Background: an optimization exercise with open tools, aiming at small area and a short achievable clock period. Do not read the settings as production practice.
At most, simulation tests tie the RTL to the original design; equivalence was not proved.
The series may have gaps, and a smaller design here may also do less where the tests do not look.
For runs 7 to 11, only the layout was checked, not whether the RTL still works.
No activity file was given, so power comes from the tool's default toggle rates.

==> design.v <==
module multiplier #(parameter N = 32) (
    input logic CLK, EN_mult, EN_blockRead, rst_n,
    input logic [15:0] mult_input0,
    input logic [15:0] mult_input1,
    input logic [N - 1:0] readMem_val,
    output logic RDY_mult, EN_readMem, EN_writeMem, VALID_memVal,
    output logic [N - 1:0] writeMem_val, memVal_data,
    output logic [5:0] writeMem_addr, readMem_addr
    );
    logic st_init, st_w, st_wf, st_f, st_r;
    logic [2:0] pipe_en;
    logic [5:0] wa, ra;
    logic vld;
    logic wr;          
    logic nxt_w;
    assign nxt_w = st_init | (st_w & ~(wr & (&wa))) | (st_r & (&ra));
    always_ff @(posedge CLK) begin
        if (!rst_n) begin
            st_init <= 1'b1; st_w <= 1'b0; st_wf <= 1'b0; st_f <= 1'b0; st_r <= 1'b0;
            pipe_en <= 3'b0;
            wr <= 1'b0;
            wa <= 6'd0;
            ra <= 6'd0;
            vld <= 1'b0;
        end else begin
            pipe_en <= {pipe_en[1:0], EN_mult};
            wr <= pipe_en[2] & nxt_w;
            st_init <= 1'b0;
            st_w  <= nxt_w;
            st_wf <= wr & (&wa);
            st_f  <= st_wf | (st_f & ~EN_blockRead);
            st_r  <= (st_f & EN_blockRead) | (st_r & ~(&ra));
            if (wr) wa <= wa + 6'd1;
            if (st_r) ra <= ra + 6'd1;
            vld <= st_r;
        end
    end
    assign RDY_mult = st_w;
    assign EN_writeMem = wr;
    assign EN_readMem = st_r;
    assign VALID_memVal = vld;
    assign writeMem_addr = wa;
    assign readMem_addr = ra;
    assign memVal_data = readMem_val;
    logic pp1;
    logic pp2;
    logic pp3;
    logic pp4;
    logic pp5;
    logic pp6;
    logic pp7;
    logic pp8;
    logic pp9;
    logic pp10;
    logic pp11;
    logic pp12;
    logic pp13;
    logic pp14;
    logic pp15;
    logic pp16;
    logic pp17;
    logic pp18;
    logic pp19;
    logic pp20;
    logic pp21;
    logic pp22;
    logic pp23;
    logic pp24;
    logic pp25;
    logic pp26;
    logic pp27;
    logic pp28;
    logic pp29;
    logic pp30;
    logic pp31;
    logic pp32;
    logic pp33;
    logic pp34;
    logic pp35;
    logic pp36;
    logic pp37;
    logic pp38;
    logic pp39;
    logic pp40;
    logic pp41;
    logic pp42;
    logic pp43;
    logic pp44;
    logic pp45;
    logic pp46;
    logic pp47;
    logic pp48;
    logic pp49;
    logic pp50;
    logic pp51;
    logic pp52;
    logic pp53;
    logic pp54;
    logic pp55;
    logic pp56;
    logic pp57;
    logic pp58;
    logic pp59;
    logic pp60;
    logic pp61;
    logic pp62;
    logic pp63;
    logic pp64;
    logic pp65;
    logic pp66;
    logic pp67;
    logic pp68;
    logic pp69;
    logic pp70;
    logic pp71;
    logic pp72;
    logic pp73;
    logic pp74;
    logic pp75;
    logic pp76;
    logic pp77;
    logic pp78;
    logic pp79;
    logic pp80;
    logic pp81;
    logic pp82;
    logic pp83;
    logic pp84;
    logic pp85;
    logic pp86;
    logic pp87;
    logic pp88;
    logic pp89;
    logic pp90;
    logic pp91;
    logic pp92;
    logic pp93;
    logic pp94;
    logic pp95;
    logic pp96;
    logic pp97;
    logic pp98;
    logic pp99;
    logic pp100;
    logic pp101;
    logic pp102;
    logic pp103;
    logic pp104;
    logic pp105;
    logic pp106;
    logic pp107;
    logic pp108;
    logic pp109;
    logic pp110;
    logic pp111;
    logic pp112;
    logic pp113;
    logic pp114;
    logic pp115;
    logic pp116;
    logic pp117;
    logic pp118;
    logic pp119;
    logic pp120;
    logic pp121;
    logic pp122;
    logic pp123;
    logic pp124;
    logic pp125;
    logic pp126;
    logic pp127;
    logic pp128;
    logic pp129;
    logic pp130;
    logic pp131;
    logic pp132;
    logic pp133;
    logic pp134;
    logic pp135;
    logic pp136;
    logic pp137;
    logic pp138;
    logic pp139;
    logic pp140;
    logic pp141;
    logic pp142;
    logic pp143;
    logic pp144;
    logic pp145;
    logic pp146;
    logic pp147;
    logic pp148;
    logic pp149;
    logic pp150;
    logic pp151;
    logic pp152;
    logic pp153;
    logic pp154;
    logic pp155;
    logic pp156;
    logic pp157;
    logic pp158;
    logic pp159;
    logic pp160;
    logic pp161;
    logic pp162;
    logic pp163;
    logic pp164;
    logic pp165;
    logic pp166;
    logic pp167;
    logic pp168;
    logic pp169;
    logic pp170;
    logic pp171;
    logic pp172;
    logic pp173;
    logic pp174;
    logic pp175;
    logic pp176;
    logic pp177;
    logic pp178;
    logic pp179;
    logic pp180;
    logic pp181;
    logic pp182;
    logic pp183;
    logic pp184;
    logic pp185;
    logic pp186;
    logic pp187;
    logic pp188;
    logic pp189;
    logic pp190;
    logic pp191;
    logic pp192;
    logic pp193;
    logic pp194;
    logic pp195;
    logic pp196;
    logic pp197;
    logic pp198;
    logic pp199;
    logic pp200;
    logic pp201;
    logic pp202;
    logic pp203;
    logic pp204;
    logic pp205;
    logic pp206;
    logic pp207;
    logic pp208;
    logic pp209;
    logic pp210;
    logic pp211;
    logic pp212;
    logic pp213;
    logic pp214;
    logic pp215;
    logic pp216;
    logic pp217;
    logic pp218;
    logic pp219;
    logic pp220;
    logic pp221;
    logic pp222;
    logic pp223;
    logic pp224;
    logic pp225;
    logic pp226;
    logic pp227;
    logic pp228;
    logic pp229;
    logic pp230;
    logic pp231;
    logic pp232;
    logic pp233;
    logic pp234;
    logic pp235;
    logic pp236;
    logic pp237;
    logic pp238;
    logic pp239;
    logic pp240;
    logic pp241;
    logic pp242;
    logic pp243;
    logic pp244;
    logic pp245;
    logic pp246;
    logic pp247;
    logic pp248;
    logic pp249;
    logic pp250;
    logic pp251;
    logic pp252;
    logic pp253;
    logic pp254;
    logic pp255;
    logic pp256;
    logic fs257;
    logic fc258;
    logic fs259;
    logic fc260;
    logic fs261;
    logic fc262;
    logic fs263;
    logic fc264;
    logic fs265;
    logic fc266;
    logic fs267;
    logic fc268;
    logic fs269;
    logic fc270;
    logic fs271;
    logic fc272;
    logic fs273;
    logic fc274;
    logic fs275;
    logic fc276;
    logic fs277;
    logic fc278;
    logic fs279;
    logic fc280;
    logic fs281;
    logic fc282;
    logic fs283;
    logic fc284;
    logic fs285;
    logic fc286;
    logic fs287;
    logic fc288;
    logic fs289;
    logic fc290;
    logic fs291;
    logic fc292;
    logic fs293;
    logic fc294;
    logic fs295;
    logic fc296;
    logic fs297;
    logic fc298;
    logic fs299;
    logic fc300;
    logic fs301;
    logic fc302;
    logic fs303;
    logic fc304;
    logic fs305;
    logic fc306;
    logic fs307;
    logic fc308;
    logic fs309;
    logic fc310;
    logic fs311;
    logic fc312;
    logic fs313;
    logic fc314;
    logic fs315;
    logic fc316;
    logic fs317;
    logic fc318;
    logic fs319;
    logic fc320;
    logic fs321;
    logic fc322;
    logic fs323;
    logic fc324;
    logic fs325;
    logic fc326;
    logic fs327;
    logic fc328;
    logic fs329;
    logic fc330;
    logic fs331;
    logic fc332;
    logic fs333;
    logic fc334;
    logic fs335;
    logic fc336;
    logic fs337;
    logic fc338;
    logic fs339;
    logic fc340;
    logic fs341;
    logic fc342;
    logic fs343;
    logic fc344;
    logic fs345;
    logic fc346;
    logic fs347;
    logic fc348;
    logic fs349;
    logic fc350;
    logic fs351;
    logic fc352;
    logic fs353;
    logic fc354;
    logic fs355;
    logic fc356;
    logic fs357;
    logic fc358;
    logic fs359;
    logic fc360;
    logic fs361;
    logic fc362;
    logic fs363;
    logic fc364;
    logic fs365;
    logic fc366;
    logic fs367;
    logic fc368;
    logic fs369;
    logic fc370;
    logic fs371;
    logic fc372;
    logic fs373;
    logic fc374;
    logic fs375;
    logic fc376;
    logic fs377;
    logic fc378;
    logic fs379;
    logic fc380;
    logic fs381;
    logic fc382;
    logic fs383;
    logic fc384;
    logic fs385;
    logic fc386;
    logic fs387;
    logic fc388;
    logic fs389;
    logic fc390;
    logic fs391;
    logic fc392;
    logic fs393;
    logic fc394;
    logic fs395;
    logic fc396;
    logic fs397;
    logic fc398;
    logic fs399;
    logic fc400;
    logic fs401;
    logic fc402;
    logic fs403;
    logic fc404;
    logic fs405;
    logic fc406;
    logic fs407;
    logic fc408;
    logic fs409;
    logic fc410;
    logic fs411;
    logic fc412;
    logic fs413;
    logic fc414;
    logic fs415;
    logic fc416;
    logic fs417;
    logic fc418;
    logic fs419;
    logic fc420;
    logic fs421;
    logic fc422;
    logic fs423;
    logic fc424;
    logic fs425;
    logic fc426;
    logic fs427;
    logic fc428;
    logic fs429;
    logic fc430;
    logic fs431;
    logic fc432;
    logic fs433;
    logic fc434;
    logic fs435;
    logic fc436;
    logic fs437;
    logic fc438;
    logic fs439;
    logic fc440;
    logic fs441;
    logic fc442;
    logic fs443;
    logic fc444;
    logic fs445;
    logic fc446;
    logic fs447;
    logic fc448;
    logic fs449;
    logic fc450;
    logic fs451;
    logic fc452;
    logic fs453;
    logic fc454;
    logic fs455;
    logic fc456;
    logic fs457;
    logic fc458;
    logic fs459;
    logic fc460;
    logic fs461;
    logic fc462;
    logic fs463;
    logic fc464;
    logic fs465;
    logic fc466;
    logic fs467;
    logic fc468;
    logic fs469;
    logic fc470;
    logic fs471;
    logic fc472;
    logic fs473;
    logic fc474;
    logic fs475;
    logic fc476;
    logic fs477;
    logic fc478;
    logic fs479;
    logic fc480;
    logic fs481;
    logic fc482;
    logic fs483;
    logic fc484;
    logic fs485;
    logic fc486;
    logic fs487;
    logic fc488;
    logic fs489;
    logic fc490;
    logic fs491;
    logic fc492;
    logic fs493;
    logic fc494;
    logic fs495;
    logic fc496;
    logic fs497;
    logic fc498;
    logic fs499;
    logic fc500;
    logic fs501;
    logic fc502;
    logic fs503;
    logic fc504;
    logic fs505;
    logic fc506;
    logic s0_507;
    logic s0_508;
    logic s0_509;
    logic s0_510;
    logic s0_511;
    logic s0_512;
    logic s0_513;
    logic s0_514;
    logic s0_515;
    logic s0_516;
    logic s0_517;
    logic s0_518;
    logic s0_519;
    logic s0_520;
    logic s0_521;
    logic s0_522;
    logic s0_523;
    logic s0_524;
    logic s0_525;
    logic s0_526;
    logic s0_527;
    logic s0_528;
    logic s0_529;
    logic s0_530;
    logic s0_531;
    logic s0_532;
    logic s0_533;
    logic s0_534;
    logic s0_535;
    logic s0_536;
    logic s0_537;
    logic s0_538;
    logic s0_539;
    logic s0_540;
    logic s0_541;
    logic s0_542;
    logic s0_543;
    logic s0_544;
    logic s0_545;
    logic s0_546;
    logic s0_547;
    logic s0_548;
    logic s0_549;
    logic s0_550;
    logic s0_551;
    logic s0_552;
    logic s0_553;
    logic s0_554;
    logic s0_555;
    logic s0_556;
    logic s0_557;
    logic s0_558;
    logic s0_559;
    logic s0_560;
    logic s0_561;
    logic s0_562;
    logic s0_563;
    logic s0_564;
    logic s0_565;
    logic s0_566;
    logic s0_567;
    logic s0_568;
    logic s0_569;
    logic s0_570;
    logic s0_571;
    logic s0_572;
    logic s0_573;
    logic s0_574;
    logic s0_575;
    logic s0_576;
    logic s0_577;
    logic s0_578;
    logic s0_579;
    logic s0_580;
    logic s0_581;
    logic s0_582;
    logic s0_583;
    logic s0_584;
    logic s0_585;
    logic s0_586;
    logic s0_587;
    logic s0_588;
    logic s0_589;
    logic s0_590;
    logic s0_591;
    logic s0_592;
    logic s0_593;
    logic s0_594;
    logic s0_595;
    logic s0_596;
    logic s0_597;
    logic s0_598;
    logic s0_599;
    logic s0_600;
    logic s0_601;
    logic s0_602;
    logic s0_603;
    logic s0_604;
    logic s0_605;
    logic s0_606;
    logic s0_607;
    logic s0_608;
    logic s0_609;
    logic s0_610;
    logic s0_611;
    logic s0_612;
    logic s0_613;
    logic s0_614;
    logic s0_615;
    logic s0_616;
    logic s0_617;
    logic s0_618;
    logic s0_619;
    logic s0_620;
    logic s0_621;
    logic s0_622;
    logic s0_623;
    logic s0_624;
    logic s0_625;
    logic s0_626;
    logic s0_627;
    logic s0_628;
    logic s0_629;
    logic s0_630;
    logic s0_631;
    logic s0_632;
    logic s0_633;
    logic s0_634;
    logic s0_635;
    logic s0_636;
    logic s0_637;
    logic fs638;
    logic fc639;
    logic fs640;
    logic fc641;
    logic fs642;
    logic fc643;
    logic fs644;
    logic fc645;
    logic fs646;
    logic fc647;
    logic fs648;
    logic fc649;
    logic fs650;
    logic fc651;
    logic fs652;
    logic fc653;
    logic fs654;
    logic fc655;
    logic fs656;
    logic fc657;
    logic fs658;
    logic fc659;
    logic fs660;
    logic fc661;
    logic fs662;
    logic fc663;
    logic fs664;
    logic fc665;
    logic fs666;
    logic fc667;
    logic fs668;
    logic fc669;
    logic fs670;
    logic fc671;
    logic fs672;
    logic fc673;
    logic fs674;
    logic fc675;
    logic fs676;
    logic fc677;
    logic fs678;
    logic fc679;
    logic fs680;
    logic fc681;
    logic fs682;
    logic fc683;
    logic fs684;
    logic fc685;
    logic fs686;
    logic fc687;
    logic fs688;
    logic fc689;
    logic fs690;
    logic fc691;
    logic fs692;
    logic fc693;
    logic fs694;
    logic fc695;
    logic fs696;
    logic fc697;
    logic fs698;
    logic fc699;
    logic fs700;
    logic fc701;
    logic fs702;
    logic fc703;
    logic fs704;
    logic fc705;
    logic fs706;
    logic fc707;
    logic fs708;
    logic fc709;
    logic fs710;
    logic fc711;
    logic fs712;
    logic fc713;
    logic fs714;
    logic fc715;
    logic fs716;
    logic fc717;
    logic fs718;
    logic fc719;
    logic fs720;
    logic fc721;
    logic fs722;
    logic fc723;
    logic hs724;
    logic hc725;
    logic fs726;
    logic fc727;
    logic fs728;
    logic fc729;
    logic fs730;
    logic fc731;
    logic fs732;
    logic fc733;
    logic fs734;
    logic fc735;
    logic fs736;
    logic fc737;
    logic fs738;
    logic fc739;
    logic fs740;
    logic fc741;
    logic fs742;
    logic fc743;
    logic fs744;
    logic fc745;
    logic fs746;
    logic fc747;
    logic s1_748;
    logic s1_749;
    logic s1_750;
    logic s1_751;
    logic s1_752;
    logic s1_753;
    logic s1_754;
    logic s1_755;
    logic s1_756;
    logic s1_757;
    logic s1_758;
    logic s1_759;
    logic s1_760;
    logic s1_761;
    logic s1_762;
    logic s1_763;
    logic s1_764;
    logic s1_765;
    logic s1_766;
    logic s1_767;
    logic s1_768;
    logic s1_769;
    logic s1_770;
    logic s1_771;
    logic s1_772;
    logic s1_773;
    logic s1_774;
    logic s1_775;
    logic s1_776;
    logic s1_777;
    logic s1_778;
    logic s1_779;
    logic s1_780;
    logic s1_781;
    logic s1_782;
    logic s1_783;
    logic s1_784;
    logic s1_785;
    logic s1_786;
    logic s1_787;
    logic s1_788;
    logic s1_789;
    logic s1_790;
    logic s1_791;
    logic s1_792;
    logic s1_793;
    logic s1_794;
    logic s1_795;
    logic s1_796;
    logic s1_797;
    logic s1_798;
    logic s1_799;
    logic s1_800;
    logic s1_801;
    logic s1_802;
    logic s1_803;
    logic s1_804;
    logic s1_805;
    logic s1_806;
    logic s1_807;
    logic s1_808;
    logic s1_809;
    logic s1_810;
    logic s1_811;
    logic s1_812;
    logic s1_813;
    logic s1_814;
    logic s1_815;
    logic s1_816;
    logic s1_817;
    logic s1_818;
    logic s1_819;
    logic s1_820;
    logic s1_821;
    logic s1_822;
    logic s1_823;
    logic s1_824;
    logic fs825;
    logic fc826;
    logic fs827;
    logic fc828;
    logic fs829;
    logic fc830;
    logic fs831;
    logic fc832;
    logic fs833;
    logic fc834;
    logic fs835;
    logic fc836;
    logic fs837;
    logic fc838;
    logic fs839;
    logic fc840;
    logic fs841;
    logic fc842;
    logic fs843;
    logic fc844;
    logic fs845;
    logic fc846;
    logic fs847;
    logic fc848;
    logic fs849;
    logic fc850;
    logic fs851;
    logic fc852;
    logic fs853;
    logic fc854;
    logic fs855;
    logic fc856;
    logic hs857;
    logic hc858;
    logic hs859;
    logic hc860;
    logic hs861;
    logic hc862;
    logic hs863;
    logic hc864;
    logic hs865;
    logic hc866;
    logic hs867;
    logic hc868;
    logic hs869;
    logic hc870;
    logic hs871;
    logic hc872;
    logic fs873;
    logic fc874;
    logic fs875;
    logic fc876;
    logic fs877;
    logic fc878;
    logic fs879;
    logic fc880;
    logic fs881;
    logic fc882;
    logic fs883;
    logic fc884;
    logic s2_885;
    logic s2_886;
    logic s2_887;
    logic s2_888;
    logic s2_889;
    logic s2_890;
    logic s2_891;
    logic s2_892;
    logic s2_893;
    logic s2_894;
    logic s2_895;
    logic s2_896;
    logic s2_897;
    logic s2_898;
    logic s2_899;
    logic s2_900;
    logic s2_901;
    logic s2_902;
    logic s2_903;
    logic s2_904;
    logic s2_905;
    logic s2_906;
    logic s2_907;
    logic s2_908;
    logic s2_909;
    logic s2_910;
    logic s2_911;
    logic s2_912;
    logic s2_913;
    logic s2_914;
    logic s2_915;
    logic s2_916;
    logic s2_917;
    logic s2_918;
    logic s2_919;
    logic s2_920;
    logic s2_921;
    logic s2_922;
    logic s2_923;
    logic s2_924;
    logic s2_925;
    logic s2_926;
    logic s2_927;
    logic s2_928;
    logic s2_929;
    logic s2_930;
    logic s2_931;
    logic s2_932;
    logic s2_933;
    logic s2_934;
    logic s2_935;
    logic s2_936;
    logic s2_937;
    logic s2_938;
    logic s2_939;
    logic q940;
    logic q941;
    logic q942;
    logic q943;
    logic q944;
    logic q945;
    logic q946;
    logic q947;
    logic q948;
    logic q949;
    logic q950;
    logic q951;
    logic q952;
    logic q953;
    logic q954;
    logic q955;
    logic q956;
    logic q957;
    logic q958;
    logic q959;
    logic q960;
    logic q961;
    logic q962;
    logic q963;
    logic q964;
    logic q965;
    logic q966;
    logic q967;
    logic q968;
    logic q969;
    logic q970;
    logic q971;
    logic q972;
    logic q973;
    logic q974;
    logic q975;
    logic q976;
    logic q977;
    logic q978;
    logic q979;
    logic q980;
    logic q981;
    logic q982;
    logic q983;
    logic q984;
    logic q985;
    logic q986;
    logic q987;
    logic q988;
    logic q989;
    logic q990;
    logic q991;
    logic q992;
    logic q993;
    logic q994;
    logic q995;
    logic q996;
    logic q997;
    logic q998;
    logic q999;
    logic q1000;
    logic q1001;
    logic q1002;
    logic q1003;
    logic q1004;
    logic q1005;
    logic q1006;
    logic q1007;
    logic q1008;
    logic q1009;
    logic q1010;
    logic q1011;
    logic q1012;
    logic q1013;
    logic q1014;
    logic q1015;
    logic q1016;
    logic q1017;
    logic q1018;
    logic q1019;
    logic q1020;
    logic q1021;
    logic q1022;
    logic q1023;
    logic q1024;
    logic q1025;
    logic q1026;
    logic q1027;
    logic q1028;
    logic q1029;
    logic q1030;
    logic q1031;
    logic q1032;
    logic q1033;
    logic q1034;
    logic q1035;
    logic q1036;
    logic q1037;
    logic q1038;
    logic q1039;
    logic q1040;
    logic q1041;
    logic q1042;
    logic q1043;
    logic q1044;
    logic q1045;
    logic q1046;
    logic q1047;
    logic q1048;
    logic q1049;
    logic q1050;
    logic q1051;
    logic q1052;
    logic q1053;
    logic q1054;
    logic q1055;
    logic q1056;
    logic q1057;
    logic q1058;
    logic q1059;
    logic q1060;
    logic q1061;
    logic q1062;
    logic q1063;
    logic q1064;
    logic q1065;
    logic q1066;
    logic q1067;
    logic q1068;
    logic q1069;
    logic q1070;
    logic q1071;
    logic q1072;
    logic q1073;
    logic q1074;
    logic q1075;
    logic q1076;
    logic q1077;
    logic q1078;
    logic q1079;
    logic q1080;
    logic q1081;
    logic q1082;
    logic q1083;
    logic q1084;
    logic q1085;
    logic q1086;
    logic q1087;
    logic q1088;
    logic q1089;
    logic q1090;
    logic q1091;
    logic q1092;
    logic q1093;
    logic q1094;
    logic q1095;
    logic q1096;
    logic q1097;
    logic q1098;
    logic q1099;
    logic q1100;
    logic q1101;
    logic q1102;
    logic q1103;
    logic q1104;
    logic q1105;
    logic q1106;
    logic q1107;
    logic q1108;
    logic q1109;
    logic q1110;
    logic q1111;
    logic q1112;
    logic q1113;
    logic q1114;
    logic q1115;
    logic q1116;
    logic q1117;
    logic q1118;
    logic q1119;
    logic q1120;
    logic q1121;
    logic q1122;
    logic q1123;
    logic q1124;
    logic q1125;
    logic q1126;
    logic q1127;
    logic q1128;
    logic q1129;
    logic q1130;
    logic q1131;
    logic q1132;
    logic q1133;
    logic q1134;
    logic q1135;
    logic q1136;
    logic q1137;
    logic q1138;
    logic q1139;
    logic q1140;
    logic q1141;
    logic q1142;
    logic q1143;
    logic q1144;
    logic q1145;
    logic q1146;
    logic q1147;
    logic q1148;
    logic q1149;
    logic q1150;
    logic q1151;
    logic q1152;
    logic q1153;
    logic q1154;
    logic q1155;
    logic q1156;
    logic q1157;
    logic q1158;
    logic q1159;
    logic q1160;
    logic q1161;
    logic q1162;
    logic q1163;
    logic q1164;
    logic q1165;
    logic q1166;
    logic q1167;
    logic q1168;
    logic q1169;
    logic q1170;
    logic q1171;
    logic q1172;
    logic q1173;
    logic q1174;
    logic q1175;
    logic q1176;
    logic q1177;
    logic q1178;
    logic q1179;
    logic q1180;
    logic q1181;
    logic q1182;
    logic q1183;
    logic q1184;
    logic q1185;
    logic q1186;
    logic q1187;
    logic q1188;
    logic q1189;
    logic q1190;
    logic q1191;
    logic q1192;
    logic q1193;
    logic q1194;
    logic q1195;
    logic q1196;
    logic q1197;
    logic q1198;
    logic q1199;
    logic q1200;
    logic q1201;
    logic q1202;
    logic q1203;
    logic q1204;
    logic q1205;
    logic q1206;
    logic q1207;
    logic q1208;
    logic q1209;
    logic q1210;
    logic q1211;
    logic q1212;
    logic q1213;
    logic q1214;
    logic q1215;
    logic q1216;
    logic q1217;
    logic q1218;
    logic q1219;
    logic q1220;
    logic q1221;
    logic q1222;
    logic q1223;
    logic q1224;
    logic q1225;
    logic q1226;
    logic q1227;
    logic q1228;
    logic q1229;
    logic q1230;
    logic q1231;
    logic q1232;
    logic q1233;
    logic q1234;
    logic q1235;
    logic q1236;
    logic q1237;
    logic q1238;
    logic q1240;
    logic q1241;
    logic q1242;
    logic q1243;
    logic q1244;
    logic q1245;
    logic q1246;
    logic q1247;
    logic q1248;
    logic q1249;
    logic q1250;
    logic q1251;
    logic q1252;
    logic q1253;
    logic q1254;
    logic q1255;
    logic q1256;
    logic q1257;
    logic q1258;
    logic q1259;
    logic q1260;
    logic q1261;
    logic q1262;
    logic q1263;
    logic q1264;
    logic q1265;
    logic q1266;
    logic q1267;
    logic q1268;
    logic s3_1269;
    logic s3_1270;
    logic s3_1271;
    logic s3_1272;
    logic s3_1273;
    logic s3_1274;
    logic s3_1275;
    logic s3_1276;
    logic s3_1277;
    logic s3_1278;
    logic s3_1279;
    logic s3_1280;
    logic s3_1281;
    logic s3_1282;
    logic s3_1283;
    logic s3_1284;
    logic s3_1285;
    logic s3_1286;
    logic s3_1287;
    logic s3_1288;
    logic s3_1289;
    logic s3_1290;
    logic s3_1291;
    logic s3_1292;
    logic s3_1293;
    logic s3_1294;
    logic s3_1295;
    logic s3_1296;
    logic s3_1297;
    logic s3_1298;
    logic s3_1299;
    logic s3_1300;
    logic [31:0] pr1239;
    assign pp1 = mult_input0[0] & mult_input1[0];
    assign pp2 = mult_input0[0] & mult_input1[1];
    assign pp3 = mult_input0[0] & mult_input1[2];
    assign pp4 = mult_input0[0] & mult_input1[3];
    assign pp5 = mult_input0[0] & mult_input1[4];
    assign pp6 = mult_input0[0] & mult_input1[5];
    assign pp7 = mult_input0[0] & mult_input1[6];
    assign pp8 = mult_input0[0] & mult_input1[7];
    assign pp9 = mult_input0[0] & mult_input1[8];
    assign pp10 = mult_input0[0] & mult_input1[9];
    assign pp11 = mult_input0[0] & mult_input1[10];
    assign pp12 = mult_input0[0] & mult_input1[11];
    assign pp13 = mult_input0[0] & mult_input1[12];
    assign pp14 = mult_input0[0] & mult_input1[13];
    assign pp15 = mult_input0[0] & mult_input1[14];
    assign pp16 = mult_input0[0] & mult_input1[15];
    assign pp17 = mult_input0[1] & mult_input1[0];
    assign pp18 = mult_input0[1] & mult_input1[1];
    assign pp19 = mult_input0[1] & mult_input1[2];
    assign pp20 = mult_input0[1] & mult_input1[3];
    assign pp21 = mult_input0[1] & mult_input1[4];
    assign pp22 = mult_input0[1] & mult_input1[5];
    assign pp23 = mult_input0[1] & mult_input1[6];
    assign pp24 = mult_input0[1] & mult_input1[7];
    assign pp25 = mult_input0[1] & mult_input1[8];
    assign pp26 = mult_input0[1] & mult_input1[9];
    assign pp27 = mult_input0[1] & mult_input1[10];
    assign pp28 = mult_input0[1] & mult_input1[11];
    assign pp29 = mult_input0[1] & mult_input1[12];
    assign pp30 = mult_input0[1] & mult_input1[13];
    assign pp31 = mult_input0[1] & mult_input1[14];
    assign pp32 = mult_input0[1] & mult_input1[15];
    assign pp33 = mult_input0[2] & mult_input1[0];
    assign pp34 = mult_input0[2] & mult_input1[1];
    assign pp35 = mult_input0[2] & mult_input1[2];
    assign pp36 = mult_input0[2] & mult_input1[3];
    assign pp37 = mult_input0[2] & mult_input1[4];
    assign pp38 = mult_input0[2] & mult_input1[5];
    assign pp39 = mult_input0[2] & mult_input1[6];
    assign pp40 = mult_input0[2] & mult_input1[7];
    assign pp41 = mult_input0[2] & mult_input1[8];
    assign pp42 = mult_input0[2] & mult_input1[9];
    assign pp43 = mult_input0[2] & mult_input1[10];
    assign pp44 = mult_input0[2] & mult_input1[11];
    assign pp45 = mult_input0[2] & mult_input1[12];
    assign pp46 = mult_input0[2] & mult_input1[13];
    assign pp47 = mult_input0[2] & mult_input1[14];
    assign pp48 = mult_input0[2] & mult_input1[15];
    assign pp49 = mult_input0[3] & mult_input1[0];
    assign pp50 = mult_input0[3] & mult_input1[1];
    assign pp51 = mult_input0[3] & mult_input1[2];
    assign pp52 = mult_input0[3] & mult_input1[3];
    assign pp53 = mult_input0[3] & mult_input1[4];
    assign pp54 = mult_input0[3] & mult_input1[5];
    assign pp55 = mult_input0[3] & mult_input1[6];
    assign pp56 = mult_input0[3] & mult_input1[7];
    assign pp57 = mult_input0[3] & mult_input1[8];
    assign pp58 = mult_input0[3] & mult_input1[9];
    assign pp59 = mult_input0[3] & mult_input1[10];
    assign pp60 = mult_input0[3] & mult_input1[11];
    assign pp61 = mult_input0[3] & mult_input1[12];
    assign pp62 = mult_input0[3] & mult_input1[13];
    assign pp63 = mult_input0[3] & mult_input1[14];
    assign pp64 = mult_input0[3] & mult_input1[15];
    assign pp65 = mult_input0[4] & mult_input1[0];
    assign pp66 = mult_input0[4] & mult_input1[1];
    assign pp67 = mult_input0[4] & mult_input1[2];
    assign pp68 = mult_input0[4] & mult_input1[3];
    assign pp69 = mult_input0[4] & mult_input1[4];
    assign pp70 = mult_input0[4] & mult_input1[5];
    assign pp71 = mult_input0[4] & mult_input1[6];
    assign pp72 = mult_input0[4] & mult_input1[7];
    assign pp73 = mult_input0[4] & mult_input1[8];
    assign pp74 = mult_input0[4] & mult_input1[9];
    assign pp75 = mult_input0[4] & mult_input1[10];
    assign pp76 = mult_input0[4] & mult_input1[11];
    assign pp77 = mult_input0[4] & mult_input1[12];
    assign pp78 = mult_input0[4] & mult_input1[13];
    assign pp79 = mult_input0[4] & mult_input1[14];
    assign pp80 = mult_input0[4] & mult_input1[15];
    assign pp81 = mult_input0[5] & mult_input1[0];
    assign pp82 = mult_input0[5] & mult_input1[1];
    assign pp83 = mult_input0[5] & mult_input1[2];
    assign pp84 = mult_input0[5] & mult_input1[3];
    assign pp85 = mult_input0[5] & mult_input1[4];
    assign pp86 = mult_input0[5] & mult_input1[5];
    assign pp87 = mult_input0[5] & mult_input1[6];
    assign pp88 = mult_input0[5] & mult_input1[7];
    assign pp89 = mult_input0[5] & mult_input1[8];
    assign pp90 = mult_input0[5] & mult_input1[9];
    assign pp91 = mult_input0[5] & mult_input1[10];
    assign pp92 = mult_input0[5] & mult_input1[11];
    assign pp93 = mult_input0[5] & mult_input1[12];
    assign pp94 = mult_input0[5] & mult_input1[13];
    assign pp95 = mult_input0[5] & mult_input1[14];
    assign pp96 = mult_input0[5] & mult_input1[15];
    assign pp97 = mult_input0[6] & mult_input1[0];
    assign pp98 = mult_input0[6] & mult_input1[1];
    assign pp99 = mult_input0[6] & mult_input1[2];
    assign pp100 = mult_input0[6] & mult_input1[3];
    assign pp101 = mult_input0[6] & mult_input1[4];
    assign pp102 = mult_input0[6] & mult_input1[5];
    assign pp103 = mult_input0[6] & mult_input1[6];
    assign pp104 = mult_input0[6] & mult_input1[7];
    assign pp105 = mult_input0[6] & mult_input1[8];
    assign pp106 = mult_input0[6] & mult_input1[9];
    assign pp107 = mult_input0[6] & mult_input1[10];
    assign pp108 = mult_input0[6] & mult_input1[11];
    assign pp109 = mult_input0[6] & mult_input1[12];
    assign pp110 = mult_input0[6] & mult_input1[13];
    assign pp111 = mult_input0[6] & mult_input1[14];
    assign pp112 = mult_input0[6] & mult_input1[15];
    assign pp113 = mult_input0[7] & mult_input1[0];
    assign pp114 = mult_input0[7] & mult_input1[1];
    assign pp115 = mult_input0[7] & mult_input1[2];
    assign pp116 = mult_input0[7] & mult_input1[3];
    assign pp117 = mult_input0[7] & mult_input1[4];
    assign pp118 = mult_input0[7] & mult_input1[5];
    assign pp119 = mult_input0[7] & mult_input1[6];
    assign pp120 = mult_input0[7] & mult_input1[7];
    assign pp121 = mult_input0[7] & mult_input1[8];
    assign pp122 = mult_input0[7] & mult_input1[9];
    assign pp123 = mult_input0[7] & mult_input1[10];
    assign pp124 = mult_input0[7] & mult_input1[11];
    assign pp125 = mult_input0[7] & mult_input1[12];
    assign pp126 = mult_input0[7] & mult_input1[13];
    assign pp127 = mult_input0[7] & mult_input1[14];
    assign pp128 = mult_input0[7] & mult_input1[15];
    assign pp129 = mult_input0[8] & mult_input1[0];
    assign pp130 = mult_input0[8] & mult_input1[1];
    assign pp131 = mult_input0[8] & mult_input1[2];
    assign pp132 = mult_input0[8] & mult_input1[3];
    assign pp133 = mult_input0[8] & mult_input1[4];
    assign pp134 = mult_input0[8] & mult_input1[5];
    assign pp135 = mult_input0[8] & mult_input1[6];
    assign pp136 = mult_input0[8] & mult_input1[7];
    assign pp137 = mult_input0[8] & mult_input1[8];
    assign pp138 = mult_input0[8] & mult_input1[9];
    assign pp139 = mult_input0[8] & mult_input1[10];
    assign pp140 = mult_input0[8] & mult_input1[11];
    assign pp141 = mult_input0[8] & mult_input1[12];
    assign pp142 = mult_input0[8] & mult_input1[13];
    assign pp143 = mult_input0[8] & mult_input1[14];
    assign pp144 = mult_input0[8] & mult_input1[15];
    assign pp145 = mult_input0[9] & mult_input1[0];
    assign pp146 = mult_input0[9] & mult_input1[1];
    assign pp147 = mult_input0[9] & mult_input1[2];
    assign pp148 = mult_input0[9] & mult_input1[3];
    assign pp149 = mult_input0[9] & mult_input1[4];
    assign pp150 = mult_input0[9] & mult_input1[5];
    assign pp151 = mult_input0[9] & mult_input1[6];
    assign pp152 = mult_input0[9] & mult_input1[7];
    assign pp153 = mult_input0[9] & mult_input1[8];
    assign pp154 = mult_input0[9] & mult_input1[9];
    assign pp155 = mult_input0[9] & mult_input1[10];
    assign pp156 = mult_input0[9] & mult_input1[11];
    assign pp157 = mult_input0[9] & mult_input1[12];
    assign pp158 = mult_input0[9] & mult_input1[13];
    assign pp159 = mult_input0[9] & mult_input1[14];
    assign pp160 = mult_input0[9] & mult_input1[15];
    assign pp161 = mult_input0[10] & mult_input1[0];
    assign pp162 = mult_input0[10] & mult_input1[1];
    assign pp163 = mult_input0[10] & mult_input1[2];
    assign pp164 = mult_input0[10] & mult_input1[3];
    assign pp165 = mult_input0[10] & mult_input1[4];
    assign pp166 = mult_input0[10] & mult_input1[5];
    assign pp167 = mult_input0[10] & mult_input1[6];
    assign pp168 = mult_input0[10] & mult_input1[7];
    assign pp169 = mult_input0[10] & mult_input1[8];
    assign pp170 = mult_input0[10] & mult_input1[9];
    assign pp171 = mult_input0[10] & mult_input1[10];
    assign pp172 = mult_input0[10] & mult_input1[11];
    assign pp173 = mult_input0[10] & mult_input1[12];
    assign pp174 = mult_input0[10] & mult_input1[13];
    assign pp175 = mult_input0[10] & mult_input1[14];
    assign pp176 = mult_input0[10] & mult_input1[15];
    assign pp177 = mult_input0[11] & mult_input1[0];
    assign pp178 = mult_input0[11] & mult_input1[1];
    assign pp179 = mult_input0[11] & mult_input1[2];
    assign pp180 = mult_input0[11] & mult_input1[3];
    assign pp181 = mult_input0[11] & mult_input1[4];
    assign pp182 = mult_input0[11] & mult_input1[5];
    assign pp183 = mult_input0[11] & mult_input1[6];
    assign pp184 = mult_input0[11] & mult_input1[7];
    assign pp185 = mult_input0[11] & mult_input1[8];
    assign pp186 = mult_input0[11] & mult_input1[9];
    assign pp187 = mult_input0[11] & mult_input1[10];
    assign pp188 = mult_input0[11] & mult_input1[11];
    assign pp189 = mult_input0[11] & mult_input1[12];
    assign pp190 = mult_input0[11] & mult_input1[13];
    assign pp191 = mult_input0[11] & mult_input1[14];
    assign pp192 = mult_input0[11] & mult_input1[15];
    assign pp193 = mult_input0[12] & mult_input1[0];
    assign pp194 = mult_input0[12] & mult_input1[1];
    assign pp195 = mult_input0[12] & mult_input1[2];
    assign pp196 = mult_input0[12] & mult_input1[3];
    assign pp197 = mult_input0[12] & mult_input1[4];
    assign pp198 = mult_input0[12] & mult_input1[5];
    assign pp199 = mult_input0[12] & mult_input1[6];
    assign pp200 = mult_input0[12] & mult_input1[7];
    assign pp201 = mult_input0[12] & mult_input1[8];
    assign pp202 = mult_input0[12] & mult_input1[9];
    assign pp203 = mult_input0[12] & mult_input1[10];
    assign pp204 = mult_input0[12] & mult_input1[11];
    assign pp205 = mult_input0[12] & mult_input1[12];
    assign pp206 = mult_input0[12] & mult_input1[13];
    assign pp207 = mult_input0[12] & mult_input1[14];
    assign pp208 = mult_input0[12] & mult_input1[15];
    assign pp209 = mult_input0[13] & mult_input1[0];
    assign pp210 = mult_input0[13] & mult_input1[1];
    assign pp211 = mult_input0[13] & mult_input1[2];
    assign pp212 = mult_input0[13] & mult_input1[3];
    assign pp213 = mult_input0[13] & mult_input1[4];
    assign pp214 = mult_input0[13] & mult_input1[5];
    assign pp215 = mult_input0[13] & mult_input1[6];
    assign pp216 = mult_input0[13] & mult_input1[7];
    assign pp217 = mult_input0[13] & mult_input1[8];
    assign pp218 = mult_input0[13] & mult_input1[9];
    assign pp219 = mult_input0[13] & mult_input1[10];
    assign pp220 = mult_input0[13] & mult_input1[11];
    assign pp221 = mult_input0[13] & mult_input1[12];
    assign pp222 = mult_input0[13] & mult_input1[13];
    assign pp223 = mult_input0[13] & mult_input1[14];
    assign pp224 = mult_input0[13] & mult_input1[15];
    assign pp225 = mult_input0[14] & mult_input1[0];
    assign pp226 = mult_input0[14] & mult_input1[1];
    assign pp227 = mult_input0[14] & mult_input1[2];
    assign pp228 = mult_input0[14] & mult_input1[3];
    assign pp229 = mult_input0[14] & mult_input1[4];
    assign pp230 = mult_input0[14] & mult_input1[5];
    assign pp231 = mult_input0[14] & mult_input1[6];
    assign pp232 = mult_input0[14] & mult_input1[7];
    assign pp233 = mult_input0[14] & mult_input1[8];
    assign pp234 = mult_input0[14] & mult_input1[9];
    assign pp235 = mult_input0[14] & mult_input1[10];
    assign pp236 = mult_input0[14] & mult_input1[11];
    assign pp237 = mult_input0[14] & mult_input1[12];
    assign pp238 = mult_input0[14] & mult_input1[13];
    assign pp239 = mult_input0[14] & mult_input1[14];
    assign pp240 = mult_input0[14] & mult_input1[15];
    assign pp241 = mult_input0[15] & mult_input1[0];
    assign pp242 = mult_input0[15] & mult_input1[1];
    assign pp243 = mult_input0[15] & mult_input1[2];
    assign pp244 = mult_input0[15] & mult_input1[3];
    assign pp245 = mult_input0[15] & mult_input1[4];
    assign pp246 = mult_input0[15] & mult_input1[5];
    assign pp247 = mult_input0[15] & mult_input1[6];
    assign pp248 = mult_input0[15] & mult_input1[7];
    assign pp249 = mult_input0[15] & mult_input1[8];
    assign pp250 = mult_input0[15] & mult_input1[9];
    assign pp251 = mult_input0[15] & mult_input1[10];
    assign pp252 = mult_input0[15] & mult_input1[11];
    assign pp253 = mult_input0[15] & mult_input1[12];
    assign pp254 = mult_input0[15] & mult_input1[13];
    assign pp255 = mult_input0[15] & mult_input1[14];
    assign pp256 = mult_input0[15] & mult_input1[15];
    mul_fa u_fs257 (pp3, pp18, pp33, fs257, fc258);
    mul_fa u_fs259 (pp4, pp19, pp34, fs259, fc260);
    mul_fa u_fs261 (pp5, pp20, pp35, fs261, fc262);
    mul_fa u_fs263 (pp6, pp21, pp36, fs263, fc264);
    mul_fa u_fs265 (pp51, pp66, pp81, fs265, fc266);
    mul_fa u_fs267 (pp7, pp22, pp37, fs267, fc268);
    mul_fa u_fs269 (pp52, pp67, pp82, fs269, fc270);
    mul_fa u_fs271 (pp8, pp23, pp38, fs271, fc272);
    mul_fa u_fs273 (pp53, pp68, pp83, fs273, fc274);
    mul_fa u_fs275 (pp9, pp24, pp39, fs275, fc276);
    mul_fa u_fs277 (pp54, pp69, pp84, fs277, fc278);
    mul_fa u_fs279 (pp99, pp114, pp129, fs279, fc280);
    mul_fa u_fs281 (pp10, pp25, pp40, fs281, fc282);
    mul_fa u_fs283 (pp55, pp70, pp85, fs283, fc284);
    mul_fa u_fs285 (pp100, pp115, pp130, fs285, fc286);
    mul_fa u_fs287 (pp11, pp26, pp41, fs287, fc288);
    mul_fa u_fs289 (pp56, pp71, pp86, fs289, fc290);
    mul_fa u_fs291 (pp101, pp116, pp131, fs291, fc292);
    mul_fa u_fs293 (pp12, pp27, pp42, fs293, fc294);
    mul_fa u_fs295 (pp57, pp72, pp87, fs295, fc296);
    mul_fa u_fs297 (pp102, pp117, pp132, fs297, fc298);
    mul_fa u_fs299 (pp147, pp162, pp177, fs299, fc300);
    mul_fa u_fs301 (pp13, pp28, pp43, fs301, fc302);
    mul_fa u_fs303 (pp58, pp73, pp88, fs303, fc304);
    mul_fa u_fs305 (pp103, pp118, pp133, fs305, fc306);
    mul_fa u_fs307 (pp148, pp163, pp178, fs307, fc308);
    mul_fa u_fs309 (pp14, pp29, pp44, fs309, fc310);
    mul_fa u_fs311 (pp59, pp74, pp89, fs311, fc312);
    mul_fa u_fs313 (pp104, pp119, pp134, fs313, fc314);
    mul_fa u_fs315 (pp149, pp164, pp179, fs315, fc316);
    mul_fa u_fs317 (pp15, pp30, pp45, fs317, fc318);
    mul_fa u_fs319 (pp60, pp75, pp90, fs319, fc320);
    mul_fa u_fs321 (pp105, pp120, pp135, fs321, fc322);
    mul_fa u_fs323 (pp150, pp165, pp180, fs323, fc324);
    mul_fa u_fs325 (pp195, pp210, pp225, fs325, fc326);
    mul_fa u_fs327 (pp16, pp31, pp46, fs327, fc328);
    mul_fa u_fs329 (pp61, pp76, pp91, fs329, fc330);
    mul_fa u_fs331 (pp106, pp121, pp136, fs331, fc332);
    mul_fa u_fs333 (pp151, pp166, pp181, fs333, fc334);
    mul_fa u_fs335 (pp196, pp211, pp226, fs335, fc336);
    mul_fa u_fs337 (pp32, pp47, pp62, fs337, fc338);
    mul_fa u_fs339 (pp77, pp92, pp107, fs339, fc340);
    mul_fa u_fs341 (pp122, pp137, pp152, fs341, fc342);
    mul_fa u_fs343 (pp167, pp182, pp197, fs343, fc344);
    mul_fa u_fs345 (pp212, pp227, pp242, fs345, fc346);
    mul_fa u_fs347 (pp48, pp63, pp78, fs347, fc348);
    mul_fa u_fs349 (pp93, pp108, pp123, fs349, fc350);
    mul_fa u_fs351 (pp138, pp153, pp168, fs351, fc352);
    mul_fa u_fs353 (pp183, pp198, pp213, fs353, fc354);
    mul_fa u_fs355 (pp64, pp79, pp94, fs355, fc356);
    mul_fa u_fs357 (pp109, pp124, pp139, fs357, fc358);
    mul_fa u_fs359 (pp154, pp169, pp184, fs359, fc360);
    mul_fa u_fs361 (pp199, pp214, pp229, fs361, fc362);
    mul_fa u_fs363 (pp80, pp95, pp110, fs363, fc364);
    mul_fa u_fs365 (pp125, pp140, pp155, fs365, fc366);
    mul_fa u_fs367 (pp170, pp185, pp200, fs367, fc368);
    mul_fa u_fs369 (pp215, pp230, pp245, fs369, fc370);
    mul_fa u_fs371 (pp96, pp111, pp126, fs371, fc372);
    mul_fa u_fs373 (pp141, pp156, pp171, fs373, fc374);
    mul_fa u_fs375 (pp186, pp201, pp216, fs375, fc376);
    mul_fa u_fs377 (pp112, pp127, pp142, fs377, fc378);
    mul_fa u_fs379 (pp157, pp172, pp187, fs379, fc380);
    mul_fa u_fs381 (pp202, pp217, pp232, fs381, fc382);
    mul_fa u_fs383 (pp128, pp143, pp158, fs383, fc384);
    mul_fa u_fs385 (pp173, pp188, pp203, fs385, fc386);
    mul_fa u_fs387 (pp218, pp233, pp248, fs387, fc388);
    mul_fa u_fs389 (pp144, pp159, pp174, fs389, fc390);
    mul_fa u_fs391 (pp189, pp204, pp219, fs391, fc392);
    mul_fa u_fs393 (pp160, pp175, pp190, fs393, fc394);
    mul_fa u_fs395 (pp205, pp220, pp235, fs395, fc396);
    mul_fa u_fs397 (pp176, pp191, pp206, fs397, fc398);
    mul_fa u_fs399 (pp221, pp236, pp251, fs399, fc400);
    mul_fa u_fs401 (pp192, pp207, pp222, fs401, fc402);
    mul_fa u_fs403 (pp208, pp223, pp238, fs403, fc404);
    mul_fa u_fs405 (pp224, pp239, pp254, fs405, fc406);
    mul_fa u_fs407 (pp49, fc258, fs259, fs407, fc408);
    mul_fa u_fs409 (pp50, pp65, fc260, fs409, fc410);
    mul_fa u_fs411 (fc262, fs263, fs265, fs411, fc412);
    mul_fa u_fs413 (pp97, fc264, fc266, fs413, fc414);
    mul_fa u_fs415 (pp98, pp113, fc268, fs415, fc416);
    mul_fa u_fs417 (fc270, fs271, fs273, fs417, fc418);
    mul_fa u_fs419 (fc272, fc274, fs275, fs419, fc420);
    mul_fa u_fs421 (pp145, fc276, fc278, fs421, fc422);
    mul_fa u_fs423 (fc280, fs281, fs283, fs423, fc424);
    mul_fa u_fs425 (pp146, pp161, fc282, fs425, fc426);
    mul_fa u_fs427 (fc284, fc286, fs287, fs427, fc428);
    mul_fa u_fs429 (fc288, fc290, fc292, fs429, fc430);
    mul_fa u_fs431 (fs293, fs295, fs297, fs431, fc432);
    mul_fa u_fs433 (pp193, fc294, fc296, fs433, fc434);
    mul_fa u_fs435 (fc298, fc300, fs301, fs435, fc436);
    mul_fa u_fs437 (fs303, fs305, fs307, fs437, fc438);
    mul_fa u_fs439 (pp194, pp209, fc302, fs439, fc440);
    mul_fa u_fs441 (fc304, fc306, fc308, fs441, fc442);
    mul_fa u_fs443 (fs309, fs311, fs313, fs443, fc444);
    mul_fa u_fs445 (fc310, fc312, fc314, fs445, fc446);
    mul_fa u_fs447 (fc316, fs317, fs319, fs447, fc448);
    mul_fa u_fs449 (fs321, fs323, fs325, fs449, fc450);
    mul_fa u_fs451 (pp241, fc318, fc320, fs451, fc452);
    mul_fa u_fs453 (fc322, fc324, fc326, fs453, fc454);
    mul_fa u_fs455 (fs327, fs329, fs331, fs455, fc456);
    mul_fa u_fs457 (fc328, fc330, fc332, fs457, fc458);
    mul_fa u_fs459 (fc334, fc336, fs337, fs459, fc460);
    mul_fa u_fs461 (fs339, fs341, fs343, fs461, fc462);
    mul_fa u_fs463 (pp228, pp243, fc338, fs463, fc464);
    mul_fa u_fs465 (fc340, fc342, fc344, fs465, fc466);
    mul_fa u_fs467 (fc346, fs347, fs349, fs467, fc468);
    mul_fa u_fs469 (pp244, fc348, fc350, fs469, fc470);
    mul_fa u_fs471 (fc352, fc354, fs355, fs471, fc472);
    mul_fa u_fs473 (fs357, fs359, fs361, fs473, fc474);
    mul_fa u_fs475 (fc356, fc358, fc360, fs475, fc476);
    mul_fa u_fs477 (fc362, fs363, fs365, fs477, fc478);
    mul_fa u_fs479 (pp231, pp246, fc364, fs479, fc480);
    mul_fa u_fs481 (fc366, fc368, fc370, fs481, fc482);
    mul_fa u_fs483 (fs371, fs373, fs375, fs483, fc484);
    mul_fa u_fs485 (pp247, fc372, fc374, fs485, fc486);
    mul_fa u_fs487 (fc376, fs377, fs379, fs487, fc488);
    mul_fa u_fs489 (fc378, fc380, fc382, fs489, fc490);
    mul_fa u_fs491 (fs383, fs385, fs387, fs491, fc492);
    mul_fa u_fs493 (pp234, pp249, fc384, fs493, fc494);
    mul_fa u_fs495 (fc386, fc388, fs389, fs495, fc496);
    mul_fa u_fs497 (pp250, fc390, fc392, fs497, fc498);
    mul_fa u_fs499 (fc394, fc396, fs397, fs499, fc500);
    mul_fa u_fs501 (pp237, pp252, fc398, fs501, fc502);
    mul_fa u_fs503 (pp253, fc402, fs403, fs503, fc504);
    mul_fa u_fs505 (pp240, pp255, fc406, fs505, fc506);
    mul_fa u_fs638 (s0_512, s0_513, s0_514, fs638, fc639);
    mul_fa u_fs640 (s0_517, s0_518, s0_519, fs640, fc641);
    mul_fa u_fs642 (s0_521, s0_522, s0_523, fs642, fc643);
    mul_fa u_fs644 (s0_524, s0_525, s0_526, fs644, fc645);
    mul_fa u_fs646 (s0_529, s0_530, s0_531, fs646, fc647);
    mul_fa u_fs648 (s0_533, s0_534, s0_535, fs648, fc649);
    mul_fa u_fs650 (s0_536, s0_537, s0_538, fs650, fc651);
    mul_fa u_fs652 (s0_539, s0_540, s0_541, fs652, fc653);
    mul_fa u_fs654 (s0_544, s0_545, s0_546, fs654, fc655);
    mul_fa u_fs656 (s0_549, s0_550, s0_551, fs656, fc657);
    mul_fa u_fs658 (s0_552, s0_553, s0_554, fs658, fc659);
    mul_fa u_fs660 (s0_556, s0_557, s0_558, fs660, fc661);
    mul_fa u_fs662 (s0_559, s0_560, s0_561, fs662, fc663);
    mul_fa u_fs664 (s0_562, s0_563, s0_564, fs664, fc665);
    mul_fa u_fs666 (s0_565, s0_566, s0_567, fs666, fc667);
    mul_fa u_fs668 (s0_570, s0_571, s0_572, fs668, fc669);
    mul_fa u_fs670 (s0_573, s0_574, s0_575, fs670, fc671);
    mul_fa u_fs672 (s0_577, s0_578, s0_579, fs672, fc673);
    mul_fa u_fs674 (s0_580, s0_581, s0_582, fs674, fc675);
    mul_fa u_fs676 (s0_585, s0_586, s0_587, fs676, fc677);
    mul_fa u_fs678 (s0_588, s0_589, s0_590, fs678, fc679);
    mul_fa u_fs680 (s0_591, s0_592, s0_593, fs680, fc681);
    mul_fa u_fs682 (s0_594, s0_595, s0_596, fs682, fc683);
    mul_fa u_fs684 (s0_598, s0_599, s0_600, fs684, fc685);
    mul_fa u_fs686 (s0_603, s0_604, s0_605, fs686, fc687);
    mul_fa u_fs688 (s0_606, s0_607, s0_608, fs688, fc689);
    mul_fa u_fs690 (s0_609, s0_610, s0_611, fs690, fc691);
    mul_fa u_fs692 (s0_613, s0_614, s0_615, fs692, fc693);
    mul_fa u_fs694 (s0_618, s0_619, s0_620, fs694, fc695);
    mul_fa u_fs696 (s0_623, s0_624, s0_625, fs696, fc697);
    mul_fa u_fs698 (s0_626, s0_627, s0_628, fs698, fc699);
    mul_fa u_fs700 (s0_632, s0_633, s0_634, fs700, fc701);
    mul_fa u_fs702 (s0_515, s0_516, fc639, fs702, fc703);
    mul_fa u_fs704 (s0_527, s0_528, fc643, fs704, fc705);
    mul_fa u_fs706 (s0_532, fc645, fs646, fs706, fc707);
    mul_fa u_fs708 (fc647, fs648, fs650, fs708, fc709);
    mul_fa u_fs710 (s0_542, s0_543, fc649, fs710, fc711);
    mul_fa u_fs712 (s0_547, s0_548, fc653, fs712, fc713);
    mul_fa u_fs714 (s0_555, fc655, fs656, fs714, fc715);
    mul_fa u_fs716 (fc657, fc659, fs660, fs716, fc717);
    mul_fa u_fs718 (s0_568, s0_569, fc661, fs718, fc719);
    mul_fa u_fs720 (fc663, fs664, fs666, fs720, fc721);
    mul_fa u_fs722 (s0_576, fc665, fc667, fs722, fc723);
    mul_ha u_hs724 (fs668, fs670, hs724, hc725);
    mul_fa u_fs726 (s0_583, s0_584, fc669, fs726, fc727);
    mul_fa u_fs728 (fc671, fs672, fs674, fs728, fc729);
    mul_fa u_fs730 (fc673, fc675, fs676, fs730, fc731);
    mul_fa u_fs732 (s0_597, fc677, fc679, fs732, fc733);
    mul_fa u_fs734 (s0_601, s0_602, fc681, fs734, fc735);
    mul_fa u_fs736 (fc685, fs686, fs688, fs736, fc737);
    mul_fa u_fs738 (s0_612, fc687, fc689, fs738, fc739);
    mul_fa u_fs740 (s0_616, s0_617, fc691, fs740, fc741);
    mul_fa u_fs742 (s0_621, s0_622, fc693, fs742, fc743);
    mul_fa u_fs744 (s0_629, fc697, fs698, fs744, fc745);
    mul_fa u_fs746 (s0_630, s0_631, fc699, fs746, fc747);
    mul_fa u_fs825 (s1_755, s1_756, s1_757, fs825, fc826);
    mul_fa u_fs827 (s1_766, s1_767, s1_768, fs827, fc828);
    mul_fa u_fs829 (s1_770, s1_771, s1_772, fs829, fc830);
    mul_fa u_fs831 (s1_773, s1_774, s1_775, fs831, fc832);
    mul_fa u_fs833 (s1_776, s1_777, s1_778, fs833, fc834);
    mul_fa u_fs835 (s1_779, s1_780, s1_781, fs835, fc836);
    mul_fa u_fs837 (s1_782, s1_783, s1_784, fs837, fc838);
    mul_fa u_fs839 (s1_786, s1_787, s1_788, fs839, fc840);
    mul_fa u_fs841 (s1_790, s1_791, s1_792, fs841, fc842);
    mul_fa u_fs843 (s1_794, s1_795, s1_796, fs843, fc844);
    mul_fa u_fs845 (s1_798, s1_799, s1_800, fs845, fc846);
    mul_fa u_fs847 (s1_804, s1_805, s1_806, fs847, fc848);
    mul_fa u_fs849 (s1_807, s1_808, s1_809, fs849, fc850);
    mul_fa u_fs851 (s1_810, s1_811, s1_812, fs851, fc852);
    mul_fa u_fs853 (s1_813, s1_814, s1_815, fs853, fc854);
    mul_fa u_fs855 (s1_758, s1_759, fc826, fs855, fc856);
    mul_ha u_hs857 (s1_760, s1_761, hs857, hc858);
    mul_ha u_hs859 (s1_762, s1_763, hs859, hc860);
    mul_ha u_hs861 (s1_764, s1_765, hs861, hc862);
    mul_ha u_hs863 (s1_769, fs827, hs863, hc864);
    mul_ha u_hs865 (fc828, fs829, hs865, hc866);
    mul_ha u_hs867 (fc830, fs831, hs867, hc868);
    mul_ha u_hs869 (fc832, fs833, hs869, hc870);
    mul_ha u_hs871 (fc834, fs835, hs871, hc872);
    mul_fa u_fs873 (s1_785, fc836, fs837, fs873, fc874);
    mul_fa u_fs875 (s1_789, fc838, fs839, fs875, fc876);
    mul_fa u_fs877 (s1_793, fc840, fs841, fs877, fc878);
    mul_fa u_fs879 (s1_797, fc842, fs843, fs879, fc880);
    mul_fa u_fs881 (s1_801, fc844, fs845, fs881, fc882);
    mul_fa u_fs883 (s1_802, s1_803, fc846, fs883, fc884);
    mul_pg0 u_mul_pg0_1 (s2_886, s2_887, q940, q941);
    mul_xor u_mul_xor_2 (s2_886, s2_887, q942);
    mul_pg0 u_mul_pg0_3 (s2_894, s2_895, q943, q944);
    mul_xor u_mul_xor_4 (s2_894, s2_895, q945);
    mul_pg0 u_mul_pg0_5 (s2_896, s2_897, q946, q947);
    mul_xor u_mul_xor_6 (s2_896, s2_897, q948);
    mul_pg0 u_mul_pg0_7 (s2_898, s2_899, q949, q950);
    mul_xor u_mul_xor_8 (s2_898, s2_899, q951);
    mul_pg0 u_mul_pg0_9 (s2_900, s2_901, q952, q953);
    mul_xor u_mul_xor_10 (s2_900, s2_901, q954);
    mul_pg0 u_mul_pg0_11 (s2_902, s2_903, q955, q956);
    mul_xor u_mul_xor_12 (s2_902, s2_903, q957);
    mul_pg0 u_mul_pg0_13 (s2_904, s2_905, q958, q959);
    mul_xor u_mul_xor_14 (s2_904, s2_905, q960);
    mul_pg0 u_mul_pg0_15 (s2_906, s2_907, q961, q962);
    mul_xor u_mul_xor_16 (s2_906, s2_907, q963);
    mul_pg0 u_mul_pg0_17 (s2_908, s2_909, q964, q965);
    mul_xor u_mul_xor_18 (s2_908, s2_909, q966);
    mul_pg0 u_mul_pg0_19 (s2_910, s2_911, q967, q968);
    mul_xor u_mul_xor_20 (s2_910, s2_911, q969);
    mul_pg0 u_mul_pg0_21 (s2_912, s2_913, q970, q971);
    mul_xor u_mul_xor_22 (s2_912, s2_913, q972);
    mul_pg0 u_mul_pg0_23 (s2_914, s2_915, q973, q974);
    mul_xor u_mul_xor_24 (s2_914, s2_915, q975);
    mul_pg0 u_mul_pg0_25 (s2_916, s2_917, q976, q977);
    mul_xor u_mul_xor_26 (s2_916, s2_917, q978);
    mul_pg0 u_mul_pg0_27 (s2_918, s2_919, q979, q980);
    mul_xor u_mul_xor_28 (s2_918, s2_919, q981);
    mul_pg0 u_mul_pg0_29 (s2_920, s2_921, q982, q983);
    mul_xor u_mul_xor_30 (s2_920, s2_921, q984);
    mul_pg0 u_mul_pg0_31 (s2_922, s2_923, q985, q986);
    mul_xor u_mul_xor_32 (s2_922, s2_923, q987);
    mul_pg0 u_mul_pg0_33 (s2_924, s2_925, q988, q989);
    mul_xor u_mul_xor_34 (s2_924, s2_925, q990);
    mul_pg0 u_mul_pg0_35 (s2_926, s2_927, q991, q992);
    mul_xor u_mul_xor_36 (s2_926, s2_927, q993);
    mul_pg0 u_mul_pg0_37 (s2_928, s2_929, q994, q995);
    mul_xor u_mul_xor_38 (s2_928, s2_929, q996);
    mul_pg0 u_mul_pg0_39 (s2_930, s2_931, q997, q998);
    mul_xor u_mul_xor_40 (s2_930, s2_931, q999);
    mul_pg0 u_mul_pg0_41 (s2_932, s2_933, q1000, q1001);
    mul_xor u_mul_xor_42 (s2_932, s2_933, q1002);
    mul_pg0 u_mul_pg0_43 (s2_934, s2_935, q1003, q1004);
    mul_xor u_mul_xor_44 (s2_934, s2_935, q1005);
    mul_pg0 u_mul_pg0_45 (s2_936, s2_937, q1006, q1007);
    mul_xor u_mul_xor_46 (s2_936, s2_937, q1008);
    mul_pg0 u_mul_pg0_47 (s2_938, s2_939, q1009, q1010);
    mul_xor u_mul_xor_48 (s2_938, s2_939, q1011);
    mul_inv u_mul_inv_49 (s2_888, q1012);
    mul_nor u_mul_nor_50 (q1012, q940, q1013);
    mul_nor u_mul_nor_51 (q1012, q941, q1014);
    mul_nand u_mul_nand_52 (s2_889, s2_888, q1015);
    mul_nand u_mul_nand_53 (s2_890, s2_889, q1016);
    mul_nand u_mul_nand_54 (s2_891, s2_890, q1017);
    mul_nand u_mul_nand_55 (s2_892, s2_891, q1018);
    mul_nand u_mul_nand_56 (s2_893, s2_892, q1019);
    mul_inv u_mul_inv_57 (s2_893, q1020);
    mul_nor u_mul_nor_58 (q944, q1020, q1021);
    mul_gpp u_mul_gpp_59 (q946, q947, q943, q944, q1022, q1023);
    mul_gpp u_mul_gpp_60 (q949, q950, q946, q947, q1024, q1025);
    mul_gpp u_mul_gpp_61 (q952, q953, q949, q950, q1026, q1027);
    mul_gpp u_mul_gpp_62 (q955, q956, q952, q953, q1028, q1029);
    mul_gpp u_mul_gpp_63 (q958, q959, q955, q956, q1030, q1031);
    mul_gpp u_mul_gpp_64 (q961, q962, q958, q959, q1032, q1033);
    mul_gpp u_mul_gpp_65 (q964, q965, q961, q962, q1034, q1035);
    mul_gpp u_mul_gpp_66 (q967, q968, q964, q965, q1036, q1037);
    mul_gpp u_mul_gpp_67 (q970, q971, q967, q968, q1038, q1039);
    mul_gpp u_mul_gpp_68 (q973, q974, q970, q971, q1040, q1041);
    mul_gpp u_mul_gpp_69 (q976, q977, q973, q974, q1042, q1043);
    mul_gpp u_mul_gpp_70 (q979, q980, q976, q977, q1044, q1045);
    mul_gpp u_mul_gpp_71 (q982, q983, q979, q980, q1046, q1047);
    mul_gpp u_mul_gpp_72 (q985, q986, q982, q983, q1048, q1049);
    mul_gpp u_mul_gpp_73 (q988, q989, q985, q986, q1050, q1051);
    mul_gpp u_mul_gpp_74 (q991, q992, q988, q989, q1052, q1053);
    mul_gpp u_mul_gpp_75 (q994, q995, q991, q992, q1054, q1055);
    mul_gpp u_mul_gpp_76 (q997, q998, q994, q995, q1056, q1057);
    mul_gpp u_mul_gpp_77 (q1000, q1001, q997, q998, q1058, q1059);
    mul_gpp u_mul_gpp_78 (q1003, q1004, q1000, q1001, q1060, q1061);
    mul_gpp u_mul_gpp_79 (q1006, q1007, q1003, q1004, q1062, q1063);
    mul_gpp u_mul_gpp_80 (q1009, q1010, q1006, q1007, q1064, q1065);
    mul_nor u_mul_nor_81 (q1015, q940, q1066);
    mul_inv u_mul_inv_82 (q1013, q1067);
    mul_nor u_mul_nor_83 (q1016, q1067, q1068);
    mul_inv u_mul_inv_84 (q1014, q1069);
    mul_nor u_mul_nor_85 (q1016, q1069, q1070);
    mul_nor u_mul_nor_86 (q1017, q1015, q1071);
    mul_nor u_mul_nor_87 (q1018, q1016, q1072);
    mul_nor u_mul_nor_88 (q1019, q1017, q1073);
    mul_inv u_mul_inv_89 (q1021, q1074);
    mul_nor u_mul_nor_90 (q1074, q1018, q1075);
    mul_inv u_mul_inv_91 (q1023, q1076);
    mul_nor u_mul_nor_92 (q1076, q1019, q1077);
    mul_inv u_mul_inv_93 (q943, q1078);
    mul_gpn u_mul_gpn_94 (q1024, q1025, q1078, q1021, q1079, q1080);
    mul_gpn u_mul_gpn_95 (q1026, q1027, q1022, q1023, q1081, q1082);
    mul_gpn u_mul_gpn_96 (q1028, q1029, q1024, q1025, q1083, q1084);
    mul_gpn u_mul_gpn_97 (q1030, q1031, q1026, q1027, q1085, q1086);
    mul_gpn u_mul_gpn_98 (q1032, q1033, q1028, q1029, q1087, q1088);
    mul_gpn u_mul_gpn_99 (q1034, q1035, q1030, q1031, q1089, q1090);
    mul_gpn u_mul_gpn_100 (q1036, q1037, q1032, q1033, q1091, q1092);
    mul_gpn u_mul_gpn_101 (q1038, q1039, q1034, q1035, q1093, q1094);
    mul_gpn u_mul_gpn_102 (q1040, q1041, q1036, q1037, q1095, q1096);
    mul_gpn u_mul_gpn_103 (q1042, q1043, q1038, q1039, q1097, q1098);
    mul_gpn u_mul_gpn_104 (q1044, q1045, q1040, q1041, q1099, q1100);
    mul_gpn u_mul_gpn_105 (q1046, q1047, q1042, q1043, q1101, q1102);
    mul_gpn u_mul_gpn_106 (q1048, q1049, q1044, q1045, q1103, q1104);
    mul_gpn u_mul_gpn_107 (q1050, q1051, q1046, q1047, q1105, q1106);
    mul_gpn u_mul_gpn_108 (q1052, q1053, q1048, q1049, q1107, q1108);
    mul_gpn u_mul_gpn_109 (q1054, q1055, q1050, q1051, q1109, q1110);
    mul_gpn u_mul_gpn_110 (q1056, q1057, q1052, q1053, q1111, q1112);
    mul_gpn u_mul_gpn_111 (q1058, q1059, q1054, q1055, q1113, q1114);
    mul_gpn u_mul_gpn_112 (q1060, q1061, q1056, q1057, q1115, q1116);
    mul_gpn u_mul_gpn_113 (q1062, q1063, q1058, q1059, q1117, q1118);
    mul_gpn u_mul_gpn_114 (q1064, q1065, q1060, q1061, q1119, q1120);
    mul_inv u_mul_inv_115 (q1071, q1121);
    mul_nor u_mul_nor_116 (q1121, q940, q1122);
    mul_nand u_mul_nand_117 (q1072, q1013, q1123);
    mul_nand u_mul_nand_118 (q1073, q1066, q1124);
    mul_inv u_mul_inv_119 (q1075, q1125);
    mul_inv u_mul_inv_120 (q1068, q1126);
    mul_inv u_mul_inv_121 (q1070, q1127);
    mul_gpp u_mul_gpp_122 (q943, q1125, q1126, q1127, q1128, q1129);
    mul_nand u_mul_nand_123 (q1077, q1071, q1130);
    mul_inv u_mul_inv_124 (q1072, q1131);
    mul_nor u_mul_nor_125 (q1080, q1131, q1132);
    mul_inv u_mul_inv_126 (q1073, q1133);
    mul_nor u_mul_nor_127 (q1082, q1133, q1134);
    mul_gpp u_mul_gpp_128 (q1083, q1084, q943, q1125, q1135, q1136);
    mul_inv u_mul_inv_129 (q1022, q1137);
    mul_inv u_mul_inv_130 (q1077, q1138);
    mul_gpp u_mul_gpp_131 (q1085, q1086, q1137, q1138, q1139, q1140);
    mul_gpp u_mul_gpp_132 (q1087, q1088, q1079, q1080, q1141, q1142);
    mul_gpp u_mul_gpp_133 (q1089, q1090, q1081, q1082, q1143, q1144);
    mul_gpp u_mul_gpp_134 (q1091, q1092, q1083, q1084, q1145, q1146);
    mul_gpp u_mul_gpp_135 (q1093, q1094, q1085, q1086, q1147, q1148);
    mul_gpp u_mul_gpp_136 (q1095, q1096, q1087, q1088, q1149, q1150);
    mul_gpp u_mul_gpp_137 (q1097, q1098, q1089, q1090, q1151, q1152);
    mul_gpp u_mul_gpp_138 (q1099, q1100, q1091, q1092, q1153, q1154);
    mul_gpp u_mul_gpp_139 (q1101, q1102, q1093, q1094, q1155, q1156);
    mul_gpp u_mul_gpp_140 (q1103, q1104, q1095, q1096, q1157, q1158);
    mul_gpp u_mul_gpp_141 (q1105, q1106, q1097, q1098, q1159, q1160);
    mul_gpp u_mul_gpp_142 (q1107, q1108, q1099, q1100, q1161, q1162);
    mul_gpp u_mul_gpp_143 (q1109, q1110, q1101, q1102, q1163, q1164);
    mul_gpp u_mul_gpp_144 (q1111, q1112, q1103, q1104, q1165, q1166);
    mul_gpp u_mul_gpp_145 (q1113, q1114, q1105, q1106, q1167, q1168);
    mul_gpp u_mul_gpp_146 (q1115, q1116, q1107, q1108, q1169, q1170);
    mul_gpp u_mul_gpp_147 (q1117, q1118, q1109, q1110, q1171, q1172);
    mul_gpp u_mul_gpp_148 (q1119, q1120, q1111, q1112, q1173, q1174);
    mul_inv u_mul_inv_149 (q1130, q1175);
    mul_inv u_mul_inv_150 (q940, q1176);
    mul_gn u_mul_gn_151 (q1022, q1175, q1176, q1177);
    mul_inv u_mul_inv_152 (q1132, q1178);
    mul_gp u_mul_gp_153 (q1079, q1178, q1067, q1179);
    mul_inv u_mul_inv_154 (q1134, q1180);
    mul_inv u_mul_inv_155 (q1066, q1181);
    mul_gp u_mul_gp_156 (q1081, q1180, q1181, q1182);
    mul_gn u_mul_gn_157 (q1135, q1136, q1068, q1183);
    mul_gn u_mul_gn_158 (q1139, q1140, q1122, q1184);
    mul_inv u_mul_inv_159 (q1123, q1185);
    mul_gn u_mul_gn_160 (q1141, q1142, q1185, q1186);
    mul_inv u_mul_inv_161 (q1124, q1187);
    mul_gn u_mul_gn_162 (q1143, q1144, q1187, q1188);
    mul_gpn u_mul_gpn_163 (q1145, q1146, q1128, q1129, q1189, q1190);
    mul_gpn u_mul_gpn_164 (q1147, q1148, q1022, q1175, q1191, q1192);
    mul_inv u_mul_inv_165 (q1079, q1193);
    mul_gpn u_mul_gpn_166 (q1149, q1150, q1193, q1132, q1194, q1195);
    mul_inv u_mul_inv_167 (q1081, q1196);
    mul_gpn u_mul_gpn_168 (q1151, q1152, q1196, q1134, q1197, q1198);
    mul_gpn u_mul_gpn_169 (q1153, q1154, q1135, q1136, q1199, q1200);
    mul_gpn u_mul_gpn_170 (q1155, q1156, q1139, q1140, q1201, q1202);
    mul_gpn u_mul_gpn_171 (q1157, q1158, q1141, q1142, q1203, q1204);
    mul_gpn u_mul_gpn_172 (q1159, q1160, q1143, q1144, q1205, q1206);
    mul_gpn u_mul_gpn_173 (q1161, q1162, q1145, q1146, q1207, q1208);
    mul_gpn u_mul_gpn_174 (q1163, q1164, q1147, q1148, q1209, q1210);
    mul_gpn u_mul_gpn_175 (q1165, q1166, q1149, q1150, q1211, q1212);
    mul_gpn u_mul_gpn_176 (q1167, q1168, q1151, q1152, q1213, q1214);
    mul_gpn u_mul_gpn_177 (q1169, q1170, q1153, q1154, q1215, q1216);
    mul_gpn u_mul_gpn_178 (q1171, q1172, q1155, q1156, q1217, q1218);
    mul_gpn u_mul_gpn_179 (q1173, q1174, q1157, q1158, q1219, q1220);
    mul_gp u_mul_gp_180 (q1191, q1192, q940, q1221);
    mul_gp u_mul_gp_181 (q1194, q1195, q1067, q1222);
    mul_gp u_mul_gp_182 (q1197, q1198, q1181, q1223);
    mul_gp u_mul_gp_183 (q1199, q1200, q1126, q1224);
    mul_inv u_mul_inv_184 (q1122, q1225);
    mul_gp u_mul_gp_185 (q1201, q1202, q1225, q1226);
    mul_gp u_mul_gp_186 (q1203, q1204, q1123, q1227);
    mul_gp u_mul_gp_187 (q1205, q1206, q1124, q1228);
    mul_inv u_mul_inv_188 (q1128, q1229);
    mul_gp u_mul_gp_189 (q1207, q1208, q1229, q1230);
    mul_gp u_mul_gp_190 (q1209, q1210, q1177, q1231);
    mul_inv u_mul_inv_191 (q1179, q1232);
    mul_gp u_mul_gp_192 (q1211, q1212, q1232, q1233);
    mul_inv u_mul_inv_193 (q1182, q1234);
    mul_gp u_mul_gp_194 (q1213, q1214, q1234, q1235);
    mul_gp u_mul_gp_195 (q1215, q1216, q1183, q1236);
    mul_gp u_mul_gp_196 (q1217, q1218, q1184, q1237);
    mul_gp u_mul_gp_197 (q1219, q1220, q1186, q1238);
    assign pr1239[0] = s2_885;
    assign pr1239[1] = q942;
    mul_xnor u_mul_xnor_198 (s2_888, q940, q1240);
    assign pr1239[2] = q1240;
    mul_xor u_mul_xor_199 (s2_889, q1013, q1241);
    assign pr1239[3] = q1241;
    mul_xor u_mul_xor_200 (s2_890, q1066, q1242);
    assign pr1239[4] = q1242;
    mul_xor u_mul_xor_201 (s2_891, q1068, q1243);
    assign pr1239[5] = q1243;
    mul_xor u_mul_xor_202 (s2_892, q1122, q1244);
    assign pr1239[6] = q1244;
    mul_xnor u_mul_xnor_203 (s2_893, q1123, q1245);
    assign pr1239[7] = q1245;
    mul_xnor u_mul_xnor_204 (q945, q1124, q1246);
    assign pr1239[8] = q1246;
    mul_xor u_mul_xor_205 (q948, q1128, q1247);
    assign pr1239[9] = q1247;
    mul_xnor u_mul_xnor_206 (q951, q1177, q1248);
    assign pr1239[10] = q1248;
    mul_xor u_mul_xor_207 (q954, q1179, q1249);
    assign pr1239[11] = q1249;
    mul_xor u_mul_xor_208 (q957, q1182, q1250);
    assign pr1239[12] = q1250;
    mul_xnor u_mul_xnor_209 (q960, q1183, q1251);
    assign pr1239[13] = q1251;
    mul_xnor u_mul_xnor_210 (q963, q1184, q1252);
    assign pr1239[14] = q1252;
    mul_xnor u_mul_xnor_211 (q966, q1186, q1253);
    assign pr1239[15] = q1253;
    mul_xnor u_mul_xnor_212 (q969, q1188, q1254);
    assign pr1239[16] = q1254;
    mul_xnor u_mul_xnor_213 (q972, q1189, q1255);
    assign pr1239[17] = q1255;
    mul_xor u_mul_xor_214 (q975, q1221, q1256);
    assign pr1239[18] = q1256;
    mul_xor u_mul_xor_215 (q978, q1222, q1257);
    assign pr1239[19] = q1257;
    mul_xor u_mul_xor_216 (q981, q1223, q1258);
    assign pr1239[20] = q1258;
    mul_xor u_mul_xor_217 (q984, q1224, q1259);
    assign pr1239[21] = q1259;
    mul_xor u_mul_xor_218 (q987, q1226, q1260);
    assign pr1239[22] = q1260;
    mul_xor u_mul_xor_219 (q990, q1227, q1261);
    assign pr1239[23] = q1261;
    mul_xor u_mul_xor_220 (q993, q1228, q1262);
    assign pr1239[24] = q1262;
    mul_xor u_mul_xor_221 (q996, q1230, q1263);
    assign pr1239[25] = q1263;
    mul_xor u_mul_xor_222 (q999, q1231, q1264);
    assign pr1239[26] = q1264;
    mul_xor u_mul_xor_223 (q1002, q1233, q1265);
    assign pr1239[27] = q1265;
    mul_xor u_mul_xor_224 (q1005, q1235, q1266);
    assign pr1239[28] = q1266;
    mul_xor u_mul_xor_225 (q1008, q1236, q1267);
    assign pr1239[29] = q1267;
    mul_xor u_mul_xor_226 (q1011, q1237, q1268);
    assign pr1239[30] = q1268;
    assign pr1239[31] = q1238;
    always_ff @(posedge CLK) begin
        s0_507 <= pp1;
        s0_508 <= pp2;
        s0_509 <= pp17;
        s0_510 <= fs257;
        s0_511 <= fs407;
        s0_512 <= fs261;
        s0_513 <= fc408;
        s0_514 <= fs409;
        s0_515 <= fc410;
        s0_516 <= fs411;
        s0_517 <= fs267;
        s0_518 <= fs269;
        s0_519 <= fc412;
        s0_520 <= fs413;
        s0_521 <= fc414;
        s0_522 <= fs415;
        s0_523 <= fs417;
        s0_524 <= fs277;
        s0_525 <= fs279;
        s0_526 <= fc416;
        s0_527 <= fc418;
        s0_528 <= fs419;
        s0_529 <= fs285;
        s0_530 <= fc420;
        s0_531 <= fs421;
        s0_532 <= fs423;
        s0_533 <= fs289;
        s0_534 <= fs291;
        s0_535 <= fc422;
        s0_536 <= fc424;
        s0_537 <= fs425;
        s0_538 <= fs427;
        s0_539 <= fs299;
        s0_540 <= fc426;
        s0_541 <= fc428;
        s0_542 <= fs429;
        s0_543 <= fs431;
        s0_544 <= fc430;
        s0_545 <= fc432;
        s0_546 <= fs433;
        s0_547 <= fs435;
        s0_548 <= fs437;
        s0_549 <= fs315;
        s0_550 <= fc434;
        s0_551 <= fc436;
        s0_552 <= fc438;
        s0_553 <= fs439;
        s0_554 <= fs441;
        s0_555 <= fs443;
        s0_556 <= fc440;
        s0_557 <= fc442;
        s0_558 <= fc444;
        s0_559 <= fs445;
        s0_560 <= fs447;
        s0_561 <= fs449;
        s0_562 <= fs333;
        s0_563 <= fs335;
        s0_564 <= fc446;
        s0_565 <= fc448;
        s0_566 <= fc450;
        s0_567 <= fs451;
        s0_568 <= fs453;
        s0_569 <= fs455;
        s0_570 <= fs345;
        s0_571 <= fc452;
        s0_572 <= fc454;
        s0_573 <= fc456;
        s0_574 <= fs457;
        s0_575 <= fs459;
        s0_576 <= fs461;
        s0_577 <= fs351;
        s0_578 <= fs353;
        s0_579 <= fc458;
        s0_580 <= fc460;
        s0_581 <= fc462;
        s0_582 <= fs463;
        s0_583 <= fs465;
        s0_584 <= fs467;
        s0_585 <= fc464;
        s0_586 <= fc466;
        s0_587 <= fc468;
        s0_588 <= fs469;
        s0_589 <= fs471;
        s0_590 <= fs473;
        s0_591 <= fs367;
        s0_592 <= fs369;
        s0_593 <= fc470;
        s0_594 <= fc472;
        s0_595 <= fc474;
        s0_596 <= fs475;
        s0_597 <= fs477;
        s0_598 <= fc476;
        s0_599 <= fc478;
        s0_600 <= fs479;
        s0_601 <= fs481;
        s0_602 <= fs483;
        s0_603 <= fs381;
        s0_604 <= fc480;
        s0_605 <= fc482;
        s0_606 <= fc484;
        s0_607 <= fs485;
        s0_608 <= fs487;
        s0_609 <= fc486;
        s0_610 <= fc488;
        s0_611 <= fs489;
        s0_612 <= fs491;
        s0_613 <= fs391;
        s0_614 <= fc490;
        s0_615 <= fc492;
        s0_616 <= fs493;
        s0_617 <= fs495;
        s0_618 <= fs393;
        s0_619 <= fs395;
        s0_620 <= fc494;
        s0_621 <= fc496;
        s0_622 <= fs497;
        s0_623 <= fs399;
        s0_624 <= fc498;
        s0_625 <= fs499;
        s0_626 <= fc400;
        s0_627 <= fs401;
        s0_628 <= fc500;
        s0_629 <= fs501;
        s0_630 <= fc502;
        s0_631 <= fs503;
        s0_632 <= fc404;
        s0_633 <= fs405;
        s0_634 <= fc504;
        s0_635 <= fs505;
        s0_636 <= pp256;
        s0_637 <= fc506;
        s1_748 <= s0_507;
        s1_749 <= s0_508;
        s1_750 <= s0_509;
        s1_751 <= s0_510;
        s1_752 <= s0_511;
        s1_753 <= fs638;
        s1_754 <= fs702;
        s1_755 <= s0_520;
        s1_756 <= fs640;
        s1_757 <= fc703;
        s1_758 <= fc641;
        s1_759 <= fs642;
        s1_760 <= fs644;
        s1_761 <= fs704;
        s1_762 <= fc705;
        s1_763 <= fs706;
        s1_764 <= fc707;
        s1_765 <= fs708;
        s1_766 <= fc651;
        s1_767 <= fs652;
        s1_768 <= fc709;
        s1_769 <= fs710;
        s1_770 <= fs654;
        s1_771 <= fc711;
        s1_772 <= fs712;
        s1_773 <= fs658;
        s1_774 <= fc713;
        s1_775 <= fs714;
        s1_776 <= fs662;
        s1_777 <= fc715;
        s1_778 <= fs716;
        s1_779 <= fc717;
        s1_780 <= fs718;
        s1_781 <= fs720;
        s1_782 <= fc719;
        s1_783 <= fc721;
        s1_784 <= fs722;
        s1_785 <= hs724;
        s1_786 <= fc723;
        s1_787 <= hc725;
        s1_788 <= fs726;
        s1_789 <= fs728;
        s1_790 <= fs678;
        s1_791 <= fc727;
        s1_792 <= fc729;
        s1_793 <= fs730;
        s1_794 <= fs680;
        s1_795 <= fs682;
        s1_796 <= fc731;
        s1_797 <= fs732;
        s1_798 <= fc683;
        s1_799 <= fs684;
        s1_800 <= fc733;
        s1_801 <= fs734;
        s1_802 <= fc735;
        s1_803 <= fs736;
        s1_804 <= fs690;
        s1_805 <= fc737;
        s1_806 <= fs738;
        s1_807 <= fs692;
        s1_808 <= fc739;
        s1_809 <= fs740;
        s1_810 <= fs694;
        s1_811 <= fc741;
        s1_812 <= fs742;
        s1_813 <= fc695;
        s1_814 <= fs696;
        s1_815 <= fc743;
        s1_816 <= fs744;
        s1_817 <= fc745;
        s1_818 <= fs746;
        s1_819 <= fs700;
        s1_820 <= fc747;
        s1_821 <= s0_635;
        s1_822 <= fc701;
        s1_823 <= s0_636;
        s1_824 <= s0_637;
        s2_885 <= s1_748;
        s2_886 <= s1_749;
        s2_887 <= s1_750;
        s2_888 <= s1_751;
        s2_889 <= s1_752;
        s2_890 <= s1_753;
        s2_891 <= s1_754;
        s2_892 <= fs825;
        s2_893 <= fs855;
        s2_894 <= fc856;
        s2_895 <= hs857;
        s2_896 <= hc858;
        s2_897 <= hs859;
        s2_898 <= hc860;
        s2_899 <= hs861;
        s2_900 <= hc862;
        s2_901 <= hs863;
        s2_902 <= hc864;
        s2_903 <= hs865;
        s2_904 <= hc866;
        s2_905 <= hs867;
        s2_906 <= hc868;
        s2_907 <= hs869;
        s2_908 <= hc870;
        s2_909 <= hs871;
        s2_910 <= hc872;
        s2_911 <= fs873;
        s2_912 <= fc874;
        s2_913 <= fs875;
        s2_914 <= fc876;
        s2_915 <= fs877;
        s2_916 <= fc878;
        s2_917 <= fs879;
        s2_918 <= fc880;
        s2_919 <= fs881;
        s2_920 <= fc882;
        s2_921 <= fs883;
        s2_922 <= fs847;
        s2_923 <= fc884;
        s2_924 <= fc848;
        s2_925 <= fs849;
        s2_926 <= fc850;
        s2_927 <= fs851;
        s2_928 <= fc852;
        s2_929 <= fs853;
        s2_930 <= s1_816;
        s2_931 <= fc854;
        s2_932 <= s1_817;
        s2_933 <= s1_818;
        s2_934 <= s1_819;
        s2_935 <= s1_820;
        s2_936 <= s1_821;
        s2_937 <= s1_822;
        s2_938 <= s1_823;
        s2_939 <= s1_824;
        s3_1269 <= pr1239[0];
        s3_1270 <= pr1239[1];
        s3_1271 <= pr1239[2];
        s3_1272 <= pr1239[3];
        s3_1273 <= pr1239[4];
        s3_1274 <= pr1239[5];
        s3_1275 <= pr1239[6];
        s3_1276 <= pr1239[7];
        s3_1277 <= pr1239[8];
        s3_1278 <= pr1239[9];
        s3_1279 <= pr1239[10];
        s3_1280 <= pr1239[11];
        s3_1281 <= pr1239[12];
        s3_1282 <= pr1239[13];
        s3_1283 <= pr1239[14];
        s3_1284 <= pr1239[15];
        s3_1285 <= pr1239[16];
        s3_1286 <= pr1239[17];
        s3_1287 <= pr1239[18];
        s3_1288 <= pr1239[19];
        s3_1289 <= pr1239[20];
        s3_1290 <= pr1239[21];
        s3_1291 <= pr1239[22];
        s3_1292 <= pr1239[23];
        s3_1293 <= pr1239[24];
        s3_1294 <= pr1239[25];
        s3_1295 <= pr1239[26];
        s3_1296 <= pr1239[27];
        s3_1297 <= pr1239[28];
        s3_1298 <= pr1239[29];
        s3_1299 <= pr1239[30];
        s3_1300 <= pr1239[31];
    end
    assign writeMem_val = {s3_1300, s3_1299, s3_1298, s3_1297, s3_1296, s3_1295, s3_1294, s3_1293, s3_1292, s3_1291, s3_1290, s3_1289, s3_1288, s3_1287, s3_1286, s3_1285, s3_1284, s3_1283, s3_1282, s3_1281, s3_1280, s3_1279, s3_1278, s3_1277, s3_1276, s3_1275, s3_1274, s3_1273, s3_1272, s3_1271, s3_1270, s3_1269};
endmodule
module mul_fa (input logic a, b, c, output logic s, co);
    assign s = a ^ b ^ c;
    assign co = (a & b) | (a & c) | (b & c);
endmodule
module mul_ha (input logic a, b, output logic s, co);
    assign s = a ^ b;
    assign co = a & b;
endmodule
module mul_gn (input logic gh, th, gl, output logic gn);
    assign gn = ~(gh | (th & gl));
endmodule
module mul_gp (input logic ghn, thn, gln, output logic g);
    assign g = ~(ghn & (thn | gln));
endmodule
module mul_gpn (input logic gh, th, gl, tl, output logic gn, tn);
    assign gn = ~(gh | (th & gl));
    assign tn = ~(th & tl);
endmodule
module mul_gpp (input logic ghn, thn, gln, tln, output logic g, t);
    assign g = ~(ghn & (thn | gln));
    assign t = ~(thn | tln);
endmodule
module mul_inv (input logic x, output logic y);
    assign y = ~x;
endmodule
module mul_nand (input logic x, y, output logic z);
    assign z = ~(x & y);
endmodule
module mul_nor (input logic x, y, output logic z);
    assign z = ~(x | y);
endmodule
module mul_pg0 (input logic x, y, output logic gn, tn);
    assign gn = ~(x & y);
    assign tn = ~(x | y);
endmodule
module mul_xnor (input logic x, y, output logic s);
    assign s = ~(x ^ y);
endmodule
module mul_xor (input logic x, y, output logic s);
    assign s = x ^ y;
endmodule
==> run.sh <==
#!/bin/bash
# synth_recipe.tcl (not shown) runs the flow's synth.tcl, then flattens the netlist and writes it again
# the make line also repeats each setting of config.mk as NAME=value (left out here)
make -C /OpenROAD-flow-scripts/flow DESIGN_CONFIG=/design/flow/config.mk WORK_HOME=/design/flow/orfs CLKGATE_MAP_FILE= SYNTH_SCRIPT=/design/flow/synth_recipe.tcl finish
==> constraint.sdc <==
create_clock -name core_clock -period 3.6 [get_ports {CLK}]
set_input_delay 0.7200 -clock core_clock [delete_from_list [all_inputs] [get_ports {CLK}]]
set_output_delay 0.7200 -clock core_clock [all_outputs]
set_load 0.01 [all_outputs]
==> config.mk <==
export PLATFORM = sky130hd
export DESIGN_NAME = multiplier
export DESIGN_NICKNAME = multiplier
export VERILOG_FILES = /design/flow/design.v
export SDC_FILE = /design/flow/constraint.sdc
export NUM_CORES = 4
export LEC_CHECK = 0
export CAP_MARGIN = 20
export CORE_MARGIN = 2
export CORE_UTILIZATION = 65
export SETUP_SLACK_MARGIN = 1.85
export SLEW_MARGIN = 20
export SYNTH_HIERARCHICAL = 1
export SYNTH_MINIMUM_KEEP_SIZE = 0
==> results.txt, run 1 <==
Worst setup path:
- The number of buffers and inverters on the critical path is 2.
- On the critical path, the stage with the largest delay is an instance of sky130_fd_sc_hd__fa_2.
- Setup slack on the worst reg-to-reg path comes out at 1930 ps.
- The path depth of the worst reg2reg path is 7.
- Traced cell by cell, the critical path runs through buf_6, buf_6, and2_4, fa_2, fa_1.
- The kind of end point of the critical path is a flop.

Clock network:
- The number of H-tree levels is 2.
- TritonCTS built the clock tree.
- The number of CTS-inserted buffers is 34.

Place:
- Routability-driven placement finished with a final weighted congestion of 0.9245.

Hold path:
- In this run the worst hold path is classified as flop to flop.

STA:
- The shortest period the worst path allows is 1741 ps.
- The maximum operating frequency is 574.4 MHz.

Drt:
- Once detail routing completed, the nets flagged for antenna violations numbered 0.
- The via count of the routed design is 8,534.
- Before antenna repair, the detailed router went through 5 iterations.
- The overall routed net length is around 32 mm.

GRT:
- The number of antenna violations at the first check in global routing was 0.
- The total global-route track usage is 0.2781.

Final layout:
- The largest registers in the layout are ra: 6 flops, wa: 6 flops, pipe_en: 3 flops.
- Leaving out fill and tap cells, the most frequent cell in the layout is sky130_fd_sc_hd__dfxtp_1.
- The area growth from synthesis to layout is 14.40%.

Floorplanning:
- The initial standard-cell utilization of the core is 0.6611.
- The die covers between 20,000 and 25,000 µm².

Run status:
- The flow ran to the end and the layout has no timing, DRC or antenna violations.

Flow run:
- Max-cap violations in this run came to 0.
==> run 1: through the flow <==
step / power [mW] / utilization / setup slack, ps / hold slack (ps)
2_1_floorplan: 8.401 / - / 1521 / 309.6
3_3_place_gp: 9.561 / 0.7058 / 555.8 / 311.3
3_5_place_dp: 9.716 / 0.7058 / 520.1 / 312.1
4_1_cts: 13.29 / 0.7555 / 1775 / 324.0
5_1_grt: 14.06 / 0.7563 / 1845 / 332.0
6_report: 13.23 / 0.7563 / 1859 / 325.2
==> run 1: routing by layer <==
metal | global-route usage | wire [µm] | vias up
met2 | 0.4381 | 14970 | 279
li1 | - | - | 3919
met1 | 0.4033 | 14680 | 4295
met3 | 0.05722 | 2217 | 41
met5 | 0 | 0 | -
met4 | 0.06466 | 452 | 0
==> run 1: layout make-up <==
class | count | area, µm²
clock inverters | 14 | 163.9
multi-input cells | 815 | 8453
well taps | 285 | 356.6
clock buffers | 46 | 1010
inverters | 29 | 108.9
fillers | 1521 | 5518
flip-flops and latches | 317 | 6382
repair buffers | 96 | 648.1
==> run 1: report_power, final <==
part	internal [mW]	switching (mW)	leakage (nW)
clock	2.19	1.37	0.572
sequential	4.63	0.645	2.66
combinational	1.80	2.58	3.99
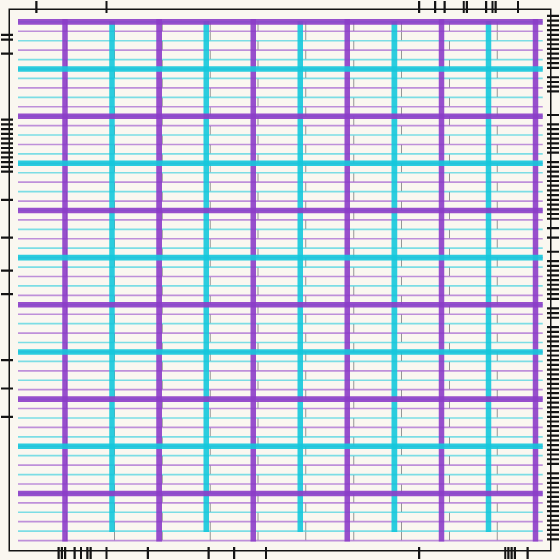
run_1/pdn.png
Pins as bars on the die edge. Tap cells in gray.
legend:
  cyan:
    net: VDD
  purple:
    net: VSS
met4 straps: 11
tap cells: 285
signal pins: 148
met1 rails: 56
Die Width: 155.7 µm
Worst VDD drop: 0.3579 mV
area of the placeable core: 22,640 µm²
chip height: 155.7 µm

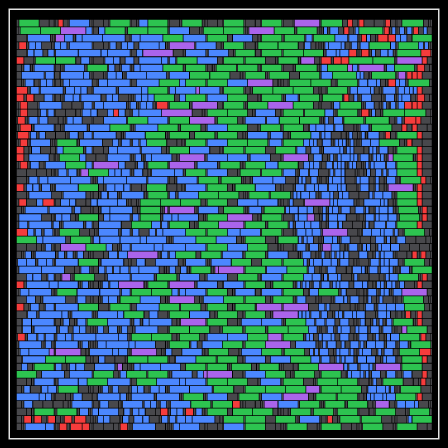
run_1/cell_classes.png
Fill, decap, tap and diode cells in gray.
legend:
  red:
    class: other buffers and delay cells
    cells: 96
    share_of_their_area: 3.9%
  purple:
    class: clock drivers and dummy loads
    cells: 60
    share_of_their_area: 7.0%
  green:
    class: flip-flops
    cells: 317
    share_of_their_area: 38%
  blue:
    class: all other logic
    cells: 844
    share_of_their_area: 51%
Seq/total area: 0.3727
# rows: 55
final core utilization: 0.7563
Final Instance Area: 17,120 µm²

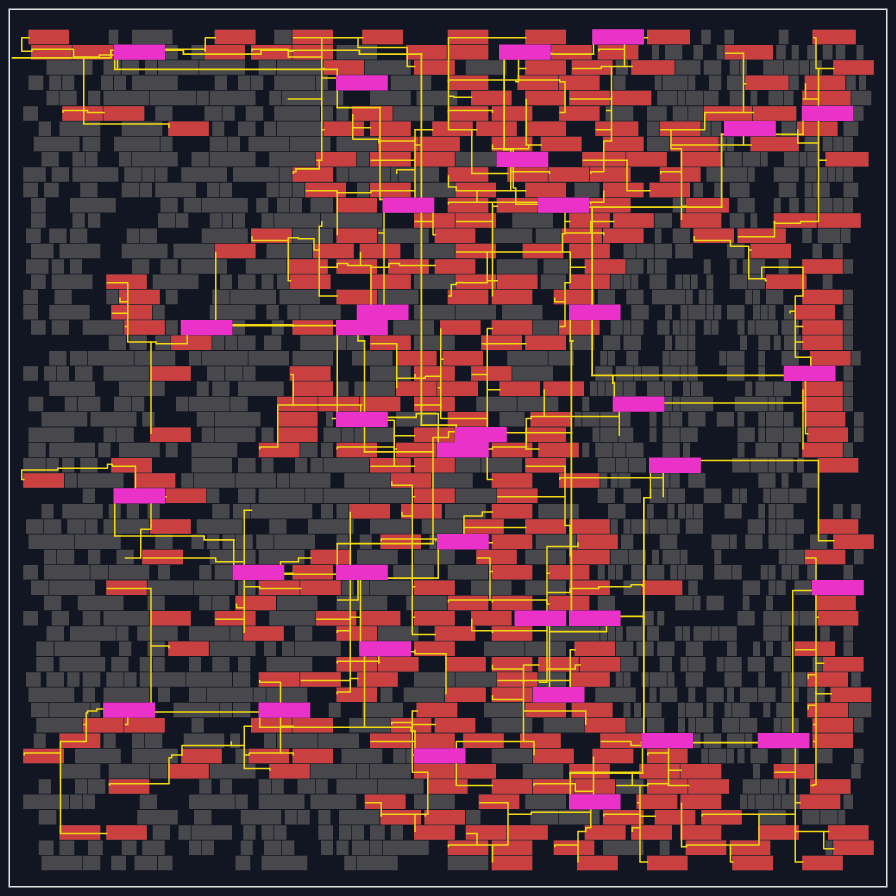
run_1/clock_map.png
legend:
  yellow:
    item: clock wires
    length: 3,400 µm
  magenta:
    item: cells driving clock nets
    count: 34
  red:
    item: flip-flops
    count: 317
routed clock nets: 35
flops lie: spread over the die
Clock Latency Late Sink: 500 ps
clock network power: 3.56 mW
clock group share of total power: 0.269
Post-Route Skew: 10.71 ps

run_1/metal_stack.png
Only two layers are drawn.
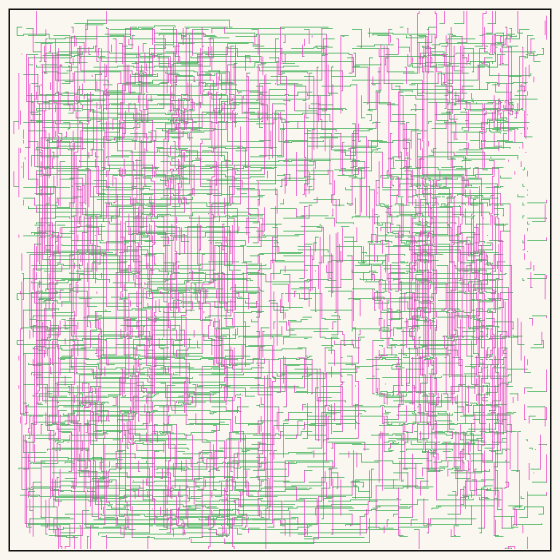

==> run 1 -> run 2 <==
--- a/config.mk
+++ b/config.mk
@@ -10,2 +10,3 @@
 export CORE_UTILIZATION = 65
+export PLACE_DENSITY = 0.75
 export SETUP_SLACK_MARGIN = 1.85
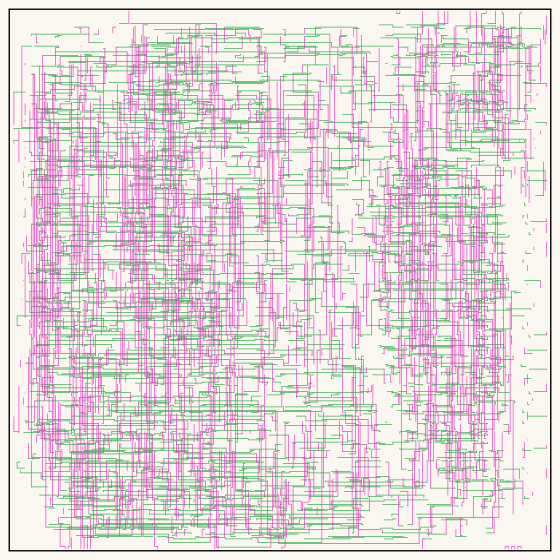
run_2/metal_stack.png
Only two layers are drawn.
legend:
  magenta:
    layer: met2
    wire_length: 15,700 µm
  green:
    layer: met1
    wire_length: 14,600 µm

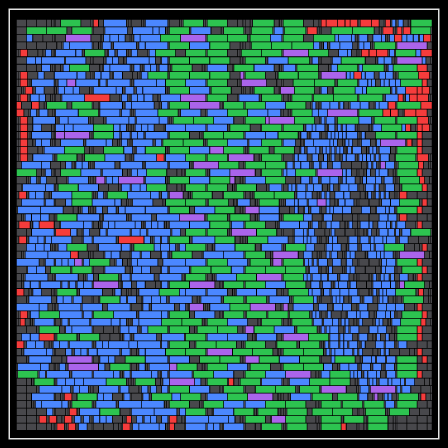
run_2/cell_classes.png
Fill, decap, tap and diode cells in gray.
legend:
  green:
    class: flip-flops
    cells: 317
    share_of_their_area: 38%
  purple:
    class: clock drivers and dummy loads
    cells: 57
    share_of_their_area: 6.5%
  blue:
    class: all other logic
    cells: 844
    share_of_their_area: 51%
  red:
    class: other buffers and delay cells
    cells: 108
    share_of_their_area: 4.9%
final core utilization: 0.7602
Seq/total area: 0.3715

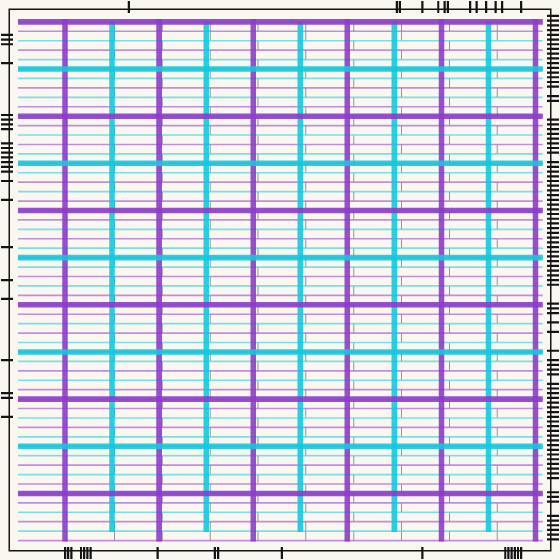
run_2/pdn.png
Pins as bars on the die edge. Tap cells in gray.
legend:
  cyan:
    net: VDD
  purple:
    net: VSS
signal pins: 148
met5 straps: 11
tap cells: 285
met4 straps: 11
Worst VDD drop: 0.4152 mV

==> results.txt, run 2 <==
Hold path:
- The min-delay analysis places its worst path in the category flop to flop.

Run status:
- The flow ran to the end and the layout has no timing, DRC or antenna violations.

Clock network:
- The number of H-tree levels is 1.
- The cell sitting at the root of the clock tree is a sky130_fd_sc_hd__clkbuf_16.
- TritonCTS built the clock tree.
- The number of hold buffers added after CTS was 0.

Floorplanning:
- The die width is about 160 µm.
- The initial utilization of the core area, before any placement, comes to 0.6611.
- The core box area is roughly 23,000 µm².
- The area of the die is 24,250 µm².

Drt:
- The count of nets left with antenna violations once routing finished came out at 0.
- The routed design has 33.06 mm of wire.
- In the routed design, unresolved DRC markers number 0.
- Detailed routing inserted a total of roughly 8,600 vias.
- The first TritonRoute pass finished after 6 iterations.

Worst setup path:
- STA classifies the critical path endpoint as a flop.
- Counting cells, the worst reg-to-reg path comes to 9.
- The critical path goes through clkbuf_4, and2_4, fa_1, fa_1.
- The endpoint of the most critical setup path is s0_612$_DFF_P_.
- The cell depth of the worst setup path is 4.
- The register-to-register path setup slack is between 1500 and 2000 ps.
- Data on the critical path is required at its endpoint by 4020 ps.
- On the critical path, the stage with the largest delay is an instance of sky130_fd_sc_hd__fa_1.
- The number of buffers and inverters on the critical path is 1.

STA:
- Clock skew on the completed layout was measured at between 15 and 20 ps.
- The shortest period the worst path allows is 1751 ps.
- For this run, the top clock speed supported by timing is 571.2 MHz.
- The slack of the critical path is 1849 ps.
- The final-layout worst hold slack is about 330 ps.

Final layout:
- The register area is 6394 µm².
- The final design area excluding fillers is between 15,000 and 20,000 µm².
- The number of fill cells is 1,440.
- The area growth from synthesis to layout is 15.00%.
- In the final layout, the registers with the most flip-flops are ra: 6 flops, wa: 6 flops, pipe_en: 3 flops.
- The area of the multi-input gates is between 8000 and 9000 µm².

Pwr:
- The overall power after layout is 13.13 mW.
- For this design the ratio of total power to cell area is 763.1 nW/µm².

Place:
- The global placer's final weighted congestion is 0.9167.

GRT:
- For this run, the total global-route usage over all layers was measured as 0.2820.

Flow run:
- The max-cap check violation count is 0.
==> run 2: cell count changes in the layout (fill, tap and decap cells not counted), sizes merged <==
cell           delta
clkbuf           +13
clkinvlp          -1
clkdlybuf4s15     -1
buf               -5
inv               +4
clkinv            -2
bufinv            +1
==> run 2: final cells by class <==
type / instances / area share
flip-flops and latches: 317 / 0.3715
repair buffers: 108 / 0.04776
clock inverters: 16 / 0.01207
multi-input cells: 815 / 0.4903
inverters: 29 / 0.006324
clock buffers: 41 / 0.05132
well taps: 285 / 0.02072
==> run 2: power by group <==
part           switching [mW]  internal [mW]
combinational            2.64           1.84
sequential              0.644           4.64
clock                    1.34           2.02
==> run 2: worst register-to-register path, delay by kind of cell, from the launching register on <==
kind / cells / cell delay, ps
AOI/OAI and AO/OA: 2 / 360
xor gates and xnor gates: 1 / 160
DFF: 1 / 370
and+or+nand+nor: 4 / 550
buffers and inverters: 2 / 150
==> run 2: repair_timing <==
action	CTS	global route
buffers inserted	14	3
resized for setup	406	66
pin swaps	1	7
gates cloned	0	2
setup endpoints to repair	184	48
==> run 2: routing by layer <==
layer  global-route usage  part of all wire
met5                    0                 0
met2               0.4602              0.48
met3              0.04694             0.059
met1               0.3942              0.44
met4              0.08475             0.024
run_2/final_clocks.png
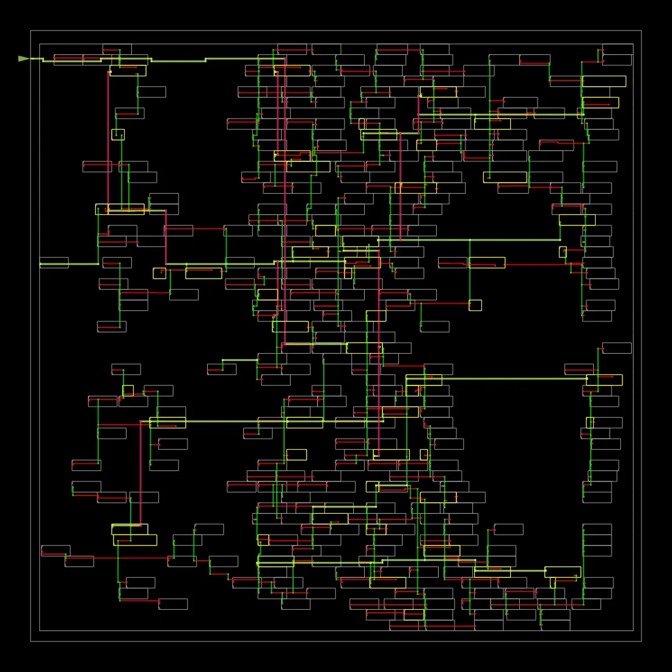

==> run 2 -> run 3 <==
--- a/config.mk
+++ b/config.mk
@@ -10,3 +10,3 @@
 export CORE_UTILIZATION = 65
-export PLACE_DENSITY = 0.75
+export CTS_CLUSTER_SIZE = 32
 export SETUP_SLACK_MARGIN = 1.85
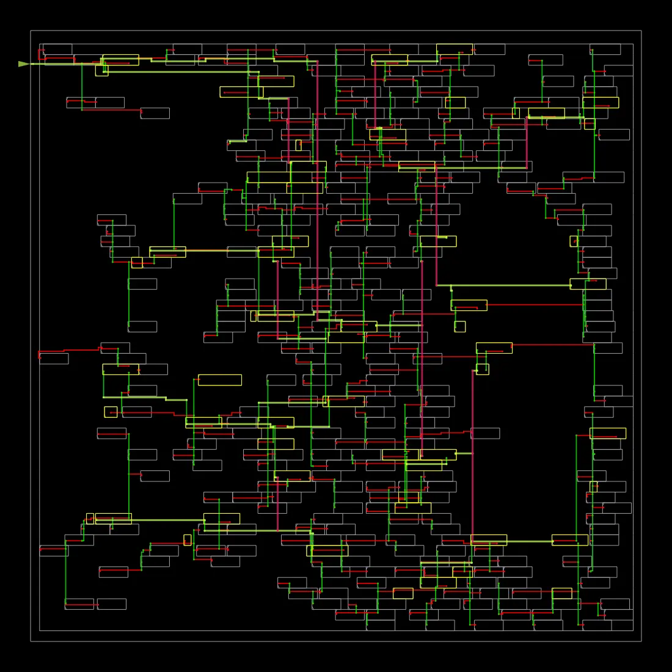
run_3/final_clocks.png
layout clock buffer count: 46
number of sequential storage elements: 317

==> results.txt, run 3 <==
Clock network:
- The number of CTS-inserted buffers is 34.
- TritonCTS built the clock tree.

Final layout:
- The most common cell after layout, fill and taps aside is sky130_fd_sc_hd__dfxtp_1.
- Ranked by total area, the top cell class in this layout is multi-input gates.
- Of the total standard cell area in the layout, the sequential portion is 0.3727.
- In the final layout, the registers with the most flip-flops are ra: 6 flops, wa: 6 flops, pipe_en: 3 flops.

GRT:
- The number of antenna violations at the first check in global routing is 0.

Worst setup path:
- The signal on the critical path passes through buf_6, buf_6, and2_4, fa_2, fa_1.
- The slowest stage of the critical path is the sky130_fd_sc_hd__fa_2 cell.
- STA classifies the critical path endpoint as a flop.
- The number of buffers and inverters on the critical path is 2.
- Data on the critical path is required at its endpoint by 3980 ps.

Pwr:
- Power comes to around 13 mW.
- The largest voltage drop on the vdd net is 0.3579 mV.
- The power density normalized to cell area is 772.5 nW/µm².

STA:
- The slack of the critical path is roughly 1900 ps.
- The final worst clock skew is roughly 11 ps.

Floorplanning:
- The floorplan step set the die width to 155.7 µm.
- The die covers 24,250 µm².
- Row generation in the floorplan step produced 55 rows.
- The flow inserted 285 tap cells.

Hold path:
- In this run the worst hold path is classified as flop to flop.

Drt:
- The first-pass detailed-route iteration total is 5.

Place:
- Routability-driven placement finished with a final weighted congestion of 0.9245.

Run status:
- The run finished with no timing, DRC or antenna violations.
run 3: routing by layer:
metal | up-vias | routed length, µm | GRT usage
met4 | 0 | 452 | 0.06466
met1 | 4295 | 14680 | 0.4033
met3 | 41 | 2217 | 0.05722
li1 | 3919 | - | -
met5 | - | 0 | 0
met2 | 279 | 14970 | 0.4381
run 3: path summary, 6_finish.rpt:
check                     to  slack (ps)  cells past startpoint            from
max           s0_555$_DFF_P_        1860                      5  mult_input0[6]
min           s2_938$_DFF_P_         330                      0  s1_823$_DFF_P_
max reg2reg  s3_1299$_DFF_P_        1930                      7  s2_905$_DFF_P_
min reg2reg   s2_938$_DFF_P_         330                      0  s1_823$_DFF_P_
run 3: power by group through the flow:
stage | clock network (mW) | registers [mW] | logic (mW)
2_1_floorplan | 0 | 5.17 | 3.23
3_3_place_gp | 0 | 5.31 | 4.25
3_5_place_dp | 0 | 5.35 | 4.37
4_1_cts | 3.61 | 5.29 | 4.39
5_1_grt | 3.76 | 5.39 | 4.91
6_report | 3.56 | 5.28 | 4.38
run 3: what timing repair did:
item                       CTS  global route
pin swaps                    1             4
setup endpoints to repair  183            44
setup buffers               10             0
gates cloned                 1             0
gates resized for setup    395            60
==> run 3 -> run 4 <==
--- a/config.mk
+++ b/config.mk
@@ -10,3 +10,3 @@
 export CORE_UTILIZATION = 65
-export CTS_CLUSTER_SIZE = 32
+export GPL_TIMING_DRIVEN = 0
 export SETUP_SLACK_MARGIN = 1.85
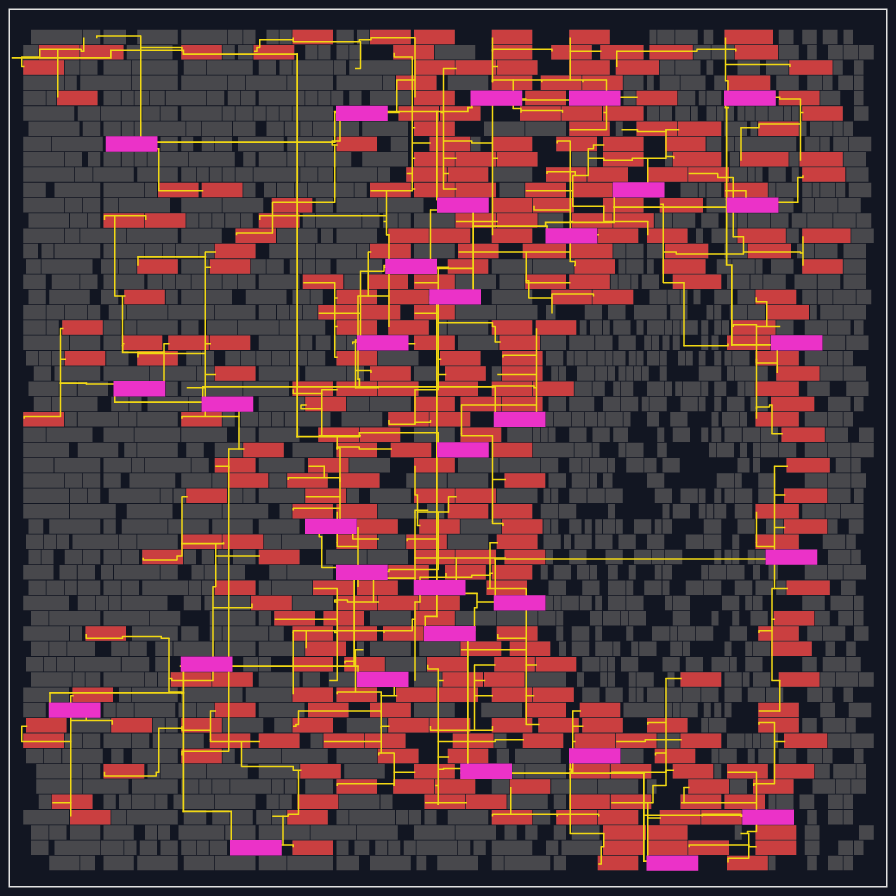
run_4/clock_map.png
clock group share of total power: 0.237
Clock Latency Late Sink: 570 ps
clock network power: 3.34 mW
Post-Route Skew: 24.52 ps

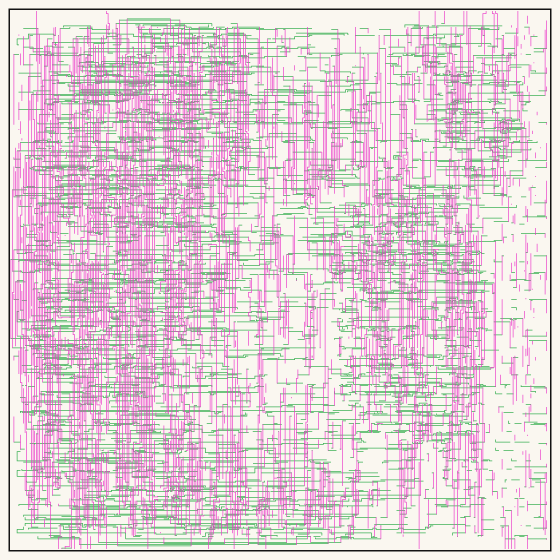
run_4/metal_stack.png
Only two layers are drawn.
legend:
  green:
    layer: met1
    wire_length: 15,400 µm
  magenta:
    layer: met2
    wire_length: 20.4 mm

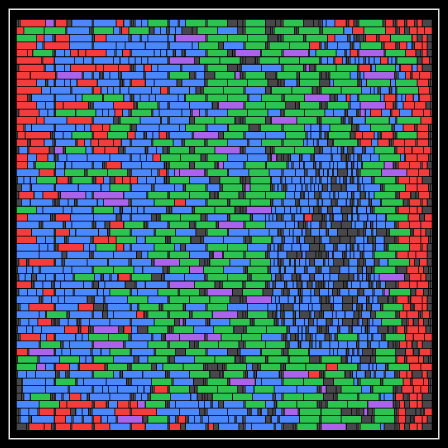
run_4/cell_classes.png
Fill, decap, tap and diode cells in gray.
Final Instance Area: 19,440 µm²
final core utilization: 0.8585

==> results.txt, run 4 <==
Final layout:
- The layout has 283 buffers outside the clock class.
- Registers represent a cell area share of 0.3298.
- Leaving out fill and tap cells, the most frequent cell in the layout is sky130_fd_sc_hd__dfxtp_1.
- The largest contributor to cell area by class is multi-input gates.
- Summing all flip-flop and latch instances after layout gives 6411 µm².
- The fraction of final cell area spent on non-clock buffers in this run is 0.1551.
- The share of cell area taken by multi-input logic gates is 0.4365.
- The clock buffer and inverter area fraction after layout is 0.05459.
- The number of clock buffers in the layout is 38.
- The number of ordinary inverters in the final layout is 29.
- The area of the multi-input gates is around 8500 µm².

Drt:
- The length of routed wiring on met1 is about 15 mm.
- The routed layout has 10,097 vias.

Place:
- OpenSTA, run right after detailed placement, puts the worst setup slack at 521.9 ps.

STA:
- The clock period could shrink to 1830 ps.
- The maximum operating frequency is 546.5 MHz.
- Setup slack on the critical path of the routed design comes to 1770 ps.

Clock network:
- In this run the number of H-tree levels came out at 1.
- TritonCTS built the clock tree.

Floorplanning:
- Tap insertion was completed with approximately 290 tapcells.
- The core box area is 22,640 µm².

GRT:
- The number of antenna violations at the first check in global routing was 4.
- The most crowded layer after global routing is met2.
- For this run, global-route usage on met1 was measured as 0.4089.

Pwr:
- For this design the ratio of total power to cell area is ~720 nW/µm².

Run status:
- The run finished with no timing, DRC or antenna violations.
-- run 4: cell types whose count changed in the layout (fill, tap and decap cells not counted), sizes merged --
cell and delta:
inv +3, clkinv +2, buf +148, clkdlybuf4s15 -1, clkbuf +32, clkinvlp -1, bufinv +1
-- run 4: critical path, stage by stage --
cell and delay, ps:
sky130_fd_sc_hd__buf_12 110, sky130_fd_sc_hd__buf_4 150, sky130_fd_sc_hd__and2_1 200, sky130_fd_sc_hd__fa_2 650
sky130_fd_sc_hd__fa_1 440
-- run 4: power breakdown --
group / internal, mW / total, mW / switching, mW
registers: 4.66 / 5.33 / 0.668
logic: 2.51 / 5.42 / 2.91
clock network: 1.96 / 3.34 / 1.38
-- run 4: path summary, 6_finish.rpt --
| path | startpoint | endpoint | slack (ps) | cells after the start |
|---|---|---|---|---|
| hold reg to reg | s1_816$_DFF_P_ | s2_930$_DFF_P_ | 320 | 0 |
| setup reg to reg | s2_896$_DFF_P_ | s3_1296$_DFF_P_ | 1890 | 9 |
| setup / recovery | mult_input1[12] | s0_547$_DFF_P_ | 1770 | 5 |
| hold / removal | s1_816$_DFF_P_ | s2_930$_DFF_P_ | 320 | 0 |
run_4/final_clocks.png
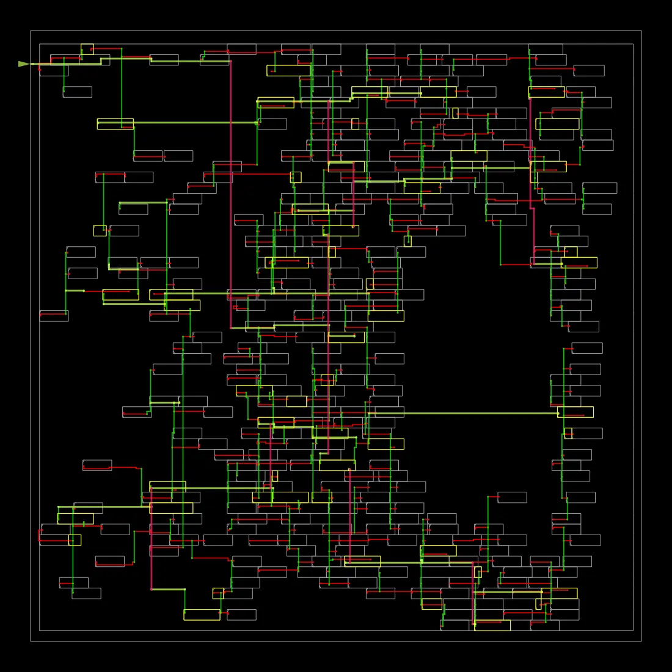

==> run 4 -> run 5 <==
==> flow/run.sh (new file) <==
#!/bin/bash
# The standard layout, with OpenROAD's power recovery after global routing
# (downsizes gates on paths that have slack to spare).
bash standard.sh RECOVER_POWER=40 finish > standard.log 2>&1
==> standard.sh (new file) <==
#!/bin/bash
# synth_recipe.tcl (not shown) runs the flow's synth.tcl, then flattens the netlist and writes it again
# the make line also repeats each setting of config.mk as NAME=value (left out here)
make -C /OpenROAD-flow-scripts/flow DESIGN_CONFIG=/design/flow/config.mk WORK_HOME=/design/flow/orfs CLKGATE_MAP_FILE= SYNTH_SCRIPT=/design/flow/synth_recipe.tcl "${@:-finish}"
--- a/config.mk
+++ b/config.mk
@@ -10,3 +10,2 @@
 export CORE_UTILIZATION = 65
-export GPL_TIMING_DRIVEN = 0
 export SETUP_SLACK_MARGIN = 1.85
removed: run.sh
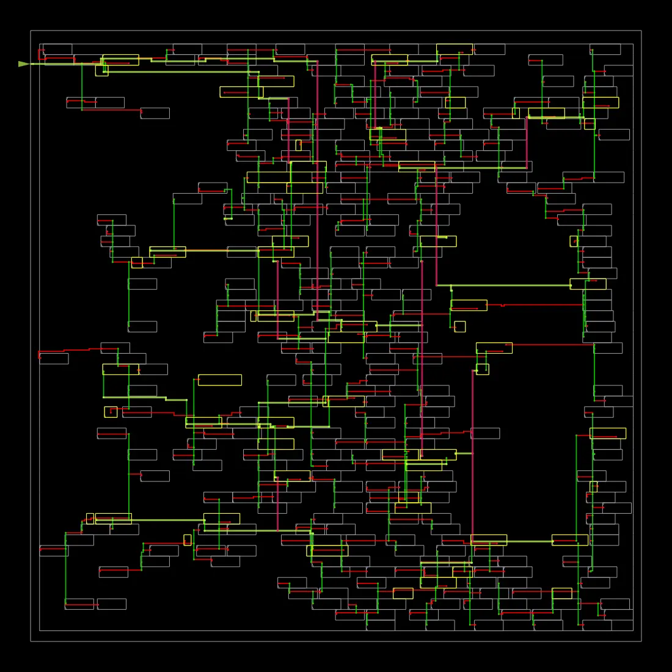
run_5/final_clocks.png
number of buffers created by CTS: 34
CTS sink cnt: 317
Clock Latency Late Sink: 500 ps
Post-Route Skew: 10.98 ps

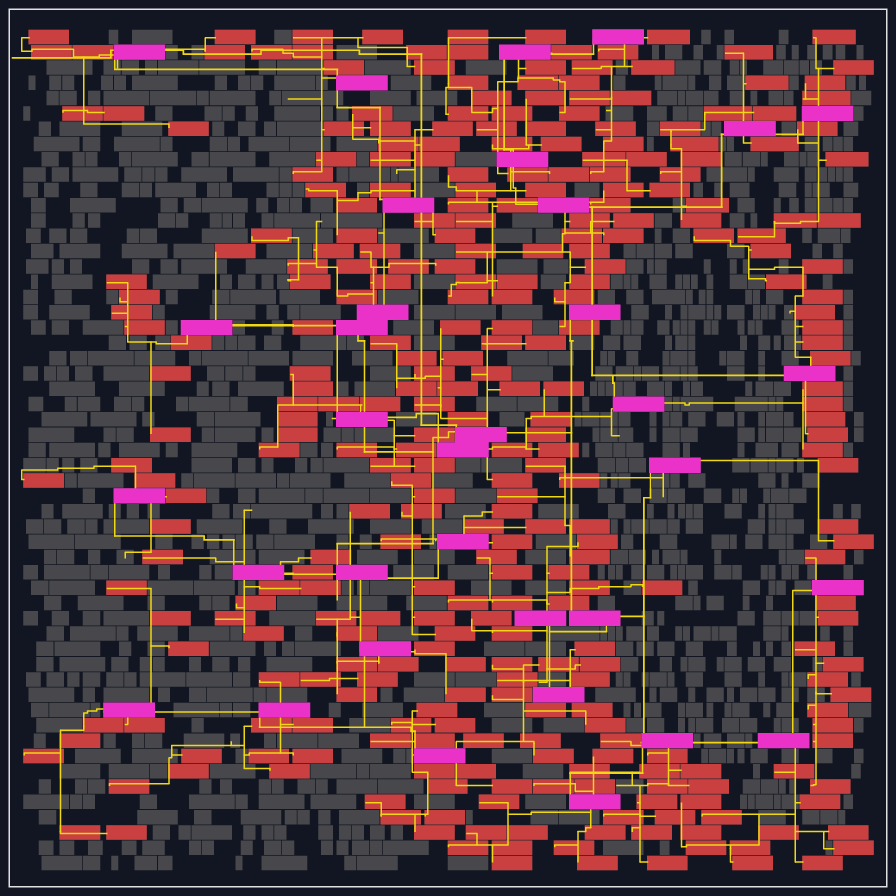
run_5/clock_map.png
clock network power: 3.56 mW
clock group share of total power: 0.269

==> results.txt, run 5 <==
Run status:
- The flow ran to the end and the layout has no timing, DRC or antenna violations.

Final layout:
- The area of the multi-input gates is 8428 µm².
- After routing the design area is 17,070 µm².
- The number of fill cells is roughly 1,500.
- Across the whole layout, storage elements account for 6381 µm².
- In the layout the commonest cells are 301 x sky130_fd_sc_hd__dfxtp_1, 142 x sky130_fd_sc_hd__and2_1, 118 x sky130_fd_sc_hd__fa_1.
- The number of antenna diodes in the final layout is 0.
- In the final layout, the registers with the most flip-flops are ra: 6 flops, wa: 6 flops, pipe_en: 3 flops.
- The most common cell after layout, fill and taps aside is sky130_fd_sc_hd__dfxtp_1.
- The area growth from synthesis to layout is 14.08%.

Pwr:
- The power dissipated by switching net loads is 4.600 mW.
- The internal power of the cells totals ~8.6 mW.
- In this run the power density over the cells is 774.6 nW/µm².
- The sequential fraction of design power is 0.399.
- Of the total power, the share spent switching nets is 0.3478.
- The overall power after layout is 13.23 mW.
- The group that draws the most power in this run is registers.
- The largest voltage drop on the vdd net is 0.3579 mV.
- The power consumed by sequential cells is between 5 and 6 mW.
- Summed over all combinational cells, the power is around 4.4 mW.
- The combinational power share is 0.331.

Worst setup path:
- The largest individual stage delay along the critical path comes from the cell sky130_fd_sc_hd__clkbuf_1.
- Walking the worst path, the cells encountered are clkbuf_1, and2_4, fa_2, fa_1.
- The worst register-to-register path ends at s3_1294$_DFF_P_.
- The path depth of the worst reg2reg path is 9.
- The critical path starts at mult_input1[6].
- The start of the worst register-to-register path is s2_887$_DFF_P_.
- The largest stage delay on the critical path is 680 ps.
- The critical path required time is roughly 4000 ps.
- The register-to-register path setup slack is approximately 1600 ps.

GRT:
- The most crowded layer after global routing is met2.
- The met3 usage is 0.05722.
- The met2 routing resource usage after global routing is 0.4381.
- In the global route stage, met1 resource usage came out at 0.4033.
- The number of antenna violations at the first check in global routing is 0.

Hold path:
- The worst hold path was traced through 0 stages.
- The hold path endpoint is s2_938$_DFF_P_.
- The worst hold path begins at s1_823$_DFF_P_.
- The worst hold path belongs to the class flop to flop.

Floorplanning:
- The die width is 155.7 µm.
- The area of the die is between 20,000 and 25,000 µm².
- The number of rows created at floorplan is 55.
- The core box area is 22,640 µm².
- The initial standard-cell utilization of the core is 0.6611.
- The die outline height is 155.7 µm.

Yosys:
- In this run the cell area of the synthesized design comes to about 15,000 µm².

Place:
- Before CTS, the worst setup slack after placement is 520.1 ps.
- The global placer's final weighted congestion is 0.9245.

Drt:
- The count of antenna-violating nets left after detailed routing is 0.
- In the routed design, unresolved DRC markers number 0.
- The first-pass detailed-route iteration total is 5.

STA:
- The shortest period the worst path allows is roughly 2300 ps.
- The maximum operating frequency is 439.6 MHz.
- On the final layout, the worst hold slack is 325.2 ps.

Clock network:
- The number of H-tree levels is 2.
- Buffers inserted to repair hold after CTS numbered 0.
- TritonCTS built the clock tree.
- The tree is rooted in a sky130_fd_sc_hd__clkbuf_16.

Flow run:
- The max-cap check violation count is 0.
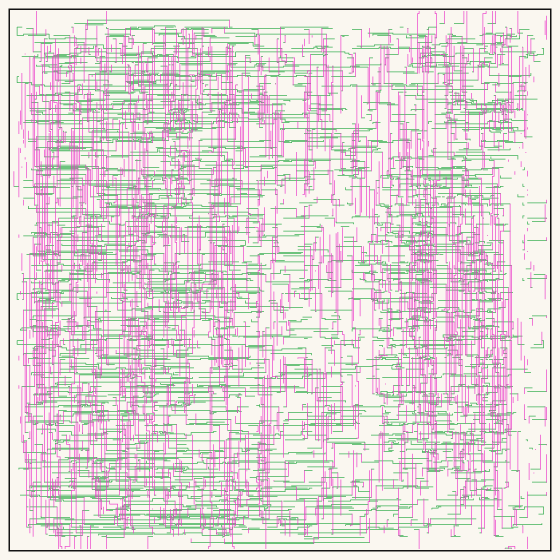
run_5/metal_stack.png
Only two layers are drawn.
vias post-DR: 8,538
combined global-route utilization of all metal layers: 0.2781
routed length per placed instance: 20.17 µm
Total Wirelength: 32.32 mm

-- run 5: worst max-delay path: cells and delay by family --
| kind | cells | cell delay, ps |
|---|---|---|
| fa+ha+maj | 2 | 930 |
| buf+inv | 1 | 680 |
| simple gates | 1 | 300 |
-- run 5: layer usage --
layer	routed length, µm	vias up
met5	0	-
met4	410	0
met3	2176	37
met2	15000	273
met1	14730	4305
li1	-	3923
-- run 5: worst max-delay path by stage --
stage	slack, ps	end
4_1_cts	1780	s3_1297$_DFF_P_
5_1_grt	1310	s0_548$_DFF_P_
3_5_place_dp	520	s0_516$_DFF_P_
3_3_place_gp	560	s0_532$_DFF_P_
6_report	1330	s0_532$_DFF_P_
2_1_floorplan	1520	s0_548$_DFF_P_
-- run 5: final cells by class --
cell class                 instances  area share
clock inverter                    14    0.009600
tap                              285     0.02089
clock buffer                      46     0.05914
timing repair buffer              96     0.03664
inverter                          29    0.006375
sequential                       317      0.3737
multi-input combinational        815      0.4936
-- run 5: repair_timing --
item	in CTS	in global routing
setup buffers	10	0
pin swaps	1	4
gates cloned	1	0
resized for setup	395	60
setup endpoints to repair	183	44
run_5/cell_classes.png
Fill, decap, tap and diode cells in gray.
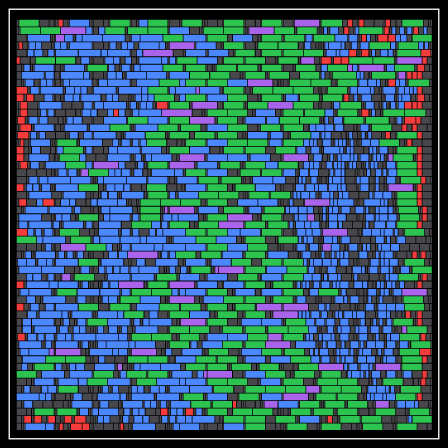

==> run 5 -> run 6 <==
==> flow/run.sh (replaced) <==
#!/bin/bash
# The standard layout, with OpenROAD's power recovery after global routing
# (downsizes gates on paths that have slack to spare).
bash standard.sh RECOVER_POWER=100 finish > standard.log 2>&1
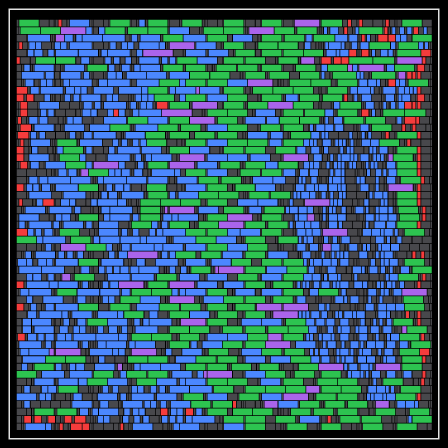
run_6/cell_classes.png
Fill, decap, tap and diode cells in gray.
legend:
  green:
    class: flip-flops
    cells: 317
    share_of_their_area: 39%
  purple:
    class: clock drivers and dummy loads
    cells: 60
    share_of_their_area: 7.1%
  blue:
    class: all other logic
    cells: 844
    share_of_their_area: 51%
  red:
    class: other buffers and delay cells
    cells: 96
    share_of_their_area: 3.4%

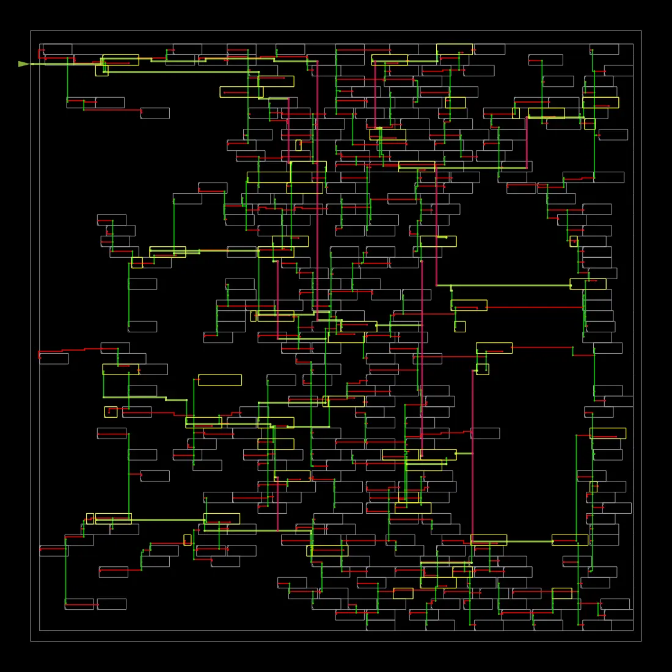
run_6/final_clocks.png
clock network power: 3.57 mW
Post-Route Skew: 10.64 ps

==> results.txt, run 6 <==
Run status:
- The run finished with no timing, DRC or antenna violations.

Worst setup path:
- Setup slack on the worst reg-to-reg path comes out at 1190 ps.
- The most critical setup path has its endpoint at s3_1294$_DFF_P_.
- The slowest stage of the critical path belongs to the cell sky130_fd_sc_hd__o21ai_0.
- The number of buffers and inverters on the critical path is 3.
- For the worst setup path, the data required time is around 4000 ps.
- The largest stage delay on the critical path is 460 ps.
- The worst register-to-register path begins at s2_887$_DFF_P_.
- Traced cell by cell, the critical path runs through nand2_1, nor2_1, inv_1, nor2_1, inv_1, o21ai_0, inv_1, o21ai_0, xor2_1.
- The kind of end point of the critical path is a flop.
- Tracing the worst setup path back leads to its startpoint at s2_887$_DFF_P_.

Pwr:
- The power consumed by sequential cells is 5.28 mW.
- The internal cell power is 8.517 mW.
- The largest voltage drop on the vdd net is 0.3581 mV.
- The largest power group is registers.
- The share of total power dissipated in the clock network is 0.273.
- Of the total power, combinational logic draws 0.322.
- The power density normalized to cell area is between 700 and 800 nW/µm².
- In this run, power in combinational logic comes to 4.21 mW.

Clock network:
- In this run the clock root is driven by a sky130_fd_sc_hd__clkbuf_16.
- The clock reaches the later pin of the worst-skew pair after 500 ps.
- In this run, post-CTS hold repair placed 0 buffers.
- The number of H-tree levels is 2.

GRT:
- The total global-route track usage is 0.2781.
- The number of antenna violations at the first check in global routing is 0.

Final layout:
- The sequential cells in the finished layout cover a total of 6375 µm².
- In the final layout, the registers with the most flip-flops are ra: 6 flops, wa: 6 flops, pipe_en: 3 flops.
- The layout has 1,609 filler cells.
- The diode insertion count for antenna repair is 0.
- The area growth from synthesis to layout is 12.28%.
- After routing the design area is 16,800 µm².
- In the layout the commonest cells are 304 x sky130_fd_sc_hd__dfxtp_1, 141 x sky130_fd_sc_hd__fa_1, 126 x sky130_fd_sc_hd__and2_1.

Hold path:
- The worst hold path class is flop to flop.
- In this run the most critical hold path is launched from s1_823$_DFF_P_.

Floorplanning:
- In this run the vertical extent of the chip is about 160 µm.
- The floorplan has 55 rows.
- Measured along the x axis, the die boundary spans 155.7 µm.
- The floorplan step defined a core boundary enclosing 22,640 µm².

Drt:
- In this run the remaining antenna-violating nets after routing total 0.
- The first detailed-routing pass ran for 6 iterations.
- After detailed routing, the average wire length per cell comes to ~20 µm.

Yosys:
- The cell area that synthesis handed to floorplanning was about 15,000 µm².
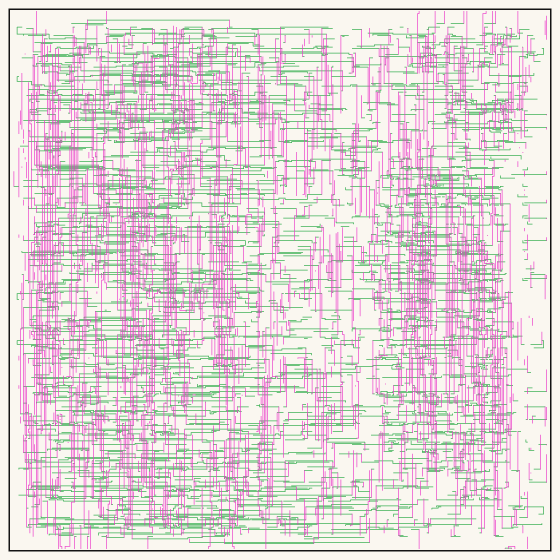
run_6/metal_stack.png
Only two layers are drawn.
legend:
  green:
    layer: met1
    wire_length: 14,700 µm
  magenta:
    layer: met2
    wire_length: 15,100 µm

-- run 6: cell type report --
cell class                 count  area share
sequential                   317      0.3793
timing repair buffer          96     0.03343
inverter                      29    0.006478
clock inverter                14    0.009754
clock buffer                  46     0.06008
tap                          285     0.02122
multi-input combinational    815      0.4897
-- run 6: metrics by stage --
| step | instances | utilization | hold slack [ps] | power (mW) | setup WS (ps) |
|---|---|---|---|---|---|
| finish | 1602 | 0.7422 | 325.2 | 13.06 | 1192 |
| global route | 1602 | 0.7422 | 332.0 | 13.88 | 954.8 |
| CTS | 1602 | 0.7555 | 324.0 | 13.29 | 1775 |
| detailed placement | 1531 | 0.7058 | 312.1 | 9.716 | 520.1 |
| global placement | 1531 | 0.7058 | 311.3 | 9.561 | 555.8 |
| floorplan | 1260 | - | 309.6 | 8.401 | 1521 |
-- run 6: metal layers --
layer  track usage  share of wire
met4       0.06466          0.015
met5             0              0
met3       0.05722          0.067
met1        0.4033           0.45
met2        0.4381           0.46
-- run 6: what timing repair did --
action,in CTS,in global routing
resized for setup,395,60
setup endpoints to repair,183,44
cloned,1,0
pin swaps,1,4
setup buffers,10,0
run_6/clock_map.png
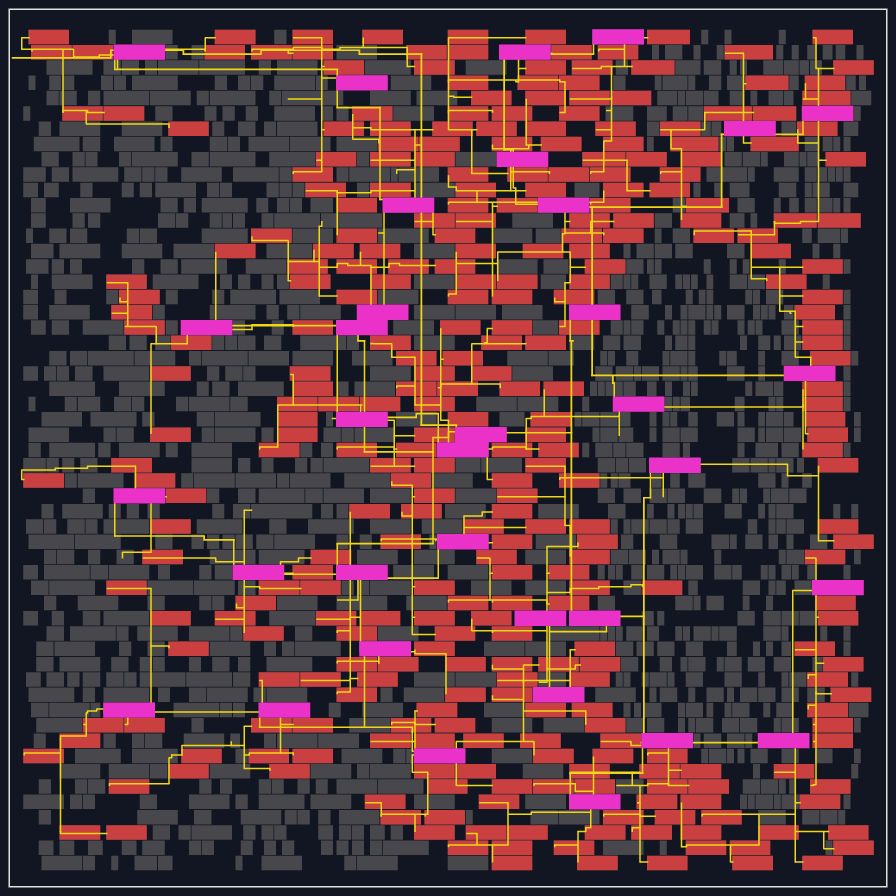

==> run 6 -> run 7 <==
--- a/design.v
+++ b/design.v
@@ -1194,3 +1194,2 @@
     logic q1150;
-    logic q1151;
     logic q1152;
@@ -1225,121 +1224,35 @@
     logic q1181;
-    logic q1182;
-    logic q1183;
-    logic q1184;
-    logic q1185;
-    logic q1186;
-    logic q1187;
-    logic q1188;
-    logic q1189;
-    logic q1190;
-    logic q1191;
-    logic q1192;
-    logic q1193;
-    logic q1194;
-    logic q1195;
-    logic q1196;
-    logic q1197;
-    logic q1198;
-    logic q1199;
-    logic q1200;
-    logic q1201;
-    logic q1202;
-    logic q1203;
-    logic q1204;
-    logic q1205;
-    logic q1206;
-    logic q1207;
-    logic q1208;
-    logic q1209;
-    logic q1210;
-    logic q1211;
-    logic q1212;
-    logic q1213;
-    logic q1214;
-    logic q1215;
-    logic q1216;
-    logic q1217;
-    logic q1218;
-    logic q1219;
-    logic q1220;
-    logic q1221;
-    logic q1222;
-    logic q1223;
-    logic q1224;
-    logic q1225;
-    logic q1226;
-    logic q1227;
-    logic q1228;
-    logic q1229;
-    logic q1230;
-    logic q1231;
-    logic q1232;
-    logic q1233;
-    logic q1234;
-    logic q1235;
-    logic q1236;
-    logic q1237;
-    logic q1238;
-    logic q1240;
-    logic q1241;
-    logic q1242;
-    logic q1243;
-    logic q1244;
-    logic q1245;
-    logic q1246;
-    logic q1247;
-    logic q1248;
-    logic q1249;
-    logic q1250;
-    logic q1251;
-    logic q1252;
-    logic q1253;
-    logic q1254;
-    logic q1255;
-    logic q1256;
-    logic q1257;
-    logic q1258;
-    logic q1259;
-    logic q1260;
-    logic q1261;
-    logic q1262;
-    logic q1263;
-    logic q1264;
-    logic q1265;
-    logic q1266;
-    logic q1267;
-    logic q1268;
-    logic s3_1269;
-    logic s3_1270;
-    logic s3_1271;
-    logic s3_1272;
-    logic s3_1273;
-    logic s3_1274;
-    logic s3_1275;
-    logic s3_1276;
-    logic s3_1277;
-    logic s3_1278;
-    logic s3_1279;
-    logic s3_1280;
-    logic s3_1281;
-    logic s3_1282;
-    logic s3_1283;
-    logic s3_1284;
-    logic s3_1285;
-    logic s3_1286;
-    logic s3_1287;
-    logic s3_1288;
-    logic s3_1289;
-    logic s3_1290;
-    logic s3_1291;
-    logic s3_1292;
-    logic s3_1293;
-    logic s3_1294;
-    logic s3_1295;
-    logic s3_1296;
-    logic s3_1297;
-    logic s3_1298;
-    logic s3_1299;
-    logic s3_1300;
-    logic [31:0] pr1239;
+    logic s3_1182;
+    logic s3_1183;
+    logic s3_1184;
+    logic s3_1185;
+    logic s3_1186;
+    logic s3_1187;
+    logic s3_1188;
+    logic s3_1189;
+    logic s3_1190;
+    logic s3_1191;
+    logic s3_1192;
+    logic s3_1193;
+    logic s3_1194;
+    logic s3_1195;
+    logic s3_1196;
+    logic s3_1197;
+    logic s3_1198;
+    logic s3_1199;
+    logic s3_1200;
+    logic s3_1201;
+    logic s3_1202;
+    logic s3_1203;
+    logic s3_1204;
+    logic s3_1205;
+    logic s3_1206;
+    logic s3_1207;
+    logic s3_1208;
+    logic s3_1209;
+    logic s3_1210;
+    logic s3_1211;
+    logic s3_1212;
+    logic s3_1213;
+    logic [31:0] pr1151;
     assign pp1 = mult_input0[0] & mult_input1[0];
@@ -1858,212 +1771,163 @@
     mul_xor u_mul_xor_48 (s2_938, s2_939, q1011);
-    mul_inv u_mul_inv_49 (s2_888, q1012);
-    mul_nor u_mul_nor_50 (q1012, q940, q1013);
-    mul_nor u_mul_nor_51 (q1012, q941, q1014);
-    mul_nand u_mul_nand_52 (s2_889, s2_888, q1015);
-    mul_nand u_mul_nand_53 (s2_890, s2_889, q1016);
-    mul_nand u_mul_nand_54 (s2_891, s2_890, q1017);
-    mul_nand u_mul_nand_55 (s2_892, s2_891, q1018);
-    mul_nand u_mul_nand_56 (s2_893, s2_892, q1019);
-    mul_inv u_mul_inv_57 (s2_893, q1020);
-    mul_nor u_mul_nor_58 (q944, q1020, q1021);
-    mul_gpp u_mul_gpp_59 (q946, q947, q943, q944, q1022, q1023);
-    mul_gpp u_mul_gpp_60 (q949, q950, q946, q947, q1024, q1025);
-    mul_gpp u_mul_gpp_61 (q952, q953, q949, q950, q1026, q1027);
-    mul_gpp u_mul_gpp_62 (q955, q956, q952, q953, q1028, q1029);
-    mul_gpp u_mul_gpp_63 (q958, q959, q955, q956, q1030, q1031);
-    mul_gpp u_mul_gpp_64 (q961, q962, q958, q959, q1032, q1033);
-    mul_gpp u_mul_gpp_65 (q964, q965, q961, q962, q1034, q1035);
-    mul_gpp u_mul_gpp_66 (q967, q968, q964, q965, q1036, q1037);
-    mul_gpp u_mul_gpp_67 (q970, q971, q967, q968, q1038, q1039);
-    mul_gpp u_mul_gpp_68 (q973, q974, q970, q971, q1040, q1041);
-    mul_gpp u_mul_gpp_69 (q976, q977, q973, q974, q1042, q1043);
-    mul_gpp u_mul_gpp_70 (q979, q980, q976, q977, q1044, q1045);
-    mul_gpp u_mul_gpp_71 (q982, q983, q979, q980, q1046, q1047);
-    mul_gpp u_mul_gpp_72 (q985, q986, q982, q983, q1048, q1049);
-    mul_gpp u_mul_gpp_73 (q988, q989, q985, q986, q1050, q1051);
-    mul_gpp u_mul_gpp_74 (q991, q992, q988, q989, q1052, q1053);
-    mul_gpp u_mul_gpp_75 (q994, q995, q991, q992, q1054, q1055);
-    mul_gpp u_mul_gpp_76 (q997, q998, q994, q995, q1056, q1057);
-    mul_gpp u_mul_gpp_77 (q1000, q1001, q997, q998, q1058, q1059);
-    mul_gpp u_mul_gpp_78 (q1003, q1004, q1000, q1001, q1060, q1061);
-    mul_gpp u_mul_gpp_79 (q1006, q1007, q1003, q1004, q1062, q1063);
-    mul_gpp u_mul_gpp_80 (q1009, q1010, q1006, q1007, q1064, q1065);
-    mul_nor u_mul_nor_81 (q1015, q940, q1066);
-    mul_inv u_mul_inv_82 (q1013, q1067);
-    mul_nor u_mul_nor_83 (q1016, q1067, q1068);
-    mul_inv u_mul_inv_84 (q1014, q1069);
-    mul_nor u_mul_nor_85 (q1016, q1069, q1070);
-    mul_nor u_mul_nor_86 (q1017, q1015, q1071);
-    mul_nor u_mul_nor_87 (q1018, q1016, q1072);
-    mul_nor u_mul_nor_88 (q1019, q1017, q1073);
-    mul_inv u_mul_inv_89 (q1021, q1074);
-    mul_nor u_mul_nor_90 (q1074, q1018, q1075);
-    mul_inv u_mul_inv_91 (q1023, q1076);
-    mul_nor u_mul_nor_92 (q1076, q1019, q1077);
-    mul_inv u_mul_inv_93 (q943, q1078);
-    mul_gpn u_mul_gpn_94 (q1024, q1025, q1078, q1021, q1079, q1080);
-    mul_gpn u_mul_gpn_95 (q1026, q1027, q1022, q1023, q1081, q1082);
-    mul_gpn u_mul_gpn_96 (q1028, q1029, q1024, q1025, q1083, q1084);
-    mul_gpn u_mul_gpn_97 (q1030, q1031, q1026, q1027, q1085, q1086);
-    mul_gpn u_mul_gpn_98 (q1032, q1033, q1028, q1029, q1087, q1088);
-    mul_gpn u_mul_gpn_99 (q1034, q1035, q1030, q1031, q1089, q1090);
-    mul_gpn u_mul_gpn_100 (q1036, q1037, q1032, q1033, q1091, q1092);
-    mul_gpn u_mul_gpn_101 (q1038, q1039, q1034, q1035, q1093, q1094);
-    mul_gpn u_mul_gpn_102 (q1040, q1041, q1036, q1037, q1095, q1096);
-    mul_gpn u_mul_gpn_103 (q1042, q1043, q1038, q1039, q1097, q1098);
-    mul_gpn u_mul_gpn_104 (q1044, q1045, q1040, q1041, q1099, q1100);
-    mul_gpn u_mul_gpn_105 (q1046, q1047, q1042, q1043, q1101, q1102);
-    mul_gpn u_mul_gpn_106 (q1048, q1049, q1044, q1045, q1103, q1104);
-    mul_gpn u_mul_gpn_107 (q1050, q1051, q1046, q1047, q1105, q1106);
-    mul_gpn u_mul_gpn_108 (q1052, q1053, q1048, q1049, q1107, q1108);
-    mul_gpn u_mul_gpn_109 (q1054, q1055, q1050, q1051, q1109, q1110);
-    mul_gpn u_mul_gpn_110 (q1056, q1057, q1052, q1053, q1111, q1112);
-    mul_gpn u_mul_gpn_111 (q1058, q1059, q1054, q1055, q1113, q1114);
-    mul_gpn u_mul_gpn_112 (q1060, q1061, q1056, q1057, q1115, q1116);
-    mul_gpn u_mul_gpn_113 (q1062, q1063, q1058, q1059, q1117, q1118);
-    mul_gpn u_mul_gpn_114 (q1064, q1065, q1060, q1061, q1119, q1120);
-    mul_inv u_mul_inv_115 (q1071, q1121);
-    mul_nor u_mul_nor_116 (q1121, q940, q1122);
-    mul_nand u_mul_nand_117 (q1072, q1013, q1123);
-    mul_nand u_mul_nand_118 (q1073, q1066, q1124);
-    mul_inv u_mul_inv_119 (q1075, q1125);
-    mul_inv u_mul_inv_120 (q1068, q1126);
-    mul_inv u_mul_inv_121 (q1070, q1127);
-    mul_gpp u_mul_gpp_122 (q943, q1125, q1126, q1127, q1128, q1129);
-    mul_nand u_mul_nand_123 (q1077, q1071, q1130);
-    mul_inv u_mul_inv_124 (q1072, q1131);
-    mul_nor u_mul_nor_125 (q1080, q1131, q1132);
-    mul_inv u_mul_inv_126 (q1073, q1133);
-    mul_nor u_mul_nor_127 (q1082, q1133, q1134);
-    mul_gpp u_mul_gpp_128 (q1083, q1084, q943, q1125, q1135, q1136);
-    mul_inv u_mul_inv_129 (q1022, q1137);
-    mul_inv u_mul_inv_130 (q1077, q1138);
-    mul_gpp u_mul_gpp_131 (q1085, q1086, q1137, q1138, q1139, q1140);
-    mul_gpp u_mul_gpp_132 (q1087, q1088, q1079, q1080, q1141, q1142);
-    mul_gpp u_mul_gpp_133 (q1089, q1090, q1081, q1082, q1143, q1144);
-    mul_gpp u_mul_gpp_134 (q1091, q1092, q1083, q1084, q1145, q1146);
-    mul_gpp u_mul_gpp_135 (q1093, q1094, q1085, q1086, q1147, q1148);
-    mul_gpp u_mul_gpp_136 (q1095, q1096, q1087, q1088, q1149, q1150);
-    mul_gpp u_mul_gpp_137 (q1097, q1098, q1089, q1090, q1151, q1152);
-    mul_gpp u_mul_gpp_138 (q1099, q1100, q1091, q1092, q1153, q1154);
-    mul_gpp u_mul_gpp_139 (q1101, q1102, q1093, q1094, q1155, q1156);
-    mul_gpp u_mul_gpp_140 (q1103, q1104, q1095, q1096, q1157, q1158);
-    mul_gpp u_mul_gpp_141 (q1105, q1106, q1097, q1098, q1159, q1160);
-    mul_gpp u_mul_gpp_142 (q1107, q1108, q1099, q1100, q1161, q1162);
-    mul_gpp u_mul_gpp_143 (q1109, q1110, q1101, q1102, q1163, q1164);
-    mul_gpp u_mul_gpp_144 (q1111, q1112, q1103, q1104, q1165, q1166);
-    mul_gpp u_mul_gpp_145 (q1113, q1114, q1105, q1106, q1167, q1168);
-    mul_gpp u_mul_gpp_146 (q1115, q1116, q1107, q1108, q1169, q1170);
-    mul_gpp u_mul_gpp_147 (q1117, q1118, q1109, q1110, q1171, q1172);
-    mul_gpp u_mul_gpp_148 (q1119, q1120, q1111, q1112, q1173, q1174);
-    mul_inv u_mul_inv_149 (q1130, q1175);
-    mul_inv u_mul_inv_150 (q940, q1176);
-    mul_gn u_mul_gn_151 (q1022, q1175, q1176, q1177);
-    mul_inv u_mul_inv_152 (q1132, q1178);
-    mul_gp u_mul_gp_153 (q1079, q1178, q1067, q1179);
-    mul_inv u_mul_inv_154 (q1134, q1180);
-    mul_inv u_mul_inv_155 (q1066, q1181);
-    mul_gp u_mul_gp_156 (q1081, q1180, q1181, q1182);
-    mul_gn u_mul_gn_157 (q1135, q1136, q1068, q1183);
-    mul_gn u_mul_gn_158 (q1139, q1140, q1122, q1184);
-    mul_inv u_mul_inv_159 (q1123, q1185);
-    mul_gn u_mul_gn_160 (q1141, q1142, q1185, q1186);
-    mul_inv u_mul_inv_161 (q1124, q1187);
-    mul_gn u_mul_gn_162 (q1143, q1144, q1187, q1188);
-    mul_gpn u_mul_gpn_163 (q1145, q1146, q1128, q1129, q1189, q1190);
-    mul_gpn u_mul_gpn_164 (q1147, q1148, q1022, q1175, q1191, q1192);
-    mul_inv u_mul_inv_165 (q1079, q1193);
-    mul_gpn u_mul_gpn_166 (q1149, q1150, q1193, q1132, q1194, q1195);
-    mul_inv u_mul_inv_167 (q1081, q1196);
-    mul_gpn u_mul_gpn_168 (q1151, q1152, q1196, q1134, q1197, q1198);
-    mul_gpn u_mul_gpn_169 (q1153, q1154, q1135, q1136, q1199, q1200);
-    mul_gpn u_mul_gpn_170 (q1155, q1156, q1139, q1140, q1201, q1202);
-    mul_gpn u_mul_gpn_171 (q1157, q1158, q1141, q1142, q1203, q1204);
-    mul_gpn u_mul_gpn_172 (q1159, q1160, q1143, q1144, q1205, q1206);
-    mul_gpn u_mul_gpn_173 (q1161, q1162, q1145, q1146, q1207, q1208);
-    mul_gpn u_mul_gpn_174 (q1163, q1164, q1147, q1148, q1209, q1210);
-    mul_gpn u_mul_gpn_175 (q1165, q1166, q1149, q1150, q1211, q1212);
-    mul_gpn u_mul_gpn_176 (q1167, q1168, q1151, q1152, q1213, q1214);
-    mul_gpn u_mul_gpn_177 (q1169, q1170, q1153, q1154, q1215, q1216);
-    mul_gpn u_mul_gpn_178 (q1171, q1172, q1155, q1156, q1217, q1218);
-    mul_gpn u_mul_gpn_179 (q1173, q1174, q1157, q1158, q1219, q1220);
-    mul_gp u_mul_gp_180 (q1191, q1192, q940, q1221);
-    mul_gp u_mul_gp_181 (q1194, q1195, q1067, q1222);
-    mul_gp u_mul_gp_182 (q1197, q1198, q1181, q1223);
-    mul_gp u_mul_gp_183 (q1199, q1200, q1126, q1224);
-    mul_inv u_mul_inv_184 (q1122, q1225);
-    mul_gp u_mul_gp_185 (q1201, q1202, q1225, q1226);
-    mul_gp u_mul_gp_186 (q1203, q1204, q1123, q1227);
-    mul_gp u_mul_gp_187 (q1205, q1206, q1124, q1228);
-    mul_inv u_mul_inv_188 (q1128, q1229);
-    mul_gp u_mul_gp_189 (q1207, q1208, q1229, q1230);
-    mul_gp u_mul_gp_190 (q1209, q1210, q1177, q1231);
-    mul_inv u_mul_inv_191 (q1179, q1232);
-    mul_gp u_mul_gp_192 (q1211, q1212, q1232, q1233);
-    mul_inv u_mul_inv_193 (q1182, q1234);
-    mul_gp u_mul_gp_194 (q1213, q1214, q1234, q1235);
-    mul_gp u_mul_gp_195 (q1215, q1216, q1183, q1236);
-    mul_gp u_mul_gp_196 (q1217, q1218, q1184, q1237);
-    mul_gp u_mul_gp_197 (q1219, q1220, q1186, q1238);
-    assign pr1239[0] = s2_885;
-    assign pr1239[1] = q942;
-    mul_xnor u_mul_xnor_198 (s2_888, q940, q1240);
-    assign pr1239[2] = q1240;
-    mul_xor u_mul_xor_199 (s2_889, q1013, q1241);
-    assign pr1239[3] = q1241;
-    mul_xor u_mul_xor_200 (s2_890, q1066, q1242);
-    assign pr1239[4] = q1242;
-    mul_xor u_mul_xor_201 (s2_891, q1068, q1243);
-    assign pr1239[5] = q1243;
-    mul_xor u_mul_xor_202 (s2_892, q1122, q1244);
-    assign pr1239[6] = q1244;
-    mul_xnor u_mul_xnor_203 (s2_893, q1123, q1245);
-    assign pr1239[7] = q1245;
-    mul_xnor u_mul_xnor_204 (q945, q1124, q1246);
-    assign pr1239[8] = q1246;
-    mul_xor u_mul_xor_205 (q948, q1128, q1247);
-    assign pr1239[9] = q1247;
-    mul_xnor u_mul_xnor_206 (q951, q1177, q1248);
-    assign pr1239[10] = q1248;
-    mul_xor u_mul_xor_207 (q954, q1179, q1249);
-    assign pr1239[11] = q1249;
-    mul_xor u_mul_xor_208 (q957, q1182, q1250);
-    assign pr1239[12] = q1250;
-    mul_xnor u_mul_xnor_209 (q960, q1183, q1251);
-    assign pr1239[13] = q1251;
-    mul_xnor u_mul_xnor_210 (q963, q1184, q1252);
-    assign pr1239[14] = q1252;
-    mul_xnor u_mul_xnor_211 (q966, q1186, q1253);
-    assign pr1239[15] = q1253;
-    mul_xnor u_mul_xnor_212 (q969, q1188, q1254);
-    assign pr1239[16] = q1254;
-    mul_xnor u_mul_xnor_213 (q972, q1189, q1255);
-    assign pr1239[17] = q1255;
-    mul_xor u_mul_xor_214 (q975, q1221, q1256);
-    assign pr1239[18] = q1256;
-    mul_xor u_mul_xor_215 (q978, q1222, q1257);
-    assign pr1239[19] = q1257;
-    mul_xor u_mul_xor_216 (q981, q1223, q1258);
-    assign pr1239[20] = q1258;
-    mul_xor u_mul_xor_217 (q984, q1224, q1259);
-    assign pr1239[21] = q1259;
-    mul_xor u_mul_xor_218 (q987, q1226, q1260);
-    assign pr1239[22] = q1260;
-    mul_xor u_mul_xor_219 (q990, q1227, q1261);
-    assign pr1239[23] = q1261;
-    mul_xor u_mul_xor_220 (q993, q1228, q1262);
-    assign pr1239[24] = q1262;
-    mul_xor u_mul_xor_221 (q996, q1230, q1263);
-    assign pr1239[25] = q1263;
-    mul_xor u_mul_xor_222 (q999, q1231, q1264);
-    assign pr1239[26] = q1264;
-    mul_xor u_mul_xor_223 (q1002, q1233, q1265);
-    assign pr1239[27] = q1265;
-    mul_xor u_mul_xor_224 (q1005, q1235, q1266);
-    assign pr1239[28] = q1266;
-    mul_xor u_mul_xor_225 (q1008, q1236, q1267);
-    assign pr1239[29] = q1267;
-    mul_xor u_mul_xor_226 (q1011, q1237, q1268);
-    assign pr1239[30] = q1268;
-    assign pr1239[31] = q1238;
+    mul_nand u_mul_nand_49 (s2_889, s2_888, q1012);
+    mul_nand u_mul_nand_50 (s2_891, s2_890, q1013);
+    mul_nand u_mul_nand_51 (s2_893, s2_892, q1014);
+    mul_gpp u_mul_gpp_52 (q946, q947, q943, q944, q1015, q1016);
+    mul_gpp u_mul_gpp_53 (q952, q953, q949, q950, q1017, q1018);
+    mul_gpp u_mul_gpp_54 (q958, q959, q955, q956, q1019, q1020);
+    mul_gpp u_mul_gpp_55 (q964, q965, q961, q962, q1021, q1022);
+    mul_gpp u_mul_gpp_56 (q970, q971, q967, q968, q1023, q1024);
+    mul_gpp u_mul_gpp_57 (q976, q977, q973, q974, q1025, q1026);
+    mul_gpp u_mul_gpp_58 (q982, q983, q979, q980, q1027, q1028);
+    mul_gpp u_mul_gpp_59 (q988, q989, q985, q986, q1029, q1030);
+    mul_gpp u_mul_gpp_60 (q994, q995, q991, q992, q1031, q1032);
+    mul_gpp u_mul_gpp_61 (q1000, q1001, q997, q998, q1033, q1034);
+    mul_gpp u_mul_gpp_62 (q1006, q1007, q1003, q1004, q1035, q1036);
+    mul_inv u_mul_inv_63 (s2_888, q1037);
+    mul_nor u_mul_nor_64 (q1037, q940, q1038);
+    mul_nor u_mul_nor_65 (q1012, q940, q1039);
+    mul_inv u_mul_inv_66 (s2_892, q1040);
+    mul_nor u_mul_nor_67 (q1040, q1013, q1041);
+    mul_nor u_mul_nor_68 (q1014, q1013, q1042);
+    mul_inv u_mul_inv_69 (q1015, q1043);
+    mul_inv u_mul_inv_70 (q1016, q1044);
+    mul_gpp u_mul_gpp_71 (q949, q950, q1043, q1044, q1045, q1046);
+    mul_gpn u_mul_gpn_72 (q1017, q1018, q1015, q1016, q1047, q1048);
+    mul_inv u_mul_inv_73 (q1019, q1049);
+    mul_inv u_mul_inv_74 (q1020, q1050);
+    mul_gpp u_mul_gpp_75 (q961, q962, q1049, q1050, q1051, q1052);
+    mul_gpn u_mul_gpn_76 (q1021, q1022, q1019, q1020, q1053, q1054);
+    mul_inv u_mul_inv_77 (q1023, q1055);
+    mul_inv u_mul_inv_78 (q1024, q1056);
+    mul_gpp u_mul_gpp_79 (q973, q974, q1055, q1056, q1057, q1058);
+    mul_gpn u_mul_gpn_80 (q1025, q1026, q1023, q1024, q1059, q1060);
+    mul_inv u_mul_inv_81 (q1027, q1061);
+    mul_inv u_mul_inv_82 (q1028, q1062);
+    mul_gpp u_mul_gpp_83 (q985, q986, q1061, q1062, q1063, q1064);
+    mul_gpn u_mul_gpn_84 (q1029, q1030, q1027, q1028, q1065, q1066);
+    mul_inv u_mul_inv_85 (q1031, q1067);
+    mul_inv u_mul_inv_86 (q1032, q1068);
+    mul_gpp u_mul_gpp_87 (q997, q998, q1067, q1068, q1069, q1070);
+    mul_gpn u_mul_gpn_88 (q1033, q1034, q1031, q1032, q1071, q1072);
+    mul_inv u_mul_inv_89 (q1035, q1073);
+    mul_inv u_mul_inv_90 (q1036, q1074);
+    mul_gpp u_mul_gpp_91 (q1009, q1010, q1073, q1074, q1075, q1076);
+    mul_nand u_mul_nand_92 (s2_890, q1039, q1077);
+    mul_inv u_mul_inv_93 (q1039, q1078);
+    mul_nor u_mul_nor_94 (q1013, q1078, q1079);
+    mul_nand u_mul_nand_95 (q1041, q1039, q1080);
+    mul_nand u_mul_nand_96 (q1042, q1039, q1081);
+    mul_gpp u_mul_gpp_97 (q955, q956, q1047, q1048, q1082, q1083);
+    mul_inv u_mul_inv_98 (q1047, q1084);
+    mul_inv u_mul_inv_99 (q1048, q1085);
+    mul_gpn u_mul_gpn_100 (q1019, q1020, q1084, q1085, q1086, q1087);
+    mul_gpn u_mul_gpn_101 (q1051, q1052, q1084, q1085, q1088, q1089);
+    mul_gpp u_mul_gpp_102 (q1053, q1054, q1047, q1048, q1090, q1091);
+    mul_gpp u_mul_gpp_103 (q979, q980, q1059, q1060, q1092, q1093);
+    mul_inv u_mul_inv_104 (q1059, q1094);
+    mul_inv u_mul_inv_105 (q1060, q1095);
+    mul_gpn u_mul_gpn_106 (q1027, q1028, q1094, q1095, q1096, q1097);
+    mul_gpn u_mul_gpn_107 (q1063, q1064, q1094, q1095, q1098, q1099);
+    mul_gpp u_mul_gpp_108 (q1065, q1066, q1059, q1060, q1100, q1101);
+    mul_gpp u_mul_gpp_109 (q1003, q1004, q1071, q1072, q1102, q1103);
+    mul_inv u_mul_inv_110 (q1071, q1104);
+    mul_inv u_mul_inv_111 (q1072, q1105);
+    mul_gpn u_mul_gpn_112 (q1035, q1036, q1104, q1105, q1106, q1107);
+    mul_gpn u_mul_gpn_113 (q1075, q1076, q1104, q1105, q1108, q1109);
+    mul_gp u_mul_gp_114 (q943, q944, q1081, q1110);
+    mul_inv u_mul_inv_115 (q1081, q1111);
+    mul_gn u_mul_gn_116 (q1015, q1016, q1111, q1112);
+    mul_gn u_mul_gn_117 (q1045, q1046, q1111, q1113);
+    mul_gp u_mul_gp_118 (q1047, q1048, q1081, q1114);
+    mul_gn u_mul_gn_119 (q1082, q1083, q1111, q1115);
+    mul_gp u_mul_gp_120 (q1086, q1087, q1081, q1116);
+    mul_gp u_mul_gp_121 (q1088, q1089, q1081, q1117);
+    mul_gn u_mul_gn_122 (q1090, q1091, q1111, q1118);
+    mul_inv u_mul_inv_123 (q1100, q1119);
+    mul_inv u_mul_inv_124 (q1101, q1120);
+    mul_gpp u_mul_gpp_125 (q991, q992, q1119, q1120, q1121, q1122);
+    mul_gpn u_mul_gpn_126 (q1031, q1032, q1100, q1101, q1123, q1124);
+    mul_gpn u_mul_gpn_127 (q1069, q1070, q1100, q1101, q1125, q1126);
+    mul_gpp u_mul_gpp_128 (q1071, q1072, q1119, q1120, q1127, q1128);
+    mul_gpn u_mul_gpn_129 (q1102, q1103, q1100, q1101, q1129, q1130);
+    mul_gpp u_mul_gpp_130 (q1106, q1107, q1119, q1120, q1131, q1132);
+    mul_gpp u_mul_gpp_131 (q1108, q1109, q1119, q1120, q1133, q1134);
+    mul_gp u_mul_gp_132 (q967, q968, q1118, q1135);
+    mul_inv u_mul_inv_133 (q1118, q1136);
+    mul_gn u_mul_gn_134 (q1023, q1024, q1136, q1137);
+    mul_gn u_mul_gn_135 (q1057, q1058, q1136, q1138);
+    mul_gp u_mul_gp_136 (q1059, q1060, q1118, q1139);
+    mul_gn u_mul_gn_137 (q1092, q1093, q1136, q1140);
+    mul_gp u_mul_gp_138 (q1096, q1097, q1118, q1141);
+    mul_gp u_mul_gp_139 (q1098, q1099, q1118, q1142);
+    mul_gn u_mul_gn_140 (q1100, q1101, q1136, q1143);
+    mul_gn u_mul_gn_141 (q1121, q1122, q1136, q1144);
+    mul_gp u_mul_gp_142 (q1123, q1124, q1118, q1145);
+    mul_gp u_mul_gp_143 (q1125, q1126, q1118, q1146);
+    mul_gn u_mul_gn_144 (q1127, q1128, q1136, q1147);
+    mul_gp u_mul_gp_145 (q1129, q1130, q1118, q1148);
+    mul_gn u_mul_gn_146 (q1131, q1132, q1136, q1149);
+    mul_gn u_mul_gn_147 (q1133, q1134, q1136, q1150);
+    assign pr1151[0] = s2_885;
+    assign pr1151[1] = q942;
+    mul_xnor u_mul_xnor_148 (s2_888, q940, q1152);
+    assign pr1151[2] = q1152;
+    mul_xor u_mul_xor_149 (s2_889, q1038, q1153);
+    assign pr1151[3] = q1153;
+    mul_xor u_mul_xor_150 (s2_890, q1039, q1154);
+    assign pr1151[4] = q1154;
+    mul_xnor u_mul_xnor_151 (s2_891, q1077, q1155);
+    assign pr1151[5] = q1155;
+    mul_xor u_mul_xor_152 (s2_892, q1079, q1156);
+    assign pr1151[6] = q1156;
+    mul_xnor u_mul_xnor_153 (s2_893, q1080, q1157);
+    assign pr1151[7] = q1157;
+    mul_xnor u_mul_xnor_154 (q945, q1081, q1158);
+    assign pr1151[8] = q1158;
+    mul_xor u_mul_xor_155 (q948, q1110, q1159);
+    assign pr1151[9] = q1159;
+    mul_xnor u_mul_xnor_156 (q951, q1112, q1160);
+    assign pr1151[10] = q1160;
+    mul_xnor u_mul_xnor_157 (q954, q1113, q1161);
+    assign pr1151[11] = q1161;
+    mul_xor u_mul_xor_158 (q957, q1114, q1162);
+    assign pr1151[12] = q1162;
+    mul_xnor u_mul_xnor_159 (q960, q1115, q1163);
+    assign pr1151[13] = q1163;
+    mul_xor u_mul_xor_160 (q963, q1116, q1164);
+    assign pr1151[14] = q1164;
+    mul_xor u_mul_xor_161 (q966, q1117, q1165);
+    assign pr1151[15] = q1165;
+    mul_xnor u_mul_xnor_162 (q969, q1118, q1166);
+    assign pr1151[16] = q1166;
+    mul_xor u_mul_xor_163 (q972, q1135, q1167);
+    assign pr1151[17] = q1167;
+    mul_xnor u_mul_xnor_164 (q975, q1137, q1168);
+    assign pr1151[18] = q1168;
+    mul_xnor u_mul_xnor_165 (q978, q1138, q1169);
+    assign pr1151[19] = q1169;
+    mul_xor u_mul_xor_166 (q981, q1139, q1170);
+    assign pr1151[20] = q1170;
+    mul_xnor u_mul_xnor_167 (q984, q1140, q1171);
+    assign pr1151[21] = q1171;
+    mul_xor u_mul_xor_168 (q987, q1141, q1172);
+    assign pr1151[22] = q1172;
+    mul_xor u_mul_xor_169 (q990, q1142, q1173);
+    assign pr1151[23] = q1173;
+    mul_xnor u_mul_xnor_170 (q993, q1143, q1174);
+    assign pr1151[24] = q1174;
+    mul_xnor u_mul_xnor_171 (q996, q1144, q1175);
+    assign pr1151[25] = q1175;
+    mul_xor u_mul_xor_172 (q999, q1145, q1176);
+    assign pr1151[26] = q1176;
+    mul_xor u_mul_xor_173 (q1002, q1146, q1177);
+    assign pr1151[27] = q1177;
+    mul_xnor u_mul_xnor_174 (q1005, q1147, q1178);
+    assign pr1151[28] = q1178;
+    mul_xor u_mul_xor_175 (q1008, q1148, q1179);
+    assign pr1151[29] = q1179;
+    mul_xnor u_mul_xnor_176 (q1011, q1149, q1180);
+    assign pr1151[30] = q1180;
+    mul_inv u_mul_inv_177 (q1150, q1181);
+    assign pr1151[31] = q1181;
     always_ff @(posedge CLK) begin
@@ -2332,36 +2196,36 @@
         s2_939 <= s1_824;
-        s3_1269 <= pr1239[0];
-        s3_1270 <= pr1239[1];
-        s3_1271 <= pr1239[2];
-        s3_1272 <= pr1239[3];
-        s3_1273 <= pr1239[4];
-        s3_1274 <= pr1239[5];
-        s3_1275 <= pr1239[6];
-        s3_1276 <= pr1239[7];
-        s3_1277 <= pr1239[8];
-        s3_1278 <= pr1239[9];
-        s3_1279 <= pr1239[10];
-        s3_1280 <= pr1239[11];
-        s3_1281 <= pr1239[12];
-        s3_1282 <= pr1239[13];
-        s3_1283 <= pr1239[14];
-        s3_1284 <= pr1239[15];
-        s3_1285 <= pr1239[16];
-        s3_1286 <= pr1239[17];
-        s3_1287 <= pr1239[18];
-        s3_1288 <= pr1239[19];
-        s3_1289 <= pr1239[20];
-        s3_1290 <= pr1239[21];
-        s3_1291 <= pr1239[22];
-        s3_1292 <= pr1239[23];
-        s3_1293 <= pr1239[24];
-        s3_1294 <= pr1239[25];
-        s3_1295 <= pr1239[26];
-        s3_1296 <= pr1239[27];
-        s3_1297 <= pr1239[28];
-        s3_1298 <= pr1239[29];
-        s3_1299 <= pr1239[30];
-        s3_1300 <= pr1239[31];
+        s3_1182 <= pr1151[0];
+        s3_1183 <= pr1151[1];
+        s3_1184 <= pr1151[2];
+        s3_1185 <= pr1151[3];
+        s3_1186 <= pr1151[4];
+        s3_1187 <= pr1151[5];
+        s3_1188 <= pr1151[6];
+        s3_1189 <= pr1151[7];
+        s3_1190 <= pr1151[8];
+        s3_1191 <= pr1151[9];
+        s3_1192 <= pr1151[10];
+        s3_1193 <= pr1151[11];
+        s3_1194 <= pr1151[12];
+        s3_1195 <= pr1151[13];
+        s3_1196 <= pr1151[14];
+        s3_1197 <= pr1151[15];
+        s3_1198 <= pr1151[16];
+        s3_1199 <= pr1151[17];
+        s3_1200 <= pr1151[18];
+        s3_1201 <= pr1151[19];
+        s3_1202 <= pr1151[20];
+        s3_1203 <= pr1151[21];
+        s3_1204 <= pr1151[22];
+        s3_1205 <= pr1151[23];
+        s3_1206 <= pr1151[24];
+        s3_1207 <= pr1151[25];
+        s3_1208 <= pr1151[26];
+        s3_1209 <= pr1151[27];
+        s3_1210 <= pr1151[28];
+        s3_1211 <= pr1151[29];
+        s3_1212 <= pr1151[30];
+        s3_1213 <= pr1151[31];
     end
-    assign writeMem_val = {s3_1300, s3_1299, s3_1298, s3_1297, s3_1296, s3_1295, s3_1294, s3_1293, s3_1292, s3_1291, s3_1290, s3_1289, s3_1288, s3_1287, s3_1286, s3_1285, s3_1284, s3_1283, s3_1282, s3_1281, s3_1280, s3_1279, s3_1278, s3_1277, s3_1276, s3_1275, s3_1274, s3_1273, s3_1272, s3_1271, s3_1270, s3_1269};
+    assign writeMem_val = {s3_1213, s3_1212, s3_1211, s3_1210, s3_1209, s3_1208, s3_1207, s3_1206, s3_1205, s3_1204, s3_1203, s3_1202, s3_1201, s3_1200, s3_1199, s3_1198, s3_1197, s3_1196, s3_1195, s3_1194, s3_1193, s3_1192, s3_1191, s3_1190, s3_1189, s3_1188, s3_1187, s3_1186, s3_1185, s3_1184, s3_1183, s3_1182};
 endmodule
==> run.sh (new file) <==
#!/bin/bash
# synth_recipe.tcl (not shown) runs the flow's synth.tcl, then flattens the netlist and writes it again
# the make line also repeats each setting of config.mk as NAME=value (left out here)
make -C /OpenROAD-flow-scripts/flow DESIGN_CONFIG=/design/flow/config.mk WORK_HOME=/design/flow/orfs CLKGATE_MAP_FILE= SYNTH_SCRIPT=/design/flow/synth_recipe.tcl finish
--- a/config.mk
+++ b/config.mk
@@ -10,3 +10,3 @@
 export CORE_UTILIZATION = 65
-export SETUP_SLACK_MARGIN = 1.85
+export SETUP_SLACK_MARGIN = 1.8
 export SLEW_MARGIN = 20
removed: flow/run.sh
removed: standard.sh
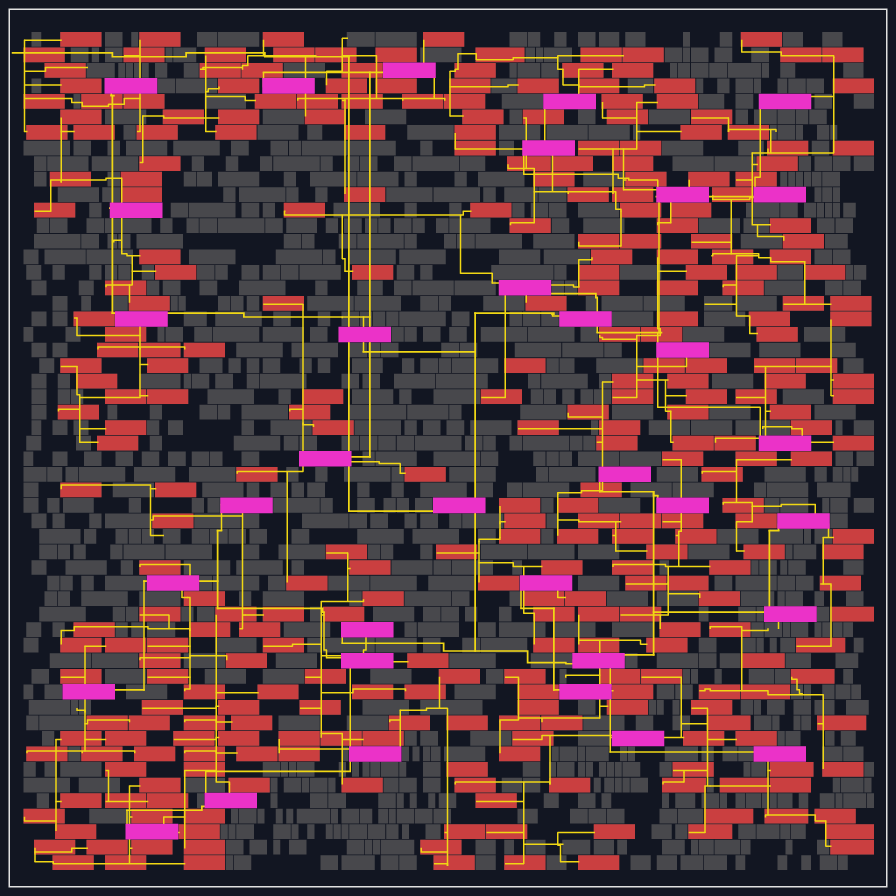
run_7/clock_map.png
legend:
  yellow:
    item: clock wires
    length: 3,530 µm
  magenta:
    item: cells driving clock nets
    count: 34
  red:
    item: flip-flops
    count: 317
flops lie: spread over the die
routed clock nets: 35
clock group share of total power: 0.274
Post-Route Skew: 8.569 ps

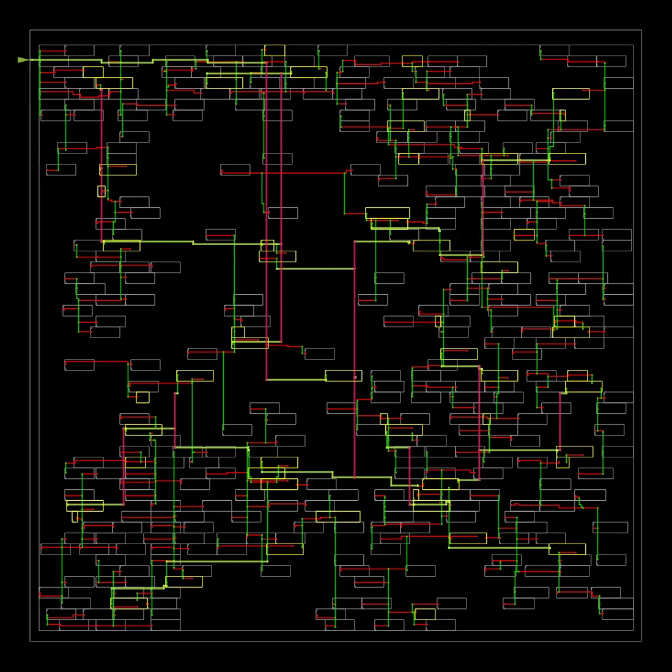
run_7/final_clocks.png
layout clock buffer count: 49
clock network power: 3.47 mW

==> results.txt, run 7 <==
Run status:
- The flow ran to the end and the layout has no timing, DRC or antenna violations.

GRT:
- The met1 layer usage reported by global route is 0.3672.
- For met2 alone, demand over resource in global routing was 0.4094.
- For this run, the total global-route usage over all layers was measured as 0.2559.
- The most crowded layer after global routing is met2.
- The met3 usage is 0.04848.
- The number of antenna violations at the first check in global routing is 0.

Worst setup path:
- At the worst endpoint, the required time is 3980 ps.

Pwr:
- The power consumed by sequential cells is 5.28 mW.
- The power dissipated by switching net loads is between 4 and 5 mW.
- Dividing total power by cell area gives a power density of 745.2 nW/µm².
- Cell internal power was estimated by the tool at 8.556 mW.
- The overall power after layout is 12.66 mW.
- Power attributed to combinational cells is 3.91 mW.
- The largest power group is registers.
- The largest voltage drop on the vdd net is 0.5361 mV.
- Of the total power, the share spent switching nets is 0.3239.

Hold path:
- The worst hold path class is flop to flop.

Clock network:
- The total setup buffers inserted after CTS is 13.
- The TritonCTS clock tree is yes.
- The count of instances resized after the clock tree is built is 314.
- The number of H-tree levels is 2.
- The cts-stage hold buffer count is 0.
- The root buffer cell chosen for the clock tree is sky130_fd_sc_hd__clkbuf_16.
- The number of CTS-inserted buffers is 34.
- The clock latency reported for the late side of the worst-skew pair is 500 ps.

Final layout:
- The number of buffers outside the clock class in the layout is 112.
- The sequential cell count of the final layout is 317.
- Of the total standard cell area in the layout, the multi-input combinational portion is 0.4734.
- In the final layout, the registers with the most flip-flops are ra: 6 flops, wa: 6 flops, pipe_en: 3 flops.
- The number of fill cells is 1,356.
- Compared with the post-synthesis result, the final layout area differs by 17.12%.
- The post-route non-filler standard cell count is 1,530.
- Ranked by total area, the top cell class in this layout is multi-input gates.
- Leaving out fill and tap cells, the most frequent cell in the layout is sky130_fd_sc_hd__dfxtp_1.
- In the final layout, flip-flops and latches occupy approximately 6400 µm².
- Registers represent a cell area share of 0.3759.
- The diode insertion count for antenna repair is 0.
- ~730 cells are multi-input combinational gates.
- The multi-input combinational cells in the finished layout cover a total of 8040 µm².

Floorplanning:
- The core region is 21,890 µm².
- The initial standard-cell utilization of the core is 0.6624.
- The number of rows created at floorplan is 54.
- The die width is 153.4 µm.

Place:
- After detailed placement, the design holds a cell count of 1,450.
- The global placer's final weighted congestion is slightly above 0.8.
- Timing analysis after detailed placement gives a worst setup slack of 523.7 ps.

Drt:
- The highest metal layer carrying signal wires in the routed design is met4.
- The count of nets left with antenna violations once routing finished came out at 0.
- The first-pass detailed-route iteration total is 5.
- For this block, the via count after detailed routing is around 8,100.
- The routed length on met2 is 13.92 mm.
- In the final routed layout, each cell accounts on average for 19.19 µm.
- The length of routed wiring on met1 is about 13 mm.

STA:
- The slack of the critical path is 1810 ps.
- For the finished layout, the period the worst path requires is 1790 ps.
- For this run, the top clock speed supported by timing is 558.6 MHz.

Yosys:
- The post-synthesis instance area is 14,500 µm².
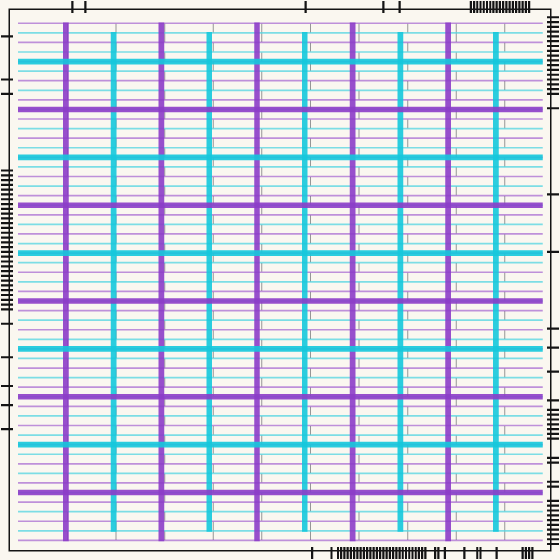
run_7/pdn.png
Pins as bars on the die edge. Tap cells in gray.
legend:
  cyan:
    net: VDD
  purple:
    net: VSS
met4 straps: 10
rows: 54

## run 7: cell types whose count changed in the layout (fill, tap and decap cells not counted), sizes merged, moves of 2 or more
| cell | previous run | this run |
|---|---|---|
| a21oi | 45 | 30 |
| buf | 40 | 51 |
| clkbuf | 98 | 74 |
| clkdlybuf4s15 | 0 | 31 |
| clkinv | 7 | 5 |
| clkinvlp | 3 | 1 |
| dlygate4sd2 | 0 | 2 |
| nand2 | 74 | 51 |
| nor2 | 87 | 65 |
| o21ai | 61 | 40 |
| xnor2 | 11 | 17 |
| xor2 | 50 | 44 |
## run 7: worst max-delay path, stage by stage
cell                       delay, ps
sky130_fd_sc_hd__clkbuf_4        200
sky130_fd_sc_hd__and2_1          190
sky130_fd_sc_hd__fa_2            610
sky130_fd_sc_hd__fa_2            440
## run 7: worst paths after layout
check / endpoint / from / cells past startpoint / slack (ps)
max: s0_560$_DFF_P_ / mult_input0[0] / 4 / 1810
min: s1_755$_DFF_P_ / s0_520$_DFF_P_ / 0 / 320
max reg2reg: s3_1209$_DFF_P_ / s2_894$_DFF_P_ / 8 / 1810
min reg2reg: s1_755$_DFF_P_ / s0_520$_DFF_P_ / 0 / 320
run_7/cell_classes.png
Fill, decap, tap and diode cells in gray.
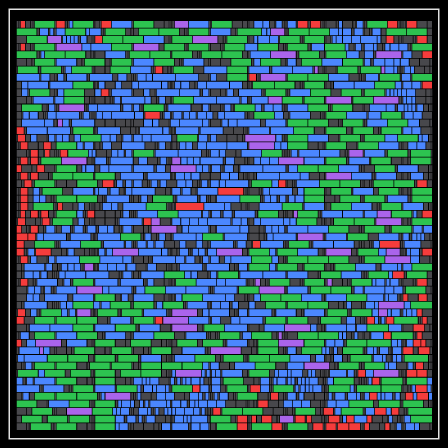

## Run 8: large edit since run 7, in outline
design.v: 2272 -> 2424 lines; modules unchanged: 11
  multiplier: edited, 2231 -> 2379 lines
  mul_han: new, 4 lines
  mul_pg0i: new, 4 lines
  removed: mul_pg0
==> module mul_han as of run 8 <==
module mul_han (input logic an, bn, output logic sn, con);
    assign sn = ~(an ^ bn);
    assign con = an | bn;
endmodule
==> module mul_pg0i as of run 8 <==
module mul_pg0i (input logic xn, yn, output logic g, t);
    assign g = ~(xn | yn);
    assign t = ~(xn & yn);
endmodule
--- a/config.mk
+++ b/config.mk
@@ -9,5 +9,5 @@
 export CORE_MARGIN = 2
 export CORE_UTILIZATION = 65
-export SETUP_SLACK_MARGIN = 1.8
+export SETUP_SLACK_MARGIN = 1.85
 export SLEW_MARGIN = 20
 export SYNTH_HIERARCHICAL = 1
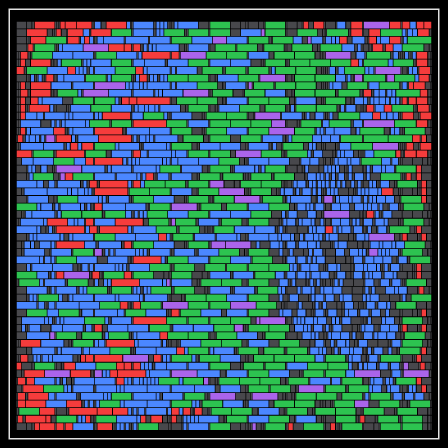
run_8/cell_classes.png
Fill, decap, tap and diode cells in gray.
legend:
  blue:
    class: all other logic
    cells: 859
    share_of_their_area: 45%
  purple:
    class: clock drivers and dummy loads
    cells: 57
    share_of_their_area: 5.8%
  red:
    class: other buffers and delay cells
    cells: 192
    share_of_their_area: 12%
  green:
    class: flip-flops
    cells: 317
    share_of_their_area: 37%
# rows: 54
Seq/total area: 0.3593
area of the placeable core: 21,890 µm²
final core utilization: 0.8121
Final Instance Area: 17,780 µm²

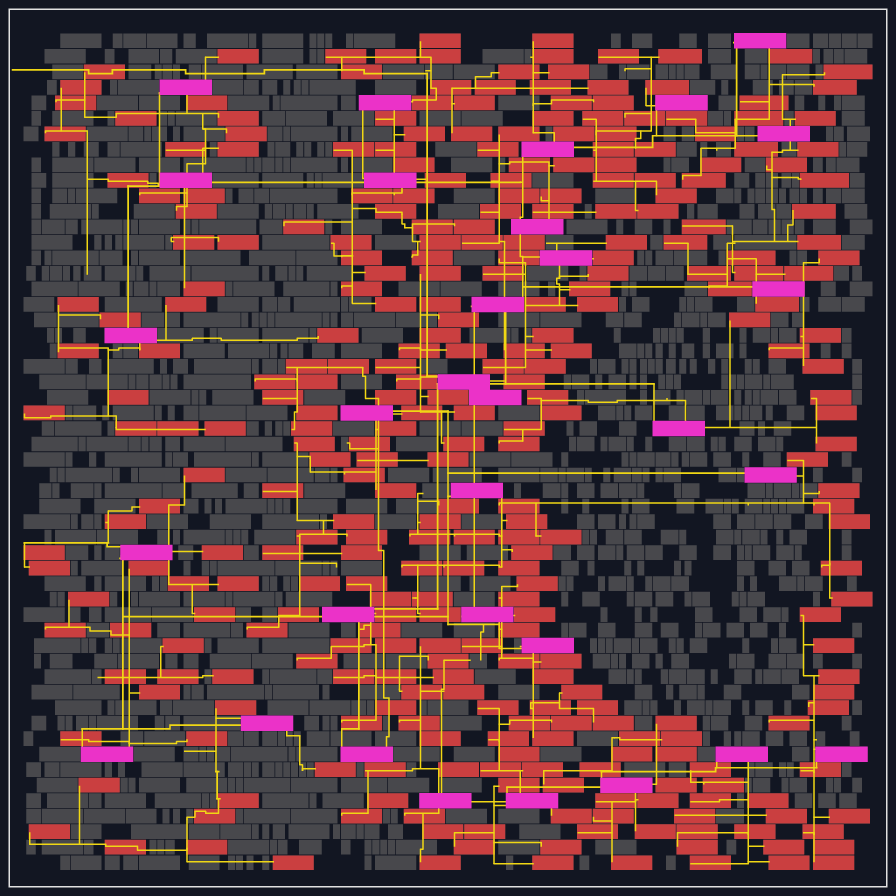
run_8/clock_map.png
clock network power: 3.21 mW
clock group share of total power: 0.235

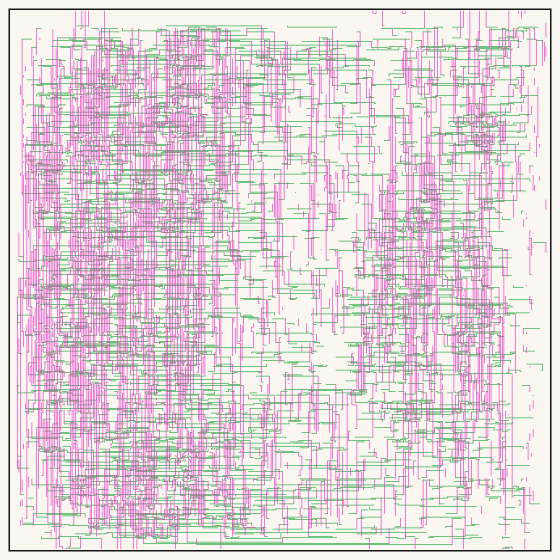
run_8/metal_stack.png
Only two layers are drawn.
legend:
  green:
    layer: met1
    wire_length: 14,100 µm
  magenta:
    layer: met2
    wire_length: 17,800 µm

==> results.txt, run 8 <==
Run status:
- The run finished with no timing, DRC or antenna violations.

Place:
- The congestion estimate from routability-driven global placement came to 0.8747.
- The pre-CTS setup slack is 616.3 ps.
- In this run, placement finished with an instance count of between 1,500 and 2,000.

Final layout:
- The area of the multi-input gates is 7730 µm².
- In the final layout, flip-flops and latches occupy 6389 µm².
- The number of fill cells is ~1,200.
- Excluding fillers, the count of instances in the completed layout stands at 1,707.
- The largest registers in the layout are ra: 6 flops, wa: 6 flops, pipe_en: 3 flops.
- Relative to the synthesized area, the layout overhead comes to 22.15%.

Hold path:
- The worst hold path passes through 0 cells.
- The worst hold path begins at s1_819$_DFF_P_.
- The worst hold path class is flop to flop.

Floorplanning:
- In this run the horizontal extent of the chip is roughly 150 µm.
- The die is 153.6 µm tall.
- The initial standard-cell utilization of the core is 0.6648.

Pwr:
- The overall power after layout is 13.66 mW.
- The internal cell power is 8.623 mW.
- The combinational power share is 0.376.
- The largest voltage drop on the vdd net is around 0.37 mV.
- The power consumed by sequential cells is around 5.3 mW.
- Ranked by power, first place goes to registers.
- Of the total power, the share spent switching nets is 0.3689.
- The share of total power dissipated in sequential elements is 0.389.
- In this run the power spent charging and discharging nets is 5.041 mW.
- Combinational cells consume a total of slightly above 5 mW.

GRT:
- The total global-route track usage is 0.3374.
- The number of antenna violations at the first check in global routing was 3.

Worst setup path:
- In this design, the critical path's most frequently occurring cell is sky130_fd_sc_hd__fa_1.
- The worst setup path is captured at a flop.
- The kind of cell with the highest combined delay along the critical path is adder cells.
- Traced cell by cell, the critical path runs through clkdlybuf4s15_2, buf_8, nand2_1, fa_1, fa_1.
- Together, buffers and inverters on the worst path number 2.
- On the critical path, the stage with the largest delay is an instance of sky130_fd_sc_hd__fa_1.
- The endpoint identified for the worst register-to-register timing path is s3_1301$_DFF_P_.
- The kind of launch point of the worst setup path is a primary input.
- The path depth of the worst reg2reg path is 9.
- For the worst setup path, the data required time is 4040 ps.
- The largest stage delay on the critical path is 510 ps.

Clock network:
- The count of instances resized after the clock tree is built is 454.
- In this run, CTS created clock tree buffers numbering 31.
- The clock latency reported for the late side of the worst-skew pair is 560 ps.
- After clock tree synthesis, the setup repair step added 45 buffers.
- The TritonCTS sink count is 317.
- The TritonCTS clock tree is yes.
- The clock tree root buffer cell is sky130_fd_sc_hd__clkbuf_16.
- The cts-stage hold buffer count is 0.
- CTS built an H-tree with a depth of 1.

Drt:
- Wires add up to 38.63 mm.
- The first-pass detailed-route iteration total is 5.
- In the final routed layout, each cell accounts on average for 22.63 µm.
- In the routed design, unresolved DRC markers number 0.

Yosys:
- The post-synthesis instance area is 14,550 µm².
- The post-synthesis average cell area is 11.21 µm².

STA:
- After layout, the minimum clock period comes to 1810 ps.
- The clock arrives with 17.21 ps of skew.
- The slack of the critical path is 1790 ps.
- Derived from the worst setup path, the maximum achievable clock frequency is between 500 and 600 MHz.
- The final-layout worst hold slack is roughly 320 ps.

Flow run:
- Across the run, the number of max-cap violations was 0.
run 8: routing by layer:
| metal | global-route usage | vias up | wire [µm] |
|---|---|---|---|
| met1 | 0.4138 | 4641 | 14080 |
| met5 | 0 | - | 13 |
| met4 | 0.1918 | 2 | 2456 |
| met3 | 0.09442 | 229 | 4251 |
| met2 | 0.5418 | 669 | 17830 |
| li1 | - | 4128 | - |
run 8: how the worst max path moves through the flow:
stage	startpoint	endpoint	slack (ps)	cells after the start
3_5_place_dp	mult_input0[14]	s0_625$_DFF_P_	620	5
3_3_place_gp	mult_input0[14]	s0_631$_DFF_P_	650	4
6_report	mult_input1[2]	s0_548$_DFF_P_	1790	5
4_1_cts	st_r$_SDFF_PN0_	EN_readMem	1850	1
2_1_floorplan	mult_input1[3]	s0_543$_DFF_P_	1480	5
5_1_grt	s2_898$_DFF_P_	s3_1295$_DFF_P_	1820	9
run 8: cell type report:
type | instances | area share
clock buffers | 43 | 0.04898
well taps | 280 | 0.01971
flip-flops and latches | 317 | 0.3593
clock inverters | 14 | 0.008164
multi-input cells | 825 | 0.4348
diodes | 2 | 0.0002815
repair buffers | 192 | 0.1215
inverters | 34 | 0.007179
run_8/pdn.png
Pins as bars on the die edge. Tap cells in gray.
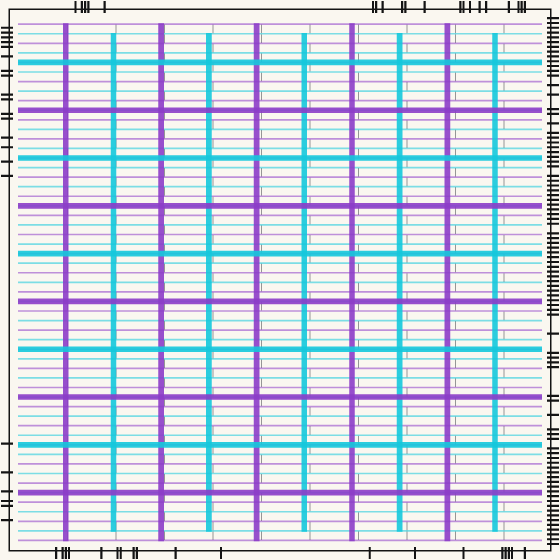

==> run 9: too many edits to list; what changed since run 8 <==
design.v: 2424 -> 1618 lines; modules unchanged: 2
  multiplier: edited, 2379 -> 1610 lines
  removed: mul_han, mul_gn, mul_gp, mul_gpn, mul_gpp, mul_inv, mul_nand, mul_nor, mul_pg0i, mul_xnor, mul_xor
--- a/config.mk
+++ b/config.mk
@@ -8,6 +8,5 @@
 export CAP_MARGIN = 20
 export CORE_MARGIN = 2
-export CORE_UTILIZATION = 65
-export SETUP_SLACK_MARGIN = 1.85
+export CORE_UTILIZATION = 40
 export SLEW_MARGIN = 20
 export SYNTH_HIERARCHICAL = 1
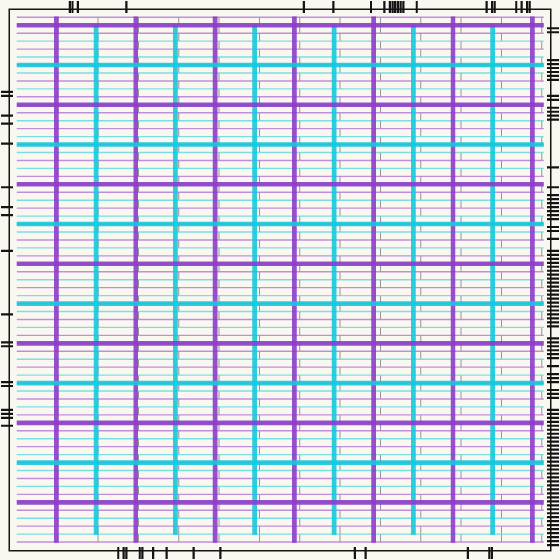
run_9/pdn.png
Pins as bars on the die edge. Tap cells in gray.
area of the placeable core: 32,370 µm²
chip height: 184.7 µm

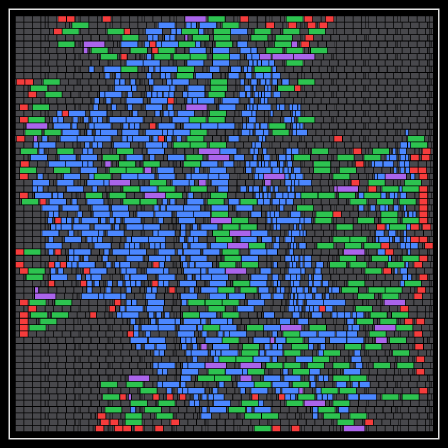
run_9/cell_classes.png
Fill, decap, tap and diode cells in gray.
Final Instance Area: 14,850 µm²
Seq/total area: 0.3113
final core utilization: 0.4588
# rows: 66

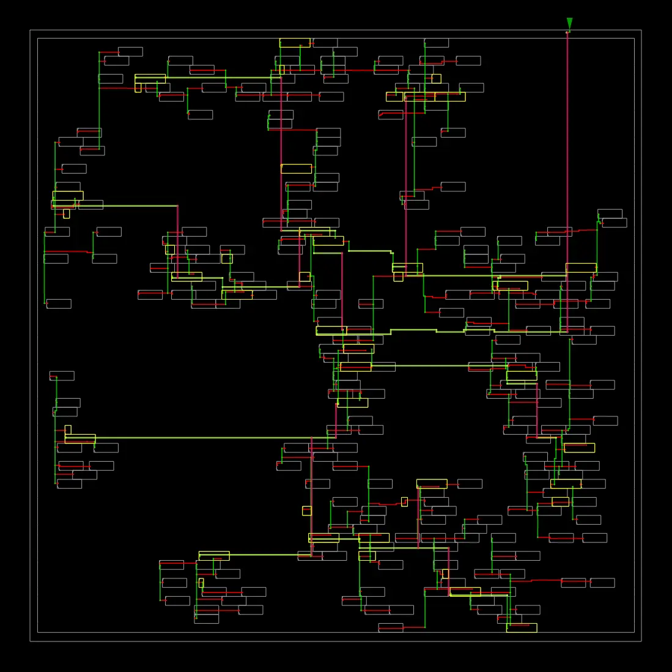
run_9/final_clocks.png
Post-Route Skew: 9.726 ps
number of buffers created by CTS: 26

==> results.txt, run 9 <==
Pwr:
- The overall power after layout is between 10 and 15 mW.
- The dominant power group in this design is combinational cells.
- Cell internal power was estimated by the tool at 8.077 mW.
- The combinational power share is 0.556.

STA:
- Setup slack on the critical path of the routed design comes to 244.1 ps.
- Counting I/O delays and the setup requirement, the final critical path takes 3356 ps.

Clock network:
- The clock tree root buffer cell is sky130_fd_sc_hd__clkbuf_16.
- The later pin in the worst-skew pair is clocked with a latency of about 520 ps.
- In this run the number of H-tree levels came out at 1.
- The cts-stage hold buffer count is 0.
- TritonCTS built the clock tree.

Final layout:
- The share of cell area taken by multi-input logic gates is 0.5231.
- The area of the multi-input gates is 7770 µm².
- In the layout the commonest cells are 263 x sky130_fd_sc_hd__and2_1, 231 x sky130_fd_sc_hd__dfxtp_1, 196 x sky130_fd_sc_hd__fa_1.
- In the final layout, the registers with the most flip-flops are ra: 6 flops, wa: 6 flops, pipe_en: 4 flops.
- The number of fill cells is just under 3,000.
- The area growth from synthesis to layout is 13.66%.

Drt:
- The overall routed net length is 27.76 mm.
- Detailed routing placed a total of 12.86 mm of wire on met2.
- In this run the remaining antenna-violating nets after routing total 0.
- The highest signal layer in the routed design is met4.

Place:
- Before CTS, the worst setup slack after placement is 206.8 ps.
- The number of placed instances, taps included is ~1,600.
- Routability-driven placement finished with a final weighted congestion of 0.8127.

Worst setup path:
- At the worst endpoint, the required time is 4000 ps.
- The kind of launch point of the worst setup path is a flop.
- The largest stage delay on the critical path is approximately 540 ps.

Floorplanning:
- The initial standard-cell utilization of the core is 0.4037.

Flow run:
- The max-cap check violation count is 0.

GRT:
- The number of antenna violations at the first check in global routing is 1.

Run status:
- The flow ran to the end and the layout has no timing, DRC or antenna violations.
==> run 9: worst register-to-register path, cell delays in order, from the launching register on <==
cell and delay [ps]:
sky130_fd_sc_hd__dfxtp_1 310, sky130_fd_sc_hd__fa_1 540, sky130_fd_sc_hd__fa_1 410, sky130_fd_sc_hd__ha_1 490, sky130_fd_sc_hd__nand4_1 180, sky130_fd_sc_hd__nor3_1 340
sky130_fd_sc_hd__o2111ai_1 260, sky130_fd_sc_hd__a311oi_2 300, sky130_fd_sc_hd__buf_4 180, sky130_fd_sc_hd__a311o_1 160, sky130_fd_sc_hd__nand3_1 70
==> run 9: worst max path at each step <==
| stage | endpoint | startpoint | cells after the start |
|---|---|---|---|
| after CTS | s2_851$_DFF_P_ | s1_647$_DFF_P_ | 10 |
| after floorplan | s2_856$_DFF_P_ | s1_619$_DFF_P_ | 9 |
| final | s2_851$_DFF_P_ | s1_647$_DFF_P_ | 10 |
| after global placement | s2_851$_DFF_P_ | s1_651$_DFF_P_ | 10 |
| after global routing | s2_851$_DFF_P_ | s1_647$_DFF_P_ | 10 |
| after detailed placement | s2_851$_DFF_P_ | s1_647$_DFF_P_ | 10 |
run_9/metal_stack.png
Only two layers are drawn.
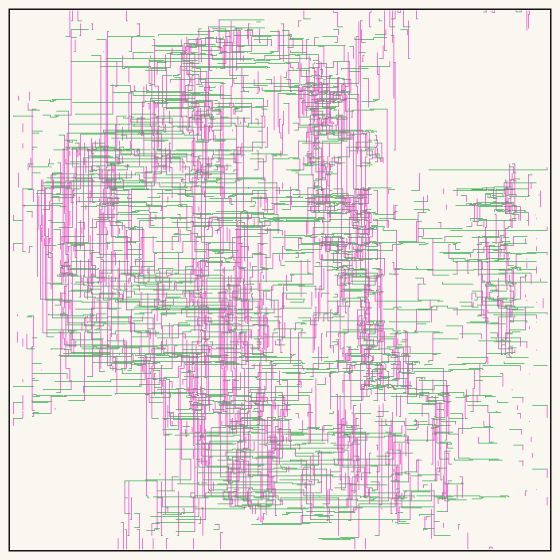

==> run 10: too many edits to list; what changed since run 9 <==
design.v: 1618 -> 1324 lines; modules unchanged: 2
  multiplier: edited, 1610 -> 1316 lines
--- a/config.mk
+++ b/config.mk
@@ -8,5 +8,6 @@
 export CAP_MARGIN = 20
 export CORE_MARGIN = 2
-export CORE_UTILIZATION = 40
+export CORE_UTILIZATION = 65
+export SETUP_SLACK_MARGIN = 1.5
 export SLEW_MARGIN = 20
 export SYNTH_HIERARCHICAL = 1
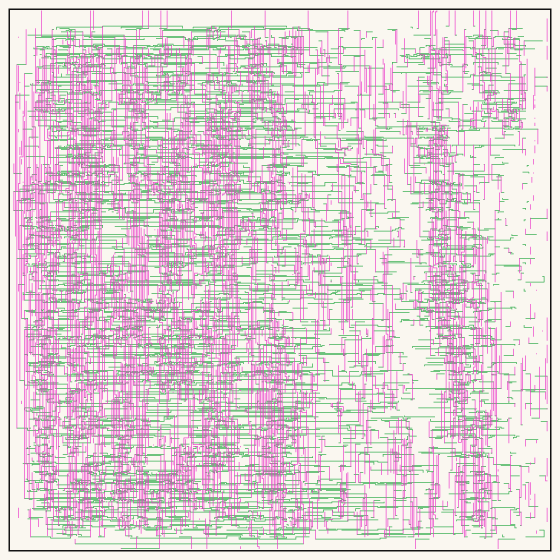
run_10/metal_stack.png
Only two layers are drawn.
legend:
  magenta:
    layer: met2
    wire_length: 20,000 µm
  green:
    layer: met1
    wire_length: 18,200 µm
vias post-DR: 13,328
combined global-route utilization of all metal layers: 0.3055

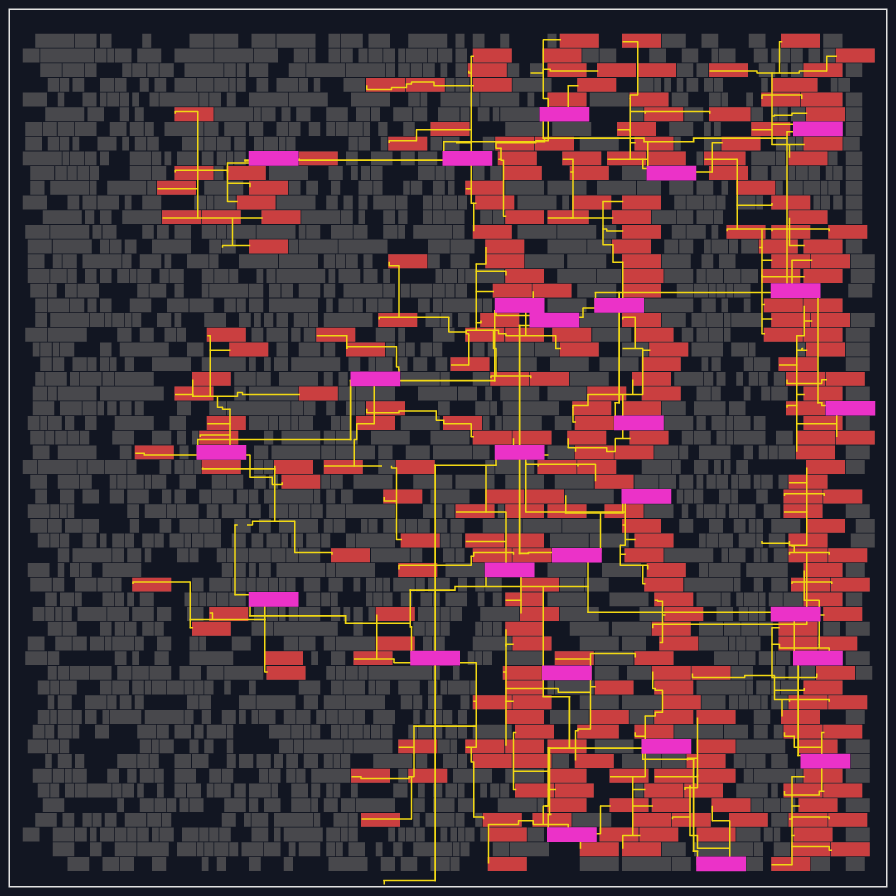
run_10/clock_map.png
legend:
  yellow:
    item: clock wires
    length: 2,740 µm
  red:
    item: flip-flops
    count: 271
  magenta:
    item: cells driving clock nets
    count: 26
routed clock nets: 27
Clock Latency Late Sink: 530 ps
Post-Route Skew: 17.48 ps

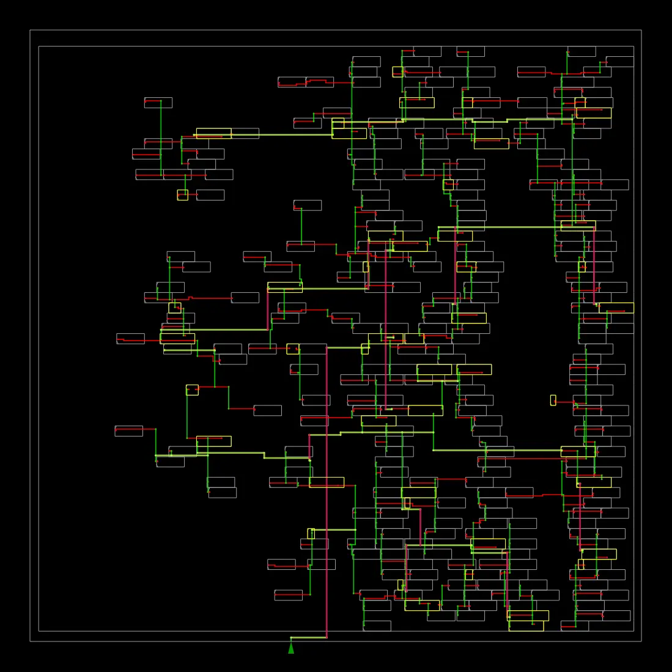
run_10/final_clocks.png
number of sequential storage elements: 271
CTS sink cnt: 271
layout clock buffer count: 34

==> results.txt, run 10 <==
Worst setup path:
- STA classifies the critical path startpoint as a primary input.
- The critical path starts at mult_input0[8].
- The critical path goes through dlygate4sd2_1, buf_12, maj3_1, o22ai_1, a21oi_2, fa_1.
- The register-to-register path setup slack is ~1600 ps.
- The largest stage delay on the critical path is 670 ps.
- The endpoint of the most critical setup path is s0_335$_DFF_P_.
- The number of cells on the worst reg-to-reg path is 7.
- The kind of end point of the critical path is a flop.
- The worst register-to-register path begins at s1_589$_DFF_P_.
- The cell depth of the worst setup path is 6.
- The endpoint of the worst register-to-register path is s2_665$_DFF_P_.

Drt:
- The count of antenna-violating nets left after detailed routing is 0.
- The first detailed-routing pass ran for 7 iterations.
- The overall routed net length is ~45 mm.
- The number of DRC violations after detailed routing is 0.

Pwr:
- Per report_power, the Combinational row totals around 5.6 mW.
- Summed over all nets, the switching power comes to 4.583 mW.
- The largest voltage drop on the vdd net is roughly 0.60 mV.
- The largest power group is combinational cells.
- Dividing total power by cell area gives a power density of 665.3 nW/µm².
- The combinational power share is 0.439.
- The design draws 12.70 mW.
- The power consumed by sequential cells is 4.48 mW.
- The net switching share of the total power is 0.3608.

Flow run:
- The max-cap check violation count is 0.

Hold path:
- The startpoint of the tightest hold check path is s2_644$_DFF_P_.
- For hold timing, the worst endpoint is s3_676$_DFF_P_.
- The worst hold path class is flop to flop.

STA:
- Across all hold checks on the routed design, the worst slack comes to 325.2 ps.
- The shortest period the worst path allows is ~2100 ps.

Final layout:
- The area of the multi-input gates is 10,040 µm².
- In the layout the commonest cells are 264 x sky130_fd_sc_hd__dfxtp_1, 214 x sky130_fd_sc_hd__a21oi_1, 154 x sky130_fd_sc_hd__nand2_1.
- The diode insertion count for antenna repair is 0.
- Measured on the final layout, the clock distribution area share stands at 0.04423.
- For this run, the share of the core covered by cells in the final layout is 0.7805.
- The number of fill cells is 1,633.
- The number of buffers outside the clock class in the layout is 176.
- After layout, the inverter instance count without clock inverters stands at 23.
- The share of cell area taken by multi-input logic gates is 0.5260.
- The fraction of standard cell area that is sequential is 0.2847.
- The multi-input combinational cell count is 1,249.
- The buffer share of cell area is 0.1168.
- Summing all flip-flop and latch instances after layout gives ~5400 µm².
- Leaving out fill and tap cells, the most frequent cell in the layout is sky130_fd_sc_hd__dfxtp_1.
- By area, multi-input gates come first.

Place:
- Prior to clock tree synthesis, the placed netlist has a worst setup slack of 576.5 ps.
- The number of placed instances, taps included, is 1,993.

Yosys:
- After synthesis the cells add up to 16,240 µm².
- A synthesized cell averages roughly 9 µm².

Floorplanning:
- In this run the core area contains 57 standard-cell rows.
- The region available for standard cell placement spans 24,460 µm².
- From bottom edge to top edge, the die measures 162.1 µm.
- For this configuration, the core starts out at a cell density of 0.6641.

Clock network:
- The cts-stage hold buffer count is 0.
- The TritonCTS clock tree is yes.
- The number of CTS-inserted buffers is 26.
- In this run the post-CTS setup repair buffer count came out at 31.
- The root buffer cell chosen for the clock tree is sky130_fd_sc_hd__clkbuf_16.

GRT:
- The number of antenna violations at the first check in global routing is 0.

Run status:
- The flow ran to the end and the layout has no timing, DRC or antenna violations.
run 10: cell count changes in the layout (fill, tap and decap cells not counted), moves of 31 or more:
cell                              before  now
sky130_fd_sc_hd__maj3_2                0   81
sky130_fd_sc_hd__fa_1                196  115
sky130_fd_sc_hd__dfxtp_1             231  264
sky130_fd_sc_hd__clkdlybuf4s50_1      83   12
sky130_fd_sc_hd__o22ai_1               1  102
sky130_fd_sc_hd__o31ai_1               0   92
sky130_fd_sc_hd__nand2_1              27  154
sky130_fd_sc_hd__dlygate4sd2_1         0   31
sky130_fd_sc_hd__and2_1              263   21
sky130_fd_sc_hd__a21oi_1              37  214
sky130_fd_sc_hd__nor2b_1               2   98
run 10: metal layers:
| layer | GRT usage | up-vias | wire (µm) |
|---|---|---|---|
| li1 | - | 6127 | - |
| met1 | 0.4496 | 6294 | 18240 |
| met2 | 0.4689 | 763 | 19990 |
| met3 | 0.04928 | 144 | 4997 |
| met4 | 0.08729 | 0 | 1634 |
| met5 | 0 | - | 0 |
run 10: per-module statistics from Yosys, one instance, submodules excluded:
module / cells / flip-flops and latches / copies in the design
mul_ha: 1 / 0 / 15
multiplier: 1653 / 271 / 1
mul_fa: 1 / 0 / 117
run_10/pdn.png
Pins as bars on the die edge. Tap cells in gray.
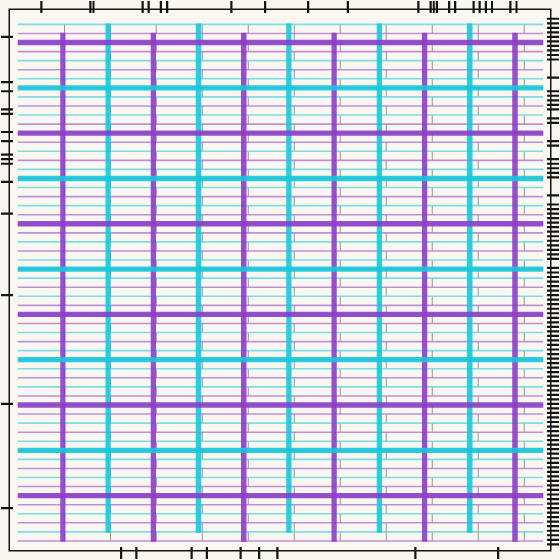

## Run 11: large edit since run 10, in outline
design.v: 1324 -> 2067 lines; modules unchanged: 2
  multiplier: edited, 1316 -> 2019 lines
  mul_benc: new, 4 lines
  mul_bsel: new, 3 lines
  mul_gn: new, 3 lines
  mul_gp: new, 3 lines
  mul_gpn: new, 4 lines
  mul_gpp: new, 4 lines
  mul_inv: new, 3 lines
  mul_nand: new, 3 lines
  mul_nor: new, 3 lines
  mul_pg0: new, 4 lines
  mul_xnor: new, 3 lines
  mul_xor: new, 3 lines
==> module mul_gp as of run 11 <==
module mul_gp (input logic ghn, thn, gln, output logic g);
    assign g = ~(ghn & (thn | gln));
endmodule
==> module mul_gn as of run 11 <==
module mul_gn (input logic gh, th, gl, output logic gn);
    assign gn = ~(gh | (th & gl));
endmodule
==> module mul_pg0 as of run 11 <==
module mul_pg0 (input logic x, y, output logic gn, tn);
    assign gn = ~(x & y);
    assign tn = ~(x | y);
endmodule
==> module mul_gpp as of run 11 <==
module mul_gpp (input logic ghn, thn, gln, tln, output logic g, t);
    assign g = ~(ghn & (thn | gln));
    assign t = ~(thn | tln);
endmodule
==> module mul_nor as of run 11 <==
module mul_nor (input logic x, y, output logic z);
    assign z = ~(x | y);
endmodule
==> module mul_nand as of run 11 <==
module mul_nand (input logic x, y, output logic z);
    assign z = ~(x & y);
endmodule
==> module mul_xnor as of run 11 <==
module mul_xnor (input logic x, y, output logic s);
    assign s = ~(x ^ y);
endmodule
==> module mul_benc as of run 11 <==
module mul_benc (input logic b1, b0, lo, output logic one, two);
    assign one = b0 ^ lo;
    assign two = (b1 & ~b0 & ~lo) | (~b1 & b0 & lo);
endmodule
==> module mul_gpn as of run 11 <==
module mul_gpn (input logic gh, th, gl, tl, output logic gn, tn);
    assign gn = ~(gh | (th & gl));
    assign tn = ~(th & tl);
endmodule
==> module mul_bsel as of run 11 <==
module mul_bsel (input logic one, ak, two, ak1, neg, output logic pp);
    assign pp = ((one & ak) | (two & ak1)) ^ neg;
endmodule
==> module mul_inv as of run 11 <==
module mul_inv (input logic x, output logic y);
    assign y = ~x;
endmodule
==> module mul_xor as of run 11 <==
module mul_xor (input logic x, y, output logic s);
    assign s = x ^ y;
endmodule
--- a/config.mk
+++ b/config.mk
@@ -9,5 +9,5 @@
 export CORE_MARGIN = 2
 export CORE_UTILIZATION = 65
-export SETUP_SLACK_MARGIN = 1.5
+export SETUP_SLACK_MARGIN = 1.8
 export SLEW_MARGIN = 20
 export SYNTH_HIERARCHICAL = 1
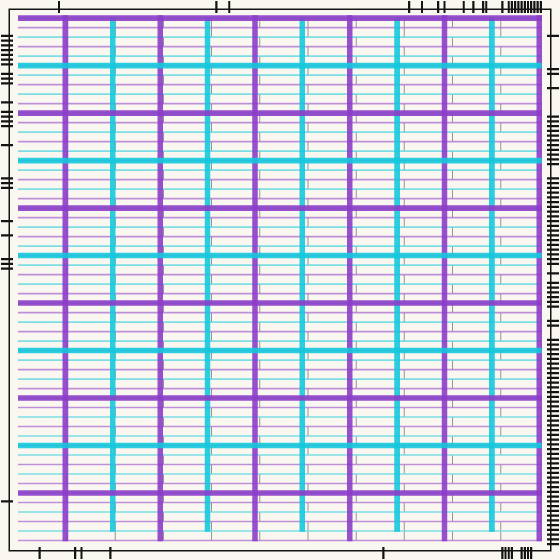
run_11/pdn.png
Pins as bars on the die edge. Tap cells in gray.
legend:
  cyan:
    net: VDD
  purple:
    net: VSS
signal pins: 148
met4 straps: 11
chip height: 154.7 µm
area of the placeable core: 22,430 µm²
Worst VDD drop: 0.3615 mV
Die Width: 154.7 µm

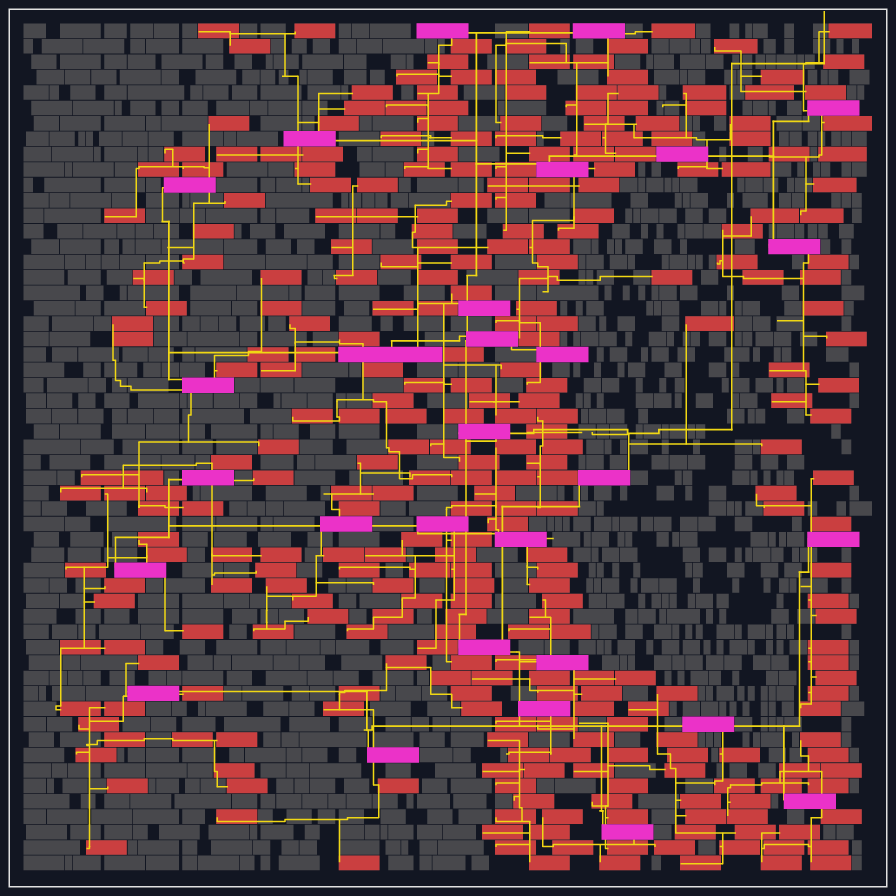
run_11/clock_map.png
legend:
  red:
    item: flip-flops
    count: 312
  yellow:
    item: clock wires
    length: 3,230 µm
  magenta:
    item: cells driving clock nets
    count: 30
routed clock nets: 31
flops lie: spread over the die

==> results.txt, run 11 <==
Run status:
- The run finished with no timing, DRC or antenna violations.

Final layout:
- The number of fill cells is between 1,000 and 1,500.
- Relative to the synthesized area, the layout overhead comes to 26.13%.
- The top cell types in the final layout, fill and taps aside, are 298 x sky130_fd_sc_hd__dfxtp_1, 120 x sky130_fd_sc_hd__a22oi_2, 108 x sky130_fd_sc_hd__fa_1.
- After routing the design area is 18,610 µm².
- Leaving out fill and tap cells, the most frequent cell in the layout is sky130_fd_sc_hd__dfxtp_1.
- The post-route non-filler standard cell count is 1,695.

STA:
- The final worst clock skew is ~13 ps.
- The shortest period the worst path allows is 1913 ps.
- The final-layout worst hold slack is 324.8 ps.

Worst setup path:
- The critical path required time is 4010 ps.
- The startpoint identified for the worst register-to-register timing path is s2_663$_DFF_P_.
- The kind of launch point of the worst setup path is a primary input.
- The worst register-to-register path has a depth of 7.
- Setup slack on the worst reg-to-reg path comes out at 1870 ps.

Pwr:
- Power comes to 15.08 mW.
- The power density normalized to cell area is 810.6 nW/µm².

Hold path:
- The worst hold path class is flop to flop.
- The hold path endpoint is s2_702$_DFF_P_.

Clock network:
- The clock drives between 300 and 400 sinks.
- The number of CTS-inserted buffers is 30.
- For the worst-skew pair, the clock arrives at the later sink with an insertion delay of around 550 ps.
- The number of H-tree levels is 1.
- TritonCTS built the clock tree.

GRT:
- The number of antenna violations at the first check in global routing was 1.

Place:
- The pre-CTS setup slack is between 400 and 500 ps.

Floorplanning:
- For this configuration, the core starts out at a cell density of 0.6576.
- The die covers 23,920 µm².

Drt:
- The number of DRC violations after detailed routing is 0.

Yosys:
- In this run the cell area of the synthesized design comes to roughly 15,000 µm².
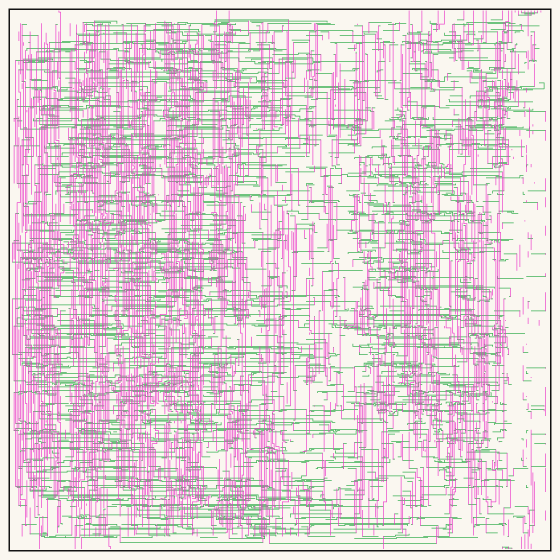
run_11/metal_stack.png
Only two layers are drawn.
vias post-DR: 9,963
Total Wirelength: 40.62 mm
combined global-route utilization of all metal layers: 0.3021
routed length per placed instance: 23.96 µm

## run 11: final cells by class
type,instances,area share
Antenna cell,1,0.0001345
Clock buffer,43,0.04788
Clock inverter,12,0.009078
Inverter,36,0.007464
Multi-Input combinational cell,820,0.4666
Sequential cell,312,0.3374
Tap cell,285,0.01916
Timing Repair Buffer,186,0.1122
## run 11: repair_timing
item,in CTS,in global routing
pin swaps,39,44
resized for setup,343,98
endpoints found under the setup margin,166,81
setup buffers,37,10
gates cloned,7,7
## run 11: layer usage
metal / global-route usage / vias up / wire length [µm]
met5: 0 / - / 0
met3: 0.03979 / 184 / 3071
met1: 0.3893 / 4895 / 15040
li1: - / 4367 / -
met4: 0.1116 / 0 / 2534
met2: 0.5247 / 517 / 19970
## run 11: report_power, final
group / internal (mW) / switching, mW
clock: 2.00 / 1.30
combinational: 2.54 / 3.64
sequential: 4.82 / 0.770
## run 11: worst max-delay path, cell delays in order
cell and delay (ps):
sky130_fd_sc_hd__buf_6 110, sky130_fd_sc_hd__nand2b_4 140, sky130_fd_sc_hd__o22ai_4 320, sky130_fd_sc_hd__buf_12 200
sky130_fd_sc_hd__a22oi_2 70, sky130_fd_sc_hd__xnor2_1 270, sky130_fd_sc_hd__fa_1 480

-- what the ideal ports hide --
The results above use ideal ports. As a check the final layouts listed here were re-extracted and re-timed, cells and wires unchanged. Step 1, drivers: a clkbuf_16 drives CLK and a buf_2 each remaining input, both assumed. Step 2 also shifts input and output timing later by t, the mid clock arrival at the registers, as if the neighbouring blocks saw the same clock. a / b / c = no drivers / after step 1 / after step 2; a / b = the first two.
run | shift t [ns] | slack for setup (ns) | worst slew at a driven data input, ns
run 1 | 0.544 | 1.859 / 1.830 / 1.334 | 0.07
run 2 | 0.593 | 1.849 / 1.816 / 1.283 | 0.07
run 3 | 0.544 | 1.859 / 1.830 / 1.334 | 0.07
run 4 | 0.609 | 1.770 / 1.733 / 1.167 | 0.07
run 5 | 0.544 | 1.325 / 1.338 / 0.793 | 0.07
run 6 | 0.544 | 1.192 / 1.192 / 0.843 | 0.07
run 7 | 0.546 | 1.810 / 1.771 / 1.290 | 0.07
run 8 | 0.603 | 1.790 / 1.811 / 1.208 | 0.07
run 9 | 0.569 | 0.244 / 0.244 / 0.244 | 0.07
run 10 | 0.563 | 1.510 / 1.493 / 0.971 | 0.08
run 11 | 0.590 | 1.687 / 1.682 / 1.092 | 0.11
After both steps setup and hold are still met in every run listed. The setup slack of run 4, which loses most, moves by -0.037 ns with the drivers and by -0.603 ns with both steps.
